Background: an optimization exercise with open tools, aiming at small area, a short achievable clock period and few clock cycles per item. Do not read the settings as production practice. At most, simulation tests tie the RTL to the original design; equivalence was not proved. Some runs may be left out. An edit can pass the tests and still lose a function that they never use. The RTL of run 17 was laid out without a check of its function.

$ cat flow/standard.sh
#!/bin/bash
# synth_recipe.tcl (not shown) runs the flow's synth.tcl, then flattens the netlist and writes it again
# the make line also repeats each setting of config.mk as NAME=value (left out here)
make -C /OpenROAD-flow-scripts/flow DESIGN_CONFIG=/design/flow/config.mk WORK_HOME=/design/flow/orfs CLKGATE_MAP_FILE= SYNTH_SCRIPT=/design/flow/synth_recipe.tcl "${@:-finish}"
$ cat flow/config.mk
export PLATFORM = sky130hd
export DESIGN_NAME = ahb_lite_fir_filter
export DESIGN_NICKNAME = ahb_lite_fir_filter
export VERILOG_FILES = /design/flow/design.v
export SDC_FILE = /design/flow/constraint.sdc
export NUM_CORES = 4
export LEC_CHECK = 0
export ABC_AREA = 1
export CAP_MARGIN = 20
export CORE_MARGIN = 2
export CORE_UTILIZATION = 40
export CTS_CLUSTER_DIAMETER = 120
export CTS_CLUSTER_SIZE = 22
export SETUP_SLACK_MARGIN = 5
export SLEW_MARGIN = 20
$ cat flow/design.v
module mul_csa (
  input  wire [15:0] x,
  input  wire [8:0]  one,
  input  wire [8:0]  two,
  input  wire [7:0]  neg,
  output wire [22:0] a,
  output wire [22:0] b,
  output wire        cl
);
  wire pp0_0 = ((one[0] & x[0])) ^ neg[0];
  wire pp0_1 = ((one[0] & x[1]) | (two[0] & x[0])) ^ neg[0];
  wire pp0_2 = ((one[0] & x[2]) | (two[0] & x[1])) ^ neg[0];
  wire pp0_3 = ((one[0] & x[3]) | (two[0] & x[2])) ^ neg[0];
  wire pp0_4 = ((one[0] & x[4]) | (two[0] & x[3])) ^ neg[0];
  wire pp0_5 = ((one[0] & x[5]) | (two[0] & x[4])) ^ neg[0];
  wire pp0_6 = ((one[0] & x[6]) | (two[0] & x[5])) ^ neg[0];
  wire pp0_7 = ((one[0] & x[7]) | (two[0] & x[6])) ^ neg[0];
  wire pp0_8 = ((one[0] & x[8]) | (two[0] & x[7])) ^ neg[0];
  wire pp0_9 = ((one[0] & x[9]) | (two[0] & x[8])) ^ neg[0];
  wire pp0_10 = ((one[0] & x[10]) | (two[0] & x[9])) ^ neg[0];
  wire pp0_11 = ((one[0] & x[11]) | (two[0] & x[10])) ^ neg[0];
  wire pp0_12 = ((one[0] & x[12]) | (two[0] & x[11])) ^ neg[0];
  wire pp0_13 = ((one[0] & x[13]) | (two[0] & x[12])) ^ neg[0];
  wire pp0_14 = ((one[0] & x[14]) | (two[0] & x[13])) ^ neg[0];
  wire pp0_15 = ((one[0] & x[15]) | (two[0] & x[14])) ^ neg[0];
  wire pp0_16 = ((two[0] & x[15])) ^ neg[0];
  wire ns0 = ~neg[0];
  wire pp1_0 = ((one[1] & x[0])) ^ neg[1];
  wire pp1_1 = ((one[1] & x[1]) | (two[1] & x[0])) ^ neg[1];
  wire pp1_2 = ((one[1] & x[2]) | (two[1] & x[1])) ^ neg[1];
  wire pp1_3 = ((one[1] & x[3]) | (two[1] & x[2])) ^ neg[1];
  wire pp1_4 = ((one[1] & x[4]) | (two[1] & x[3])) ^ neg[1];
  wire pp1_5 = ((one[1] & x[5]) | (two[1] & x[4])) ^ neg[1];
  wire pp1_6 = ((one[1] & x[6]) | (two[1] & x[5])) ^ neg[1];
  wire pp1_7 = ((one[1] & x[7]) | (two[1] & x[6])) ^ neg[1];
  wire pp1_8 = ((one[1] & x[8]) | (two[1] & x[7])) ^ neg[1];
  wire pp1_9 = ((one[1] & x[9]) | (two[1] & x[8])) ^ neg[1];
  wire pp1_10 = ((one[1] & x[10]) | (two[1] & x[9])) ^ neg[1];
  wire pp1_11 = ((one[1] & x[11]) | (two[1] & x[10])) ^ neg[1];
  wire pp1_12 = ((one[1] & x[12]) | (two[1] & x[11])) ^ neg[1];
  wire pp1_13 = ((one[1] & x[13]) | (two[1] & x[12])) ^ neg[1];
  wire pp1_14 = ((one[1] & x[14]) | (two[1] & x[13])) ^ neg[1];
  wire pp1_15 = ((one[1] & x[15]) | (two[1] & x[14])) ^ neg[1];
  wire pp1_16 = ((two[1] & x[15])) ^ neg[1];
  wire ns1 = ~neg[1];
  wire pp2_0 = ((one[2] & x[0])) ^ neg[2];
  wire pp2_1 = ((one[2] & x[1]) | (two[2] & x[0])) ^ neg[2];
  wire pp2_2 = ((one[2] & x[2]) | (two[2] & x[1])) ^ neg[2];
  wire pp2_3 = ((one[2] & x[3]) | (two[2] & x[2])) ^ neg[2];
  wire pp2_4 = ((one[2] & x[4]) | (two[2] & x[3])) ^ neg[2];
  wire pp2_5 = ((one[2] & x[5]) | (two[2] & x[4])) ^ neg[2];
  wire pp2_6 = ((one[2] & x[6]) | (two[2] & x[5])) ^ neg[2];
  wire pp2_7 = ((one[2] & x[7]) | (two[2] & x[6])) ^ neg[2];
  wire pp2_8 = ((one[2] & x[8]) | (two[2] & x[7])) ^ neg[2];
  wire pp2_9 = ((one[2] & x[9]) | (two[2] & x[8])) ^ neg[2];
  wire pp2_10 = ((one[2] & x[10]) | (two[2] & x[9])) ^ neg[2];
  wire pp2_11 = ((one[2] & x[11]) | (two[2] & x[10])) ^ neg[2];
  wire pp2_12 = ((one[2] & x[12]) | (two[2] & x[11])) ^ neg[2];
  wire pp2_13 = ((one[2] & x[13]) | (two[2] & x[12])) ^ neg[2];
  wire pp2_14 = ((one[2] & x[14]) | (two[2] & x[13])) ^ neg[2];
  wire pp2_15 = ((one[2] & x[15]) | (two[2] & x[14])) ^ neg[2];
  wire pp2_16 = ((two[2] & x[15])) ^ neg[2];
  wire ns2 = ~neg[2];
  wire pp3_0 = ((one[3] & x[0])) ^ neg[3];
  wire pp3_1 = ((one[3] & x[1]) | (two[3] & x[0])) ^ neg[3];
  wire pp3_2 = ((one[3] & x[2]) | (two[3] & x[1])) ^ neg[3];
  wire pp3_3 = ((one[3] & x[3]) | (two[3] & x[2])) ^ neg[3];
  wire pp3_4 = ((one[3] & x[4]) | (two[3] & x[3])) ^ neg[3];
  wire pp3_5 = ((one[3] & x[5]) | (two[3] & x[4])) ^ neg[3];
  wire pp3_6 = ((one[3] & x[6]) | (two[3] & x[5])) ^ neg[3];
  wire pp3_7 = ((one[3] & x[7]) | (two[3] & x[6])) ^ neg[3];
  wire pp3_8 = ((one[3] & x[8]) | (two[3] & x[7])) ^ neg[3];
  wire pp3_9 = ((one[3] & x[9]) | (two[3] & x[8])) ^ neg[3];
  wire pp3_10 = ((one[3] & x[10]) | (two[3] & x[9])) ^ neg[3];
  wire pp3_11 = ((one[3] & x[11]) | (two[3] & x[10])) ^ neg[3];
  wire pp3_12 = ((one[3] & x[12]) | (two[3] & x[11])) ^ neg[3];
  wire pp3_13 = ((one[3] & x[13]) | (two[3] & x[12])) ^ neg[3];
  wire pp3_14 = ((one[3] & x[14]) | (two[3] & x[13])) ^ neg[3];
  wire pp3_15 = ((one[3] & x[15]) | (two[3] & x[14])) ^ neg[3];
  wire pp3_16 = ((two[3] & x[15])) ^ neg[3];
  wire ns3 = ~neg[3];
  wire pp4_0 = ((one[4] & x[0])) ^ neg[4];
  wire pp4_1 = ((one[4] & x[1]) | (two[4] & x[0])) ^ neg[4];
  wire pp4_2 = ((one[4] & x[2]) | (two[4] & x[1])) ^ neg[4];
  wire pp4_3 = ((one[4] & x[3]) | (two[4] & x[2])) ^ neg[4];
  wire pp4_4 = ((one[4] & x[4]) | (two[4] & x[3])) ^ neg[4];
  wire pp4_5 = ((one[4] & x[5]) | (two[4] & x[4])) ^ neg[4];
  wire pp4_6 = ((one[4] & x[6]) | (two[4] & x[5])) ^ neg[4];
  wire pp4_7 = ((one[4] & x[7]) | (two[4] & x[6])) ^ neg[4];
  wire pp4_8 = ((one[4] & x[8]) | (two[4] & x[7])) ^ neg[4];
  wire pp4_9 = ((one[4] & x[9]) | (two[4] & x[8])) ^ neg[4];
  wire pp4_10 = ((one[4] & x[10]) | (two[4] & x[9])) ^ neg[4];
  wire pp4_11 = ((one[4] & x[11]) | (two[4] & x[10])) ^ neg[4];
  wire pp4_12 = ((one[4] & x[12]) | (two[4] & x[11])) ^ neg[4];
  wire pp4_13 = ((one[4] & x[13]) | (two[4] & x[12])) ^ neg[4];
  wire pp4_14 = ((one[4] & x[14]) | (two[4] & x[13])) ^ neg[4];
  wire pp4_15 = ((one[4] & x[15]) | (two[4] & x[14])) ^ neg[4];
  wire pp4_16 = ((two[4] & x[15])) ^ neg[4];
  wire ns4 = ~neg[4];
  wire pp5_0 = ((one[5] & x[0])) ^ neg[5];
  wire pp5_1 = ((one[5] & x[1]) | (two[5] & x[0])) ^ neg[5];
  wire pp5_2 = ((one[5] & x[2]) | (two[5] & x[1])) ^ neg[5];
  wire pp5_3 = ((one[5] & x[3]) | (two[5] & x[2])) ^ neg[5];
  wire pp5_4 = ((one[5] & x[4]) | (two[5] & x[3])) ^ neg[5];
  wire pp5_5 = ((one[5] & x[5]) | (two[5] & x[4])) ^ neg[5];
  wire pp5_6 = ((one[5] & x[6]) | (two[5] & x[5])) ^ neg[5];
  wire pp5_7 = ((one[5] & x[7]) | (two[5] & x[6])) ^ neg[5];
  wire pp5_8 = ((one[5] & x[8]) | (two[5] & x[7])) ^ neg[5];
  wire pp5_9 = ((one[5] & x[9]) | (two[5] & x[8])) ^ neg[5];
  wire pp5_10 = ((one[5] & x[10]) | (two[5] & x[9])) ^ neg[5];
  wire pp5_11 = ((one[5] & x[11]) | (two[5] & x[10])) ^ neg[5];
  wire pp5_12 = ((one[5] & x[12]) | (two[5] & x[11])) ^ neg[5];
  wire pp5_13 = ((one[5] & x[13]) | (two[5] & x[12])) ^ neg[5];
  wire pp5_14 = ((one[5] & x[14]) | (two[5] & x[13])) ^ neg[5];
  wire pp5_15 = ((one[5] & x[15]) | (two[5] & x[14])) ^ neg[5];
  wire pp5_16 = ((two[5] & x[15])) ^ neg[5];
  wire ns5 = ~neg[5];
  wire pp6_0 = ((one[6] & x[0])) ^ neg[6];
  wire pp6_1 = ((one[6] & x[1]) | (two[6] & x[0])) ^ neg[6];
  wire pp6_2 = ((one[6] & x[2]) | (two[6] & x[1])) ^ neg[6];
  wire pp6_3 = ((one[6] & x[3]) | (two[6] & x[2])) ^ neg[6];
  wire pp6_4 = ((one[6] & x[4]) | (two[6] & x[3])) ^ neg[6];
  wire pp6_5 = ((one[6] & x[5]) | (two[6] & x[4])) ^ neg[6];
  wire pp6_6 = ((one[6] & x[6]) | (two[6] & x[5])) ^ neg[6];
  wire pp6_7 = ((one[6] & x[7]) | (two[6] & x[6])) ^ neg[6];
  wire pp6_8 = ((one[6] & x[8]) | (two[6] & x[7])) ^ neg[6];
  wire pp6_9 = ((one[6] & x[9]) | (two[6] & x[8])) ^ neg[6];
  wire pp6_10 = ((one[6] & x[10]) | (two[6] & x[9])) ^ neg[6];
  wire pp6_11 = ((one[6] & x[11]) | (two[6] & x[10])) ^ neg[6];
  wire pp6_12 = ((one[6] & x[12]) | (two[6] & x[11])) ^ neg[6];
  wire pp6_13 = ((one[6] & x[13]) | (two[6] & x[12])) ^ neg[6];
  wire pp6_14 = ((one[6] & x[14]) | (two[6] & x[13])) ^ neg[6];
  wire pp6_15 = ((one[6] & x[15]) | (two[6] & x[14])) ^ neg[6];
  wire pp6_16 = ((two[6] & x[15])) ^ neg[6];
  wire ns6 = ~neg[6];
  wire pp7_0 = ((one[7] & x[0])) ^ neg[7];
  wire pp7_1 = ((one[7] & x[1]) | (two[7] & x[0])) ^ neg[7];
  wire pp7_2 = ((one[7] & x[2]) | (two[7] & x[1])) ^ neg[7];
  wire pp7_3 = ((one[7] & x[3]) | (two[7] & x[2])) ^ neg[7];
  wire pp7_4 = ((one[7] & x[4]) | (two[7] & x[3])) ^ neg[7];
  wire pp7_5 = ((one[7] & x[5]) | (two[7] & x[4])) ^ neg[7];
  wire pp7_6 = ((one[7] & x[6]) | (two[7] & x[5])) ^ neg[7];
  wire pp7_7 = ((one[7] & x[7]) | (two[7] & x[6])) ^ neg[7];
  wire pp7_8 = ((one[7] & x[8]) | (two[7] & x[7])) ^ neg[7];
  wire pp7_9 = ((one[7] & x[9]) | (two[7] & x[8])) ^ neg[7];
  wire pp7_10 = ((one[7] & x[10]) | (two[7] & x[9])) ^ neg[7];
  wire pp7_11 = ((one[7] & x[11]) | (two[7] & x[10])) ^ neg[7];
  wire pp7_12 = ((one[7] & x[12]) | (two[7] & x[11])) ^ neg[7];
  wire pp7_13 = ((one[7] & x[13]) | (two[7] & x[12])) ^ neg[7];
  wire pp7_14 = ((one[7] & x[14]) | (two[7] & x[13])) ^ neg[7];
  wire pp7_15 = ((one[7] & x[15]) | (two[7] & x[14])) ^ neg[7];
  wire pp7_16 = ((two[7] & x[15])) ^ neg[7];
  wire ns7 = ~neg[7];
  wire pp8_0 = one[8] & x[0];
  wire pp8_1 = one[8] & x[1];
  wire pp8_2 = one[8] & x[2];
  wire pp8_3 = one[8] & x[3];
  wire pp8_4 = one[8] & x[4];
  wire pp8_5 = one[8] & x[5];
  wire pp8_6 = one[8] & x[6];
  wire pp8_7 = one[8] & x[7];
  wire pp8_8 = one[8] & x[8];
  wire pp8_9 = one[8] & x[9];
  wire pp8_10 = one[8] & x[10];
  wire pp8_11 = one[8] & x[11];
  wire pp8_12 = one[8] & x[12];
  wire pp8_13 = one[8] & x[13];
  wire pp8_14 = one[8] & x[14];
  wire pp8_15 = one[8] & x[15];
  wire s1 = neg[5] ^ pp0_10;
  wire c2 = neg[5] & pp0_10;
  wire s3 = pp0_11 ^ pp1_9;
  wire c4 = pp0_11 & pp1_9;
  wire s5 = neg[6] ^ pp0_12 ^ pp1_10;
  wire c6 = (neg[6] & pp0_12) | (pp1_10 & (neg[6] ^ pp0_12));
  wire s7 = pp2_8 ^ pp3_6;
  wire c8 = pp2_8 & pp3_6;
  wire s9 = pp0_13 ^ pp1_11 ^ pp2_9;
  wire c10 = (pp0_13 & pp1_11) | (pp2_9 & (pp0_13 ^ pp1_11));
  wire s11 = pp3_7 ^ pp4_5;
  wire c12 = pp3_7 & pp4_5;
  wire s13 = neg[7] ^ pp0_14 ^ pp1_12;
  wire c14 = (neg[7] & pp0_14) | (pp1_12 & (neg[7] ^ pp0_14));
  wire s15 = pp2_10 ^ pp3_8 ^ pp4_6;
  wire c16 = (pp2_10 & pp3_8) | (pp4_6 & (pp2_10 ^ pp3_8));
  wire s17 = pp5_4 ^ pp6_2;
  wire c18 = pp5_4 & pp6_2;
  wire s19 = pp0_15 ^ pp1_13 ^ pp2_11;
  wire c20 = (pp0_15 & pp1_13) | (pp2_11 & (pp0_15 ^ pp1_13));
  wire s21 = pp3_9 ^ pp4_7 ^ pp5_5;
  wire c22 = (pp3_9 & pp4_7) | (pp5_5 & (pp3_9 ^ pp4_7));
  wire s23 = pp6_3 ^ pp7_1;
  wire c24 = pp6_3 & pp7_1;
  wire s25 = pp0_16 ^ pp1_14 ^ pp2_12;
  wire c26 = (pp0_16 & pp1_14) | (pp2_12 & (pp0_16 ^ pp1_14));
  wire s27 = pp3_10 ^ pp4_8 ^ pp5_6;
  wire c28 = (pp3_10 & pp4_8) | (pp5_6 & (pp3_10 ^ pp4_8));
  wire s29 = pp6_4 ^ pp7_2 ^ pp8_0;
  wire c30 = (pp6_4 & pp7_2) | (pp8_0 & (pp6_4 ^ pp7_2));
  wire s31 = neg[0] ^ pp1_15 ^ pp2_13;
  wire c32 = (neg[0] & pp1_15) | (pp2_13 & (neg[0] ^ pp1_15));
  wire s33 = pp3_11 ^ pp4_9 ^ pp5_7;
  wire c34 = (pp3_11 & pp4_9) | (pp5_7 & (pp3_11 ^ pp4_9));
  wire s35 = pp6_5 ^ pp7_3 ^ pp8_1;
  wire c36 = (pp6_5 & pp7_3) | (pp8_1 & (pp6_5 ^ pp7_3));
  wire s37 = neg[0] ^ pp1_16 ^ pp2_14;
  wire c38 = (neg[0] & pp1_16) | (pp2_14 & (neg[0] ^ pp1_16));
  wire s39 = pp3_12 ^ pp4_10 ^ pp5_8;
  wire c40 = (pp3_12 & pp4_10) | (pp5_8 & (pp3_12 ^ pp4_10));
  wire s41 = pp6_6 ^ pp7_4 ^ pp8_2;
  wire c42 = (pp6_6 & pp7_4) | (pp8_2 & (pp6_6 ^ pp7_4));
  wire s43 = ns0 ^ ns1 ^ pp2_15;
  wire c44 = (ns0 & ns1) | (pp2_15 & (ns0 ^ ns1));
  wire s45 = pp3_13 ^ pp4_11 ^ pp5_9;
  wire c46 = (pp3_13 & pp4_11) | (pp5_9 & (pp3_13 ^ pp4_11));
  wire s47 = pp6_7 ^ pp7_5 ^ pp8_3;
  wire c48 = (pp6_7 & pp7_5) | (pp8_3 & (pp6_7 ^ pp7_5));
  wire s49 = 1'b1 ^ pp2_16 ^ pp3_14;
  wire c50 = (1'b1 & pp2_16) | (pp3_14 & (1'b1 ^ pp2_16));
  wire s51 = pp4_12 ^ pp5_10 ^ pp6_8;
  wire c52 = (pp4_12 & pp5_10) | (pp6_8 & (pp4_12 ^ pp5_10));
  wire s53 = pp7_6 ^ pp8_4;
  wire c54 = pp7_6 & pp8_4;
  wire s55 = ns2 ^ pp3_15 ^ pp4_13;
  wire c56 = (ns2 & pp3_15) | (pp4_13 & (ns2 ^ pp3_15));
  wire s57 = pp5_11 ^ pp6_9 ^ pp7_7;
  wire c58 = (pp5_11 & pp6_9) | (pp7_7 & (pp5_11 ^ pp6_9));
  wire s59 = 1'b1 ^ pp3_16 ^ pp4_14;
  wire c60 = (1'b1 & pp3_16) | (pp4_14 & (1'b1 ^ pp3_16));
  wire s61 = pp5_12 ^ pp6_10;
  wire c62 = pp5_12 & pp6_10;
  wire s63 = ns3 ^ pp4_15 ^ pp5_13;
  wire c64 = (ns3 & pp4_15) | (pp5_13 & (ns3 ^ pp4_15));
  wire s65 = 1'b1 ^ pp4_16;
  wire c66 = 1'b1 & pp4_16;
  wire s67 = neg[3] ^ pp0_6;
  wire c68 = neg[3] & pp0_6;
  wire s69 = pp0_7 ^ pp1_5;
  wire c70 = pp0_7 & pp1_5;
  wire s71 = neg[4] ^ pp0_8 ^ pp1_6;
  wire c72 = (neg[4] & pp0_8) | (pp1_6 & (neg[4] ^ pp0_8));
  wire s73 = pp2_4 ^ pp3_2;
  wire c74 = pp2_4 & pp3_2;
  wire s75 = pp0_9 ^ pp1_7 ^ pp2_5;
  wire c76 = (pp0_9 & pp1_7) | (pp2_5 & (pp0_9 ^ pp1_7));
  wire s77 = pp3_3 ^ pp4_1;
  wire c78 = pp3_3 & pp4_1;
  wire s79 = pp1_8 ^ pp2_6 ^ pp3_4;
  wire c80 = (pp1_8 & pp2_6) | (pp3_4 & (pp1_8 ^ pp2_6));
  wire s81 = pp4_2 ^ pp5_0 ^ s1;
  wire c82 = (pp4_2 & pp5_0) | (s1 & (pp4_2 ^ pp5_0));
  wire s83 = pp2_7 ^ pp3_5 ^ pp4_3;
  wire c84 = (pp2_7 & pp3_5) | (pp4_3 & (pp2_7 ^ pp3_5));
  wire s85 = pp5_1 ^ c2 ^ s3;
  wire c86 = (pp5_1 & c2) | (s3 & (pp5_1 ^ c2));
  wire s87 = pp4_4 ^ pp5_2 ^ pp6_0;
  wire c88 = (pp4_4 & pp5_2) | (pp6_0 & (pp4_4 ^ pp5_2));
  wire s89 = c4 ^ s5 ^ s7;
  wire c90 = (c4 & s5) | (s7 & (c4 ^ s5));
  wire s91 = pp5_3 ^ pp6_1 ^ c6;
  wire c92 = (pp5_3 & pp6_1) | (c6 & (pp5_3 ^ pp6_1));
  wire s93 = c8 ^ s9 ^ s11;
  wire c94 = (c8 & s9) | (s11 & (c8 ^ s9));
  wire s95 = pp7_0 ^ c10 ^ c12;
  wire c96 = (pp7_0 & c10) | (c12 & (pp7_0 ^ c10));
  wire s97 = s13 ^ s15 ^ s17;
  wire c98 = (s13 & s15) | (s17 & (s13 ^ s15));
  wire s99 = c14 ^ c16 ^ c18;
  wire c100 = (c14 & c16) | (c18 & (c14 ^ c16));
  wire s101 = s19 ^ s21 ^ s23;
  wire c102 = (s19 & s21) | (s23 & (s19 ^ s21));
  wire s103 = c20 ^ c22 ^ c24;
  wire c104 = (c20 & c22) | (c24 & (c20 ^ c22));
  wire s105 = s25 ^ s27 ^ s29;
  wire c106 = (s25 & s27) | (s29 & (s25 ^ s27));
  wire s107 = c26 ^ c28 ^ c30;
  wire c108 = (c26 & c28) | (c30 & (c26 ^ c28));
  wire s109 = s31 ^ s33 ^ s35;
  wire c110 = (s31 & s33) | (s35 & (s31 ^ s33));
  wire s111 = c32 ^ c34 ^ c36;
  wire c112 = (c32 & c34) | (c36 & (c32 ^ c34));
  wire s113 = s37 ^ s39 ^ s41;
  wire c114 = (s37 & s39) | (s41 & (s37 ^ s39));
  wire s115 = c38 ^ c40 ^ c42;
  wire c116 = (c38 & c40) | (c42 & (c38 ^ c40));
  wire s117 = s43 ^ s45 ^ s47;
  wire c118 = (s43 & s45) | (s47 & (s43 ^ s45));
  wire s119 = c44 ^ c46 ^ c48;
  wire c120 = (c44 & c46) | (c48 & (c44 ^ c46));
  wire s121 = s49 ^ s51 ^ s53;
  wire c122 = (s49 & s51) | (s53 & (s49 ^ s51));
  wire s123 = pp8_5 ^ c50 ^ c52;
  wire c124 = (pp8_5 & c50) | (c52 & (pp8_5 ^ c50));
  wire s125 = c54 ^ s55 ^ s57;
  wire c126 = (c54 & s55) | (s57 & (c54 ^ s55));
  wire s127 = pp7_8 ^ pp8_6 ^ c56;
  wire c128 = (pp7_8 & pp8_6) | (c56 & (pp7_8 ^ pp8_6));
  wire s129 = c58 ^ s59 ^ s61;
  wire c130 = (c58 & s59) | (s61 & (c58 ^ s59));
  wire s131 = pp6_11 ^ pp7_9 ^ pp8_7;
  wire c132 = (pp6_11 & pp7_9) | (pp8_7 & (pp6_11 ^ pp7_9));
  wire s133 = c60 ^ c62 ^ s63;
  wire c134 = (c60 & c62) | (s63 & (c60 ^ c62));
  wire s135 = pp5_14 ^ pp6_12 ^ pp7_10;
  wire c136 = (pp5_14 & pp6_12) | (pp7_10 & (pp5_14 ^ pp6_12));
  wire s137 = pp8_8 ^ c64 ^ s65;
  wire c138 = (pp8_8 & c64) | (s65 & (pp8_8 ^ c64));
  wire s139 = ns4 ^ pp5_15 ^ pp6_13;
  wire c140 = (ns4 & pp5_15) | (pp6_13 & (ns4 ^ pp5_15));
  wire s141 = pp7_11 ^ pp8_9 ^ c66;
  wire c142 = (pp7_11 & pp8_9) | (c66 & (pp7_11 ^ pp8_9));
  wire s143 = 1'b1 ^ pp5_16 ^ pp6_14;
  wire c144 = (1'b1 & pp5_16) | (pp6_14 & (1'b1 ^ pp5_16));
  wire s145 = pp7_12 ^ pp8_10;
  wire c146 = pp7_12 & pp8_10;
  wire s147 = ns5 ^ pp6_15 ^ pp7_13;
  wire c148 = (ns5 & pp6_15) | (pp7_13 & (ns5 ^ pp6_15));
  wire s149 = 1'b1 ^ pp6_16;
  wire c150 = 1'b1 & pp6_16;
  wire s151 = neg[2] ^ pp0_4;
  wire c152 = neg[2] & pp0_4;
  wire s153 = pp0_5 ^ pp1_3;
  wire c154 = pp0_5 & pp1_3;
  wire s155 = pp1_4 ^ pp2_2 ^ pp3_0;
  wire c156 = (pp1_4 & pp2_2) | (pp3_0 & (pp1_4 ^ pp2_2));
  wire s157 = pp2_3 ^ pp3_1 ^ c68;
  wire c158 = (pp2_3 & pp3_1) | (c68 & (pp2_3 ^ pp3_1));
  wire s159 = pp4_0 ^ c70 ^ s71;
  wire c160 = (pp4_0 & c70) | (s71 & (pp4_0 ^ c70));
  wire s161 = c72 ^ c74 ^ s75;
  wire c162 = (c72 & c74) | (s75 & (c72 ^ c74));
  wire s163 = c76 ^ c78 ^ s79;
  wire c164 = (c76 & c78) | (s79 & (c76 ^ c78));
  wire s165 = c80 ^ s83 ^ c82;
  wire c166 = (c80 & s83) | (c82 & (c80 ^ s83));
  wire s167 = c84 ^ s87 ^ c86;
  wire c168 = (c84 & s87) | (c86 & (c84 ^ s87));
  wire s169 = c88 ^ c90 ^ s91;
  wire c170 = (c88 & c90) | (s91 & (c88 ^ c90));
  wire s171 = c92 ^ c94 ^ s95;
  wire c172 = (c92 & c94) | (s95 & (c92 ^ c94));
  wire s173 = c96 ^ c98 ^ s99;
  wire c174 = (c96 & c98) | (s99 & (c96 ^ c98));
  wire s175 = c100 ^ c102 ^ s103;
  wire c176 = (c100 & c102) | (s103 & (c100 ^ c102));
  wire s177 = c104 ^ c106 ^ s107;
  wire c178 = (c104 & c106) | (s107 & (c104 ^ c106));
  wire s179 = c108 ^ c110 ^ s111;
  wire c180 = (c108 & c110) | (s111 & (c108 ^ c110));
  wire s181 = c112 ^ c114 ^ s115;
  wire c182 = (c112 & c114) | (s115 & (c112 ^ c114));
  wire s183 = c116 ^ c118 ^ s119;
  wire c184 = (c116 & c118) | (s119 & (c116 ^ c118));
  wire s185 = c120 ^ c122 ^ s123;
  wire c186 = (c120 & c122) | (s123 & (c120 ^ c122));
  wire s187 = c124 ^ c126 ^ s127;
  wire c188 = (c124 & c126) | (s127 & (c124 ^ c126));
  wire s189 = s131 ^ c128 ^ c130;
  wire c190 = (s131 & c128) | (c130 & (s131 ^ c128));
  wire s191 = c132 ^ s135 ^ c134;
  wire c192 = (c132 & s135) | (c134 & (c132 ^ s135));
  wire s193 = c136 ^ s139 ^ c138;
  wire c194 = (c136 & s139) | (c138 & (c136 ^ s139));
  wire s195 = c140 ^ s143 ^ s145;
  wire c196 = (c140 & s143) | (s145 & (c140 ^ s143));
  wire s197 = pp8_11 ^ c144 ^ c146;
  wire c198 = (pp8_11 & c144) | (c146 & (pp8_11 ^ c144));
  wire s199 = pp7_14 ^ pp8_12 ^ c148;
  wire c200 = (pp7_14 & pp8_12) | (c148 & (pp7_14 ^ pp8_12));
  wire s201 = ns6 ^ pp7_15 ^ pp8_13;
  wire c202 = (ns6 & pp7_15) | (pp8_13 & (ns6 ^ pp7_15));
  wire s203 = 1'b1 ^ pp7_16;
  wire c204 = 1'b1 & pp7_16;
  wire s205 = neg[1] ^ pp0_2;
  wire c206 = neg[1] & pp0_2;
  wire s207 = pp0_3 ^ pp1_1;
  wire c208 = pp0_3 & pp1_1;
  wire s209 = pp1_2 ^ pp2_0 ^ s151;
  wire c210 = (pp1_2 & pp2_0) | (s151 & (pp1_2 ^ pp2_0));
  wire s211 = pp2_1 ^ c152 ^ s153;
  wire c212 = (pp2_1 & c152) | (s153 & (pp2_1 ^ c152));
  wire s213 = s67 ^ c154 ^ s155;
  wire c214 = (s67 & c154) | (s155 & (s67 ^ c154));
  wire s215 = s69 ^ c156 ^ s157;
  wire c216 = (s69 & c156) | (s157 & (s69 ^ c156));
  wire s217 = s73 ^ c158 ^ s159;
  wire c218 = (s73 & c158) | (s159 & (s73 ^ c158));
  wire s219 = s77 ^ c160 ^ s161;
  wire c220 = (s77 & c160) | (s161 & (s77 ^ c160));
  wire s221 = s81 ^ c162 ^ s163;
  wire c222 = (s81 & c162) | (s163 & (s81 ^ c162));
  wire s223 = s85 ^ c164 ^ s165;
  wire c224 = (s85 & c164) | (s165 & (s85 ^ c164));
  wire s225 = s89 ^ c166 ^ s167;
  wire c226 = (s89 & c166) | (s167 & (s89 ^ c166));
  wire s227 = s93 ^ c168 ^ s169;
  wire c228 = (s93 & c168) | (s169 & (s93 ^ c168));
  wire s229 = s97 ^ c170 ^ s171;
  wire c230 = (s97 & c170) | (s171 & (s97 ^ c170));
  wire s231 = s101 ^ c172 ^ s173;
  wire c232 = (s101 & c172) | (s173 & (s101 ^ c172));
  wire s233 = s105 ^ c174 ^ s175;
  wire c234 = (s105 & c174) | (s175 & (s105 ^ c174));
  wire s235 = s109 ^ c176 ^ s177;
  wire c236 = (s109 & c176) | (s177 & (s109 ^ c176));
  wire s237 = s113 ^ c178 ^ s179;
  wire c238 = (s113 & c178) | (s179 & (s113 ^ c178));
  wire s239 = s117 ^ c180 ^ s181;
  wire c240 = (s117 & c180) | (s181 & (s117 ^ c180));
  wire s241 = s121 ^ c182 ^ s183;
  wire c242 = (s121 & c182) | (s183 & (s121 ^ c182));
  wire s243 = s125 ^ c184 ^ s185;
  wire c244 = (s125 & c184) | (s185 & (s125 ^ c184));
  wire s245 = s129 ^ c186 ^ s187;
  wire c246 = (s129 & c186) | (s187 & (s129 ^ c186));
  wire s247 = s133 ^ c188 ^ s189;
  wire c248 = (s133 & c188) | (s189 & (s133 ^ c188));
  wire s249 = s137 ^ c190 ^ s191;
  wire c250 = (s137 & c190) | (s191 & (s137 ^ c190));
  wire s251 = s141 ^ c192 ^ s193;
  wire c252 = (s141 & c192) | (s193 & (s141 ^ c192));
  wire s253 = c142 ^ s195 ^ c194;
  wire c254 = (c142 & s195) | (c194 & (c142 ^ s195));
  wire s255 = s147 ^ c196 ^ s197;
  wire c256 = (s147 & c196) | (s197 & (s147 ^ c196));
  wire s257 = s149 ^ c198 ^ s199;
  wire c258 = (s149 & c198) | (s199 & (s149 ^ c198));
  wire s259 = c150 ^ s201 ^ c200;
  wire c260 = (c150 & s201) | (c200 & (c150 ^ s201));
  wire s261 = pp8_14 ^ c202 ^ s203;
  wire c262 = (pp8_14 & c202) | (s203 & (pp8_14 ^ c202));
  wire [7:0] la = {c214, c212, c210, c208, c206, pp1_0, pp0_1, neg[0]};
  wire [7:0] lb = {s215, s213, s211, s209, s207, s205, 1'b0, pp0_0};
  wire [8:0] ls = {1'b0, la} + {1'b0, lb};
  assign cl = ls[8];
  assign a[0] = c216;
  assign b[0] = s217;
  assign a[1] = c218;
  assign b[1] = s219;
  assign a[2] = c220;
  assign b[2] = s221;
  assign a[3] = c222;
  assign b[3] = s223;
  assign a[4] = c224;
  assign b[4] = s225;
  assign a[5] = c226;
  assign b[5] = s227;
  assign a[6] = c228;
  assign b[6] = s229;
  assign a[7] = c230;
  assign b[7] = s231;
  assign a[8] = c232;
  assign b[8] = s233;
  assign a[9] = c234;
  assign b[9] = s235;
  assign a[10] = c236;
  assign b[10] = s237;
  assign a[11] = c238;
  assign b[11] = s239;
  assign a[12] = c240;
  assign b[12] = s241;
  assign a[13] = c242;
  assign b[13] = s243;
  assign a[14] = c244;
  assign b[14] = s245;
  assign a[15] = c246;
  assign b[15] = s247;
  assign a[16] = c248;
  assign b[16] = s249;
  assign a[17] = c250;
  assign b[17] = s251;
  assign a[18] = c252;
  assign b[18] = s253;
  assign a[19] = c254;
  assign b[19] = s255;
  assign a[20] = c256;
  assign b[20] = s257;
  assign a[21] = c258;
  assign b[21] = s259;
  assign a[22] = c260;
  assign b[22] = s261;
endmodule
module booth_enc (
    input  wire [15:0] c,
    output wire [8:0]  one,
    output wire [8:0]  two,
    output wire [7:0]  neg
);
    wire [18:0] ce = {2'b00, c, 1'b0};
    genvar j;
    generate
        for (j = 0; j < 9; j = j + 1) begin : g
            wire b2 = ce[2*j+2];
            wire b1 = ce[2*j+1];
            wire b0 = ce[2*j];
            assign one[j] = b1 ^ b0;
            assign two[j] = (b2 & ~b1 & ~b0) | (~b2 & b1 & b0);
            if (j < 8) begin : gn
                assign neg[j] = b2;
            end
        end
    endgenerate
endmodule
module prefix16 (
    input  wire [15:0] g,
    input  wire [15:0] p,
    output wire        G,
    output wire        P
);
    wire [7:0] ga, pa;
    wire [3:0] gb, pb;
    wire [1:0] gc, pc;
    genvar i;
    generate
        for (i = 0; i < 8; i = i + 1) begin : l1
            assign ga[i] = g[2*i+1] | (p[2*i+1] & g[2*i]);
            assign pa[i] = p[2*i+1] & p[2*i];
        end
        for (i = 0; i < 4; i = i + 1) begin : l2
            assign gb[i] = ga[2*i+1] | (pa[2*i+1] & ga[2*i]);
            assign pb[i] = pa[2*i+1] & pa[2*i];
        end
        for (i = 0; i < 2; i = i + 1) begin : l3
            assign gc[i] = gb[2*i+1] | (pb[2*i+1] & gb[2*i]);
            assign pc[i] = pb[2*i+1] & pb[2*i];
        end
    endgenerate
    assign G = gc[1] | (pc[1] & gc[0]);
    assign P = pc[1] & pc[0];
endmodule
module ahb_lite_fir_filter (
    input  wire        clk,
    input  wire        n_rst,
    input  wire        hsel,
    input  wire [3:0]  haddr,
    input  wire        hsize,
    input  wire [1:0]  htrans,
    input  wire        hwrite,
    input  wire [15:0] hwdata,
    output reg  [15:0] hrdata,
    output reg         hresp
);
    wire xfer = hsel & (htrans != 2'b00);
    always @(*) begin
        hresp = 1'b0;
        if (xfer) begin
            if (hwrite) hresp = (haddr[3:2] == 2'b00) | (haddr == 4'd15);
            else        hresp = (haddr == 4'd15);
        end
    end
    wire wr_ok    = xfer & hwrite & (haddr[3:2] != 2'b00) & (haddr != 4'd15);
    wire s_wr_nx  = wr_ok & (haddr[3:1] == 3'd2);
    reg        wv;           
    reg        hw_lo;        
    reg        hw_hi;
    reg [3:0]  wa;
    reg        ws;
    reg [3:0]  ra;           
    reg        rs;
    always @(posedge clk, negedge n_rst) begin
        if (!n_rst) begin
            wv <= 1'b0; hw_lo <= 1'b0; hw_hi <= 1'b0;
        end else begin
            wv    <= wr_ok;
            hw_lo <= s_wr_nx & (hsize | ~haddr[0]);
            hw_hi <= s_wr_nx & (hsize | haddr[0]);
        end
    end
    always @(posedge clk) begin
        wa <= haddr;
        ws <= hsize;
        ra <= haddr;
        rs <= hsize;
    end
    wire w_lo  = ws | ~wa[0];
    wire w_hi  = ws | wa[0];
    wire s_wr  = hw_lo | hw_hi;                        
    wire ld    = wv & (wa == 4'd14) & hwdata[0];       
    wire [3:0] f_wr;
    assign f_wr[0] = wv & (wa[3:1] == 3'd3);
    assign f_wr[1] = wv & (wa[3:1] == 3'd4);
    assign f_wr[2] = wv & (wa[3:1] == 3'd5);
    assign f_wr[3] = wv & (wa[3:1] == 3'd6);
    reg [15:0] F0, F1, F2, F3;       
    reg [15:0] C0, C1, C2, C3;       
    reg [15:0] S, H1, H2;            
    reg [15:0] result;               
    reg        rneg;                 
    reg        err;
    reg [1:0] zf0, zf1, zf2, zf3;    
    reg [1:0] zc0, zc1, zc2, zc3;    
    reg       zs, zh1, zh2, zr;      
    always @(posedge clk, negedge n_rst) begin
        if (!n_rst) begin
            zf0 <= 2'b11; zf1 <= 2'b11; zf2 <= 2'b11; zf3 <= 2'b11;
            zc0 <= 2'b11; zc1 <= 2'b11; zc2 <= 2'b11; zc3 <= 2'b11;
        end else begin
            if (f_wr[0] & w_lo) zf0[0] <= 1'b0;
            if (f_wr[0] & w_hi) zf0[1] <= 1'b0;
            if (f_wr[1] & w_lo) zf1[0] <= 1'b0;
            if (f_wr[1] & w_hi) zf1[1] <= 1'b0;
            if (f_wr[2] & w_lo) zf2[0] <= 1'b0;
            if (f_wr[2] & w_hi) zf2[1] <= 1'b0;
            if (f_wr[3] & w_lo) zf3[0] <= 1'b0;
            if (f_wr[3] & w_hi) zf3[1] <= 1'b0;
            if (ld) begin
                zc0 <= zf0; zc1 <= zf1; zc2 <= zf2; zc3 <= zf3;
            end
        end
    end
    always @(posedge clk) begin
        begin
            if (f_wr[0] & w_lo) F0[7:0]  <= hwdata[7:0];
            if (f_wr[0] & w_hi) F0[15:8] <= hwdata[15:8];
            if (f_wr[1] & w_lo) F1[7:0]  <= hwdata[7:0];
            if (f_wr[1] & w_hi) F1[15:8] <= hwdata[15:8];
            if (f_wr[2] & w_lo) F2[7:0]  <= hwdata[7:0];
            if (f_wr[2] & w_hi) F2[15:8] <= hwdata[15:8];
            if (f_wr[3] & w_lo) F3[7:0]  <= hwdata[7:0];
            if (f_wr[3] & w_hi) F3[15:8] <= hwdata[15:8];
        end
    end
    always @(posedge clk) begin
        if (ld) begin
            C0 <= F0; C1 <= F1; C2 <= F2; C3 <= F3;
        end
    end
    wire [15:0] F0v = {zf0[1] ? 8'd0 : F0[15:8], zf0[0] ? 8'd0 : F0[7:0]};
    wire [15:0] F1v = {zf1[1] ? 8'd0 : F1[15:8], zf1[0] ? 8'd0 : F1[7:0]};
    wire [15:0] F2v = {zf2[1] ? 8'd0 : F2[15:8], zf2[0] ? 8'd0 : F2[7:0]};
    wire [15:0] F3v = {zf3[1] ? 8'd0 : F3[15:8], zf3[0] ? 8'd0 : F3[7:0]};
    wire [15:0] C3v = {zc3[1] ? 8'd0 : C3[15:8], zc3[0] ? 8'd0 : C3[7:0]};
    localparam J_IDLE = 3'd0, J_L3 = 3'd1, J_L2 = 3'd2, J_W2 = 3'd3, J_T1 = 3'd4;
    localparam T_NONE = 3'd0, T_P0 = 3'd5, T_L3 = 3'd1, T_L2 = 3'd2, T_W2 = 3'd3, T_T1 = 3'd4;
    reg        pend;         
    reg        acc_ok;       
    reg [2:0]  jq;           
    reg        shifted;      
    reg        msh;          
    reg [1:0]  mbk;          
    reg [2:0]  tag;          
    reg [2:0]  mop;          
    reg        sx_s, sx_h1, sx_h2;           
    reg        sc0, sc1, sc2, sc3;           
    reg [17:0] ACC;          
    wire complete_now = pend & acc_ok & (tag == T_P0);
    wire step = (mop != T_P0);
    wire gs  = sx_s  & ~zs;
    wire gh1 = sx_h1 & ~zh1;
    wire gh2 = sx_h2 & ~zh2;
    wire [15:0] xo = ({16{gs}} & S) | ({16{gh1}} & H1) | ({16{gh2}} & H2);
    wire [7:0] ca_lo = ({8{sc0 & ~zc0[0]}} & C0[7:0]) | ({8{sc1 & ~zc1[0]}} & C1[7:0])
                     | ({8{sc2 & ~zc2[0]}} & C2[7:0]) | ({8{sc3 & ~zc3[0]}} & C3[7:0]);
    wire [7:0] ca_hi = ({8{sc0 & ~zc0[1]}} & C0[15:8]) | ({8{sc1 & ~zc1[1]}} & C1[15:8])
                     | ({8{sc2 & ~zc2[1]}} & C2[15:8]) | ({8{sc3 & ~zc3[1]}} & C3[15:8]);
    wire [15:0] ca = {ca_hi, ca_lo};
    wire [15:0] xa = {hw_hi ? hwdata[15:8] : xo[15:8], hw_lo ? hwdata[7:0] : xo[7:0]};
    wire [8:0] a_one, a_two;
    wire [7:0] a_neg;
    booth_enc ENCA (.c(ca), .one(a_one), .two(a_two), .neg(a_neg));
    wire [22:0] ma_a, ma_b;
    wire        ma_c;
    mul_csa MA (.x(xa), .one(a_one), .two(a_two), .neg(a_neg), .a(ma_a), .b(ma_b), .cl(ma_c));
    reg [22:0] pa, pb;
    reg        pcl;
    always @(posedge clk) begin
        pa  <= ma_a;
        pb  <= ma_b;
        pcl <= ma_c;
    end
    wire [24:0] U2  = {1'b0, pa, 1'b1} + {1'b0, pb, pcl};
    wire [23:0] U   = U2[24:1];
    wire [15:0] T   = U[22:7];
    wire [7:0]  lo2 = {1'b0, pa[6:0]} + {1'b0, pb[6:0]} + {7'd0, pcl};
    wire        cin = lo2[7];
    wire [15:0] ph  = pa[22:7];
    wire [15:0] qh  = pb[22:7];
    wire [15:0] nk  = ~ACC[15:0];
    wire [15:0] sv  = ph ^ qh ^ nk;
    wire [15:0] cm  = (ph & qh) | (ph & nk) | (qh & nk);
    wire [15:0] g1 = ph & qh;
    wire [15:0] p1 = ph | qh;
    wire [15:0] g2 = sv & {cm[14:0], 1'b0};
    wire [15:0] p2 = sv | {cm[14:0], 1'b0};
    wire gw, pw, gr, pr;
    prefix16 PW (.g(g1), .p(p1), .G(gw), .P(pw));
    prefix16 PR (.g(g2), .p(p2), .G(gr), .P(pr));
    wire w    = gw | (pw & cin);
    wire c16  = gr | (pr & cin);
    wire ovf3 = ~ACC[17] & ACC[16];
    wire err4 = ACC[17] & (w ? (cm[15] & c16) : (cm[15] | c16));
    wire err_n = ovf3 | err4;
    wire        a_sub = (tag == T_P0) | (tag == T_L2) | (tag == T_W2);
    wire [17:0] a_op  = (tag == T_W2) ? {2'b00, M3} : (tag == T_L3) ? 18'd0 : ACC;
    wire [18:0] a_s2  = {a_op, 1'b1} + {{2'b00, T} ^ {18{a_sub}}, a_sub};
    wire [17:0] a_sum = a_s2[18:1];
    wire        mb_act = (mbk != 2'd3);
    wire [15:0] xm = ({16{~msh & ~zh1}} & H1) | ({16{msh & ~zh2}} & H2);
    reg  [2:0]  mneg, mone, mtwo;    
    wire [16:0] mg0 = ({17{mone[0]}} & {1'b0, xm}) | ({17{mtwo[0]}} & {xm, 1'b0});
    wire [16:0] mg1 = ({17{mone[1]}} & {1'b0, xm}) | ({17{mtwo[1]}} & {xm, 1'b0});
    wire [16:0] mg2 = ({17{mone[2]}} & {1'b0, xm}) | ({17{mtwo[2]}} & {xm, 1'b0});
    reg         mbp;                 
    reg  [21:0] mbacc;
    wire [15:0] M3 = mbacc[15:0];
    wire [26:0] r0 = {{8{mneg[0]}}, mg0 ^ {17{mneg[0]}}, 1'b0, (mbk != 2'd0) & mbp};
    wire [26:0] r1 = {{6{mneg[1]}}, mg1 ^ {17{mneg[1]}}, 1'b0, mneg[0], 2'b00};
    wire [26:0] r2 = {{4{mneg[2]}}, mg2 ^ {17{mneg[2]}}, 1'b0, mneg[1], 4'b0000};
    wire [26:0] r3 = (mbk == 2'd0) ? 27'd0 : {{6{mbacc[21]}}, mbacc[21:1]};
    wire [26:0] k1s = r0 ^ r1 ^ r2;
    wire [26:0] k1c = {((r0 & r1) | (r0 & r2) | (r1 & r2)), 1'b0};
    wire [26:0] k2s = k1s ^ k1c ^ r3;
    wire [26:0] k2c = {((k1s & k1c) | (k1s & r3) | (k1c & r3)), 1'b0};
    wire [26:0] mbsum = k2s + k2c;
    always @(posedge clk) begin
        if (mb_act) begin
            mbacc <= mbsum[26:5];
            mbp   <= mneg[2];
        end
        if (tag == T_L3 || tag == T_L2 || tag == T_W2 || tag == T_T1) ACC <= a_sum;
    end
    reg [2:0] jq_n;
    always @(*) begin
        if (ld)        jq_n = J_L3;
        else if (step) jq_n = (mop == T_L3) ? J_L2 : (mop == T_T1) ? J_IDLE : J_T1;
        else           jq_n = complete_now ? J_W2 : jq;
    end
    wire [2:0] tag_n    = ld ? T_NONE : mop;
    wire       pend_n   = s_wr | (pend & ~complete_now);
    wire       acc_ok_n = ~ld & ~complete_now & (acc_ok | (tag == T_T1));
    wire       shift_n  = ~ld & ~complete_now & (shifted | s_wr);
    wire [1:0] mbk_n    = (ld | complete_now) ? 2'd0 : (mbk == 2'd3) ? 2'd3 : mbk + 2'd1;
    wire       cpl_nx = pend_n & acc_ok_n & (tag_n == T_P0);
    wire [2:0] jq_nx  = cpl_nx ? J_W2 : jq_n;
    wire       sh_nx  = shift_n & ~cpl_nx;
    reg  [2:0] mop_n;
    always @(*) begin
        if (s_wr_nx) mop_n = T_P0;
        else case (jq_nx)
            J_L3:    mop_n = T_L3;
            J_L2:    mop_n = T_L2;
            J_W2:    mop_n = T_W2;
            J_T1:    mop_n = T_T1;
            default: mop_n = T_P0;
        endcase
    end
    wire [15:0] c3_n = ld ? F3v : C3v;
    wire [18:0] c3e  = {2'b00, c3_n, 1'b0};
    reg  [6:0]  cw;
    always @(*) begin
        case (mbk_n)
            2'd0:    cw = c3e[6:0];
            2'd1:    cw = c3e[12:6];
            default: cw = c3e[18:12];
        endcase
    end
    reg [2:0] mneg_n, mone_n, mtwo_n;
    integer q;
    always @(*) begin
        for (q = 0; q < 3; q = q + 1) begin
            mone_n[q] = cw[2*q+1] ^ cw[2*q];
            mtwo_n[q] = (cw[2*q+2] & ~cw[2*q+1] & ~cw[2*q]) | (~cw[2*q+2] & cw[2*q+1] & cw[2*q]);
            mneg_n[q] = cw[2*q+2];
        end
    end
    always @(posedge clk, negedge n_rst) begin
        if (!n_rst) begin
            mone <= 3'd0; mtwo <= 3'd0; mneg <= 3'd0;
        end else begin
            mone <= mone_n; mtwo <= mtwo_n; mneg <= mneg_n;
        end
    end
    always @(posedge clk, negedge n_rst) begin
        if (!n_rst) begin
            zs <= 1'b1; zh1 <= 1'b1; zh2 <= 1'b1; zr <= 1'b1;
            err <= 1'b0;
            pend <= 1'b0; acc_ok <= 1'b0;
            jq <= J_L3; shifted <= 1'b0; msh <= 1'b0; mbk <= 2'd0; tag <= T_NONE;
            mop <= T_L3;
            sx_s <= 1'b0; sx_h1 <= 1'b0; sx_h2 <= 1'b1;
            sc0 <= 1'b0; sc1 <= 1'b0; sc2 <= 1'b0; sc3 <= 1'b1;
        end else begin
            if (s_wr) begin
                zs  <= 1'b0;
                zh1 <= zs;
                zh2 <= zh1;
            end
            if (complete_now) begin
                err <= err_n;
                zr  <= 1'b0;
            end
            if (ld) err <= 1'b0;
            pend    <= pend_n;
            acc_ok  <= acc_ok_n;
            jq      <= jq_n;
            shifted <= shift_n;
            msh     <= ~ld & ~complete_now & (msh | s_wr);
            mbk     <= mbk_n;
            tag     <= tag_n;
            mop     <= mop_n;
            sx_s    <= (mop_n == T_P0) | ((mop_n == T_T1) & ~sh_nx);
            sx_h1   <= ((mop_n == T_T1) & sh_nx) | (((mop_n == T_L2) | (mop_n == T_W2)) & ~sh_nx);
            sx_h2   <= (mop_n == T_L3) | (((mop_n == T_L2) | (mop_n == T_W2)) & sh_nx);
            sc0     <= (mop_n == T_P0);
            sc1     <= (mop_n == T_T1);
            sc2     <= (mop_n == T_L2) | (mop_n == T_W2);
            sc3     <= (mop_n == T_L3);
        end
    end
    always @(posedge clk) begin
        if (s_wr) begin
            S  <= xa;
            H1 <= S;
            H2 <= H1;
        end
        if (complete_now) begin
            result <= a_sum[15:0];
            rneg   <= a_sum[17];
        end
    end
    wire busy_o = pend & ~complete_now;
    wire err_o  = complete_now ? err_n : err;
    wire [15:0] rmag = rneg ? (~result + 16'd1) : result;
    reg [15:0] rv;
    always @(*) begin
        case (ra[3:1])
            3'd0:    rv = {7'd0, err_o, 7'd0, busy_o};
            3'd1:    rv = zr ? 16'd0 : rmag;
            3'd2:    rv = zs ? 16'd0 : S;
            3'd3:    rv = F0v;
            3'd4:    rv = F1v;
            3'd5:    rv = F2v;
            3'd6:    rv = F3v;
            default: rv = 16'd0;
        endcase
        hrdata[15:8] = (rs | ra[0])  ? rv[15:8] : 8'd0;
        hrdata[7:0]  = (rs | ~ra[0]) ? rv[7:0]  : 8'd0;
    end
endmodule
$ cat flow/flow/run.sh
#!/bin/bash
bash standard.sh SETUP_SLACK_MARGIN=6.4 "BUFFER_PORTS_ARGS=-buffer_cell sky130_fd_sc_hd__buf_2" finish > standard.log 2>&1
$ cat flow/constraint.sdc
create_clock -name core_clock -period 11.0 [get_ports {clk}]
set_input_delay 2.2000 -clock core_clock [delete_from_list [all_inputs] [get_ports {clk}]]
set_output_delay 2.2000 -clock core_clock [all_outputs]
set_load 0.01 [all_outputs]
==> reports/metrics.cfg, run 1 <==
[logic_synthesis]
ys_seq_elements = 341
ys_async_sr_fraction = 0.161
syn_area_mm2 = 0.0252
seq_area_frac_synth = 0.376
yosysUniqueCellTypes = 61
syn_nets = 3035
syn_area_per_cell_um2 = 9.21
synth_enable_flop_cells = 234
synth_ff_type = edfxtp_1

[cts]
cts_buffers = 20
cts.reportedPaths.clkPinSlew_ns = 0.11
cts_tree = built
htreeDepth = 1

[cells_and_area]
nNetsFinal = 3207
drive_gt1_frac = 0.219
final_common_cell = inv_1

[critical_path]
cp-start-kind = register
crit_path_start = ACC[11]
crit_path_end_kind = output port
cp.arrival_ns = 2.92
regToRegStartpoint = zh1
required_ns = 8.80
path_max_fanout = 2
timing_worst_setup_path_type = reg2out

[timing]
whs_ns = 0.448
fmax_mhz = 195
fin_tns_setup_ns = 0
period_needed_ns = 5.12
period_share = 0.466
slew_headroom = 0.242
finalHoldViolCount = 0
worst_slack_ns = 5.88
rsz0062_at_grt = true
setup_viol = 0
maxSlewViolCount = 0
tightest_slew_ns = 1.14

[floorplanning]
pin_count = 44
die_area_mm2 = 0.0650
initial_core_util = 0.402
num_rows = 92
core_region_area_mm2 = 0.0626
die_x_um = 255

[routing]
wl_um = 78600
routed_via_density = 5.43
drtIter0Drc = 1912
drc = 0
ant_nets = 0
first_pass_iters = 5

[place]
preCtsSetupSlack_ns = 5.47
gp_congestion = 0.949
dpl.hpwl_um = 56700

[global_route]
busiest_layer = met2
grt.overflow.total = 0
gr-usage-met2 = 0.383
grt_use_met3 = 0.0313

[run_status]
status = no timing/DRC/antenna violations

[hold_path]
min_path_type = reg2reg

Testbench counts for the RTL of run 1, summed over its fixed seeds: cycles 4,880, samples 1,600.
run 1: logic make-up after synthesis:
kind of cell | synth area share
AND/OR/NAND/NOR | 0.127
buffers and inverters | 0.0942
XOR/XNOR | 0.0862
flip-flops | 0.376
AO/OA/AOI/OAI | 0.133
adder cells (fa/ha/maj) | 0.183
run 1: critical path, cell delays in order (launching register included):
cell and delay [ns]:
edfxtp_1 0.36, inv_2 0.05, fa_1 0.61, nor2_2 0.06
nor2_2 0.14, nand2_2 0.08, nor2_4 0.13, nand3_2 0.08
nand3_2 0.08, nand2_2 0.07, nand2_2 0.10, nand2_2 0.08
nand2_2 0.07, nand2_1 0.06, a21oi_2 0.17, buf_2 0.16
run 1: registers in the layout (all words and copies together), names as in the netlist, 4 cells and up:
signal and flops:
pa 23, pb 23, mbacc 22, ACC 18
C0 16, C1 16, C2 16, C3 16
F0 16, F1 16, F2 16, F3 16
H1 16, H2 16, S 16, result 16
ra 4
run 1: timing repair:
action,CTS,global route
cloned,2,3
gates resized for setup,147,226
pin swaps,66,105
setup endpoints to repair,75,56
hold buffers,0,0
buffers inserted,100,60
run 1: metrics by stage:
step	instance area, µm²	utilization	instances
finish	30200	0.483	3768
global route	30200	0.483	3768
CTS	28700	0.459	3705
detailed placement	26500	0.424	3567
global placement	26500	0.424	3566
floorplan	25600	-	2736
run 1: synthesized netlist by cell type (6+ instances only):
master	n	area, µm²
dfxtp_1	52	1040
nor3_1	32	160
o31ai_1	6	45.0
o21a_1	10	75.1
nand4_1	15	93.8
a21oi_1	101	505
clkbuf_1	31	116
dfrtp_1	31	776
edfxtp_1	234	7030
nand2_2	14	87.6
fa_1	162	3240
xnor2_1	33	289
a32oi_1	9	78.8
a31oi_1	22	138
o22ai_1	187	1170
nand3_1	111	556
dfstp_2	24	631
o22ai_2	29	363
nand2_1	373	1400
inv_2	12	45.0
o21ai_0	101	505
a21o_1	6	45.0
nor2_1	177	664
buf_2	33	165
o21ai_2	6	52.6
ha_1	110	1380
xor2_1	215	1880
clkinv_1	8	30.0
inv_1	498	1870
buf_4	10	75.1
run 1: area by class of cell:
type,count,area [µm²]
Inverter,521,2030
Fill cell,5782,32400
Timing Repair Buffer,230,2310
Clock inverter,4,71.3
Sequential cell,341,9480
Multi-Input combinational cell,1794,14700
Clock buffer,32,546
Tap cell,846,1060
run 1: worst paths after layout:
path                             end  slack (ns)  depth (start not counted)
max                        hrdata[8]        5.88                         15
min in group asynchronous      hw_hi        1.77                          2
min                            C3[8]        0.45                          0
max in group asynchronous        msh        8.70                          2
min reg2reg                    C3[8]        0.45                          0
max reg2reg                    pb[9]        6.46                         17
run 1: metal layers:
layer | vias up | wire length [µm] | share of wire
li1 | 9398 | - | -
met1 | 10000 | 33800 | 0.43
met2 | 878 | 36100 | 0.46
met3 | 187 | 5620 | 0.071
met4 | 0 | 3150 | 0.040
met5 | - | 0 | 0
Figure 1. Metal layers overlaid (run 1).
(1.5 px per µm)
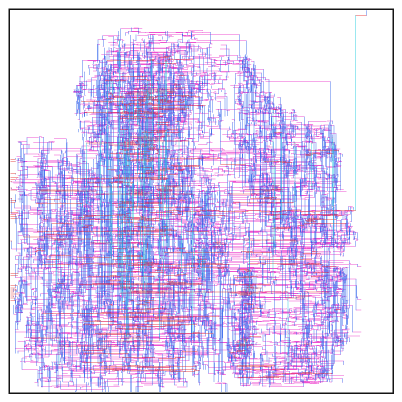
Key: magenta = met1 [wire length 33.8 mm]; blue = met2 [wire length 36.1 mm]; cyan = met4 [wire length 3150 µm]; red = met3 [wire length 5620 µm]
vias: 20500
drt wl/cell: 20.9 µm

Figure 2. Routing view (run 1).
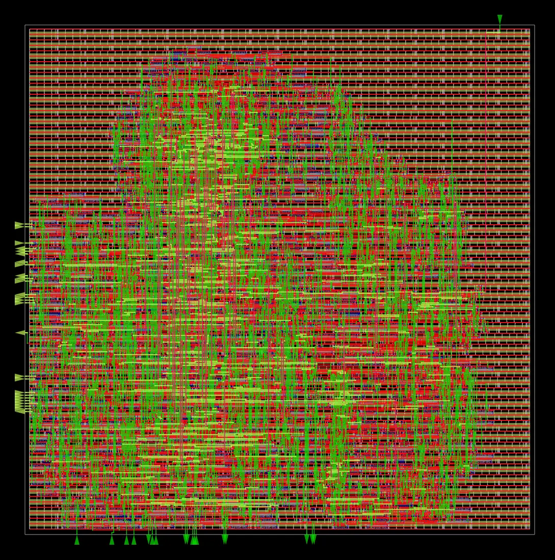
total track usage: 0.235
uppermost layer routed: met4
met2 WL: 36100 µm

Figure 3. Power grid (run 1).
(2 px per µm) Pins as bars on the die edge.
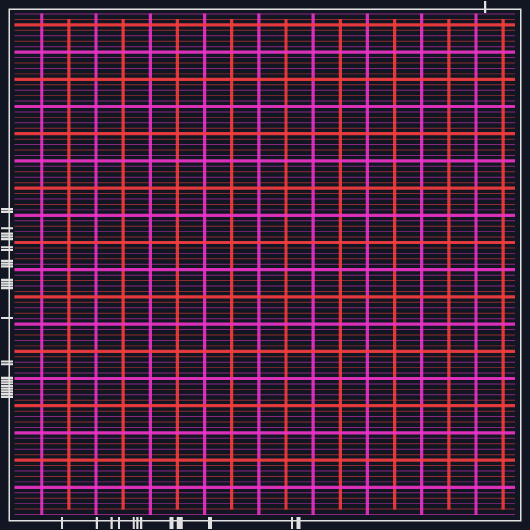
Key: red = VDD; magenta = VSS
The core has 92 rows. 44 signal pins sit on the boundary. 18 straps on met5.
die height: 255 µm

Figure 4. Routed clock nets over the placement (run 1).
(2 px per µm)
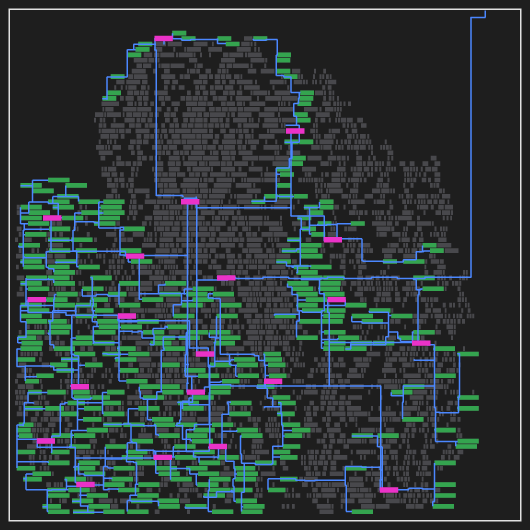
Key: blue = clock wires [length 4520 µm]; green = flip-flops [count 341]; magenta = cells driving clock nets [count 20]
There are 21 routed clock nets.
Fin Clk Skew: 0.0545 ns

Figure 5. Cells colored by class (run 1).
(1.5 px per µm)
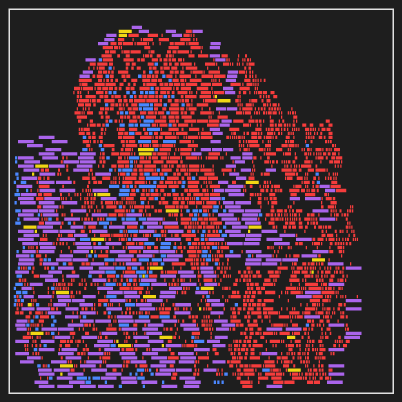

==> run 2, diff against run 1 <==
==> flow/flow/run.sh (replaced) <==
#!/bin/bash
bash standard.sh SETUP_SLACK_MARGIN=6.15 "BUFFER_PORTS_ARGS=-buffer_cell sky130_fd_sc_hd__buf_2" finish > standard.log 2>&1
Figure 6. Cells colored by class (run 2).
(1.5 px per µm)
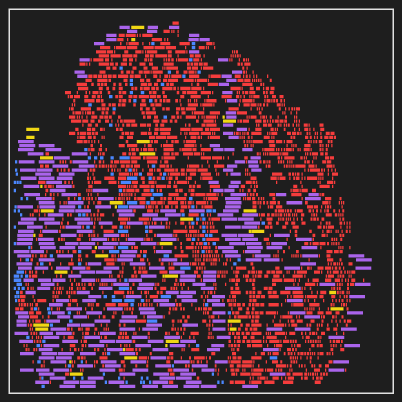
Key: yellow = clock drivers and dummy loads [cells 36, share of their area 2.4%]; blue = other buffers and delay cells [cells 155, share of their area 4.7%]; red = all other logic [cells 2317, share of their area 58%]; purple = flip-flops [cells 341, share of their area 35%]
CORE AREA: 0.0626 mm²
final instance area: 0.0284 mm²
# rows: 92
Seq/total area: 0.334
post-layout utilization of the core: 0.453

Figure 7. Power grid (run 2).
(2 px per µm) Pins as bars on the die edge.
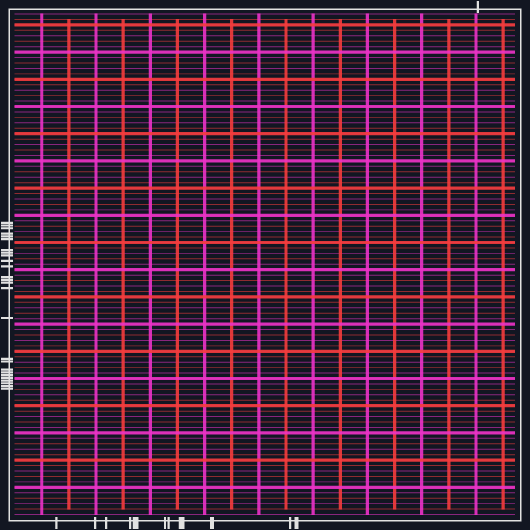
DIE WIDTH: 255 µm

==> run 2 against run 1 <==
Compared with the run above:
- register-to-register slack got worse by 0.13 ns
- die area unchanged
- global-route usage decreased by 0.71 points
- highest routed layer unchanged
==> reports/metrics.cfg, run 2 <==
[critical_path]
required_ns = 8.80
critical_path.top_delay_family = simple AND/OR/NAND/NOR gates
crit_chain = inv_1 -> fa_1 -> nor2_1 -> nor2_1 -> nand2_1 -> nor2_2 -> nand3_1 -> nand3_1 -> nand2_2 -> nand2_4 -> nand2_2 -> nand2_1 -> nand2_1 -> a21oi_2 -> buf_2
cp.arrival_ns = 2.83
cp_common_cell = nand2_1
cp-start-kind = register
worst-path-buf-inv = 2
path_max_fanout = 2
cpPeakStageDelay_ns = 0.59

[cts]
cts_buffers = 20
htreeDepth = 1
cts_tree = built
cts.reportedPaths.clkPinSlew_ns = 0.09

[logic_synthesis]
synth_top_area_frac = 0.279
netlist_top_cells_count = 498 x inv_1, 373 x nand2_1, 234 x edfxtp_1
ys_seq_elements = 341
syn_area_mm2 = 0.0252
synth_ff_type = edfxtp_1
syn_area_per_cell_um2 = 9.21
synth_enable_flop_cells = 234
yosysUniqueCellTypes = 61

[global_route]
grt_use_total = 0.228
grt.overflow.total = 0

[timing]
period_share = 0.457
finalHoldViolCount = 0
setup_viol = 0
finClkSkew_ns = 0.0617
rsz0062_at_grt = true
worst_slack_ns = 5.97
whs_ns = 0.437
period_needed_ns = 5.03
maxSlewViolCount = 0

[floorplanning]
initial_core_util = 0.402
die_area_mm2 = 0.0650
pin_count = 44

[routing]
ant_nets = 0
drtIter0Drc = 1838
drc = 0
first_pass_iters = 5
routed_via_density = 5.36

[place]
preCtsSetupSlack_ns = 5.46
gp_congestion = 0.950

[hold_path]
min_path_type = reg2reg

[run_status]
status = no timing/DRC/antenna violations

[cells_and_area]
nFillCells = 6017
reg_top3 = pa: 23 flops, pb: 23 flops, mbacc: 22 flops

Figure 8. Metal layers overlaid (run 2).
(1.5 px per µm)
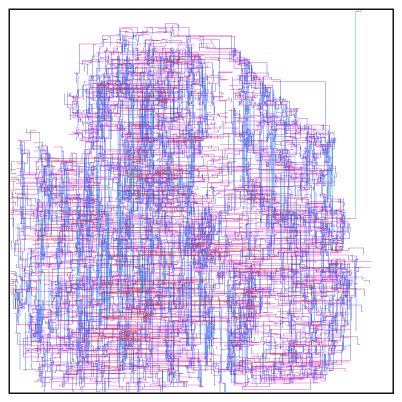
Key: cyan = met4 [wire length 2390 µm]; magenta = met1 [wire length 33.4 mm]; red = met3 [wire length 5100 µm]; blue = met2 [wire length 34.0 mm]
vias: 19800
drt wl/cell: 20.3 µm
drt total wl: 74900 µm

-- run 2: cell counts after synthesis --
Identical to the previous run, type by type.
-- run 2: path summary, 6_finish.rpt --
path / start / to / cells after the start
worst max register to register: zc2[0] / pb[11] / 18
max in group asynchronous: n_rst / mneg[1] / 2
worst min-delay path: F1[4] / C1[4] / 0
worst min register to register: F1[4] / C1[4] / 0
min in group asynchronous: n_rst / sc0 / 2
worst max-delay path: ACC[11] / hrdata[8] / 15
-- run 2: cell families after synthesis --
kind of cell / count (synthesis) / share of synthesized area
AOI/OAI and AO/OA: 522 / 0.133
xor gates and xnor gates: 248 / 0.0862
adders and majority gates: 272 / 0.183
buffers and inverters: 601 / 0.0942
DFF: 341 / 0.376
and+or+nand+nor: 752 / 0.127
-- run 2: worst reg2reg max path, stage by stage, from the launching register on --
cell	delay (ns)
dfstp_2	0.54
or2_1	0.23
inv_2	0.10
nand2_1	0.06
o21ai_0	0.07
nor2_1	0.16
buf_4	0.27
inv_4	0.15
or2_1	0.28
nand2_1	0.09
nand2_2	0.19
o22ai_1	0.22
xor2_1	0.27
fa_1	0.49
fa_1	0.44
inv_1	0.08
fa_1	0.40
inv_1	0.08
fa_1	0.40
-- run 2: layout make-up --
cell class | instances | area (µm²) | share of cell area
Clock buffer | 32 | 566 | 0.0199
Clock inverter | 4 | 85.1 | 0.00300
Inverter | 521 | 2000 | 0.0705
Multi-Input combinational cell | 1794 | 13900 | 0.490
Sequential cell | 341 | 9480 | 0.334
Tap cell | 846 | 1060 | 0.0373
Timing Repair Buffer | 155 | 1290 | 0.0455
Timing Repair inverter | 2 | 12.5 | 0.000441
-- run 2: metrics by stage --
step	area, µm²	instances
final	28400	3695
after global routing	28400	3695
after detailed placement	26400	3567
after global placement	26400	3566
after floorplan	25500	2736
after CTS	27700	3645
-- run 2: repair_timing --
item                       CTS  global route
setup endpoints to repair   56            53
gates cloned                 0             2
pin swaps                   41            23
buffers inserted            42            48
resized for setup           79            65
hold buffers                 0             0
-- run 2: layer usage --
layer	vias to the layer above	routed length (µm)	GRT usage
li1	9268	-	-
met1	9601	33400	0.323
met2	815	34000	0.370
met3	120	5100	0.0276
met4	0	2390	0.0633
met5	-	0	0
Figure 9. Routing view (run 2).
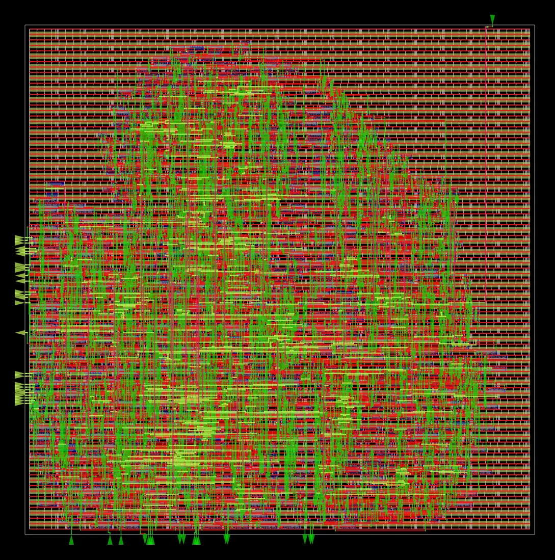

==> run 3, diff against run 2 <==
==> flow/flow/run.sh (replaced) <==
#!/bin/bash
bash standard.sh SETUP_SLACK_MARGIN=5.85 "BUFFER_PORTS_ARGS=-buffer_cell sky130_fd_sc_hd__buf_2" finish > standard.log 2>&1
--- a/flow/config.mk
+++ b/flow/config.mk
@@ -12,4 +12,5 @@
 export CTS_CLUSTER_DIAMETER = 120
 export CTS_CLUSTER_SIZE = 22
+export PLACE_DENSITY = 0.7
 export SETUP_SLACK_MARGIN = 5
 export SLEW_MARGIN = 20
Figure 10. Routing view (run 3).
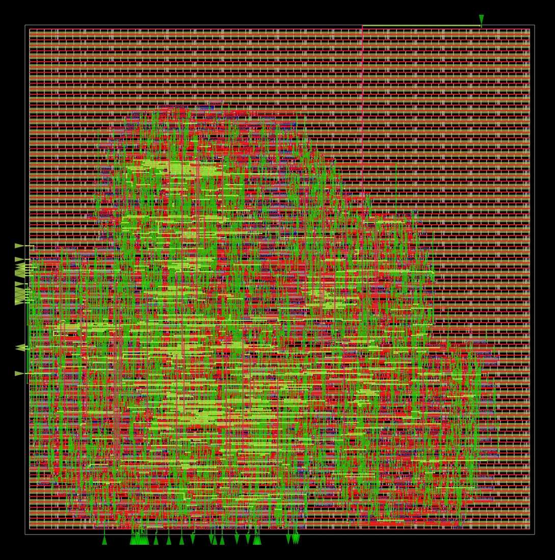
total track usage: 0.212
vias: 19500
met2 WL: 31500 µm
drt wl/cell: 19.1 µm
routed wl met3: 6090 µm

Figure 11. Metal layers overlaid (run 3).
(1.5 px per µm)
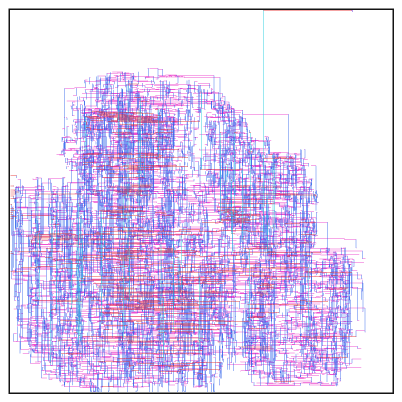
drt total wl: 69000 µm

==> run 3 against run 2 <==
Compared with the run above:
- register-to-register slack got worse by 0.32 ns
- non-clock buffer count decreased by 77
- first-iteration DRC count increased by 7.7%
- critical path depth decreased by 4
- count of clock-buffer cells in the layout decreased by 1
- synthesized cell count unchanged
- flip-flop and latch count unchanged
- global-route usage decreased by 1.6 points
- largest cell class unchanged
==> reports/metrics.cfg, run 3 <==
[critical_path]
cp-start-kind = register
path_max_fanout = 7
timing_worst_setup_path_type = reg2out
required_ns = 8.80

[place]
gp_congestion = 0.934
dpl.hpwl_um = 52800

[floorplanning]
die_area_mm2 = 0.0650
initial_core_util = 0.402
core_region_area_mm2 = 0.0626
die_x_um = 255
pin_count = 44
die_height_um = 255
num_rows = 92

[cells_and_area]
final_common_cell = inv_1
nNetsFinal = 3055
finalInstanceArea_mm2 = 0.0272

[logic_synthesis]
yosys.area.top_type = edfxtp_1
synth_top_area_frac = 0.279
seq_area_frac_synth = 0.376
synth_enable_flop_cells = 234
synth_ff_type = edfxtp_1
yosysUniqueCellTypes = 61
syn_area_per_cell_um2 = 9.21
ys_seq_elements = 341

[timing]
maxSlewViolCount = 0
rsz0062_at_grt = false
period_share = 0.460
slew_headroom = 0.267
setup_viol = 0
finalHoldViolCount = 0

[cts]
htreeDepth = 1
cts_tree = built

[routing]
first_pass_iters = 6
ant_nets = 0
routed_via_density = 5.38
drtIter0Drc = 1980

[hold_path]
min_from = F0[4]

[global_route]
grt.overflow.total = 0

[run_status]
status = no timing/DRC/antenna violations

Figure 12. Routed clock nets over the placement (run 3).
(2 px per µm)
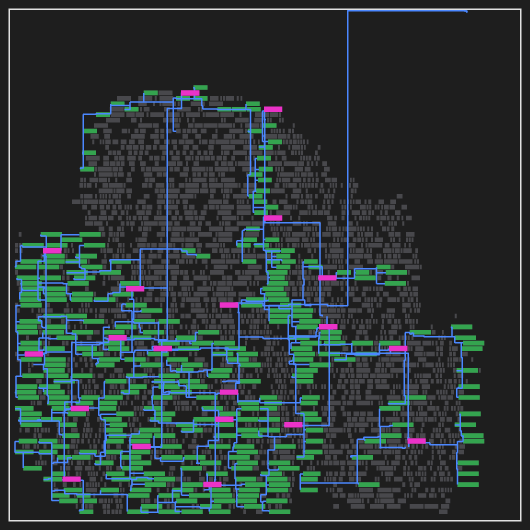
Key: magenta = cells driving clock nets [count 20]; blue = clock wires [length 4250 µm]; green = flip-flops [count 341]
There are 21 routed clock nets.
Fin Clk Skew: 0.0747 ns

run 3: cell counts after synthesis:
Identical to the previous run, type by type.
run 3: worst paths after layout:
path	end	cells after the start	slack, ns
min	C0[4]	0	0.44
max in group asynchronous	mbk[1]	2	8.74
max reg2reg	pb[13]	16	6.01
min in group asynchronous	wv	2	1.73
min reg2reg	C0[4]	0	0.44
max	hrdata[6]	11	5.94
run 3: what timing repair did:
| item | 4_1_cts | 5_1_grt |
|---|---|---|
| setup endpoints to repair | 43 | 45 |
| pin swaps | 3 | 20 |
| setup buffers | 0 | 10 |
| resized for setup | 16 | 52 |
run 3: layout make-up:
| type | instances | area (µm²) | area share |
|---|---|---|---|
| well taps | 846 | 1060 | 0.0390 |
| clock buffers | 31 | 542 | 0.0199 |
| flip-flops and latches | 341 | 9480 | 0.349 |
| clock inverters | 5 | 71.3 | 0.00262 |
| inverters | 521 | 1980 | 0.0730 |
| multi-input cells | 1794 | 13600 | 0.499 |
| repair buffers | 78 | 490 | 0.0180 |
run 3: logic make-up (layout without fill, tap and decap cells):
| logic type | count (synthesis) | count (layout) | synth area share |
|---|---|---|---|
| AOI/OAI and AO/OA | 522 | 522 | 0.133 |
| DFF | 341 | 341 | 0.376 |
| xor gates and xnor gates | 248 | 248 | 0.0862 |
| buffers and inverters | 601 | 635 | 0.0942 |
| adders and majority gates | 272 | 272 | 0.183 |
| and+or+nand+nor | 752 | 752 | 0.127 |
run 3: per-stage QoR:
step	std cells	util	setup WS, ns
after floorplan	2736	-	5.86
after global placement	3570	0.419	5.33
after detailed placement	3570	0.419	5.31
after CTS	3606	0.430	5.86
after global routing	3616	0.434	5.82
final	3616	0.434	5.94
run 3: worst max-delay path, cell delays in order, from the launching register on:
cell,delay [ns]
dfxtp_1,0.36
inv_1,0.10
nor2_1,0.11
inv_1,0.08
nor2_2,0.44
clkinvlp_4,0.22
buf_4,0.19
o21ai_0,0.21
a221oi_1,0.12
o221a_2,0.20
nor2_1,0.10
buf_2,0.15
run 3: routing by layer:
layer  routed length (µm)  vias up  track usage
met1                29300     9406        0.298
li1                     -     9098            -
met5                    0        -            0
met2                31500      856        0.341
met4                 2040        0       0.0581
met3                 6090      112       0.0351
Figure 13. Power grid (run 3).
(2 px per µm) Pins as bars on the die edge.
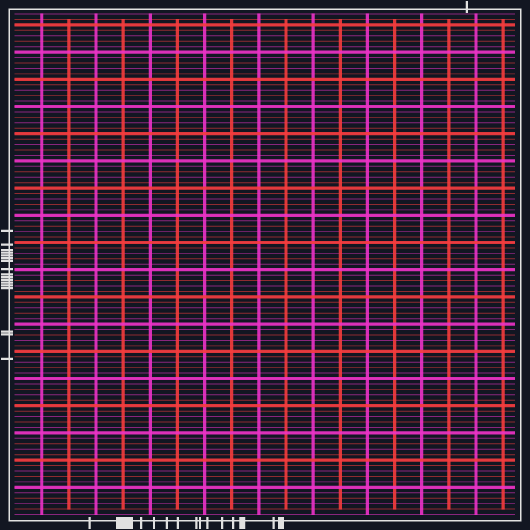

==> run 4, diff against run 3 <==
==> flow/flow/run.sh (replaced) <==
#!/bin/bash
bash standard.sh SETUP_SLACK_MARGIN=6.0 "BUFFER_PORTS_ARGS=-buffer_cell sky130_fd_sc_hd__buf_4" finish > standard.log 2>&1
Figure 14. Power grid (run 4).
(2 px per µm) Pins as bars on the die edge.
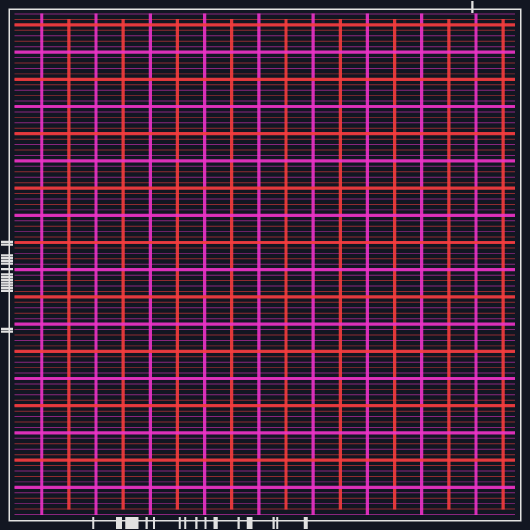
Key: red = VDD; magenta = VSS
18 straps on met4. The core has 92 rows. 18 straps on met5. 44 signal pins sit on the boundary. 93 met1 rails follow the rows.

Figure 15. Metal layers overlaid (run 4).
(1.5 px per µm)
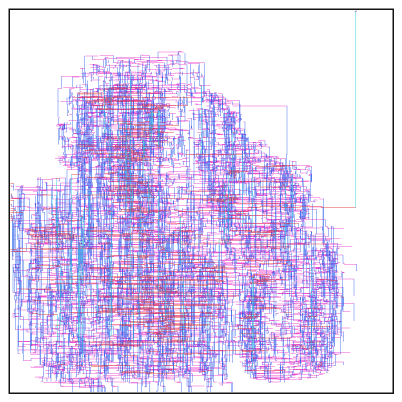
Key: red = met3 [wire length 6110 µm]; cyan = met4 [wire length 2210 µm]; magenta = met1 [wire length 29.6 mm]; blue = met2 [wire length 31.8 mm]
drt wl/cell: 19.2 µm
drt total wl: 69800 µm
vias: 19800
total track usage: 0.213

==> run 4 against run 3 <==
Compared with the run above:
- critical path type unchanged
- critical endpoint is now hrdata[8]
- non-clock buffer count increased by 24
- critical path depth increased by 3
- register-to-register slack improved by 0.12 ns
- highest routed layer unchanged
- clock skew decreased by 0.037 ns
- via count increased by 1.7%
- setup slack improved by 0.0091 ns
==> reports/metrics.cfg, run 4 <==
[run_status]
status = no timing/DRC/antenna violations

[logic_synthesis]
ys_seq_elements = 341
seq_area_frac_synth = 0.376
syn_area_mm2 = 0.0252
synth_enable_flop_cells = 234
yosysUniqueCellTypes = 61
post-synth-top-count-cell = inv_1
synth_top_area_frac = 0.279
yosys.area.top_type = edfxtp_1

[hold_path]
whs_endpoint = C2[15]
hold_depth = 0
min_from = F2[15]

[timing]
fmax_mhz = 198
fin_tns_setup_ns = 0
setup_viol = 0
slew_headroom = 0.247
finClkSkew_ns = 0.0377
tightest_slew_ns = 1.13

[critical_path]
cp_slowest_cell = fa_1
critical_path.top_delay_family = simple AND/OR/NAND/NOR gates
cp-start-kind = register
regToRegStartpoint = zh2
cpPeakStageDelay_ns = 0.54
rr_worst_depth = 21
required_ns = 8.80

[cells_and_area]
reg_top3 = pa: 23 flops, pb: 23 flops, mbacc: 22 flops
final_cells = 3642

[floorplanning]
die_height_um = 255
initial_core_util = 0.402
die_area_mm2 = 0.0650

[routing]
drtIter0Drc = 2150
first_pass_iters = 5
ant_nets = 0

[cts]
hold_buffers = 0
cts_buffers = 21

Figure 16. Cells colored by class (run 4).
(1.5 px per µm)
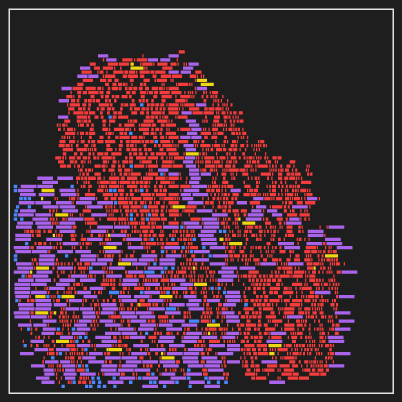
Key: purple = flip-flops [cells 341, share of their area 36%]; red = all other logic [cells 2315, share of their area 59%]; yellow = clock drivers and dummy loads [cells 38, share of their area 2.4%]; blue = other buffers and delay cells [cells 102, share of their area 3.1%]
post-layout utilization of the core: 0.442
final instance area: 0.0277 mm²
Seq/total area: 0.343

[run 4: cell count changes in the layout (fill, tap and decap cells not counted), moves of 4 or more]
| cell | before | now |
|---|---|---|
| o21ai_4 | 3 | 7 |
| nor2_1 | 172 | 167 |
| o22ai_4 | 4 | 8 |
| o21ai_2 | 11 | 6 |
| buf_4 | 34 | 98 |
| o22ai_2 | 26 | 22 |
| inv_1 | 489 | 483 |
| nor2_2 | 7 | 11 |
| buf_2 | 43 | 0 |
[run 4: worst max-delay path by stage]
stage	from	to	slack [ns]	cells past startpoint
after floorplan	hwdata[12]	pb[14]	6.01	11
after global placement	hwdata[11]	pb[6]	5.32	11
after CTS	zc0[0]	pb[14]	5.93	18
after global routing	ACC[11]	hrdata[8]	5.83	15
final	ACC[15]	hrdata[8]	5.95	14
after detailed placement	hwdata[11]	pb[14]	5.28	11
[run 4: final cells by class]
class,instances,area (µm²)
multi-input combinational,1794,13700
clock buffer,33,571
clock inverter,5,67.6
timing repair buffer,102,816
tap,846,1060
fill,6005,35000
sequential,341,9480
inverter,521,2000
[run 4: stage by stage]
step                setup WS, ns  utilization  area (µm²)  hold WS (ns)
finish                      5.95        0.442       27700         0.452
CTS                         5.93        0.436       27300         0.453
detailed placement          5.28        0.421       26400         0.432
global placement            5.32        0.421       26400         0.429
global route                5.83        0.442       27700         0.464
floorplan                   6.01            -       25300         0.426
[run 4: cells by family after synthesis]
kind of cell	synth area share
simple gates	0.127
buf+inv	0.0942
compound gates	0.133
flops	0.376
fa+ha+maj	0.183
xor+xnor	0.0862
[run 4: routing by layer]
layer | vias up | wire length, µm | GRT usage
li1 | 9142 | - | -
met1 | 9550 | 29600 | 0.299
met2 | 979 | 31800 | 0.343
met3 | 133 | 6110 | 0.0298
met4 | 0 | 2210 | 0.0658
met5 | - | 0 | 0
[run 4: timing repair]
| item | CTS | global route |
|---|---|---|
| resized for setup | 53 | 44 |
| pin swaps | 24 | 21 |
| setup buffers | 11 | 28 |
| endpoints found under the setup margin | 46 | 50 |
Figure 17. Routing view (run 4).
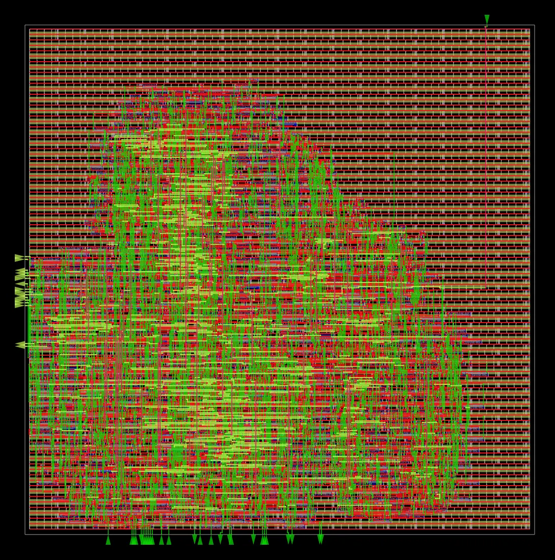

==> run 5, diff against run 4 <==
==> flow/run.sh (new file) <==
#!/bin/bash
# synth_recipe.tcl (not shown) runs the flow's synth.tcl, then flattens the netlist and writes it again
# the make line also repeats each setting of config.mk as NAME=value (left out here)
make -C /OpenROAD-flow-scripts/flow DESIGN_CONFIG=/design/flow/config.mk WORK_HOME=/design/flow/orfs CLKGATE_MAP_FILE= SYNTH_SCRIPT=/design/flow/synth_recipe.tcl finish
--- a/flow/config.mk
+++ b/flow/config.mk
@@ -6,11 +6,7 @@
 export NUM_CORES = 4
 export LEC_CHECK = 0
-export ABC_AREA = 1
 export CAP_MARGIN = 20
 export CORE_MARGIN = 2
 export CORE_UTILIZATION = 40
-export CTS_CLUSTER_DIAMETER = 120
-export CTS_CLUSTER_SIZE = 22
-export PLACE_DENSITY = 0.7
 export SETUP_SLACK_MARGIN = 5
 export SLEW_MARGIN = 20
removed: flow/flow/run.sh
removed: flow/standard.sh
Figure 18. Routing view (run 5).
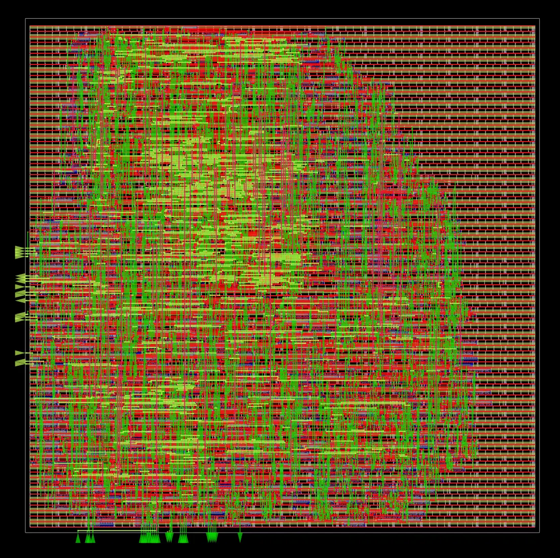
Post-Route M1 WL: 37000 µm
routed wl met3: 7680 µm

Figure 19. Cells colored by class (run 5).
(1.5 px per µm)
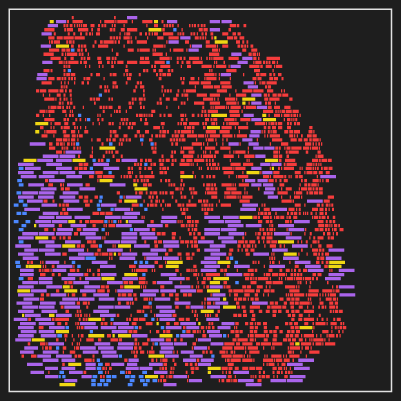
post-layout utilization of the core: 0.453
final instance area: 0.0280 mm²
CORE AREA: 0.0617 mm²
# rows: 91

Figure 20. Routed clock nets over the placement (run 5).
(2 px per µm)
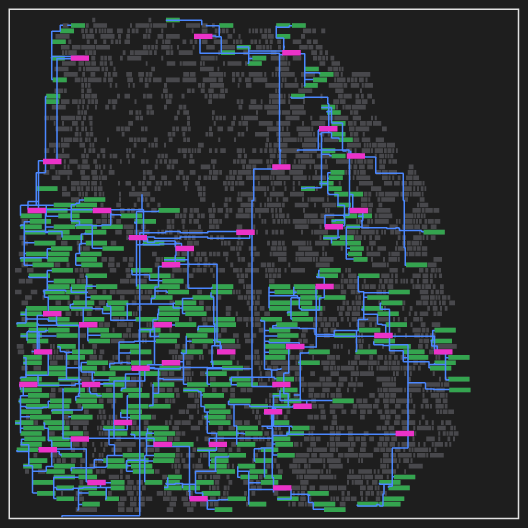
Key: blue = clock wires [length 4960 µm]; green = flip-flops [count 341]; magenta = cells driving clock nets [count 40]
There are 41 routed clock nets.
Fin Clk Skew: 0.0534 ns
Skew-Pair Late Insertion Delay: 0.60 ns

==> run 5 against run 4 <==
Compared with the run above:
- wire length is 24% higher
- first-iteration DRC count is 22% higher
- via count is 4.8% higher
- hold slack worse by 0.010 ns
- flip-flop and latch count stayed put
- global-route usage is 5.3 points higher
- design area is 1.1% higher
- die area is 0.85% lower
- setup slack worse by 0.85 ns
- clock skew is 0.016 ns higher
==> reports/metrics.cfg, run 5 <==
[run_status]
status = no timing/DRC/antenna violations

[place]
gp_congestion = 0.958
dp.cells = 3305

[cells_and_area]
multi_input_area_mm2 = 0.0140
nNetsFinal = 2823
final_common_cell = inv_1
drive_gt1_frac = 0.0908
reg_top3 = pa: 23 flops, pb: 23 flops, mbacc: 22 flops
final_cells = 3392
seq_area_mm2 = 0.00947

[logic_synthesis]
yosys.area.top_type = edfxtp_1
synth_top_area_frac = 0.281
post-synth-top-count-cell = inv_1
syn_area_mm2 = 0.0250
ys_seq_elements = 341
synth_compound_area_frac = 0.218
synth_fa_ha_area_frac = 0.186
syn_area_per_cell_um2 = 9.82
yosysUniqueCellTypes = 75
seq_area_frac_synth = 0.379
synthXorXnorAreaFrac = 0.0512
synth_simple_gate_area_frac = 0.0875
syn_nets = 2843
synth.area.mux_share = 0.0118
synth_top_family_by_area = compound AO/OA/AOI/OAI gates
synth_enable_flop_cells = 234

[critical_path]
cp_slowest_cell = fa_1
rr_worst_depth = 15
timing_worst_setup_path_type = reg2out
worst-path-buf-inv = 2
crit_chain = inv_1 -> fa_1 -> o22a_1 -> o21ai_1 -> o221ai_2 -> a21oi_1 -> o311a_1 -> o21a_1 -> maj3_2 -> o21a_2 -> o22ai_2 -> dlygate4sd2_1
path_max_fanout = 2
r2r_end = pb[9]
crit_path_start = ACC[9]

[cts]
htreeDepth = 2
cts_tree = built

[timing]
maxSlewViolCount = 0
setup_viol = 0
finalHoldViolCount = 0
fmax_mhz = 169
period_needed_ns = 5.90

[floorplanning]
die_height_um = 254
die_x_um = 254
pin_count = 44
die_area_mm2 = 0.0645

[routing]
routedWlPerCell_um = 25.4
drtIter0Drc = 2620
routed_via_density = 6.12
ant_nets = 0

[global_route]
grt_use_total = 0.267

[hold_path]
min_from = F3[2]
whs_endpoint = C3[2]

-- run 5: cells by family after synthesis --
family | count (synthesis)
AO/OA/AOI/OAI | 836
AND/OR/NAND/NOR | 479
buffers and inverters | 440
flip-flops | 341
adder cells (fa/ha/maj) | 274
XOR/XNOR | 146
multiplexers | 28
-- run 5: layout make-up --
type | count | share of cell area
well taps | 837 | 0.0374
clock inverters | 28 | 0.0157
flip-flops and latches | 341 | 0.339
multi-input cells | 1764 | 0.501
repair buffers | 99 | 0.0306
clock buffers | 45 | 0.0372
inverters | 274 | 0.0383
repair inverters | 4 | 0.000805
-- run 5: metrics by stage --
step / area, µm² / utilization / setup slack, ns
6_report: 28000 / 0.453 / 5.10
5_1_grt: 28000 / 0.453 / 4.99
4_1_cts: 27800 / 0.451 / 4.92
3_5_place_dp: 26300 / 0.426 / 4.31
3_3_place_gp: 26300 / 0.426 / 3.96
2_1_floorplan: 25000 / - / 5.42
-- run 5: worst max-delay path by stage --
stage,endpoint,slack (ns),cells after the start
after floorplan,pb[14],5.42,12
after global placement,pb[7],3.96,12
after detailed placement,pb[13],4.31,13
after CTS,hrdata[8],4.92,12
after global routing,hrdata[8],4.99,12
final,hrdata[8],5.10,12
-- run 5: repair_timing --
item / 4_1_cts / 5_1_grt
setup buffers: 0 / 9
gates resized for setup: 8 / 15
pin swaps: 0 / 1
endpoints found under the setup margin: 9 / 20
cloned: 1 / 4
-- run 5: layer usage --
layer,global-route usage,vias up,part of all wire
met4,0.105,0,0.045
met3,0.0481,212,0.089
li1,-,9115,-
met5,0,-,0
met1,0.376,10300,0.43
met2,0.407,1155,0.44
Figure 21. Metal layers overlaid (run 5).
(1.5 px per µm)
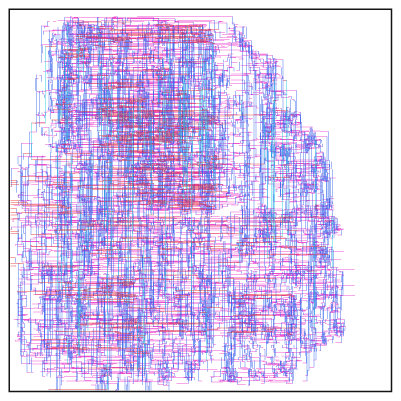

==> run 6, diff against run 5 <==
==> flow/flow/run.sh (new file) <==
#!/bin/bash
bash standard.sh SETUP_SLACK_MARGIN=5.7 finish > standard.log 2>&1
==> flow/standard.sh (new file) <==
#!/bin/bash
# synth_recipe.tcl (not shown) runs the flow's synth.tcl, then flattens the netlist and writes it again
# the make line also repeats each setting of config.mk as NAME=value (left out here)
make -C /OpenROAD-flow-scripts/flow DESIGN_CONFIG=/design/flow/config.mk WORK_HOME=/design/flow/orfs CLKGATE_MAP_FILE= SYNTH_SCRIPT=/design/flow/synth_recipe.tcl "${@:-finish}"
removed: flow/run.sh
Figure 22. Metal layers overlaid (run 6).
(1.5 px per µm)
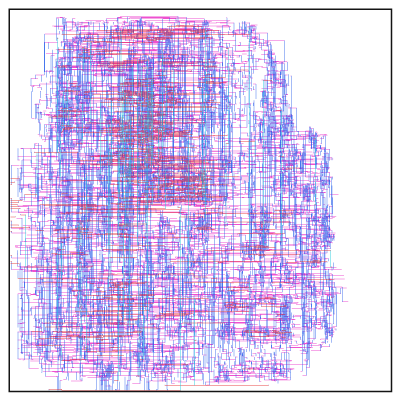
Key: red = met3 [wire length 7970 µm]; blue = met2 [wire length 38.0 mm]; cyan = met4 [wire length 3710 µm]; magenta = met1 [wire length 35.4 mm]
total track usage: 0.264
drt total wl: 85100 µm
drt wl/cell: 24.8 µm

Figure 23. Power grid (run 6).
(2 px per µm) Pins as bars on the die edge.
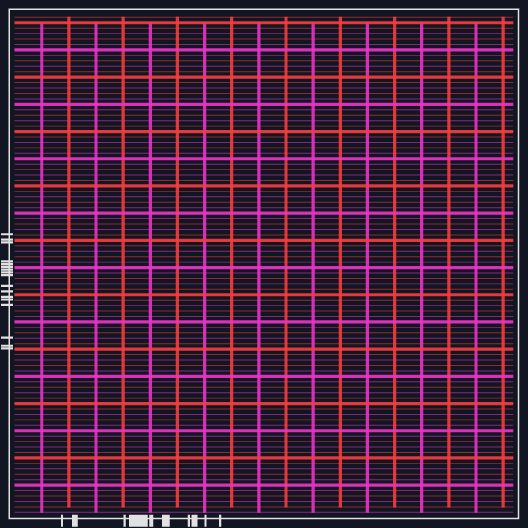
DIE WIDTH: 254 µm
die height: 254 µm

Figure 24. Routing view (run 6).
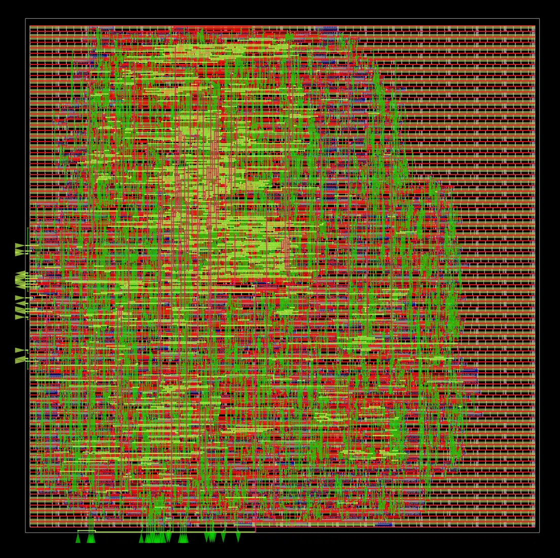
Post-Route M1 WL: 35400 µm
met2 WL: 38000 µm
vias: 20900
routed wl met3: 7970 µm

==> run 6 against run 5 <==
Compared with the run above:
- maximum frequency grew 7.5%
- critical path depth shrank 1
- design area increased by 1.8%
- utilization increased by 0.81 points
- count of clock-buffer cells in the layout up 4
- first-iteration DRC count grew 11%
- sequential share of layout area shrank 0.59 points
==> reports/metrics.cfg, run 6 <==
[timing]
setup_viol = 0
finClkSkew_ns = 0.0378
fin_tns_setup_ns = 0
finalHoldViolCount = 0

[hold_path]
min_path_type = reg2reg

[cells_and_area]
nFillCells = 5840
reg_top3 = pa: 23 flops, pb: 23 flops, mbacc: 22 flops
final_util = 0.462
final_cells = 3427
final_common_cell = inv_1
nNetsFinal = 2860

[critical_path]
r2r_setup_slack_ns = 5.79
path_max_fanout = 3
cpPeakStageDelay_ns = 0.57
required_ns = 8.80
crit_path_end_kind = output port
cp_slowest_cell = fa_2
crit_chain = inv_1 -> fa_2 -> a31oi_1 -> o221ai_2 -> nor2_1 -> o311a_1 -> o21a_1 -> maj3_2 -> o21a_4 -> o22ai_2 -> buf_2

[cts]
htreeDepth = 2
hold_buffers = 0
clock_latency_ns = 0.58

[logic_synthesis]
synth_top_area_frac = 0.281
ys_seq_elements = 341
netlist_top_cells_count = 258 x inv_1, 234 x edfxtp_1, 194 x nand2_1
post-synth-top-count-cell = inv_1
syn_area_per_cell_um2 = 9.82
yosys.area.top_type = edfxtp_1
syn_nets = 2843
synth_enable_flop_cells = 234
seq_area_frac_synth = 0.379
yosysUniqueCellTypes = 75
synth_ff_type = edfxtp_1

[routing]
drc = 0

[place]
gp_congestion = 0.925
dpl.hpwl_um = 59900

[floorplanning]
num_rows = 91
die_area_mm2 = 0.0645
pin_count = 44
initial_core_util = 0.405

[run_status]
status = no timing/DRC/antenna violations

[run 6: cell families after synthesis]
group           Yosys count  synth area share
fa+ha+maj               274             0.186
compound gates          836             0.218
mux                      28            0.0118
buf+inv                 440            0.0662
simple gates            479            0.0875
xor+xnor                146            0.0512
flops                   341             0.379
[run 6: area by class of cell]
cell class,count,area share
tap,837,0.0368
timing repair inverter,8,0.00193
timing repair buffer,135,0.0416
inverter,274,0.0388
clock inverter,20,0.00804
sequential,341,0.333
multi-input combinational,1763,0.502
clock buffer,49,0.0382
[run 6: metrics by stage]
step | hold WS, ns | worst slack [ns]
after floorplan | 0.418 | 5.65
after global placement | 0.421 | 4.43
after detailed placement | 0.426 | 4.41
after CTS | 0.440 | 5.44
after global routing | 0.447 | 5.36
final | 0.438 | 5.51
[run 6: path summary, 6_finish.rpt]
check	startpoint	endpoint	cells after the start
max in group asynchronous	n_rst	mtwo[0]	2
min in group asynchronous	n_rst	sc2	2
setup reg to reg	sc1	pb[7]	15
setup / recovery	ACC[10]	hrdata[8]	11
hold / removal	F3[9]	C3[9]	0
hold reg to reg	F3[9]	C3[9]	0
[run 6: per-layer routing]
metal	track usage	up-vias	wire (µm)
met5	0	-	0
met4	0.103	0	3710
met3	0.0517	225	7970
met2	0.410	1186	38000
met1	0.362	10300	35400
li1	-	9178	-
[run 6: what timing repair did]
item / 4_1_cts / 5_1_grt
setup buffers: 29 / 13
setup endpoints to repair: 62 / 43
gates resized for setup: 129 / 57
pin swaps: 19 / 5
gates cloned: 14 / 1
Figure 25. Routed clock nets over the placement (run 6).
(2 px per µm)
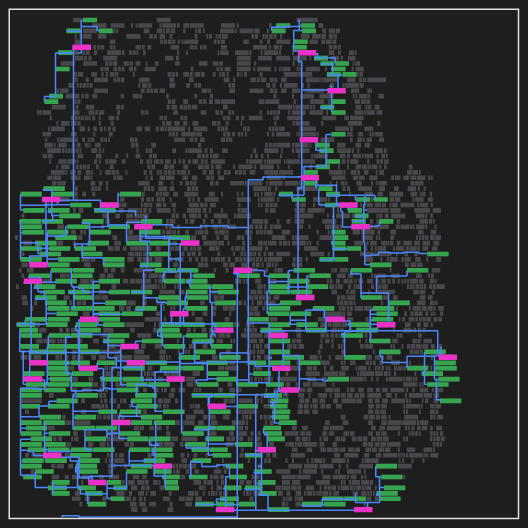

==> run 7, diff against run 6 <==
--- a/flow/config.mk
+++ b/flow/config.mk
@@ -6,4 +6,5 @@
 export NUM_CORES = 4
 export LEC_CHECK = 0
+export ABC_AREA = 1
 export CAP_MARGIN = 20
 export CORE_MARGIN = 2
Figure 26. Routed clock nets over the placement (run 7).
(2 px per µm)
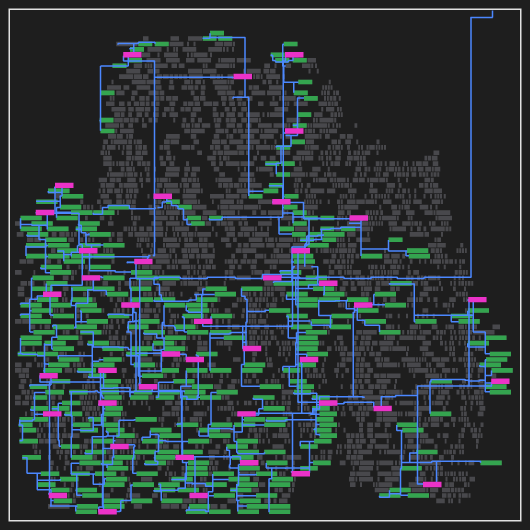
Key: blue = clock wires [length 5100 µm]; magenta = cells driving clock nets [count 41]; green = flip-flops [count 341]
There are 42 routed clock nets.
Fin Clk Skew: 0.0374 ns

Figure 27. Metal layers overlaid (run 7).
(1.5 px per µm)
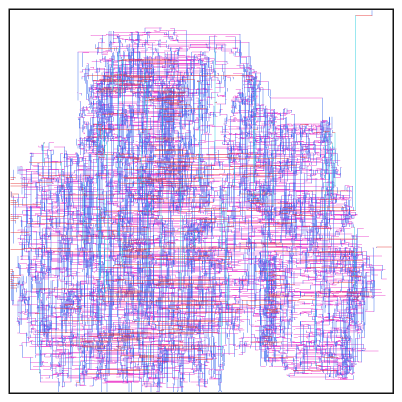
Key: magenta = met1 [wire length 33.1 mm]; red = met3 [wire length 5740 µm]; blue = met2 [wire length 34.2 mm]; cyan = met4 [wire length 2090 µm]
drt wl/cell: 20.4 µm
drt total wl: 75200 µm
vias: 19900

==> run 7 against run 6 <==
Compared with the run above:
- hold slack better by 0.0052 ns
- global-route usage fell by 3.2 points
- count of clock-buffer cells in the layout up 5
- clock skew about the same
- register-to-register slack better by 0.10 ns
- critical path depth shrank 7
- first-iteration DRC count down 37%
- critical path type is now in2out
- largest cell class unchanged
- highest routed layer unchanged
==> reports/metrics.cfg, run 7 <==
[run_status]
status = no timing/DRC/antenna violations

[critical_path]
required_ns = 8.80
timing_worst_setup_path_type = in2out
r2r_end = pb[14]
crit_path_end_kind = output port
cp.arrival_ns = 3.00

[logic_synthesis]
syn_area_per_cell_um2 = 9.21
yosys-top-cells-area = edfxtp_1 28%, fa_1 13%, xor2_1 7.5%
synth_ff_type = edfxtp_1
yosysUniqueCellTypes = 61
synth_top_area_frac = 0.279
syn_area_mm2 = 0.0252
synth_enable_flop_cells = 234
post-synth-top-count-cell = inv_1

[routing]
first_pass_iters = 7
routed_via_density = 5.39
ant_nets = 0
drc = 0

[global_route]
grt_use_total = 0.232
grt.overflow.total = 0

[hold_path]
whs_endpoint = C0[1]
hold_depth = 0
min_from = F0[1]
min_path_type = reg2reg

[cells_and_area]
nNetsFinal = 3107
drive_gt1_frac = 0.103
final_common_cell = inv_1
reg_top3 = pa: 23 flops, pb: 23 flops, mbacc: 22 flops

[timing]
period_share = 0.473
worst_slack_ns = 5.80
rsz0062_at_grt = true
setup_viol = 0
slew_headroom = 0.301
fmax_mhz = 192
period_needed_ns = 5.20
finalHoldViolCount = 0

[place]
dpl.hpwl_um = 56500
gp_congestion = 0.909
preCtsSetupSlack_ns = 4.78

[cts]
htreeDepth = 2
cts_tree = built
hold_buffers = 0
clock_latency_ns = 0.60
cts.reportedPaths.clkPinSlew_ns = 0.06

[floorplanning]
die_x_um = 255
initial_core_util = 0.402
pin_count = 44

Figure 28. Power grid (run 7).
(2 px per µm) Pins as bars on the die edge.
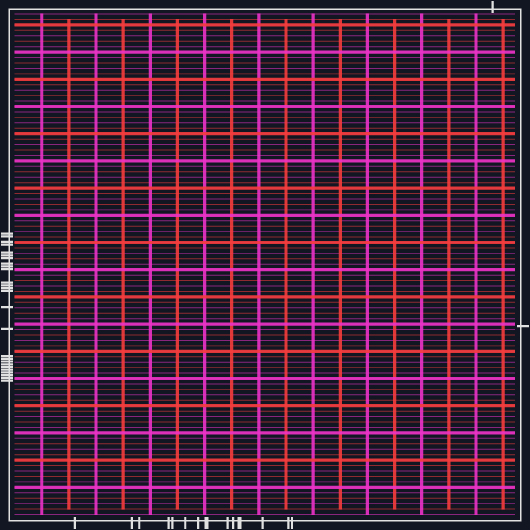
Key: magenta = VSS; red = VDD
18 straps on met5. 93 met1 rails follow the rows.
CORE AREA: 0.0626 mm²
die height: 255 µm

[run 7: cell count changes in the layout (fill, tap and decap cells not counted), moves of 83 or more]
cell / previous run / this run
xnor2_1: 124 / 33
o22ai_1: 86 / 185
nand3_1: 22 / 107
a22oi_1: 86 / 3
inv_1: 246 / 487
xor2_1: 19 / 215
a21oi_1: 181 / 98
nand2_1: 183 / 363
[run 7: worst max path at each step]
stage          startpoint        end  depth (start not counted)
2_1_floorplan   hwdata[8]      pb[6]                         11
3_3_place_gp    hwdata[7]     pb[14]                         11
3_5_place_dp    hwdata[7]     pb[14]                         11
4_1_cts            ACC[6]  hrdata[8]                         17
5_1_grt         hwdata[2]        pcl                         13
6_report        htrans[1]      hresp                          4
[run 7: logic make-up (layout without fill, tap and decap cells)]
| group | Yosys count | count (layout) | synth area share |
|---|---|---|---|
| adders and majority gates | 272 | 272 | 0.183 |
| xor gates and xnor gates | 248 | 248 | 0.0862 |
| and+or+nand+nor | 752 | 752 | 0.127 |
| buffers and inverters | 601 | 706 | 0.0942 |
| AOI/OAI and AO/OA | 522 | 522 | 0.133 |
| DFF | 341 | 341 | 0.376 |
[run 7: area by class of cell]
cell class,count,area (µm²)
well taps,846,1060
flip-flops and latches,341,9480
clock buffers,54,1110
multi-input cells,1794,13600
repair buffers,109,1010
fillers,5951,34000
inverters,521,1980
clock inverters,22,333
[run 7: worst max-delay path, cell delays in order]
cell and delay [ns]:
clkdlybuf4s50_1 0.45, o21ai_1 0.10, a21oi_2 0.11, buf_2 0.14
[run 7: through the flow]
stage                      util  std cells  area (µm²)  hold slack [ns]
after floorplan               -       2736       25200            0.426
after global placement    0.423       3574       26500            0.430
after detailed placement  0.423       3574       26500            0.433
after CTS                 0.450       3661       28200            0.446
after global routing      0.457       3687       28600            0.460
final                     0.457       3687       28600            0.443
[run 7: layer usage]
layer | wire length [µm] | GRT usage | vias to the layer above
met5 | 0 | 0 | -
met1 | 33100 | 0.329 | 9735
met4 | 2090 | 0.0647 | 0
li1 | - | - | 9216
met3 | 5740 | 0.0336 | 124
met2 | 34200 | 0.371 | 805
[run 7: repair_timing]
action                                  in CTS  in global routing
endpoints found under the hold margin        0                  0
buffers inserted                            11                 24
gates cloned                                 0                  1
resized for setup                           41                 69
pin swaps                                    5                 20
endpoints found under the setup margin      40                 43
Figure 29. Routing view (run 7).
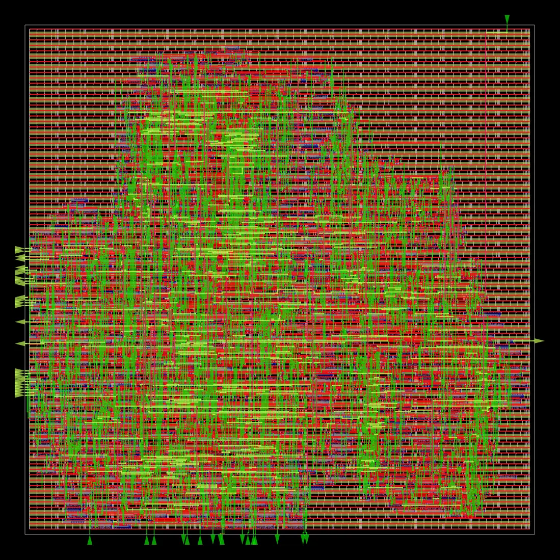

==> run 8, diff against run 7 <==
--- a/flow/config.mk
+++ b/flow/config.mk
@@ -10,4 +10,5 @@
 export CORE_MARGIN = 2
 export CORE_UTILIZATION = 40
+export CTS_BUF_LIST = sky130_fd_sc_hd__clkbuf_4 sky130_fd_sc_hd__clkbuf_8
 export SETUP_SLACK_MARGIN = 5
 export SLEW_MARGIN = 20
Figure 30. Routing view (run 8).
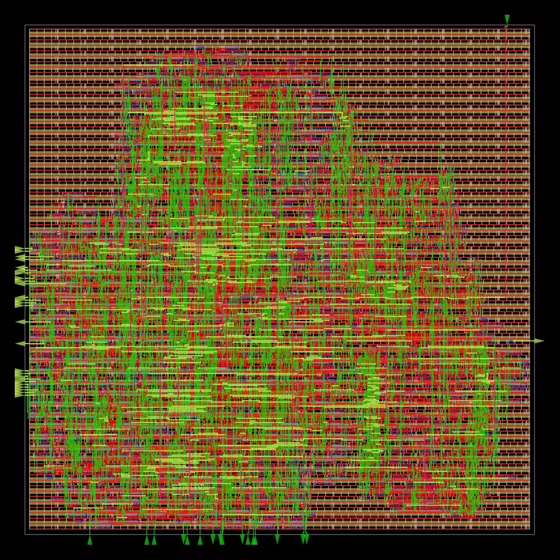
drt wl/cell: 20.3 µm
met2 WL: 34400 µm

Figure 31. Metal layers overlaid (run 8).
(1.5 px per µm)
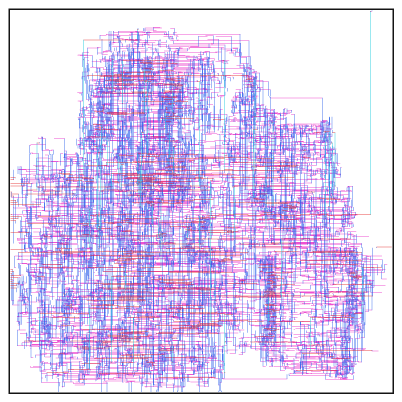
Key: magenta = met1 [wire length 33.2 mm]; cyan = met4 [wire length 1880 µm]; blue = met2 [wire length 34.4 mm]; red = met3 [wire length 6210 µm]
drt total wl: 75700 µm
vias: 20000
total track usage: 0.233

Figure 32. Cells colored by class (run 8).
(1.5 px per µm)
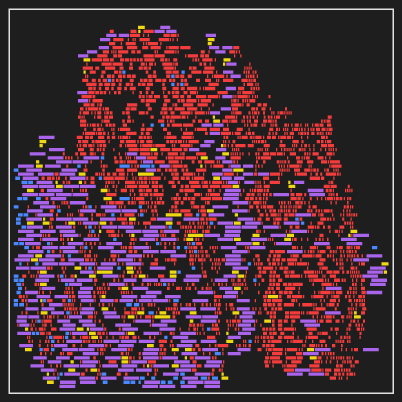
Key: red = all other logic [cells 2315, share of their area 57%]; blue = other buffers and delay cells [cells 110, share of their area 3.6%]; purple = flip-flops [cells 341, share of their area 34%]; yellow = clock drivers and dummy loads [cells 115, share of their area 5.2%]
Seq/total area: 0.332
post-layout utilization of the core: 0.456
final instance area: 0.0286 mm²
# rows: 92

==> run 8 against run 7 <==
Compared with the run above:
- maximum frequency down 1.8%
- critical path depth up 10
- via count up 0.78%
- first-iteration DRC count up 3.3%
- setup slack worse by 0.097 ns
- hold slack worse by 0.021 ns
==> reports/metrics.cfg, run 8 <==
[run_status]
status = no timing/DRC/antenna violations

[critical_path]
timing_worst_setup_path_type = reg2out
required_ns = 8.80
cp-start-kind = register
r2r_end = pb[14]
crit_path_end_kind = output port
cp.arrival_ns = 3.10

[hold_path]
min_path_type = reg2reg

[logic_synthesis]
synth_top_family_by_area = adder cells
syn_nets = 3035
yosys-top-cells-area = edfxtp_1 28%, fa_1 13%, xor2_1 7.5%
synth_top_area_frac = 0.279
syn_area_per_cell_um2 = 9.21
seq_area_frac_synth = 0.376
synth_enable_flop_cells = 234
yosysUniqueCellTypes = 61

[timing]
period_share = 0.482
finalHoldViolCount = 0
tightest_slew_ns = 1.08
maxSlewViolCount = 0

[cts]
htreeDepth = 2
cts_buffers = 61

[routing]
routed_via_density = 5.37
ant_nets = 0

[global_route]
grt.overflow.total = 0

[run 8: cell counts after synthesis]
Identical to the previous run, type by type.
[run 8: area by class of cell]
type                    instances  area share
clock inverters                32      0.0114
repair buffers                110      0.0343
inverters                     521      0.0697
multi-input cells            1794       0.477
diodes                          1   0.0000876
flip-flops and latches        341       0.332
clock buffers                  83      0.0382
well taps                     846      0.0371
[run 8: worst max path at each step]
stage | end | startpoint | slack (ns)
2_1_floorplan | pb[6] | hwdata[8] | 5.79
3_3_place_gp | pb[14] | hwdata[7] | 4.91
3_5_place_dp | pb[14] | hwdata[7] | 4.78
4_1_cts | hrdata[8] | ACC[15] | 5.45
5_1_grt | hrdata[8] | ACC[6] | 5.52
6_report | hrdata[8] | ACC[15] | 5.70
[run 8: critical path, stage by stage, from the launching register on]
cell and delay (ns):
edfxtp_1 0.44, fa_1 0.48, nand2_2 0.09, o21a_1 0.15, nand2_2 0.09, nor2_2 0.15
nand3_1 0.09, nand3_1 0.09, nand2_1 0.09, nand2_2 0.10, nand2_1 0.08, nand2_1 0.06
nand2_1 0.08, a21oi_4 0.24, buf_6 0.14
[run 8: through the flow]
stage / utilization / worst slack (ns)
final: 0.456 / 5.70
after global routing: 0.456 / 5.52
after CTS: 0.450 / 5.45
after detailed placement: 0.423 / 4.78
after global placement: 0.423 / 4.91
after floorplan: - / 5.79
[run 8: logic make-up after synthesis]
kind of cell               count (synthesis)
and+or+nand+nor                          752
DFF                                      341
xor gates and xnor gates                 248
adders and majority gates                272
buffers and inverters                    601
AOI/OAI and AO/OA                        522
[run 8: layer usage]
layer | GRT usage | up-vias | wire (µm)
li1 | - | 9272 | -
met1 | 0.331 | 9746 | 33200
met2 | 0.370 | 888 | 34400
met3 | 0.0370 | 130 | 6210
met4 | 0.0635 | 0 | 1880
met5 | 0 | - | 0
[run 8: repair_timing]
action / CTS / global route
resized for setup: 52 / 59
setup endpoints to repair: 41 / 43
buffers inserted: 12 / 26
pin swaps: 6 / 16
Figure 33. Routed clock nets over the placement (run 8).
(2 px per µm)
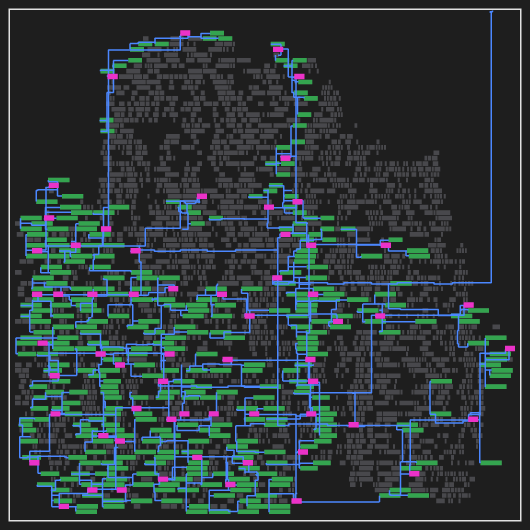

==> run 9, diff against run 8 <==
--- a/flow/config.mk
+++ b/flow/config.mk
@@ -9,6 +9,5 @@
 export CAP_MARGIN = 20
 export CORE_MARGIN = 2
-export CORE_UTILIZATION = 40
-export CTS_BUF_LIST = sky130_fd_sc_hd__clkbuf_4 sky130_fd_sc_hd__clkbuf_8
+export CORE_UTILIZATION = 50
 export SETUP_SLACK_MARGIN = 5
 export SLEW_MARGIN = 20
Figure 34. Routed clock nets over the placement (run 9).
(2 px per µm)
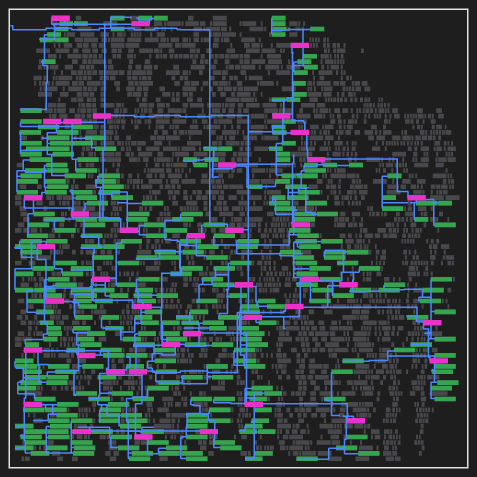
Key: blue = clock wires [length 4720 µm]; magenta = cells driving clock nets [count 40]; green = flip-flops [count 341]
Position of the flops: spread over the die.
Fin Clk Skew: 0.0685 ns
Skew-Pair Late Insertion Delay: 0.62 ns

Figure 35. Metal layers overlaid (run 9).
(1.5 px per µm)
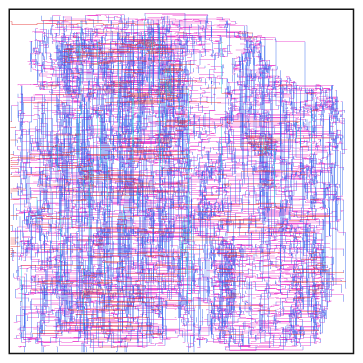
Key: blue = met2 [wire length 34.3 mm]; red = met3 [wire length 5950 µm]; magenta = met1 [wire length 33.9 mm]; cyan = met4 [wire length 1520 µm]
vias: 20100
drt wl/cell: 21.5 µm
drt total wl: 75600 µm
total track usage: 0.288

Figure 36. Power grid (run 9).
(2 px per µm) Pins as bars on the die edge.
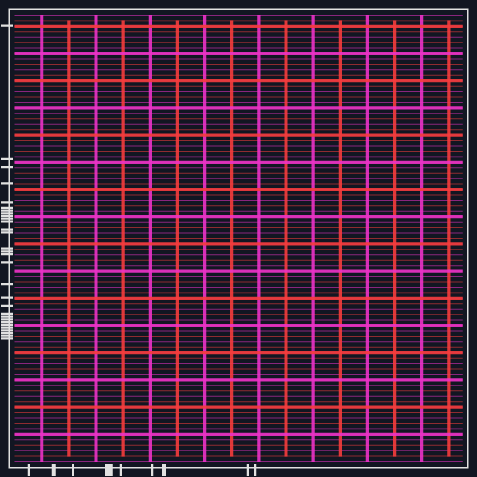
Key: red = VDD; magenta = VSS
16 straps on met4. 83 met1 rails follow the rows.
CORE AREA: 0.0500 mm²
DIE WIDTH: 228 µm
die height: 228 µm

==> run 9 against run 8 <==
Compared with the run above:
- register-to-register slack gained 0.07 ns
- count of clock-buffer cells in the layout down 23
- maximum frequency rose by 1.2%
- utilization up 12 points
- flip-flop and latch count did not move
- sequential share of layout area about the same
- synthesized cell count stayed put
- still clean
- largest cell class unchanged
==> reports/metrics.cfg, run 9 <==
[hold_path]
whs_endpoint = H1[6]
min_from = S[6]
min_path_type = reg2reg
hold_depth = 0

[critical_path]
regToRegStartpoint = zc2[0]
required_ns = 8.80
rr_worst_depth = 18
critical_path.top_delay_family = buffers and inverters
cp_slowest_cell = clkdlybuf4s50_1
r2r_setup_slack_ns = 5.84
worst-path-buf-inv = 2
cp-start-kind = input pin
cpPeakStageDelay_ns = 0.45
timing_worst_setup_path_type = in2out
r2r_end = pb[6]
path_max_fanout = 2
crit_path_end_kind = output port

[logic_synthesis]
syn_nets = 3035
ys_async_sr_fraction = 0.161
yosysUniqueCellTypes = 61
syn_area_per_cell_um2 = 9.21
syn_area_mm2 = 0.0252
seq_area_frac_synth = 0.376
synth_ff_type = edfxtp_1
synth_enable_flop_cells = 234
yosys-top-cells-area = edfxtp_1 28%, fa_1 13%, xor2_1 7.5%
post-synth-top-count-cell = inv_1
synth_top_area_frac = 0.279

[cells_and_area]
nNetsFinal = 3119
n_antenna_cell = 0
final_common_cell = inv_1
reg_top3 = pa: 23 flops, pb: 23 flops, mbacc: 22 flops

[global_route]
grt_use_met1 = 0.428
gr-usage-met2 = 0.452
grt.overflow.total = 0

[cts]
cts_buffers = 40
hold_buffers = 0
cts.reportedPaths.clkPinSlew_ns = 0.07

[timing]
setup_viol = 0
slew_headroom = 0.288
finalHoldViolCount = 0
fin_tns_setup_ns = 0
maxSlewViolCount = 0

[floorplanning]
pin_count = 44
initial_core_util = 0.504

[routing]
ant_nets = 0
drc = 0
drtIter0Drc = 2569

[place]
gp_congestion = 0.946

[run_status]
status = no timing/DRC/antenna violations

run 9: cell counts after synthesis:
No cell type changed its count.
run 9: logic make-up after synthesis:
logic type	synth area share
simple gates	0.127
buf+inv	0.0942
compound gates	0.133
flops	0.376
fa+ha+maj	0.183
xor+xnor	0.0862
run 9: layout make-up:
class                      instances  area [µm²]
clock buffer                      60        1330
clock inverter                    14         178
fill                            4498       21400
inverter                         521        1980
multi-input combinational       1794       13700
sequential                       341        9480
tap                              672         841
timing repair buffer             122        1110
run 9: stage by stage:
| step | utilization | area [µm²] | worst slack, ns | cells |
|---|---|---|---|---|
| after floorplan | - | 25200 | 5.79 | 2736 |
| after global placement | 0.525 | 26300 | 4.83 | 3395 |
| after detailed placement | 0.525 | 26300 | 4.78 | 3395 |
| after CTS | 0.560 | 28000 | 5.70 | 3479 |
| after global routing | 0.572 | 28600 | 5.68 | 3524 |
| final | 0.572 | 28600 | 5.77 | 3524 |
run 9: worst max path at each step:
stage / startpoint / to / slack [ns] / cells after the start
2_1_floorplan: hwdata[8] / pb[6] / 5.79 / 11
3_3_place_gp: hwdata[7] / pb[14] / 4.83 / 11
3_5_place_dp: hwdata[7] / pb[14] / 4.78 / 11
4_1_cts: pa[2] / hrdata[8] / 5.70 / 15
5_1_grt: result[0] / hrdata[11] / 5.68 / 12
6_report: htrans[1] / hresp / 5.77 / 4
run 9: per-layer routing:
metal,part of all wire,wire length (µm),up-vias
met1,0.45,33900,9751
met2,0.45,34300,973
met4,0.020,1520,0
li1,-,-,9249
met5,0,0,-
met3,0.079,5950,124
run 9: repair_timing:
action	CTS	global route
pin swaps	9	18
setup endpoints to repair	39	47
buffers inserted	10	44
resized for setup	49	54
Figure 37. Routing view (run 9).
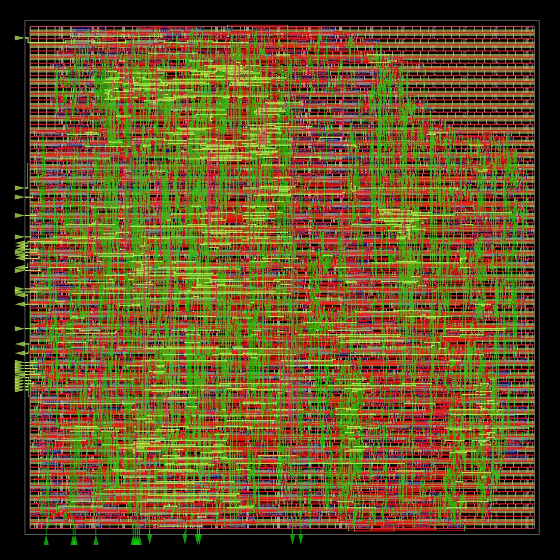

==> run 10, diff against run 9 <==
--- a/flow/config.mk
+++ b/flow/config.mk
@@ -9,5 +9,7 @@
 export CAP_MARGIN = 20
 export CORE_MARGIN = 2
-export CORE_UTILIZATION = 50
+export CORE_UTILIZATION = 40
+export CTS_CLUSTER_DIAMETER = 120
+export CTS_CLUSTER_SIZE = 22
 export SETUP_SLACK_MARGIN = 5
 export SLEW_MARGIN = 20
Figure 38. Routing view (run 10).
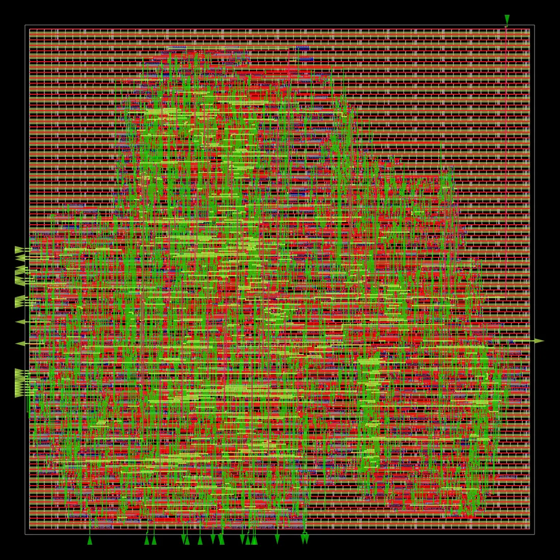
drt wl/cell: 20.4 µm
Post-Route M1 WL: 33300 µm
total track usage: 0.229
vias: 19800

Figure 39. Routed clock nets over the placement (run 10).
(2 px per µm)
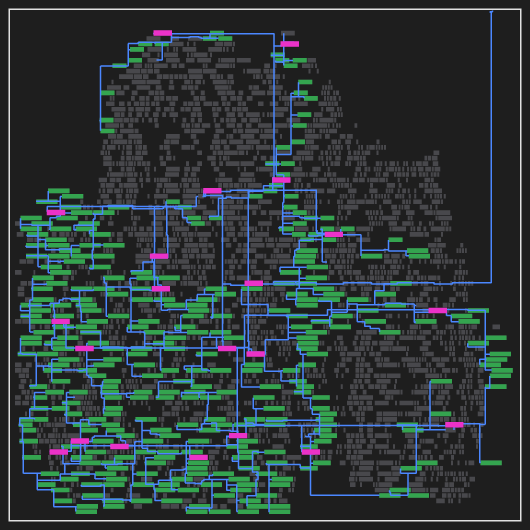
Key: blue = clock wires [length 4610 µm]; magenta = cells driving clock nets [count 21]; green = flip-flops [count 341]
There are 22 routed clock nets.
Fin Clk Skew: 0.0432 ns
Skew-Pair Late Insertion Delay: 0.58 ns

==> run 10 against run 9 <==
Compared with the run above:
- still clean on timing, DRC and antenna
- utilization down 13 points
- count of clock-buffer cells in the layout down 28
- synthesized area unchanged
- critical path depth up 11
- synthesized cell count unchanged
- setup slack better by 0.023 ns
==> reports/metrics.cfg, run 10 <==
[cells_and_area]
drive_gt1_frac = 0.0884
reg_top3 = pa: 23 flops, pb: 23 flops, mbacc: 22 flops
final_common_cell = inv_1
nNetsFinal = 3090

[logic_synthesis]
ys_async_sr_fraction = 0.161
yosys-top-cells-area = edfxtp_1 28%, fa_1 13%, xor2_1 7.5%
post-synth-top-count-cell = inv_1
yosysUniqueCellTypes = 61
yosys.area.top_type = edfxtp_1
syn_area_mm2 = 0.0252
synth_top_area_frac = 0.279
syn_nets = 3035
synth_ff_type = edfxtp_1

[cts]
cts_tree = built
hold_buffers = 0
htreeDepth = 1

[timing]
period_share = 0.474
fmax_mhz = 192
rsz0062_at_grt = true
maxSlewViolCount = 0
tightest_slew_ns = 1.08
period_needed_ns = 5.21
slew_headroom = 0.278
finalHoldViolCount = 0
worst_slack_ns = 5.79
setup_viol = 0

[global_route]
grt.overflow.total = 0

[routing]
drc = 0
drtIter0Drc = 1918
first_pass_iters = 5
wl_um = 74700

[critical_path]
r2r_end = pb[14]
required_ns = 8.80
cp.arrival_ns = 3.01
timing_worst_setup_path_type = reg2out
regToRegStartpoint = zc2[1]
cp-start-kind = register
path_max_fanout = 2

[hold_path]
min_path_type = reg2reg

[place]
post_dp_cell_area_mm2 = 0.0265
dpl.hpwl_um = 56500

[floorplanning]
initial_core_util = 0.402
die_area_mm2 = 0.0650
num_rows = 92
pin_count = 44

[run_status]
status = no timing/DRC/antenna violations

Figure 40. Cells colored by class (run 10).
(1.5 px per µm)
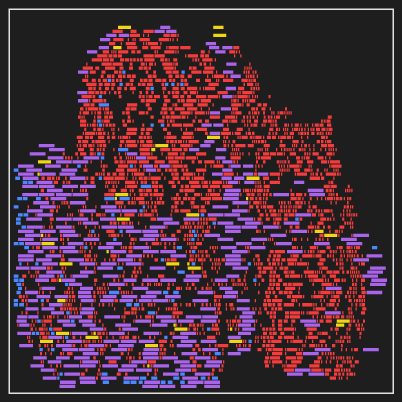
Key: purple = flip-flops [cells 341, share of their area 35%]; yellow = clock drivers and dummy loads [cells 38, share of their area 2.5%]; red = all other logic [cells 2315, share of their area 58%]; blue = other buffers and delay cells [cells 112, share of their area 4.0%]
CORE AREA: 0.0626 mm²
Seq/total area: 0.340
post-layout utilization of the core: 0.444
final instance area: 0.0278 mm²

## run 10: cell counts after synthesis
Identical to the previous run, type by type.
## run 10: kinds of logic after synthesis
logic type / synth area share
and+or+nand+nor: 0.127
xor gates and xnor gates: 0.0862
DFF: 0.376
AOI/OAI and AO/OA: 0.133
buffers and inverters: 0.0942
adders and majority gates: 0.183
## run 10: final cells by class
type	count	area (µm²)
clock buffers	32	567
clock inverters	6	95.1
fillers	6053	34800
inverters	521	1980
multi-input cells	1794	13600
flip-flops and latches	341	9480
well taps	846	1060
repair buffers	112	1070
## run 10: how the worst max path moves through the flow
stage | depth (start not counted) | endpoint | slack (ns)
finish | 15 | hrdata[8] | 5.79
global route | 15 | hrdata[8] | 5.61
floorplan | 11 | pb[6] | 5.79
global placement | 11 | pb[14] | 4.91
detailed placement | 11 | pb[14] | 4.78
CTS | 17 | hrdata[8] | 5.56
## run 10: routing by layer
layer / wire (µm) / share of wire / GRT usage / up-vias
li1: - / - / - / 9163
met1: 33300 / 0.45 / 0.330 / 9664
met2: 33800 / 0.45 / 0.367 / 812
met3: 5640 / 0.075 / 0.0292 / 111
met4: 1890 / 0.025 / 0.0543 / 0
met5: 0 / 0 / 0 / -
## run 10: repair_timing
| item | CTS | global route |
|---|---|---|
| setup endpoints to repair | 41 | 45 |
| endpoints found under the hold margin | 0 | 0 |
| pin swaps | 5 | 17 |
| setup buffers | 10 | 28 |
| gates resized for setup | 42 | 60 |
| gates cloned | 0 | 1 |
## run 10: worst max-delay path: stages (launching register included)
cell      delay [ns]
edfxtp_1        0.34
inv_1           0.07
fa_1            0.60
nor2_1          0.07
nor2_1          0.14
nand2_1         0.08
nor2_2          0.14
nand3_1         0.09
nand3_1         0.09
nand2_1         0.09
nand2_2         0.11
nand2_1         0.08
nand2_1         0.07
nand2_1         0.09
a21oi_4         0.25
buf_6           0.14
## run 10: through the flow
stage	utilization	instances	hold WS, ns
after floorplan	-	2736	0.426
after global placement	0.423	3574	0.430
after detailed placement	0.423	3574	0.433
after CTS	0.437	3622	0.439
after global routing	0.444	3652	0.458
final	0.444	3652	0.441
Figure 41. Metal layers overlaid (run 10).
(1.5 px per µm)
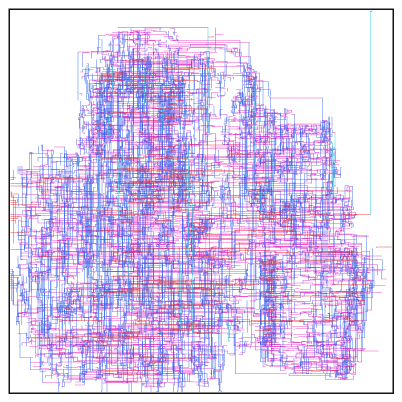

==> run 11, diff against run 10 <==
==> flow/flow/run.sh (replaced) <==
#!/bin/bash
bash standard.sh SETUP_SLACK_MARGIN=6.0 "BUFFER_PORTS_ARGS=-buffer_cell sky130_fd_sc_hd__buf_2" finish > standard.log 2>&1
Figure 42. Metal layers overlaid (run 11).
(1.5 px per µm)
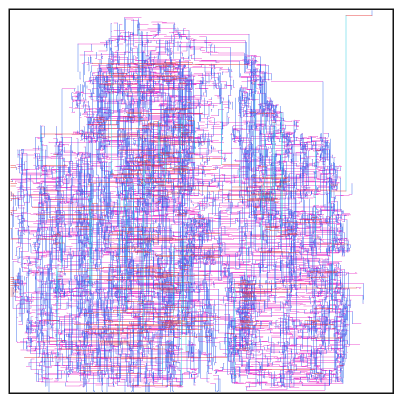
Key: red = met3 [wire length 4990 µm]; cyan = met4 [wire length 2170 µm]; blue = met2 [wire length 34.0 mm]; magenta = met1 [wire length 33.1 mm]
drt wl/cell: 20.2 µm
vias: 19700
drt total wl: 74300 µm

Figure 43. Routed clock nets over the placement (run 11).
(2 px per µm)
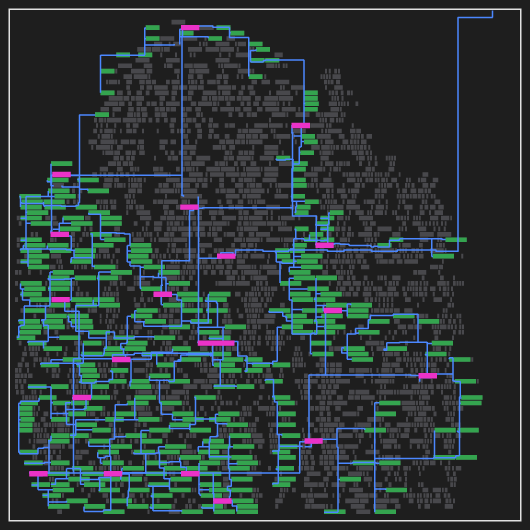
Skew-Pair Late Insertion Delay: 0.59 ns
Fin Clk Skew: 0.0488 ns

==> run 11 against run 10 <==
Compared with the run above:
- critical path type unchanged
- synthesized cell count unchanged
- global-route usage decreased by 0.11 points
- count of clock-buffer cells in the layout decreased by 1
- synthesized area unchanged
==> reports/metrics.cfg, run 11 <==
[cts]
cts_buffers = 20
cts.reportedPaths.clkPinSlew_ns = 0.10

[place]
dpl.hpwl_um = 56300
gp_congestion = 0.943
post_dp_cell_area_mm2 = 0.0263

[timing]
tightest_slew_ns = 1.06
rsz0062_at_grt = true
fmax_mhz = 200
period_needed_ns = 5.00

[run_status]
status = no timing/DRC/antenna violations

[logic_synthesis]
syn_area_per_cell_um2 = 9.21
synth_ff_type = edfxtp_1
synth_top_area_frac = 0.279
yosys-top-cells-area = edfxtp_1 28%, fa_1 13%, xor2_1 7.5%
seq_area_frac_synth = 0.376

[global_route]
grt_use_total = 0.228

[routing]
drc = 0
routed_via_density = 5.37
drtIter0Drc = 1884

[hold_path]
whs_endpoint = C3[4]
min_path_type = reg2reg
hold_depth = 0

[critical_path]
timing_worst_setup_path_type = reg2out
rr_worst_depth = 14
required_ns = 8.80
regToRegStartpoint = zh1
crit_path_end_kind = output port
path_max_fanout = 2

[cells_and_area]
n_antenna_cell = 0
drive_gt1_frac = 0.119
reg_top3 = pa: 23 flops, pb: 23 flops, mbacc: 22 flops
nNetsFinal = 3108

[floorplanning]
pin_count = 44
die_x_um = 255
die_height_um = 255
core_region_area_mm2 = 0.0626

Figure 44. Cells colored by class (run 11).
(1.5 px per µm)
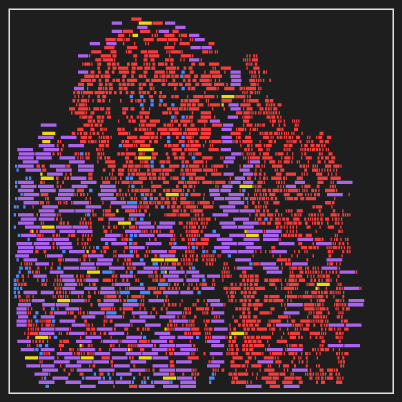
post-layout utilization of the core: 0.445
final instance area: 0.0279 mm²
Seq/total area: 0.340

## run 11: stage by stage
| step | hold slack, ns | cells | setup slack, ns |
|---|---|---|---|
| global placement | 0.429 | 3569 | 5.30 |
| detailed placement | 0.433 | 3569 | 5.26 |
| floorplan | 0.426 | 2736 | 6.01 |
| finish | 0.430 | 3669 | 6.00 |
| CTS | 0.427 | 3620 | 5.91 |
| global route | 0.453 | 3669 | 5.82 |
## run 11: area by class of cell
class,instances,area (µm²)
fillers,6061,34800
inverters,521,1990
flip-flops and latches,341,9480
clock inverters,5,68.8
clock buffers,31,563
well taps,846,1060
repair buffers,131,978
multi-input cells,1794,13700
## run 11: cell families after synthesis
kind of cell / count (synthesis) / share of synthesized area
flip-flops: 341 / 0.376
AO/OA/AOI/OAI: 522 / 0.133
buffers and inverters: 601 / 0.0942
adder cells (fa/ha/maj): 272 / 0.183
AND/OR/NAND/NOR: 752 / 0.127
XOR/XNOR: 248 / 0.0862
## run 11: worst max path at each step
stage,from,to,cells past startpoint
2_1_floorplan,hwdata[12],pb[14],11
3_3_place_gp,hwdata[11],pb[14],11
3_5_place_dp,hwdata[11],pb[6],11
4_1_cts,ACC[3],hrdata[8],15
5_1_grt,ACC[6],hrdata[8],17
6_report,pa[22],hrdata[8],15
## run 11: critical path, stage by stage (launching register included)
cell and delay [ns]:
dfxtp_1 0.40, inv_1 0.10, fa_1 0.48, nand2_1 0.09, o21a_1 0.15, nand2_2 0.10, nor2_4 0.14, nand3_2 0.09
nand3_2 0.10, nand2_2 0.06, nand2_4 0.10, nand2_4 0.05, nand2_2 0.06, nand2_2 0.06, a21oi_4 0.15, buf_6 0.12
## run 11: repair_timing
action,in CTS,in global routing
resized for setup,49,62
pin swaps,23,26
hold buffers,0,0
endpoints found under the setup margin,51,50
setup buffers,15,49
## run 11: routing by layer
metal / share of wire / wire, µm / global-route usage
met5: 0 / 0 / 0
met4: 0.029 / 2170 / 0.0617
met3: 0.067 / 4990 / 0.0253
met2: 0.46 / 34000 / 0.369
met1: 0.45 / 33100 / 0.325
Figure 45. Routing view (run 11).
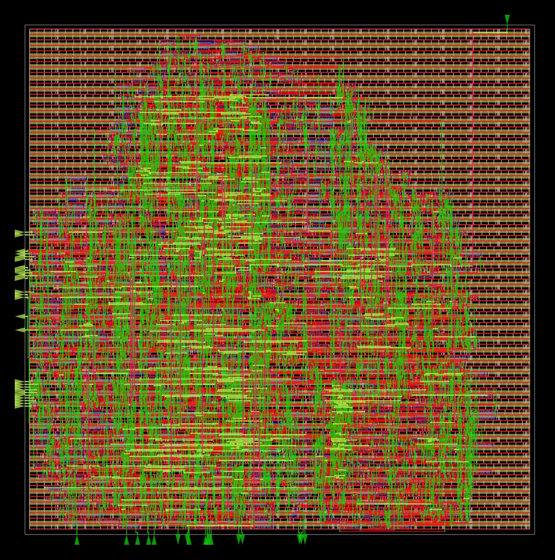

==> run 12, diff against run 11 <==
--- a/flow/config.mk
+++ b/flow/config.mk
@@ -6,5 +6,5 @@
 export NUM_CORES = 4
 export LEC_CHECK = 0
-export ABC_AREA = 1
+export ABC_AREA = 0
 export CAP_MARGIN = 20
 export CORE_MARGIN = 2
Figure 46. Routing view (run 12).
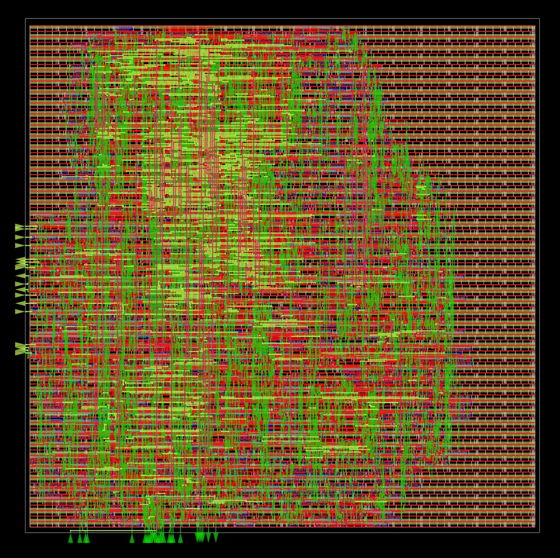
Post-Route M1 WL: 35100 µm
routed wl met3: 7790 µm
drt total wl: 84500 µm
total track usage: 0.256

Figure 47. Metal layers overlaid (run 12).
(1.5 px per µm)
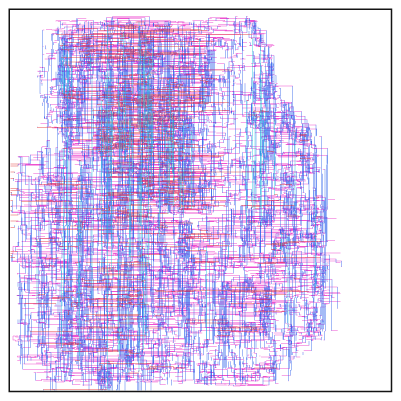
Key: magenta = met1 [wire length 35.1 mm]; red = met3 [wire length 7790 µm]; cyan = met4 [wire length 4470 µm]; blue = met2 [wire length 37.2 mm]
drt wl/cell: 24.8 µm
vias: 20600

==> run 12 against run 11 <==
Compared with the run above:
- non-clock buffer count grew 21
- register-to-register slack worse by 0.07 ns
- utilization increased by 1.1 points
- critical path depth is 3 lower
- design area up 1.0%
- setup slack got worse by 0.62 ns
- count of clock-buffer cells in the layout grew 1
- wire length up 14%
- cell count is 7.1% lower
- hold slack improved by 0.0075 ns
==> reports/metrics.cfg, run 12 <==
[cells_and_area]
nNetsFinal = 2855
n_antenna_cell = 0
drive_gt1_frac = 0.148

[timing]
finalHoldViolCount = 0
period_needed_ns = 5.62
fmax_mhz = 178
worst_slack_ns = 5.38

[critical_path]
cpPeakStageDelay_ns = 0.51
crit_path_end_kind = output port
timing_worst_setup_path_type = reg2out
cp-start-kind = register
path_max_fanout = 2
crit_chain = inv_2 -> fa_1 -> o22a_1 -> o21ai_2 -> o221ai_2 -> nor2_1 -> o311a_1 -> o21a_1 -> maj3_2 -> o21a_4 -> o22ai_2 -> buf_2

[cts]
clock_latency_ns = 0.58
cts_buffers = 20
cts_tree = built
cts.reportedPaths.clkPinSlew_ns = 0.10

[logic_synthesis]
seq_area_frac_synth = 0.379
post-synth-top-count-cell = inv_1
synth_ff_type = edfxtp_1
syn_area_per_cell_um2 = 9.82
synth_enable_flop_cells = 234

[hold_path]
min_path_type = reg2reg
whs_endpoint = C3[12]

[place]
preCtsSetupSlack_ns = 4.46

[run_status]
status = no timing/DRC/antenna violations

[global_route]
grt.overflow.total = 0

[floorplanning]
die_area_mm2 = 0.0645
num_rows = 91
initial_core_util = 0.405

[routing]
drtIter0Drc = 2546

Figure 48. Power grid (run 12).
(2 px per µm) Pins as bars on the die edge.
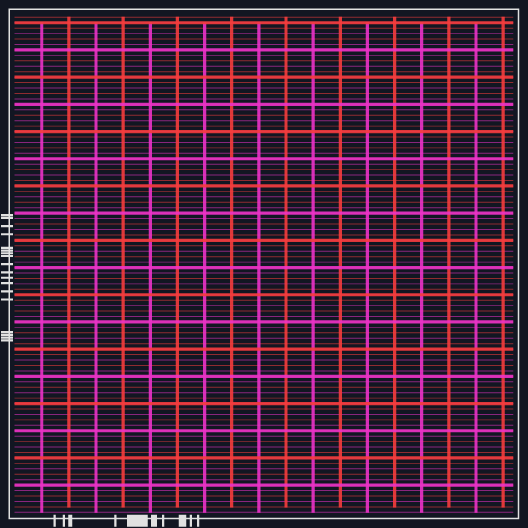
Key: magenta = VSS; red = VDD
18 straps on met4. 18 straps on met5. 92 met1 rails follow the rows. The core has 91 rows. 44 signal pins sit on the boundary.
CORE AREA: 0.0617 mm²
die height: 254 µm
DIE WIDTH: 254 µm

run 12: per-stage QoR:
stage | utilization | cell area, µm² | cells | hold WS (ns)
2_1_floorplan | - | 25200 | 2544 | 0.418
3_3_place_gp | 0.423 | 26100 | 3299 | 0.423
3_5_place_dp | 0.423 | 26100 | 3299 | 0.426
4_1_cts | 0.443 | 27300 | 3368 | 0.441
5_1_grt | 0.456 | 28100 | 3407 | 0.455
6_report | 0.456 | 28100 | 3407 | 0.438
run 12: cells by family (layout without fill, tap and decap cells):
logic type,count (synthesis),in the layout,synth area share
AO/OA/AOI/OAI,836,836,0.218
adder cells (fa/ha/maj),274,274,0.186
AND/OR/NAND/NOR,479,479,0.0875
multiplexers,28,29,0.0118
flip-flops,341,341,0.379
buffers and inverters,440,465,0.0662
XOR/XNOR,146,146,0.0512
run 12: worst max-delay path, delay by kind of cell (launching register included):
| kind | cells | cell delay, ns |
|---|---|---|
| AO/OA/AOI/OAI | 7 | 1.25 |
| flip-flops | 1 | 0.42 |
| adder cells (fa/ha/maj) | 2 | 0.87 |
| buffers and inverters | 2 | 0.23 |
| AND/OR/NAND/NOR | 1 | 0.07 |
run 12: layout make-up:
class	count	area (µm²)	area share
multi-input cells	1764	14500	0.517
flip-flops and latches	341	9480	0.337
repair buffers	152	1330	0.0472
inverters	274	1120	0.0397
well taps	837	1050	0.0372
clock buffers	32	546	0.0194
clock inverters	4	67.6	0.00240
repair inverters	3	22.5	0.000800
run 12: metal layers:
layer | routed length, µm | part of all wire | global-route usage | vias up
li1 | - | - | - | 9153
met4 | 4470 | 0.053 | 0.107 | 0
met5 | 0 | 0 | 0 | -
met2 | 37200 | 0.44 | 0.396 | 1223
met3 | 7790 | 0.092 | 0.0357 | 219
met1 | 35100 | 0.42 | 0.359 | 10000
run 12: timing repair:
item / CTS / global route
resized for setup: 96 / 123
endpoints found under the hold margin: 0 / 0
cloned: 4 / 5
endpoints found under the setup margin: 65 / 39
pin swaps: 24 / 26
setup buffers: 29 / 34
run 12: worst max path at each step:
stage / from / end / slack, ns / cells past startpoint
6_report: ACC[11] / hrdata[8] / 5.38 / 12
5_1_grt: ACC[11] / hrdata[8] / 5.28 / 12
4_1_cts: ACC[11] / hrdata[8] / 5.35 / 12
3_5_place_dp: hwdata[11] / pb[8] / 4.46 / 12
3_3_place_gp: hwdata[11] / pb[8] / 4.54 / 12
2_1_floorplan: hwdata[13] / pb[14] / 5.85 / 12
Figure 49. Routed clock nets over the placement (run 12).
(2 px per µm)
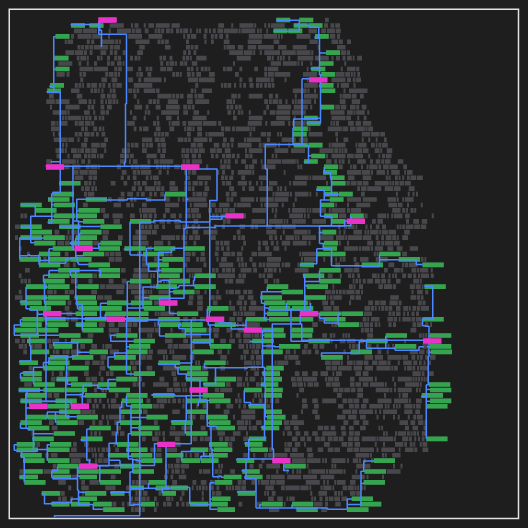

==> run 13, diff against run 12 <==
--- a/flow/config.mk
+++ b/flow/config.mk
@@ -6,5 +6,5 @@
 export NUM_CORES = 4
 export LEC_CHECK = 0
-export ABC_AREA = 0
+export ABC_AREA = 1
 export CAP_MARGIN = 20
 export CORE_MARGIN = 2
@@ -12,4 +12,5 @@
 export CTS_CLUSTER_DIAMETER = 120
 export CTS_CLUSTER_SIZE = 22
+export PLACE_DENSITY = 0.8
 export SETUP_SLACK_MARGIN = 5
 export SLEW_MARGIN = 20
Figure 50. Routed clock nets over the placement (run 13).
(2 px per µm)
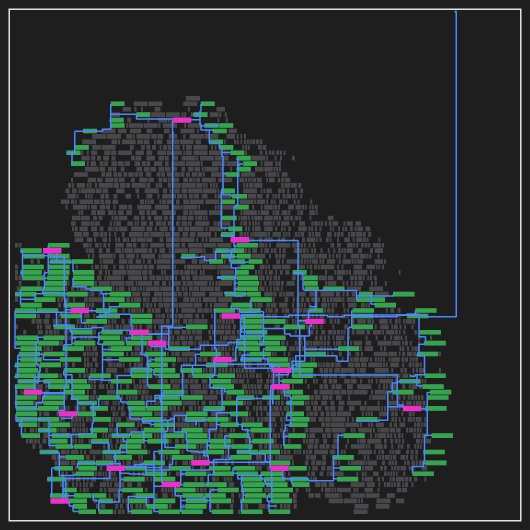
Key: blue = clock wires [length 4050 µm]; magenta = cells driving clock nets [count 19]; green = flip-flops [count 341]
There are 20 routed clock nets.
Fin Clk Skew: 0.0332 ns

Figure 51. Metal layers overlaid (run 13).
(1.5 px per µm)
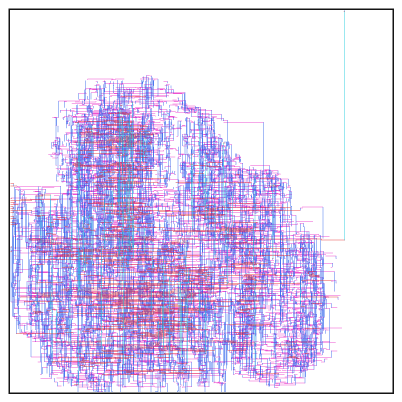
Key: red = met3 [wire length 7690 µm]; magenta = met1 [wire length 26.7 mm]; cyan = met4 [wire length 2740 µm]; blue = met2 [wire length 31.8 mm]
drt total wl: 69000 µm
total track usage: 0.209

Figure 52. Power grid (run 13).
(2 px per µm) Pins as bars on the die edge.
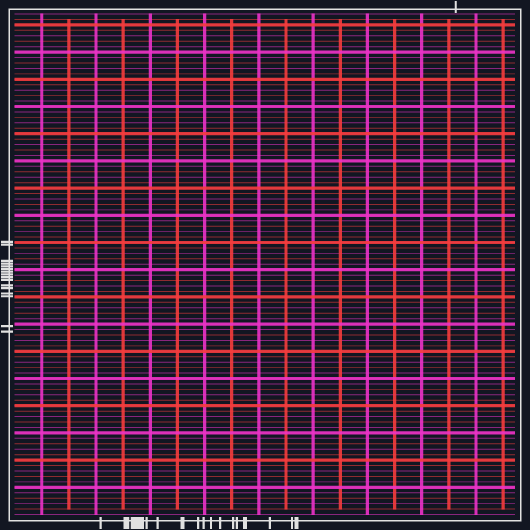
Key: red = VDD; magenta = VSS
The core has 92 rows. 93 met1 rails follow the rows. 44 signal pins sit on the boundary.
DIE WIDTH: 255 µm
CORE AREA: 0.0626 mm²
die height: 255 µm

==> run 13 against run 12 <==
Compared with the run above:
- wire length fell by 18%
- first-iteration DRC count grew 15%
- cell count up 6.8%
- utilization fell by 1.7 points
- setup slack gained 0.65 ns
- critical path depth grew 4
- clock skew up 0.0032 ns
- die area increased by 0.85%
- hold slack improved by 0.011 ns
- critical endpoint unchanged
- highest routed layer unchanged
==> reports/metrics.cfg, run 13 <==
[run_status]
status = no timing/DRC/antenna violations

[logic_synthesis]
netlist_top_cells_count = 498 x inv_1, 373 x nand2_1, 234 x edfxtp_1
yosys.area.top_type = edfxtp_1
post-synth-top-count-cell = inv_1
synth_enable_flop_cells = 234
ys_async_sr_fraction = 0.161
yosys-top-cells-area = edfxtp_1 28%, fa_1 13%, xor2_1 7.5%
syn_area_mm2 = 0.0252

[timing]
fmax_mhz = 201
fin_tns_setup_ns = 0
slew_headroom = 0.254
worst_slack_ns = 6.03
period_needed_ns = 4.97
setup_viol = 0
maxSlewViolCount = 0
whs_ns = 0.448

[place]
gp_congestion = 0.975
dpl.hpwl_um = 51600
preCtsSetupSlack_ns = 5.34

[floorplanning]
die_area_mm2 = 0.0650
pin_count = 44
num_rows = 92
initial_core_util = 0.402

[critical_path]
path_max_fanout = 2
cp-start-kind = register
crit_path_end_kind = output port

[cells_and_area]
drive_gt1_frac = 0.102

[routing]
routed_via_density = 5.53
drtIter0Drc = 2930

[cts]
cts_tree = built

-- run 13: per-stage QoR --
stage / area, µm² / cells
floorplan: 25300 / 2736
finish: 27500 / 3640
CTS: 27000 / 3608
detailed placement: 26300 / 3565
global route: 27500 / 3639
global placement: 26300 / 3565
-- run 13: cell type report --
type | instances | area, µm²
fill | 5754 | 35100
multi-input combinational | 1794 | 13700
sequential | 341 | 9480
inverter | 521 | 1980
tap | 846 | 1060
timing repair buffer | 103 | 766
clock buffer | 32 | 524
clock inverter | 2 | 25.0
antenna | 1 | 2.50
-- run 13: worst paths after layout --
check / end / from / cells after the start / slack [ns]
setup / recovery: hrdata[8] / ACC[5] / 16 / 6.03
hold / removal: H2[1] / H1[1] / 0 / 0.45
setup reg to reg: pb[14] / zc2[1] / 16 / 6.05
hold reg to reg: H2[1] / H1[1] / 0 / 0.45
max in group asynchronous: mneg[1] / n_rst / 2 / 8.68
min in group asynchronous: sc2 / n_rst / 2 / 1.78
-- run 13: metal layers --
layer | GRT usage | part of all wire | up-vias
met5 | 0 | 0 | -
met2 | 0.343 | 0.46 | 1211
li1 | - | - | 9137
met3 | 0.0510 | 0.11 | 200
met1 | 0.269 | 0.39 | 9593
met4 | 0.0713 | 0.040 | 0
-- run 13: repair_timing --
action,CTS,global route
buffers inserted,9,31
setup endpoints to repair,49,48
pin swaps,20,18
resized for setup,41,43
cloned,0,0
-- run 13: cell families after synthesis --
kind of cell    Yosys count  share of synthesized area
simple gates            752                      0.127
buf+inv                 601                     0.0942
compound gates          522                      0.133
flops                   341                      0.376
fa+ha+maj               272                      0.183
xor+xnor                248                     0.0862
-- run 13: worst max-delay path: stages, from the launching register on --
cell and delay [ns]:
edfxtp_1 0.36, inv_2 0.06, fa_1 0.58, or2_4 0.14
nand2_1 0.04, nor2_1 0.11, inv_1 0.07, nor2_2 0.09
nand3_1 0.07, nand3_1 0.09, nand2_2 0.07, nand2_2 0.07
nand2_2 0.06, nand2_2 0.07, nand2_2 0.05, a21oi_2 0.14
buf_2 0.15
Figure 53. Routing view (run 13).
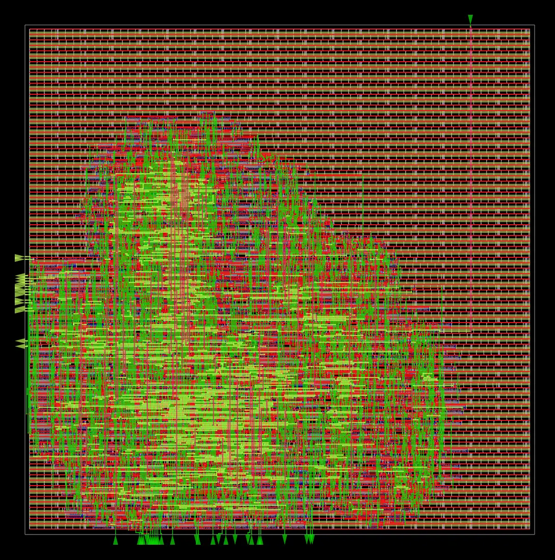

==> run 14, diff against run 13 <==
--- a/flow/config.mk
+++ b/flow/config.mk
@@ -12,5 +12,5 @@
 export CTS_CLUSTER_DIAMETER = 120
 export CTS_CLUSTER_SIZE = 22
-export PLACE_DENSITY = 0.8
+export PLACE_DENSITY = 0.7
 export SETUP_SLACK_MARGIN = 5
 export SLEW_MARGIN = 20
Figure 54. Routing view (run 14).
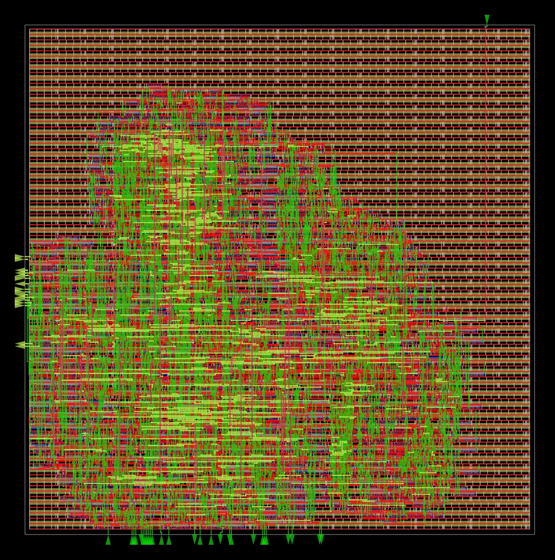
total track usage: 0.214
Post-Route M1 WL: 29300 µm
met2 WL: 31800 µm
vias: 19600

Figure 55. Metal layers overlaid (run 14).
(1.5 px per µm)
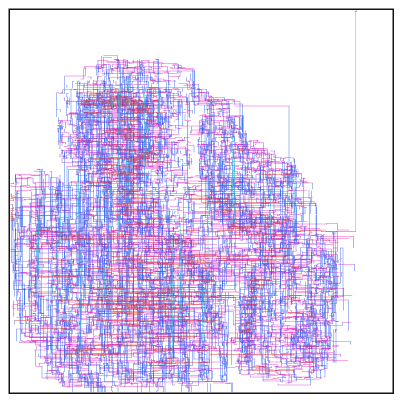
Key: magenta = met1 [wire length 29.3 mm]; blue = met2 [wire length 31.8 mm]; red = met3 [wire length 6060 µm]; cyan = met4 [wire length 1950 µm]
drt total wl: 69100 µm
drt wl/cell: 19.0 µm

Figure 56. Cells colored by class (run 14).
(1.5 px per µm)
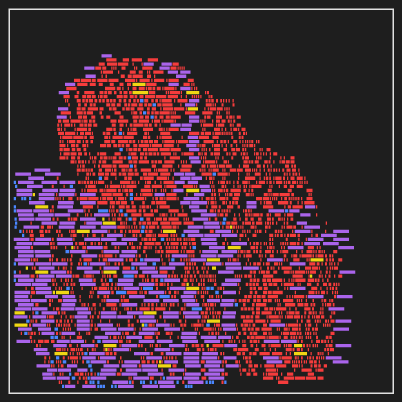
Key: purple = flip-flops [cells 341, share of their area 36%]; yellow = clock drivers and dummy loads [cells 38, share of their area 2.5%]; blue = other buffers and delay cells [cells 103, share of their area 2.8%]; red = all other logic [cells 2315, share of their area 59%]
post-layout utilization of the core: 0.441
final instance area: 0.0276 mm²
Seq/total area: 0.343

==> run 14 against run 13 <==
Compared with the run above:
- still clean
- via count decreased by 2.4%
- non-clock buffer count stayed put
- hold slack lost 0.012 ns
- clock skew grew 0.018 ns
- die area stayed put
- sequential share of layout area is 0.16 points lower
- critical path type unchanged
- largest cell class unchanged
- highest routed layer unchanged
==> reports/metrics.cfg, run 14 <==
[run_status]
status = no timing/DRC/antenna violations

[critical_path]
timing_worst_setup_path_type = reg2out
crit_path_end_kind = output port
cp.arrival_ns = 2.78
cp.depth = 14
required_ns = 8.80
rr_worst_depth = 17
cp_slowest_cell = fa_1

[cts]
htreeDepth = 1
cts_tree = built
hold_buffers = 0

[timing]
finalHoldViolCount = 0
setup_viol = 0
fin_tns_setup_ns = 0
maxSlewViolCount = 0

[cells_and_area]
reg_top3 = pa: 23 flops, pb: 23 flops, mbacc: 22 flops
drive_gt1_frac = 0.108
seq_area_mm2 = 0.00948
nNetsFinal = 3081

[routing]
routed_via_density = 5.39
drc = 0

[hold_path]
min_path_type = reg2reg
hold_depth = 0

[global_route]
grt.overflow.total = 0

[floorplanning]
die_x_um = 255
core_region_area_mm2 = 0.0626

[place]
dpl.hpwl_um = 52500

[logic_synthesis]
yosys-top-cells-area = edfxtp_1 28%, fa_1 13%, xor2_1 7.5%
syn_area_per_cell_um2 = 9.21
synth_ff_type = edfxtp_1
post-synth-top-count-cell = inv_1

run 14: cell counts after synthesis:
Identical to the previous run, type by type.
run 14: layer usage:
metal / vias to the layer above / wire length (µm) / track usage
met4: 0 / 1950 / 0.0596
met3: 124 / 6060 / 0.0360
met2: 926 / 31800 / 0.348
met5: - / 0 / 0
li1: 9156 / - / -
met1: 9442 / 29300 / 0.295
run 14: worst paths after layout:
check                        start        end  slack (ns)
max in group asynchronous    n_rst    mneg[1]        8.69
min in group asynchronous    n_rst      hw_hi        1.76
setup / recovery           ACC[15]  hrdata[8]        6.02
setup reg to reg            zc2[0]      pb[6]        6.16
hold reg to reg             F3[15]     C3[15]        0.44
hold / removal              F3[15]     C3[15]        0.44
run 14: what timing repair did:
item                       in CTS  in global routing
resized for setup              45                 52
setup endpoints to repair      47                 48
setup buffers                   4                 33
pin swaps                      23                 28
run 14: final cells by class:
class | count | share of cell area
repair buffers | 103 | 0.0268
inverters | 521 | 0.0720
clock buffers | 33 | 0.0207
multi-input cells | 1794 | 0.496
well taps | 846 | 0.0383
flip-flops and latches | 341 | 0.343
clock inverters | 5 | 0.00344
run 14: through the flow:
| step | worst slack [ns] | std cells | hold slack [ns] |
|---|---|---|---|
| after floorplan | 6.01 | 2736 | 0.426 |
| after global placement | 5.40 | 3567 | 0.428 |
| after detailed placement | 5.36 | 3567 | 0.433 |
| after CTS | 5.96 | 3609 | 0.438 |
| after global routing | 5.86 | 3643 | 0.441 |
| final | 6.02 | 3643 | 0.436 |
run 14: logic make-up (layout without fill, tap and decap cells):
kind of cell    Yosys count  after routing  synth area share
compound gates          522            522             0.133
xor+xnor                248            248            0.0862
fa+ha+maj               272            272             0.183
buf+inv                 601            662            0.0942
flops                   341            341             0.376
simple gates            752            752             0.127
Figure 57. Routed clock nets over the placement (run 14).
(2 px per µm)
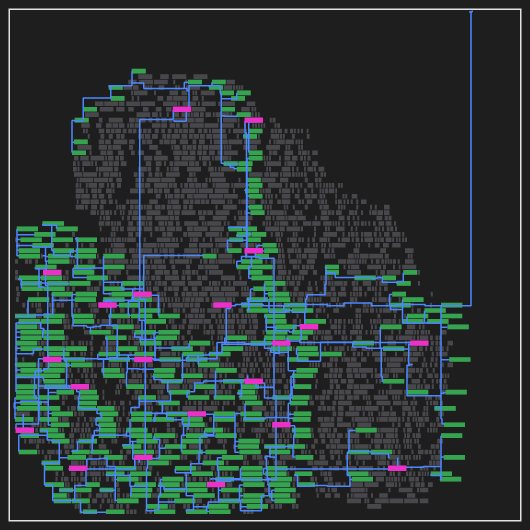

==> run 15, diff against run 14 <==
--- a/flow/config.mk
+++ b/flow/config.mk
@@ -7,5 +7,5 @@
 export LEC_CHECK = 0
 export ABC_AREA = 1
-export CAP_MARGIN = 20
+export CAP_MARGIN = 10
 export CORE_MARGIN = 2
 export CORE_UTILIZATION = 40
@@ -14,3 +14,3 @@
 export PLACE_DENSITY = 0.7
 export SETUP_SLACK_MARGIN = 5
-export SLEW_MARGIN = 20
+export SLEW_MARGIN = 10
Figure 58. Routed clock nets over the placement (run 15).
(2 px per µm)
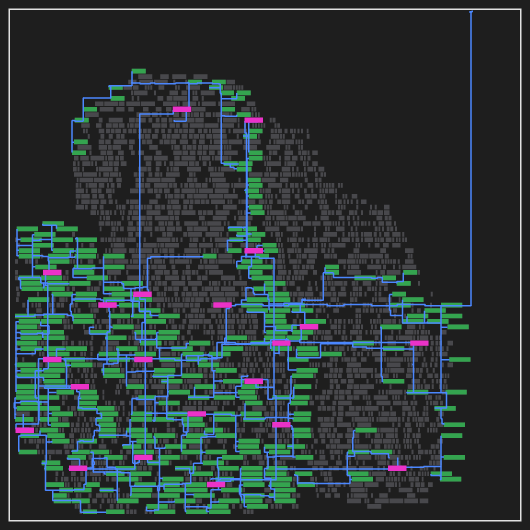
Skew-Pair Late Insertion Delay: 0.58 ns

Figure 59. Cells colored by class (run 15).
(1.5 px per µm)
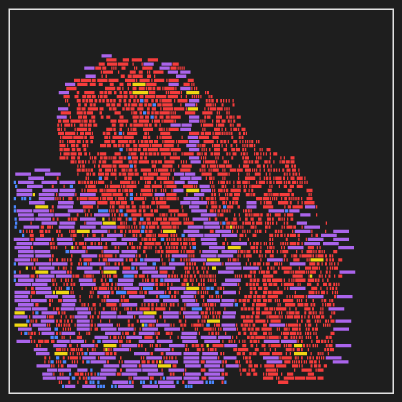
Key: blue = other buffers and delay cells [cells 101, share of their area 2.7%]; red = all other logic [cells 2315, share of their area 59%]; yellow = clock drivers and dummy loads [cells 38, share of their area 2.5%]; purple = flip-flops [cells 341, share of their area 36%]
Seq/total area: 0.343
final instance area: 0.0276 mm²
post-layout utilization of the core: 0.441

==> run 15 against run 14 <==
Compared with the run above:
- still clean
- synthesized cell count stayed put
- wire length hardly changed
- maximum frequency hardly changed
- sequential share of layout area hardly changed
- synthesized area stayed put
- flip-flop and latch count stayed put
- critical path depth stayed put
- clock skew is 0.00070 ns lower
- first-iteration DRC count is 8.1% higher
- critical endpoint unchanged
- highest routed layer unchanged
==> reports/metrics.cfg, run 15 <==
[timing]
setup_viol = 0
rsz0062_at_grt = true
finClkSkew_ns = 0.0506
maxSlewViolCount = 0
slew_headroom = 0.258
tightest_slew_ns = 1.11
period_share = 0.453
worst_slack_ns = 6.02
fin_tns_setup_ns = 0

[global_route]
grt.overflow.total = 0
grt_use_total = 0.214

[logic_synthesis]
synth_top_area_frac = 0.279
yosysUniqueCellTypes = 61
syn_nets = 3035
synth_enable_flop_cells = 234
syn_area_mm2 = 0.0252
yosys.area.top_type = edfxtp_1
synth_ff_type = edfxtp_1
seq_area_frac_synth = 0.376
ys_async_sr_fraction = 0.161
yosys-top-cells-area = edfxtp_1 28%, fa_1 13%, xor2_1 7.5%
ys_seq_elements = 341
netlist_top_cells_count = 498 x inv_1, 373 x nand2_1, 234 x edfxtp_1

[critical_path]
r2r_end = pb[6]
regToRegStartpoint = zc2[0]
required_ns = 8.80
rr_worst_depth = 17
r2r_setup_slack_ns = 6.12
cp.arrival_ns = 2.78
timing_worst_setup_path_type = reg2out

[floorplanning]
die_x_um = 255
num_rows = 92
die_height_um = 255
pin_count = 44

[hold_path]
min_from = F3[15]
hold_depth = 0
min_path_type = reg2reg
whs_endpoint = C3[15]

[routing]
top_layer = met4
first_pass_iters = 6
ant_nets = 0
drc = 0

[place]
gp_congestion = 0.921
dpl.hpwl_um = 52500
preCtsSetupSlack_ns = 5.36
post_dp_cell_area_mm2 = 0.0263

[cts]
cts_tree = built
cts_buffers = 21
hold_buffers = 0

[cells_and_area]
final_common_cell = inv_1
n_antenna_cell = 0
nFillCells = 5999

[run_status]
status = no timing/DRC/antenna violations

Figure 60. Routing view (run 15).
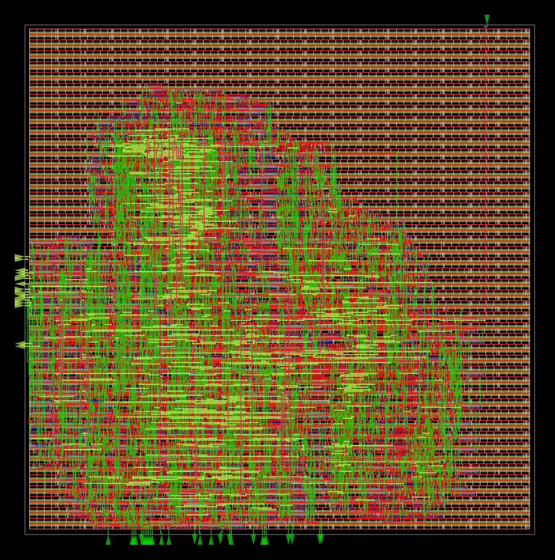
drt total wl: 69100 µm
vias: 19600
met2 WL: 31700 µm
routed wl met3: 6260 µm
Post-Route M1 WL: 29200 µm

## run 15: cell count changes in the layout (fill, tap and decap cells not counted), sizes merged
| cell | before | now |
|---|---|---|
| buf | 103 | 101 |
## run 15: what timing repair did
item / in CTS / in global routing
gates resized for setup: 45 / 54
pin swaps: 23 / 22
setup endpoints to repair: 47 / 48
setup buffers: 4 / 32
## run 15: logic make-up after synthesis
kind of cell	count (synthesis)	share of synthesized area
xor+xnor	248	0.0862
compound gates	522	0.133
simple gates	752	0.127
fa+ha+maj	272	0.183
flops	341	0.376
buf+inv	601	0.0942
## run 15: how the worst max path moves through the flow
stage          startpoint   endpoint  depth (start not counted)
6_report          ACC[15]  hrdata[8]                         14
5_1_grt            ACC[4]  hrdata[8]                         16
4_1_cts         hwdata[6]     pb[14]                         11
3_5_place_dp    hwdata[7]     pb[14]                         11
3_3_place_gp    hwdata[7]     pb[14]                         11
2_1_floorplan  hwdata[12]     pb[14]                         11
## run 15: final cells by class
| class | instances | area (µm²) | area share |
|---|---|---|---|
| clock buffer | 33 | 571 | 0.0207 |
| clock inverter | 5 | 95.1 | 0.00344 |
| inverter | 521 | 1990 | 0.0720 |
| multi-input combinational | 1794 | 13700 | 0.496 |
| sequential | 341 | 9480 | 0.343 |
| tap | 846 | 1060 | 0.0383 |
| timing repair buffer | 101 | 726 | 0.0263 |
## run 15: routing by layer
| layer | vias to the layer above | track usage |
|---|---|---|
| met5 | - | 0 |
| met4 | 0 | 0.0596 |
| met3 | 145 | 0.0360 |
| met2 | 909 | 0.348 |
| met1 | 9406 | 0.295 |
| li1 | 9141 | - |
## run 15: critical path, stage by stage, from the launching register on
cell,delay (ns)
edfxtp_1,0.46
fa_1,0.55
nand2_1,0.07
buf_4,0.13
nand3_1,0.06
nand3_1,0.13
nor2_2,0.15
nand3_2,0.08
nand2_2,0.08
nand2_2,0.06
nand2_2,0.08
nand2_2,0.06
nand2_2,0.07
a21oi_2,0.05
buf_2,0.19
## run 15: stage by stage
step / utilization / hold WS, ns / std cells
2_1_floorplan: - / 0.426 / 2736
3_3_place_gp: 0.420 / 0.428 / 3567
3_5_place_dp: 0.420 / 0.433 / 3567
4_1_cts: 0.433 / 0.438 / 3609
5_1_grt: 0.441 / 0.441 / 3641
6_report: 0.441 / 0.436 / 3641
Figure 61. Metal layers overlaid (run 15).
(1.5 px per µm)
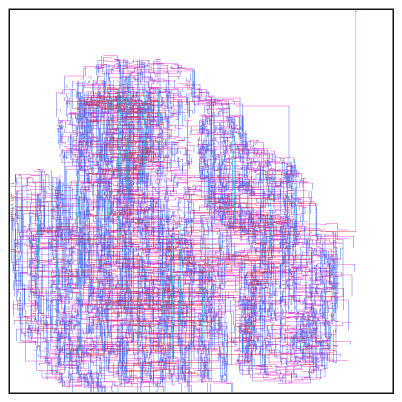

==> run 16, diff against run 15 <==
--- a/flow/config.mk
+++ b/flow/config.mk
@@ -7,10 +7,10 @@
 export LEC_CHECK = 0
 export ABC_AREA = 1
-export CAP_MARGIN = 10
+export CAP_MARGIN = 20
 export CORE_MARGIN = 2
 export CORE_UTILIZATION = 40
 export CTS_CLUSTER_DIAMETER = 120
-export CTS_CLUSTER_SIZE = 22
+export CTS_CLUSTER_SIZE = 24
 export PLACE_DENSITY = 0.7
 export SETUP_SLACK_MARGIN = 5
-export SLEW_MARGIN = 10
+export SLEW_MARGIN = 20
Figure 62. Metal layers overlaid (run 16).
(1.5 px per µm)
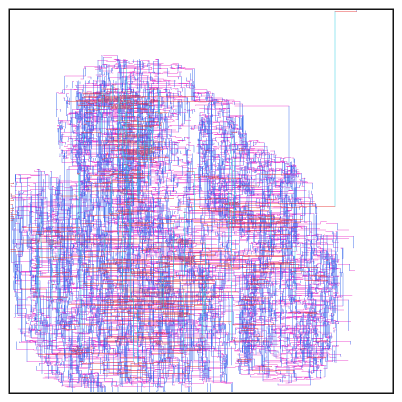
Key: red = met3 [wire length 6310 µm]; cyan = met4 [wire length 1970 µm]; magenta = met1 [wire length 29.0 mm]; blue = met2 [wire length 31.7 mm]
total track usage: 0.213
drt total wl: 69000 µm
drt wl/cell: 19.0 µm

Figure 63. Cells colored by class (run 16).
(1.5 px per µm)
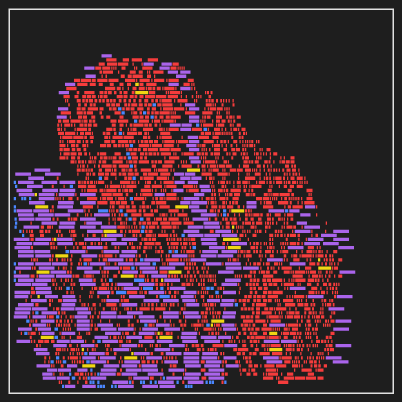
final instance area: 0.0275 mm²
post-layout utilization of the core: 0.440

==> run 16 against run 15 <==
Compared with the run above:
- clock skew rose by 0.011 ns
- synthesized cell count did not move
- register-to-register slack barely moved
- cell count barely moved
- design area fell by 0.27%
==> reports/metrics.cfg, run 16 <==
[critical_path]
crit_path_end_kind = output port
worst-path-buf-inv = 2
regToRegStartpoint = zh2
cp.arrival_ns = 2.77
path_max_fanout = 2
crit_chain = fa_1 -> nand2_1 -> buf_4 -> nand3_1 -> nand3_1 -> nor2_2 -> nand3_2 -> nand2_2 -> nand2_2 -> nand2_2 -> nand2_2 -> nand2_2 -> a21oi_2 -> buf_2
required_ns = 8.80
rr_worst_depth = 19
critical_path.top_delay_family = simple AND/OR/NAND/NOR gates

[floorplanning]
die_x_um = 255
die_area_mm2 = 0.0650
pin_count = 44
die_height_um = 255
core_region_area_mm2 = 0.0626

[run_status]
status = no timing/DRC/antenna violations

[logic_synthesis]
ys_seq_elements = 341
yosys.area.top_type = edfxtp_1
syn_area_per_cell_um2 = 9.21
seq_area_frac_synth = 0.376
yosys-top-cells-area = edfxtp_1 28%, fa_1 13%, xor2_1 7.5%
synth_simple_gate_area_frac = 0.127
synth_enable_flop_cells = 234
ys_async_sr_fraction = 0.161
syn_area_mm2 = 0.0252
synth_ff_type = edfxtp_1
synthXorXnorAreaFrac = 0.0862
post-synth-top-count-cell = inv_1
synth_top_area_frac = 0.279
yosysUniqueCellTypes = 61

[cells_and_area]
final_common_cell = inv_1
drive_gt1_frac = 0.109
nFillCells = 6011

[cts]
cts.reportedPaths.clkPinSlew_ns = 0.11
htreeDepth = 1

[timing]
fmax_mhz = 201
tightest_slew_ns = 1.13
setup_viol = 0
period_share = 0.452
maxSlewViolCount = 0
period_needed_ns = 4.97
fin_tns_setup_ns = 0

[hold_path]
min_from = F2[9]
min_path_type = reg2reg
whs_endpoint = C2[9]

[routing]
ant_nets = 0
routed_via_density = 5.40
drc = 0
first_pass_iters = 5

[place]
gp_congestion = 0.921
preCtsSetupSlack_ns = 5.36
post_dp_cell_area_mm2 = 0.0263

Figure 64. Routing view (run 16).
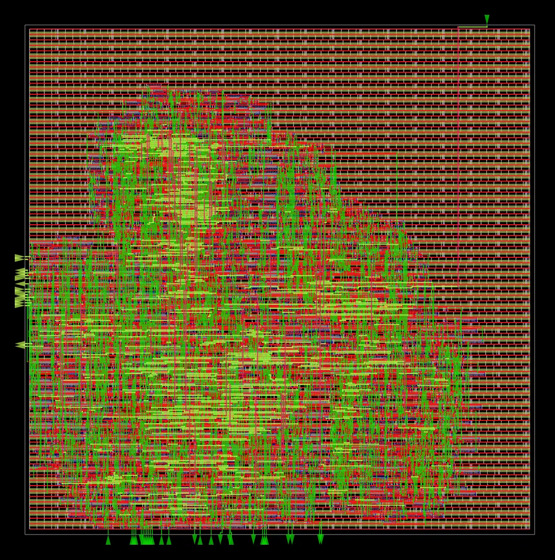
met2 WL: 31700 µm
routed wl met3: 6310 µm
Post-Route M1 WL: 29000 µm
vias: 19600

==> run 16: area by class of cell <==
| cell class | count | area (µm²) | area share |
|---|---|---|---|
| clock buffer | 28 | 488 | 0.0177 |
| clock inverter | 4 | 58.8 | 0.00214 |
| inverter | 521 | 1990 | 0.0724 |
| multi-input combinational | 1794 | 13700 | 0.498 |
| sequential | 341 | 9480 | 0.344 |
| tap | 846 | 1060 | 0.0385 |
| timing repair buffer | 105 | 743 | 0.0270 |
==> run 16: layer usage <==
metal,wire [µm],global-route usage,vias to the layer above
li1,-,-,9142
met1,29000,0.295,9425
met2,31700,0.346,948
met3,6310,0.0358,133
met4,1970,0.0570,0
met5,0,0,-
==> run 16: kinds of logic (layout without fill, tap and decap cells) <==
logic type      after synthesis  count (layout)
buf+inv                     601             658
compound gates              522             522
fa+ha+maj                   272             272
flops                       341             341
simple gates                752             752
xor+xnor                    248             248
==> run 16: timing repair <==
item                                    CTS  global route
buffers inserted                          8            32
gates resized for setup                  48            57
endpoints found under the setup margin   50            51
hold buffers                              0             0
pin swaps                                23            26
==> run 16: per-stage QoR <==
step,util,std cells
2_1_floorplan,-,2736
3_3_place_gp,0.420,3567
3_5_place_dp,0.420,3567
4_1_cts,0.431,3607
5_1_grt,0.440,3639
6_report,0.440,3639
==> run 16: worst max path at each step <==
| stage | end | cells after the start | slack (ns) | startpoint |
|---|---|---|---|---|
| 6_report | hrdata[8] | 14 | 6.03 | ACC[15] |
| 5_1_grt | hrdata[8] | 14 | 5.91 | ACC[15] |
| 4_1_cts | pb[14] | 18 | 5.93 | zc1[0] |
| 3_5_place_dp | pb[14] | 11 | 5.36 | hwdata[7] |
| 3_3_place_gp | pb[14] | 11 | 5.40 | hwdata[7] |
| 2_1_floorplan | pb[14] | 11 | 6.01 | hwdata[12] |
==> run 16: worst reg2reg max path, cell delays in order, from the launching register on <==
cell and delay [ns]:
dfstp_2 0.38, inv_1 0.14, nand2_2 0.26, o21ai_1 0.40
inv_1 0.22, o22ai_1 0.23, xor2_1 0.14, fa_1 0.49
inv_1 0.05, fa_1 0.48, inv_1 0.04, ha_1 0.39
nand2_1 0.09, nor2_1 0.15, nand4_1 0.09, nor2_1 0.14
nor2_2 0.10, o31ai_1 0.45, a21oi_1 0.18, xnor2_1 0.18
Figure 65. Routed clock nets over the placement (run 16).
(2 px per µm)
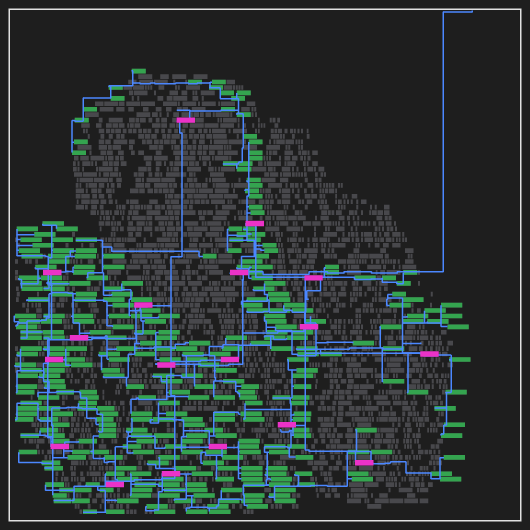

==> run 17, diff against run 16 <==
--- a/flow/design.v
+++ b/flow/design.v
@@ -672,6 +672,5 @@
     wire [23:0] U   = U2[24:1];
     wire [15:0] T   = U[22:7];
-    wire [7:0]  lo2 = {1'b0, pa[6:0]} + {1'b0, pb[6:0]} + {7'd0, pcl};
-    wire        cin = lo2[7];
+    wire        cin = U[7] ^ pa[7] ^ pb[7];
     wire [15:0] ph  = pa[22:7];
     wire [15:0] qh  = pb[22:7];
@@ -679,12 +678,9 @@
     wire [15:0] sv  = ph ^ qh ^ nk;
     wire [15:0] cm  = (ph & qh) | (ph & nk) | (qh & nk);
-    wire [15:0] g1 = ph & qh;
-    wire [15:0] p1 = ph | qh;
     wire [15:0] g2 = sv & {cm[14:0], 1'b0};
     wire [15:0] p2 = sv | {cm[14:0], 1'b0};
-    wire gw, pw, gr, pr;
-    prefix16 PW (.g(g1), .p(p1), .G(gw), .P(pw));
+    wire gr, pr;
     prefix16 PR (.g(g2), .p(p2), .G(gr), .P(pr));
-    wire w    = gw | (pw & cin);
+    wire w    = U[23];
     wire c16  = gr | (pr & cin);
     wire ovf3 = ~ACC[17] & ACC[16];
--- a/flow/config.mk
+++ b/flow/config.mk
@@ -11,5 +11,5 @@
 export CORE_UTILIZATION = 40
 export CTS_CLUSTER_DIAMETER = 120
-export CTS_CLUSTER_SIZE = 24
+export CTS_CLUSTER_SIZE = 22
 export PLACE_DENSITY = 0.7
 export SETUP_SLACK_MARGIN = 5
Figure 66. Routed clock nets over the placement (run 17).
(2 px per µm)
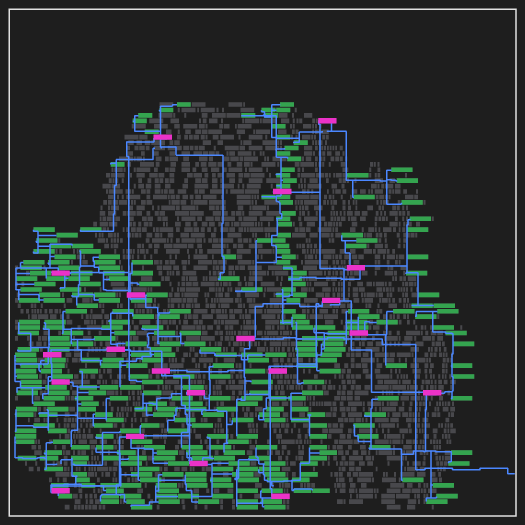
Key: magenta = cells driving clock nets [count 20]; blue = clock wires [length 4250 µm]; green = flip-flops [count 341]
There are 21 routed clock nets.
Fin Clk Skew: 0.0250 ns

Figure 67. Routing view (run 17).
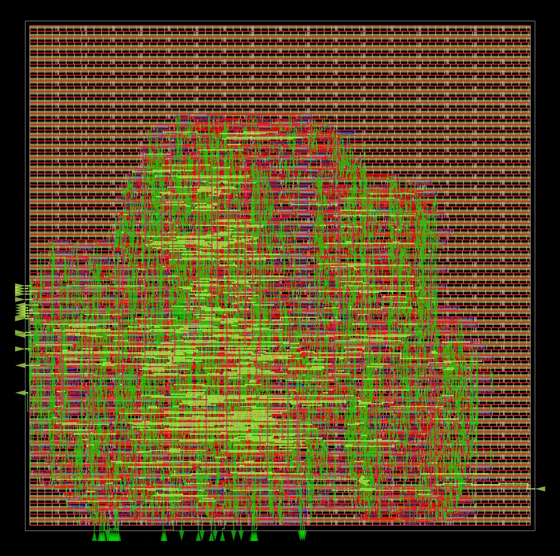
routed wl met3: 6590 µm
total track usage: 0.211
drt wl/cell: 19.6 µm

Figure 68. Metal layers overlaid (run 17).
(1.5 px per µm)
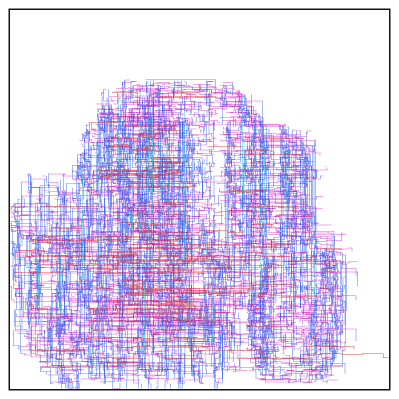
Key: red = met3 [wire length 6590 µm]; magenta = met1 [wire length 28.1 mm]; cyan = met4 [wire length 2300 µm]; blue = met2 [wire length 30.8 mm]
vias: 19100
drt total wl: 67800 µm

==> run 17 against run 16 <==
Compared with the run above:
- die area is 1.8% lower
- critical path depth is 2 higher
- largest cell class unchanged
- highest routed layer unchanged
- flip-flop and latch count unchanged
- cell count shrank 4.8%
- setup slack got worse by 0.15 ns
==> reports/metrics.cfg, run 17 <==
[timing]
setup_viol = 0
period_needed_ns = 5.12
fmax_mhz = 195
tightest_slew_ns = 1.15
period_share = 0.465
rsz0062_at_grt = true
fin_tns_setup_ns = 0
finalHoldViolCount = 0
maxSlewViolCount = 0

[cells_and_area]
nFillCells = 5725

[logic_synthesis]
synth_ff_type = edfxtp_1
syn_nets = 2903
ys_async_sr_fraction = 0.161
post-synth-top-count-cell = inv_1
yosys-top-cells-area = edfxtp_1 28%, fa_1 13%, xor2_1 7.9%
syn_area_mm2 = 0.0247
synth_enable_flop_cells = 234
netlist_top_cells_count = 416 x inv_1, 343 x nand2_1, 234 x edfxtp_1
yosys.area.top_type = edfxtp_1

[place]
post_dp_cell_area_mm2 = 0.0257
dpl.hpwl_um = 51600

[critical_path]
path_max_fanout = 2
crit_path_end_kind = output port
required_ns = 8.80
cp-start-kind = register
cp.arrival_ns = 2.92

[routing]
routed_via_density = 5.52
drtIter0Drc = 2218
drc = 0
ant_nets = 0

[floorplanning]
die_height_um = 253
die_x_um = 253
pin_count = 44
core_region_area_mm2 = 0.0614

[hold_path]
min_path_type = reg2reg

[global_route]
busiest_layer = met2
gr-usage-met2 = 0.336

[run_status]
status = no timing/DRC/antenna violations

run 17: worst max-delay path, cell delays in order (launching register included):
cell and delay [ns]:
edfxtp_1 0.38, inv_2 0.12, fa_1 0.42, or2_2 0.30, o21ai_0 0.10, nor2_2 0.06, nand2_1 0.08, a21oi_1 0.06
nor2_1 0.08, nand2_1 0.08, nand2_1 0.09, nand3_2 0.11, nand2_4 0.11, nand2_4 0.06, nand2_2 0.07, a21oi_2 0.05
buf_2 0.18
run 17: cell families after synthesis:
kind of cell | count (synthesis) | synth area share
flip-flops | 341 | 0.383
AND/OR/NAND/NOR | 693 | 0.121
buffers and inverters | 530 | 0.0854
XOR/XNOR | 246 | 0.0871
AO/OA/AOI/OAI | 554 | 0.144
adder cells (fa/ha/maj) | 256 | 0.179
run 17: through the flow:
stage / instances / hold slack, ns / setup WS (ns)
6_report: 3465 / 0.450 / 5.88
5_1_grt: 3464 / 0.462 / 5.71
4_1_cts: 3429 / 0.453 / 5.72
3_5_place_dp: 3387 / 0.434 / 5.12
3_3_place_gp: 3387 / 0.429 / 5.16
2_1_floorplan: 2620 / 0.422 / 5.97
run 17: worst paths after layout:
kind / start / cells after the start / endpoint / slack, ns
min in group asynchronous: n_rst / 2 / jq[2] / 1.77
worst min-delay path: F1[0] / 0 / C1[0] / 0.45
max in group asynchronous: n_rst / 2 / tag[0] / 8.69
worst max-delay path: ACC[5] / 16 / hrdata[8] / 5.88
worst max register to register: zc0[1] / 17 / pb[14] / 6.20
worst min register to register: F1[0] / 0 / C1[0] / 0.45
run 17: per-layer routing:
metal,part of all wire,vias to the layer above
li1,-,8851
met1,0.41,9261
met2,0.45,873
met3,0.097,131
met4,0.034,0
met5,0,-
run 17: timing repair:
item	CTS	global route
hold buffers	0	0
pin swaps	14	22
setup buffers	6	35
endpoints found under the setup margin	30	53
resized for setup	38	68
run 17: final cells by class:
class / instances / area, µm² / area share
sequential: 341 / 9480 / 0.351
timing repair buffer: 102 / 717 / 0.0266
antenna: 1 / 2.50 / 0.0000927
clock inverter: 5 / 57.6 / 0.00213
multi-input combinational: 1749 / 13500 / 0.500
inverter: 446 / 1700 / 0.0631
clock buffer: 31 / 542 / 0.0201
tap: 790 / 988 / 0.0366

port drivers added, routing unchanged:
Ports are ideal in the flow. The routed layouts listed here were re-timed in OpenROAD.
Step 1, drivers: a clkbuf_16 drives clk and a buf_2 each remaining input, both assumed.
Step 2 also shifts input and output timing later by t, the mid clock arrival at the registers, as if the neighbouring blocks saw the same clock.
Slacks: no drivers / after step 1 / after step 2; pairs: no drivers / after step 1.
run | shift t [ns] | setup WS [ns] | worst hold slack (ns) | worst setup path at the end | clock arrival spread, ns
run 1 | 0.645 | 5.875 / 5.811 / 5.740 | 0.448 / 0.448 / 0.448 | input to register | 0.055 / 0.055
run 2 | 0.636 | 5.974 / 5.911 / 5.700 | 0.437 / 0.437 / 0.437 | input to register | 0.068 / 0.068
run 3 | 0.631 | 5.937 / 5.873 / 5.448 | 0.437 / 0.437 / 0.437 | input to register | 0.075 / 0.074
run 4 | 0.619 | 5.946 / 5.883 / 5.481 | 0.452 / 0.452 / 0.452 | input to register | 0.038 / 0.038
run 5 | 0.635 | 5.097 / 5.034 / 4.511 | 0.441 / 0.441 / 0.441 | input to register | 0.055 / 0.055
run 6 | 0.611 | 5.508 / 5.453 / 5.195 | 0.438 / 0.438 / 0.438 | input to register | 0.038 / 0.037
run 7 | 0.646 | 5.799 / 5.766 / 5.242 | 0.443 / 0.443 / 0.443 | input to register | 0.037 / 0.038
run 8 | 0.741 | 5.702 / 5.645 / 5.066 | 0.422 / 0.422 / 0.422 | input to register | 0.072 / 0.072
run 9 | 0.650 | 5.766 / 5.739 / 5.177 | 0.404 / 0.404 / 0.404 | input to register | 0.068 / 0.068
run 10 | 0.620 | 5.789 / 5.729 / 5.267 | 0.441 / 0.441 / 0.441 | input to register | 0.043 / 0.044
run 11 | 0.631 | 5.996 / 5.934 / 5.470 | 0.430 / 0.430 / 0.430 | input to register | 0.050 / 0.051
run 12 | 0.637 | 5.380 / 5.315 / 5.435 | 0.438 / 0.438 / 0.438 | input to register | 0.036 / 0.037
run 13 | 0.615 | 6.034 / 5.970 / 5.491 | 0.448 / 0.448 / 0.448 | input to register | 0.034 / 0.033
run 14 | 0.619 | 6.021 / 5.955 / 5.519 | 0.436 / 0.436 / 0.436 | input to register | 0.051 / 0.051
run 15 | 0.619 | 6.020 / 5.955 / 5.515 | 0.436 / 0.436 / 0.436 | input to register | 0.050 / 0.051
run 16 | 0.621 | 6.030 / 5.969 / 5.491 | 0.454 / 0.454 / 0.454 | input to register | 0.063 / 0.063
run 17 | 0.611 | 5.883 / 5.825 / 5.556 | 0.450 / 0.450 / 0.450 | input to register | 0.025 / 0.025
After both steps setup and hold are still met in every run listed. For run 8, which loses most, drivers alone change the setup slack by -0.057 ns; drivers and shift together by -0.636 ns.
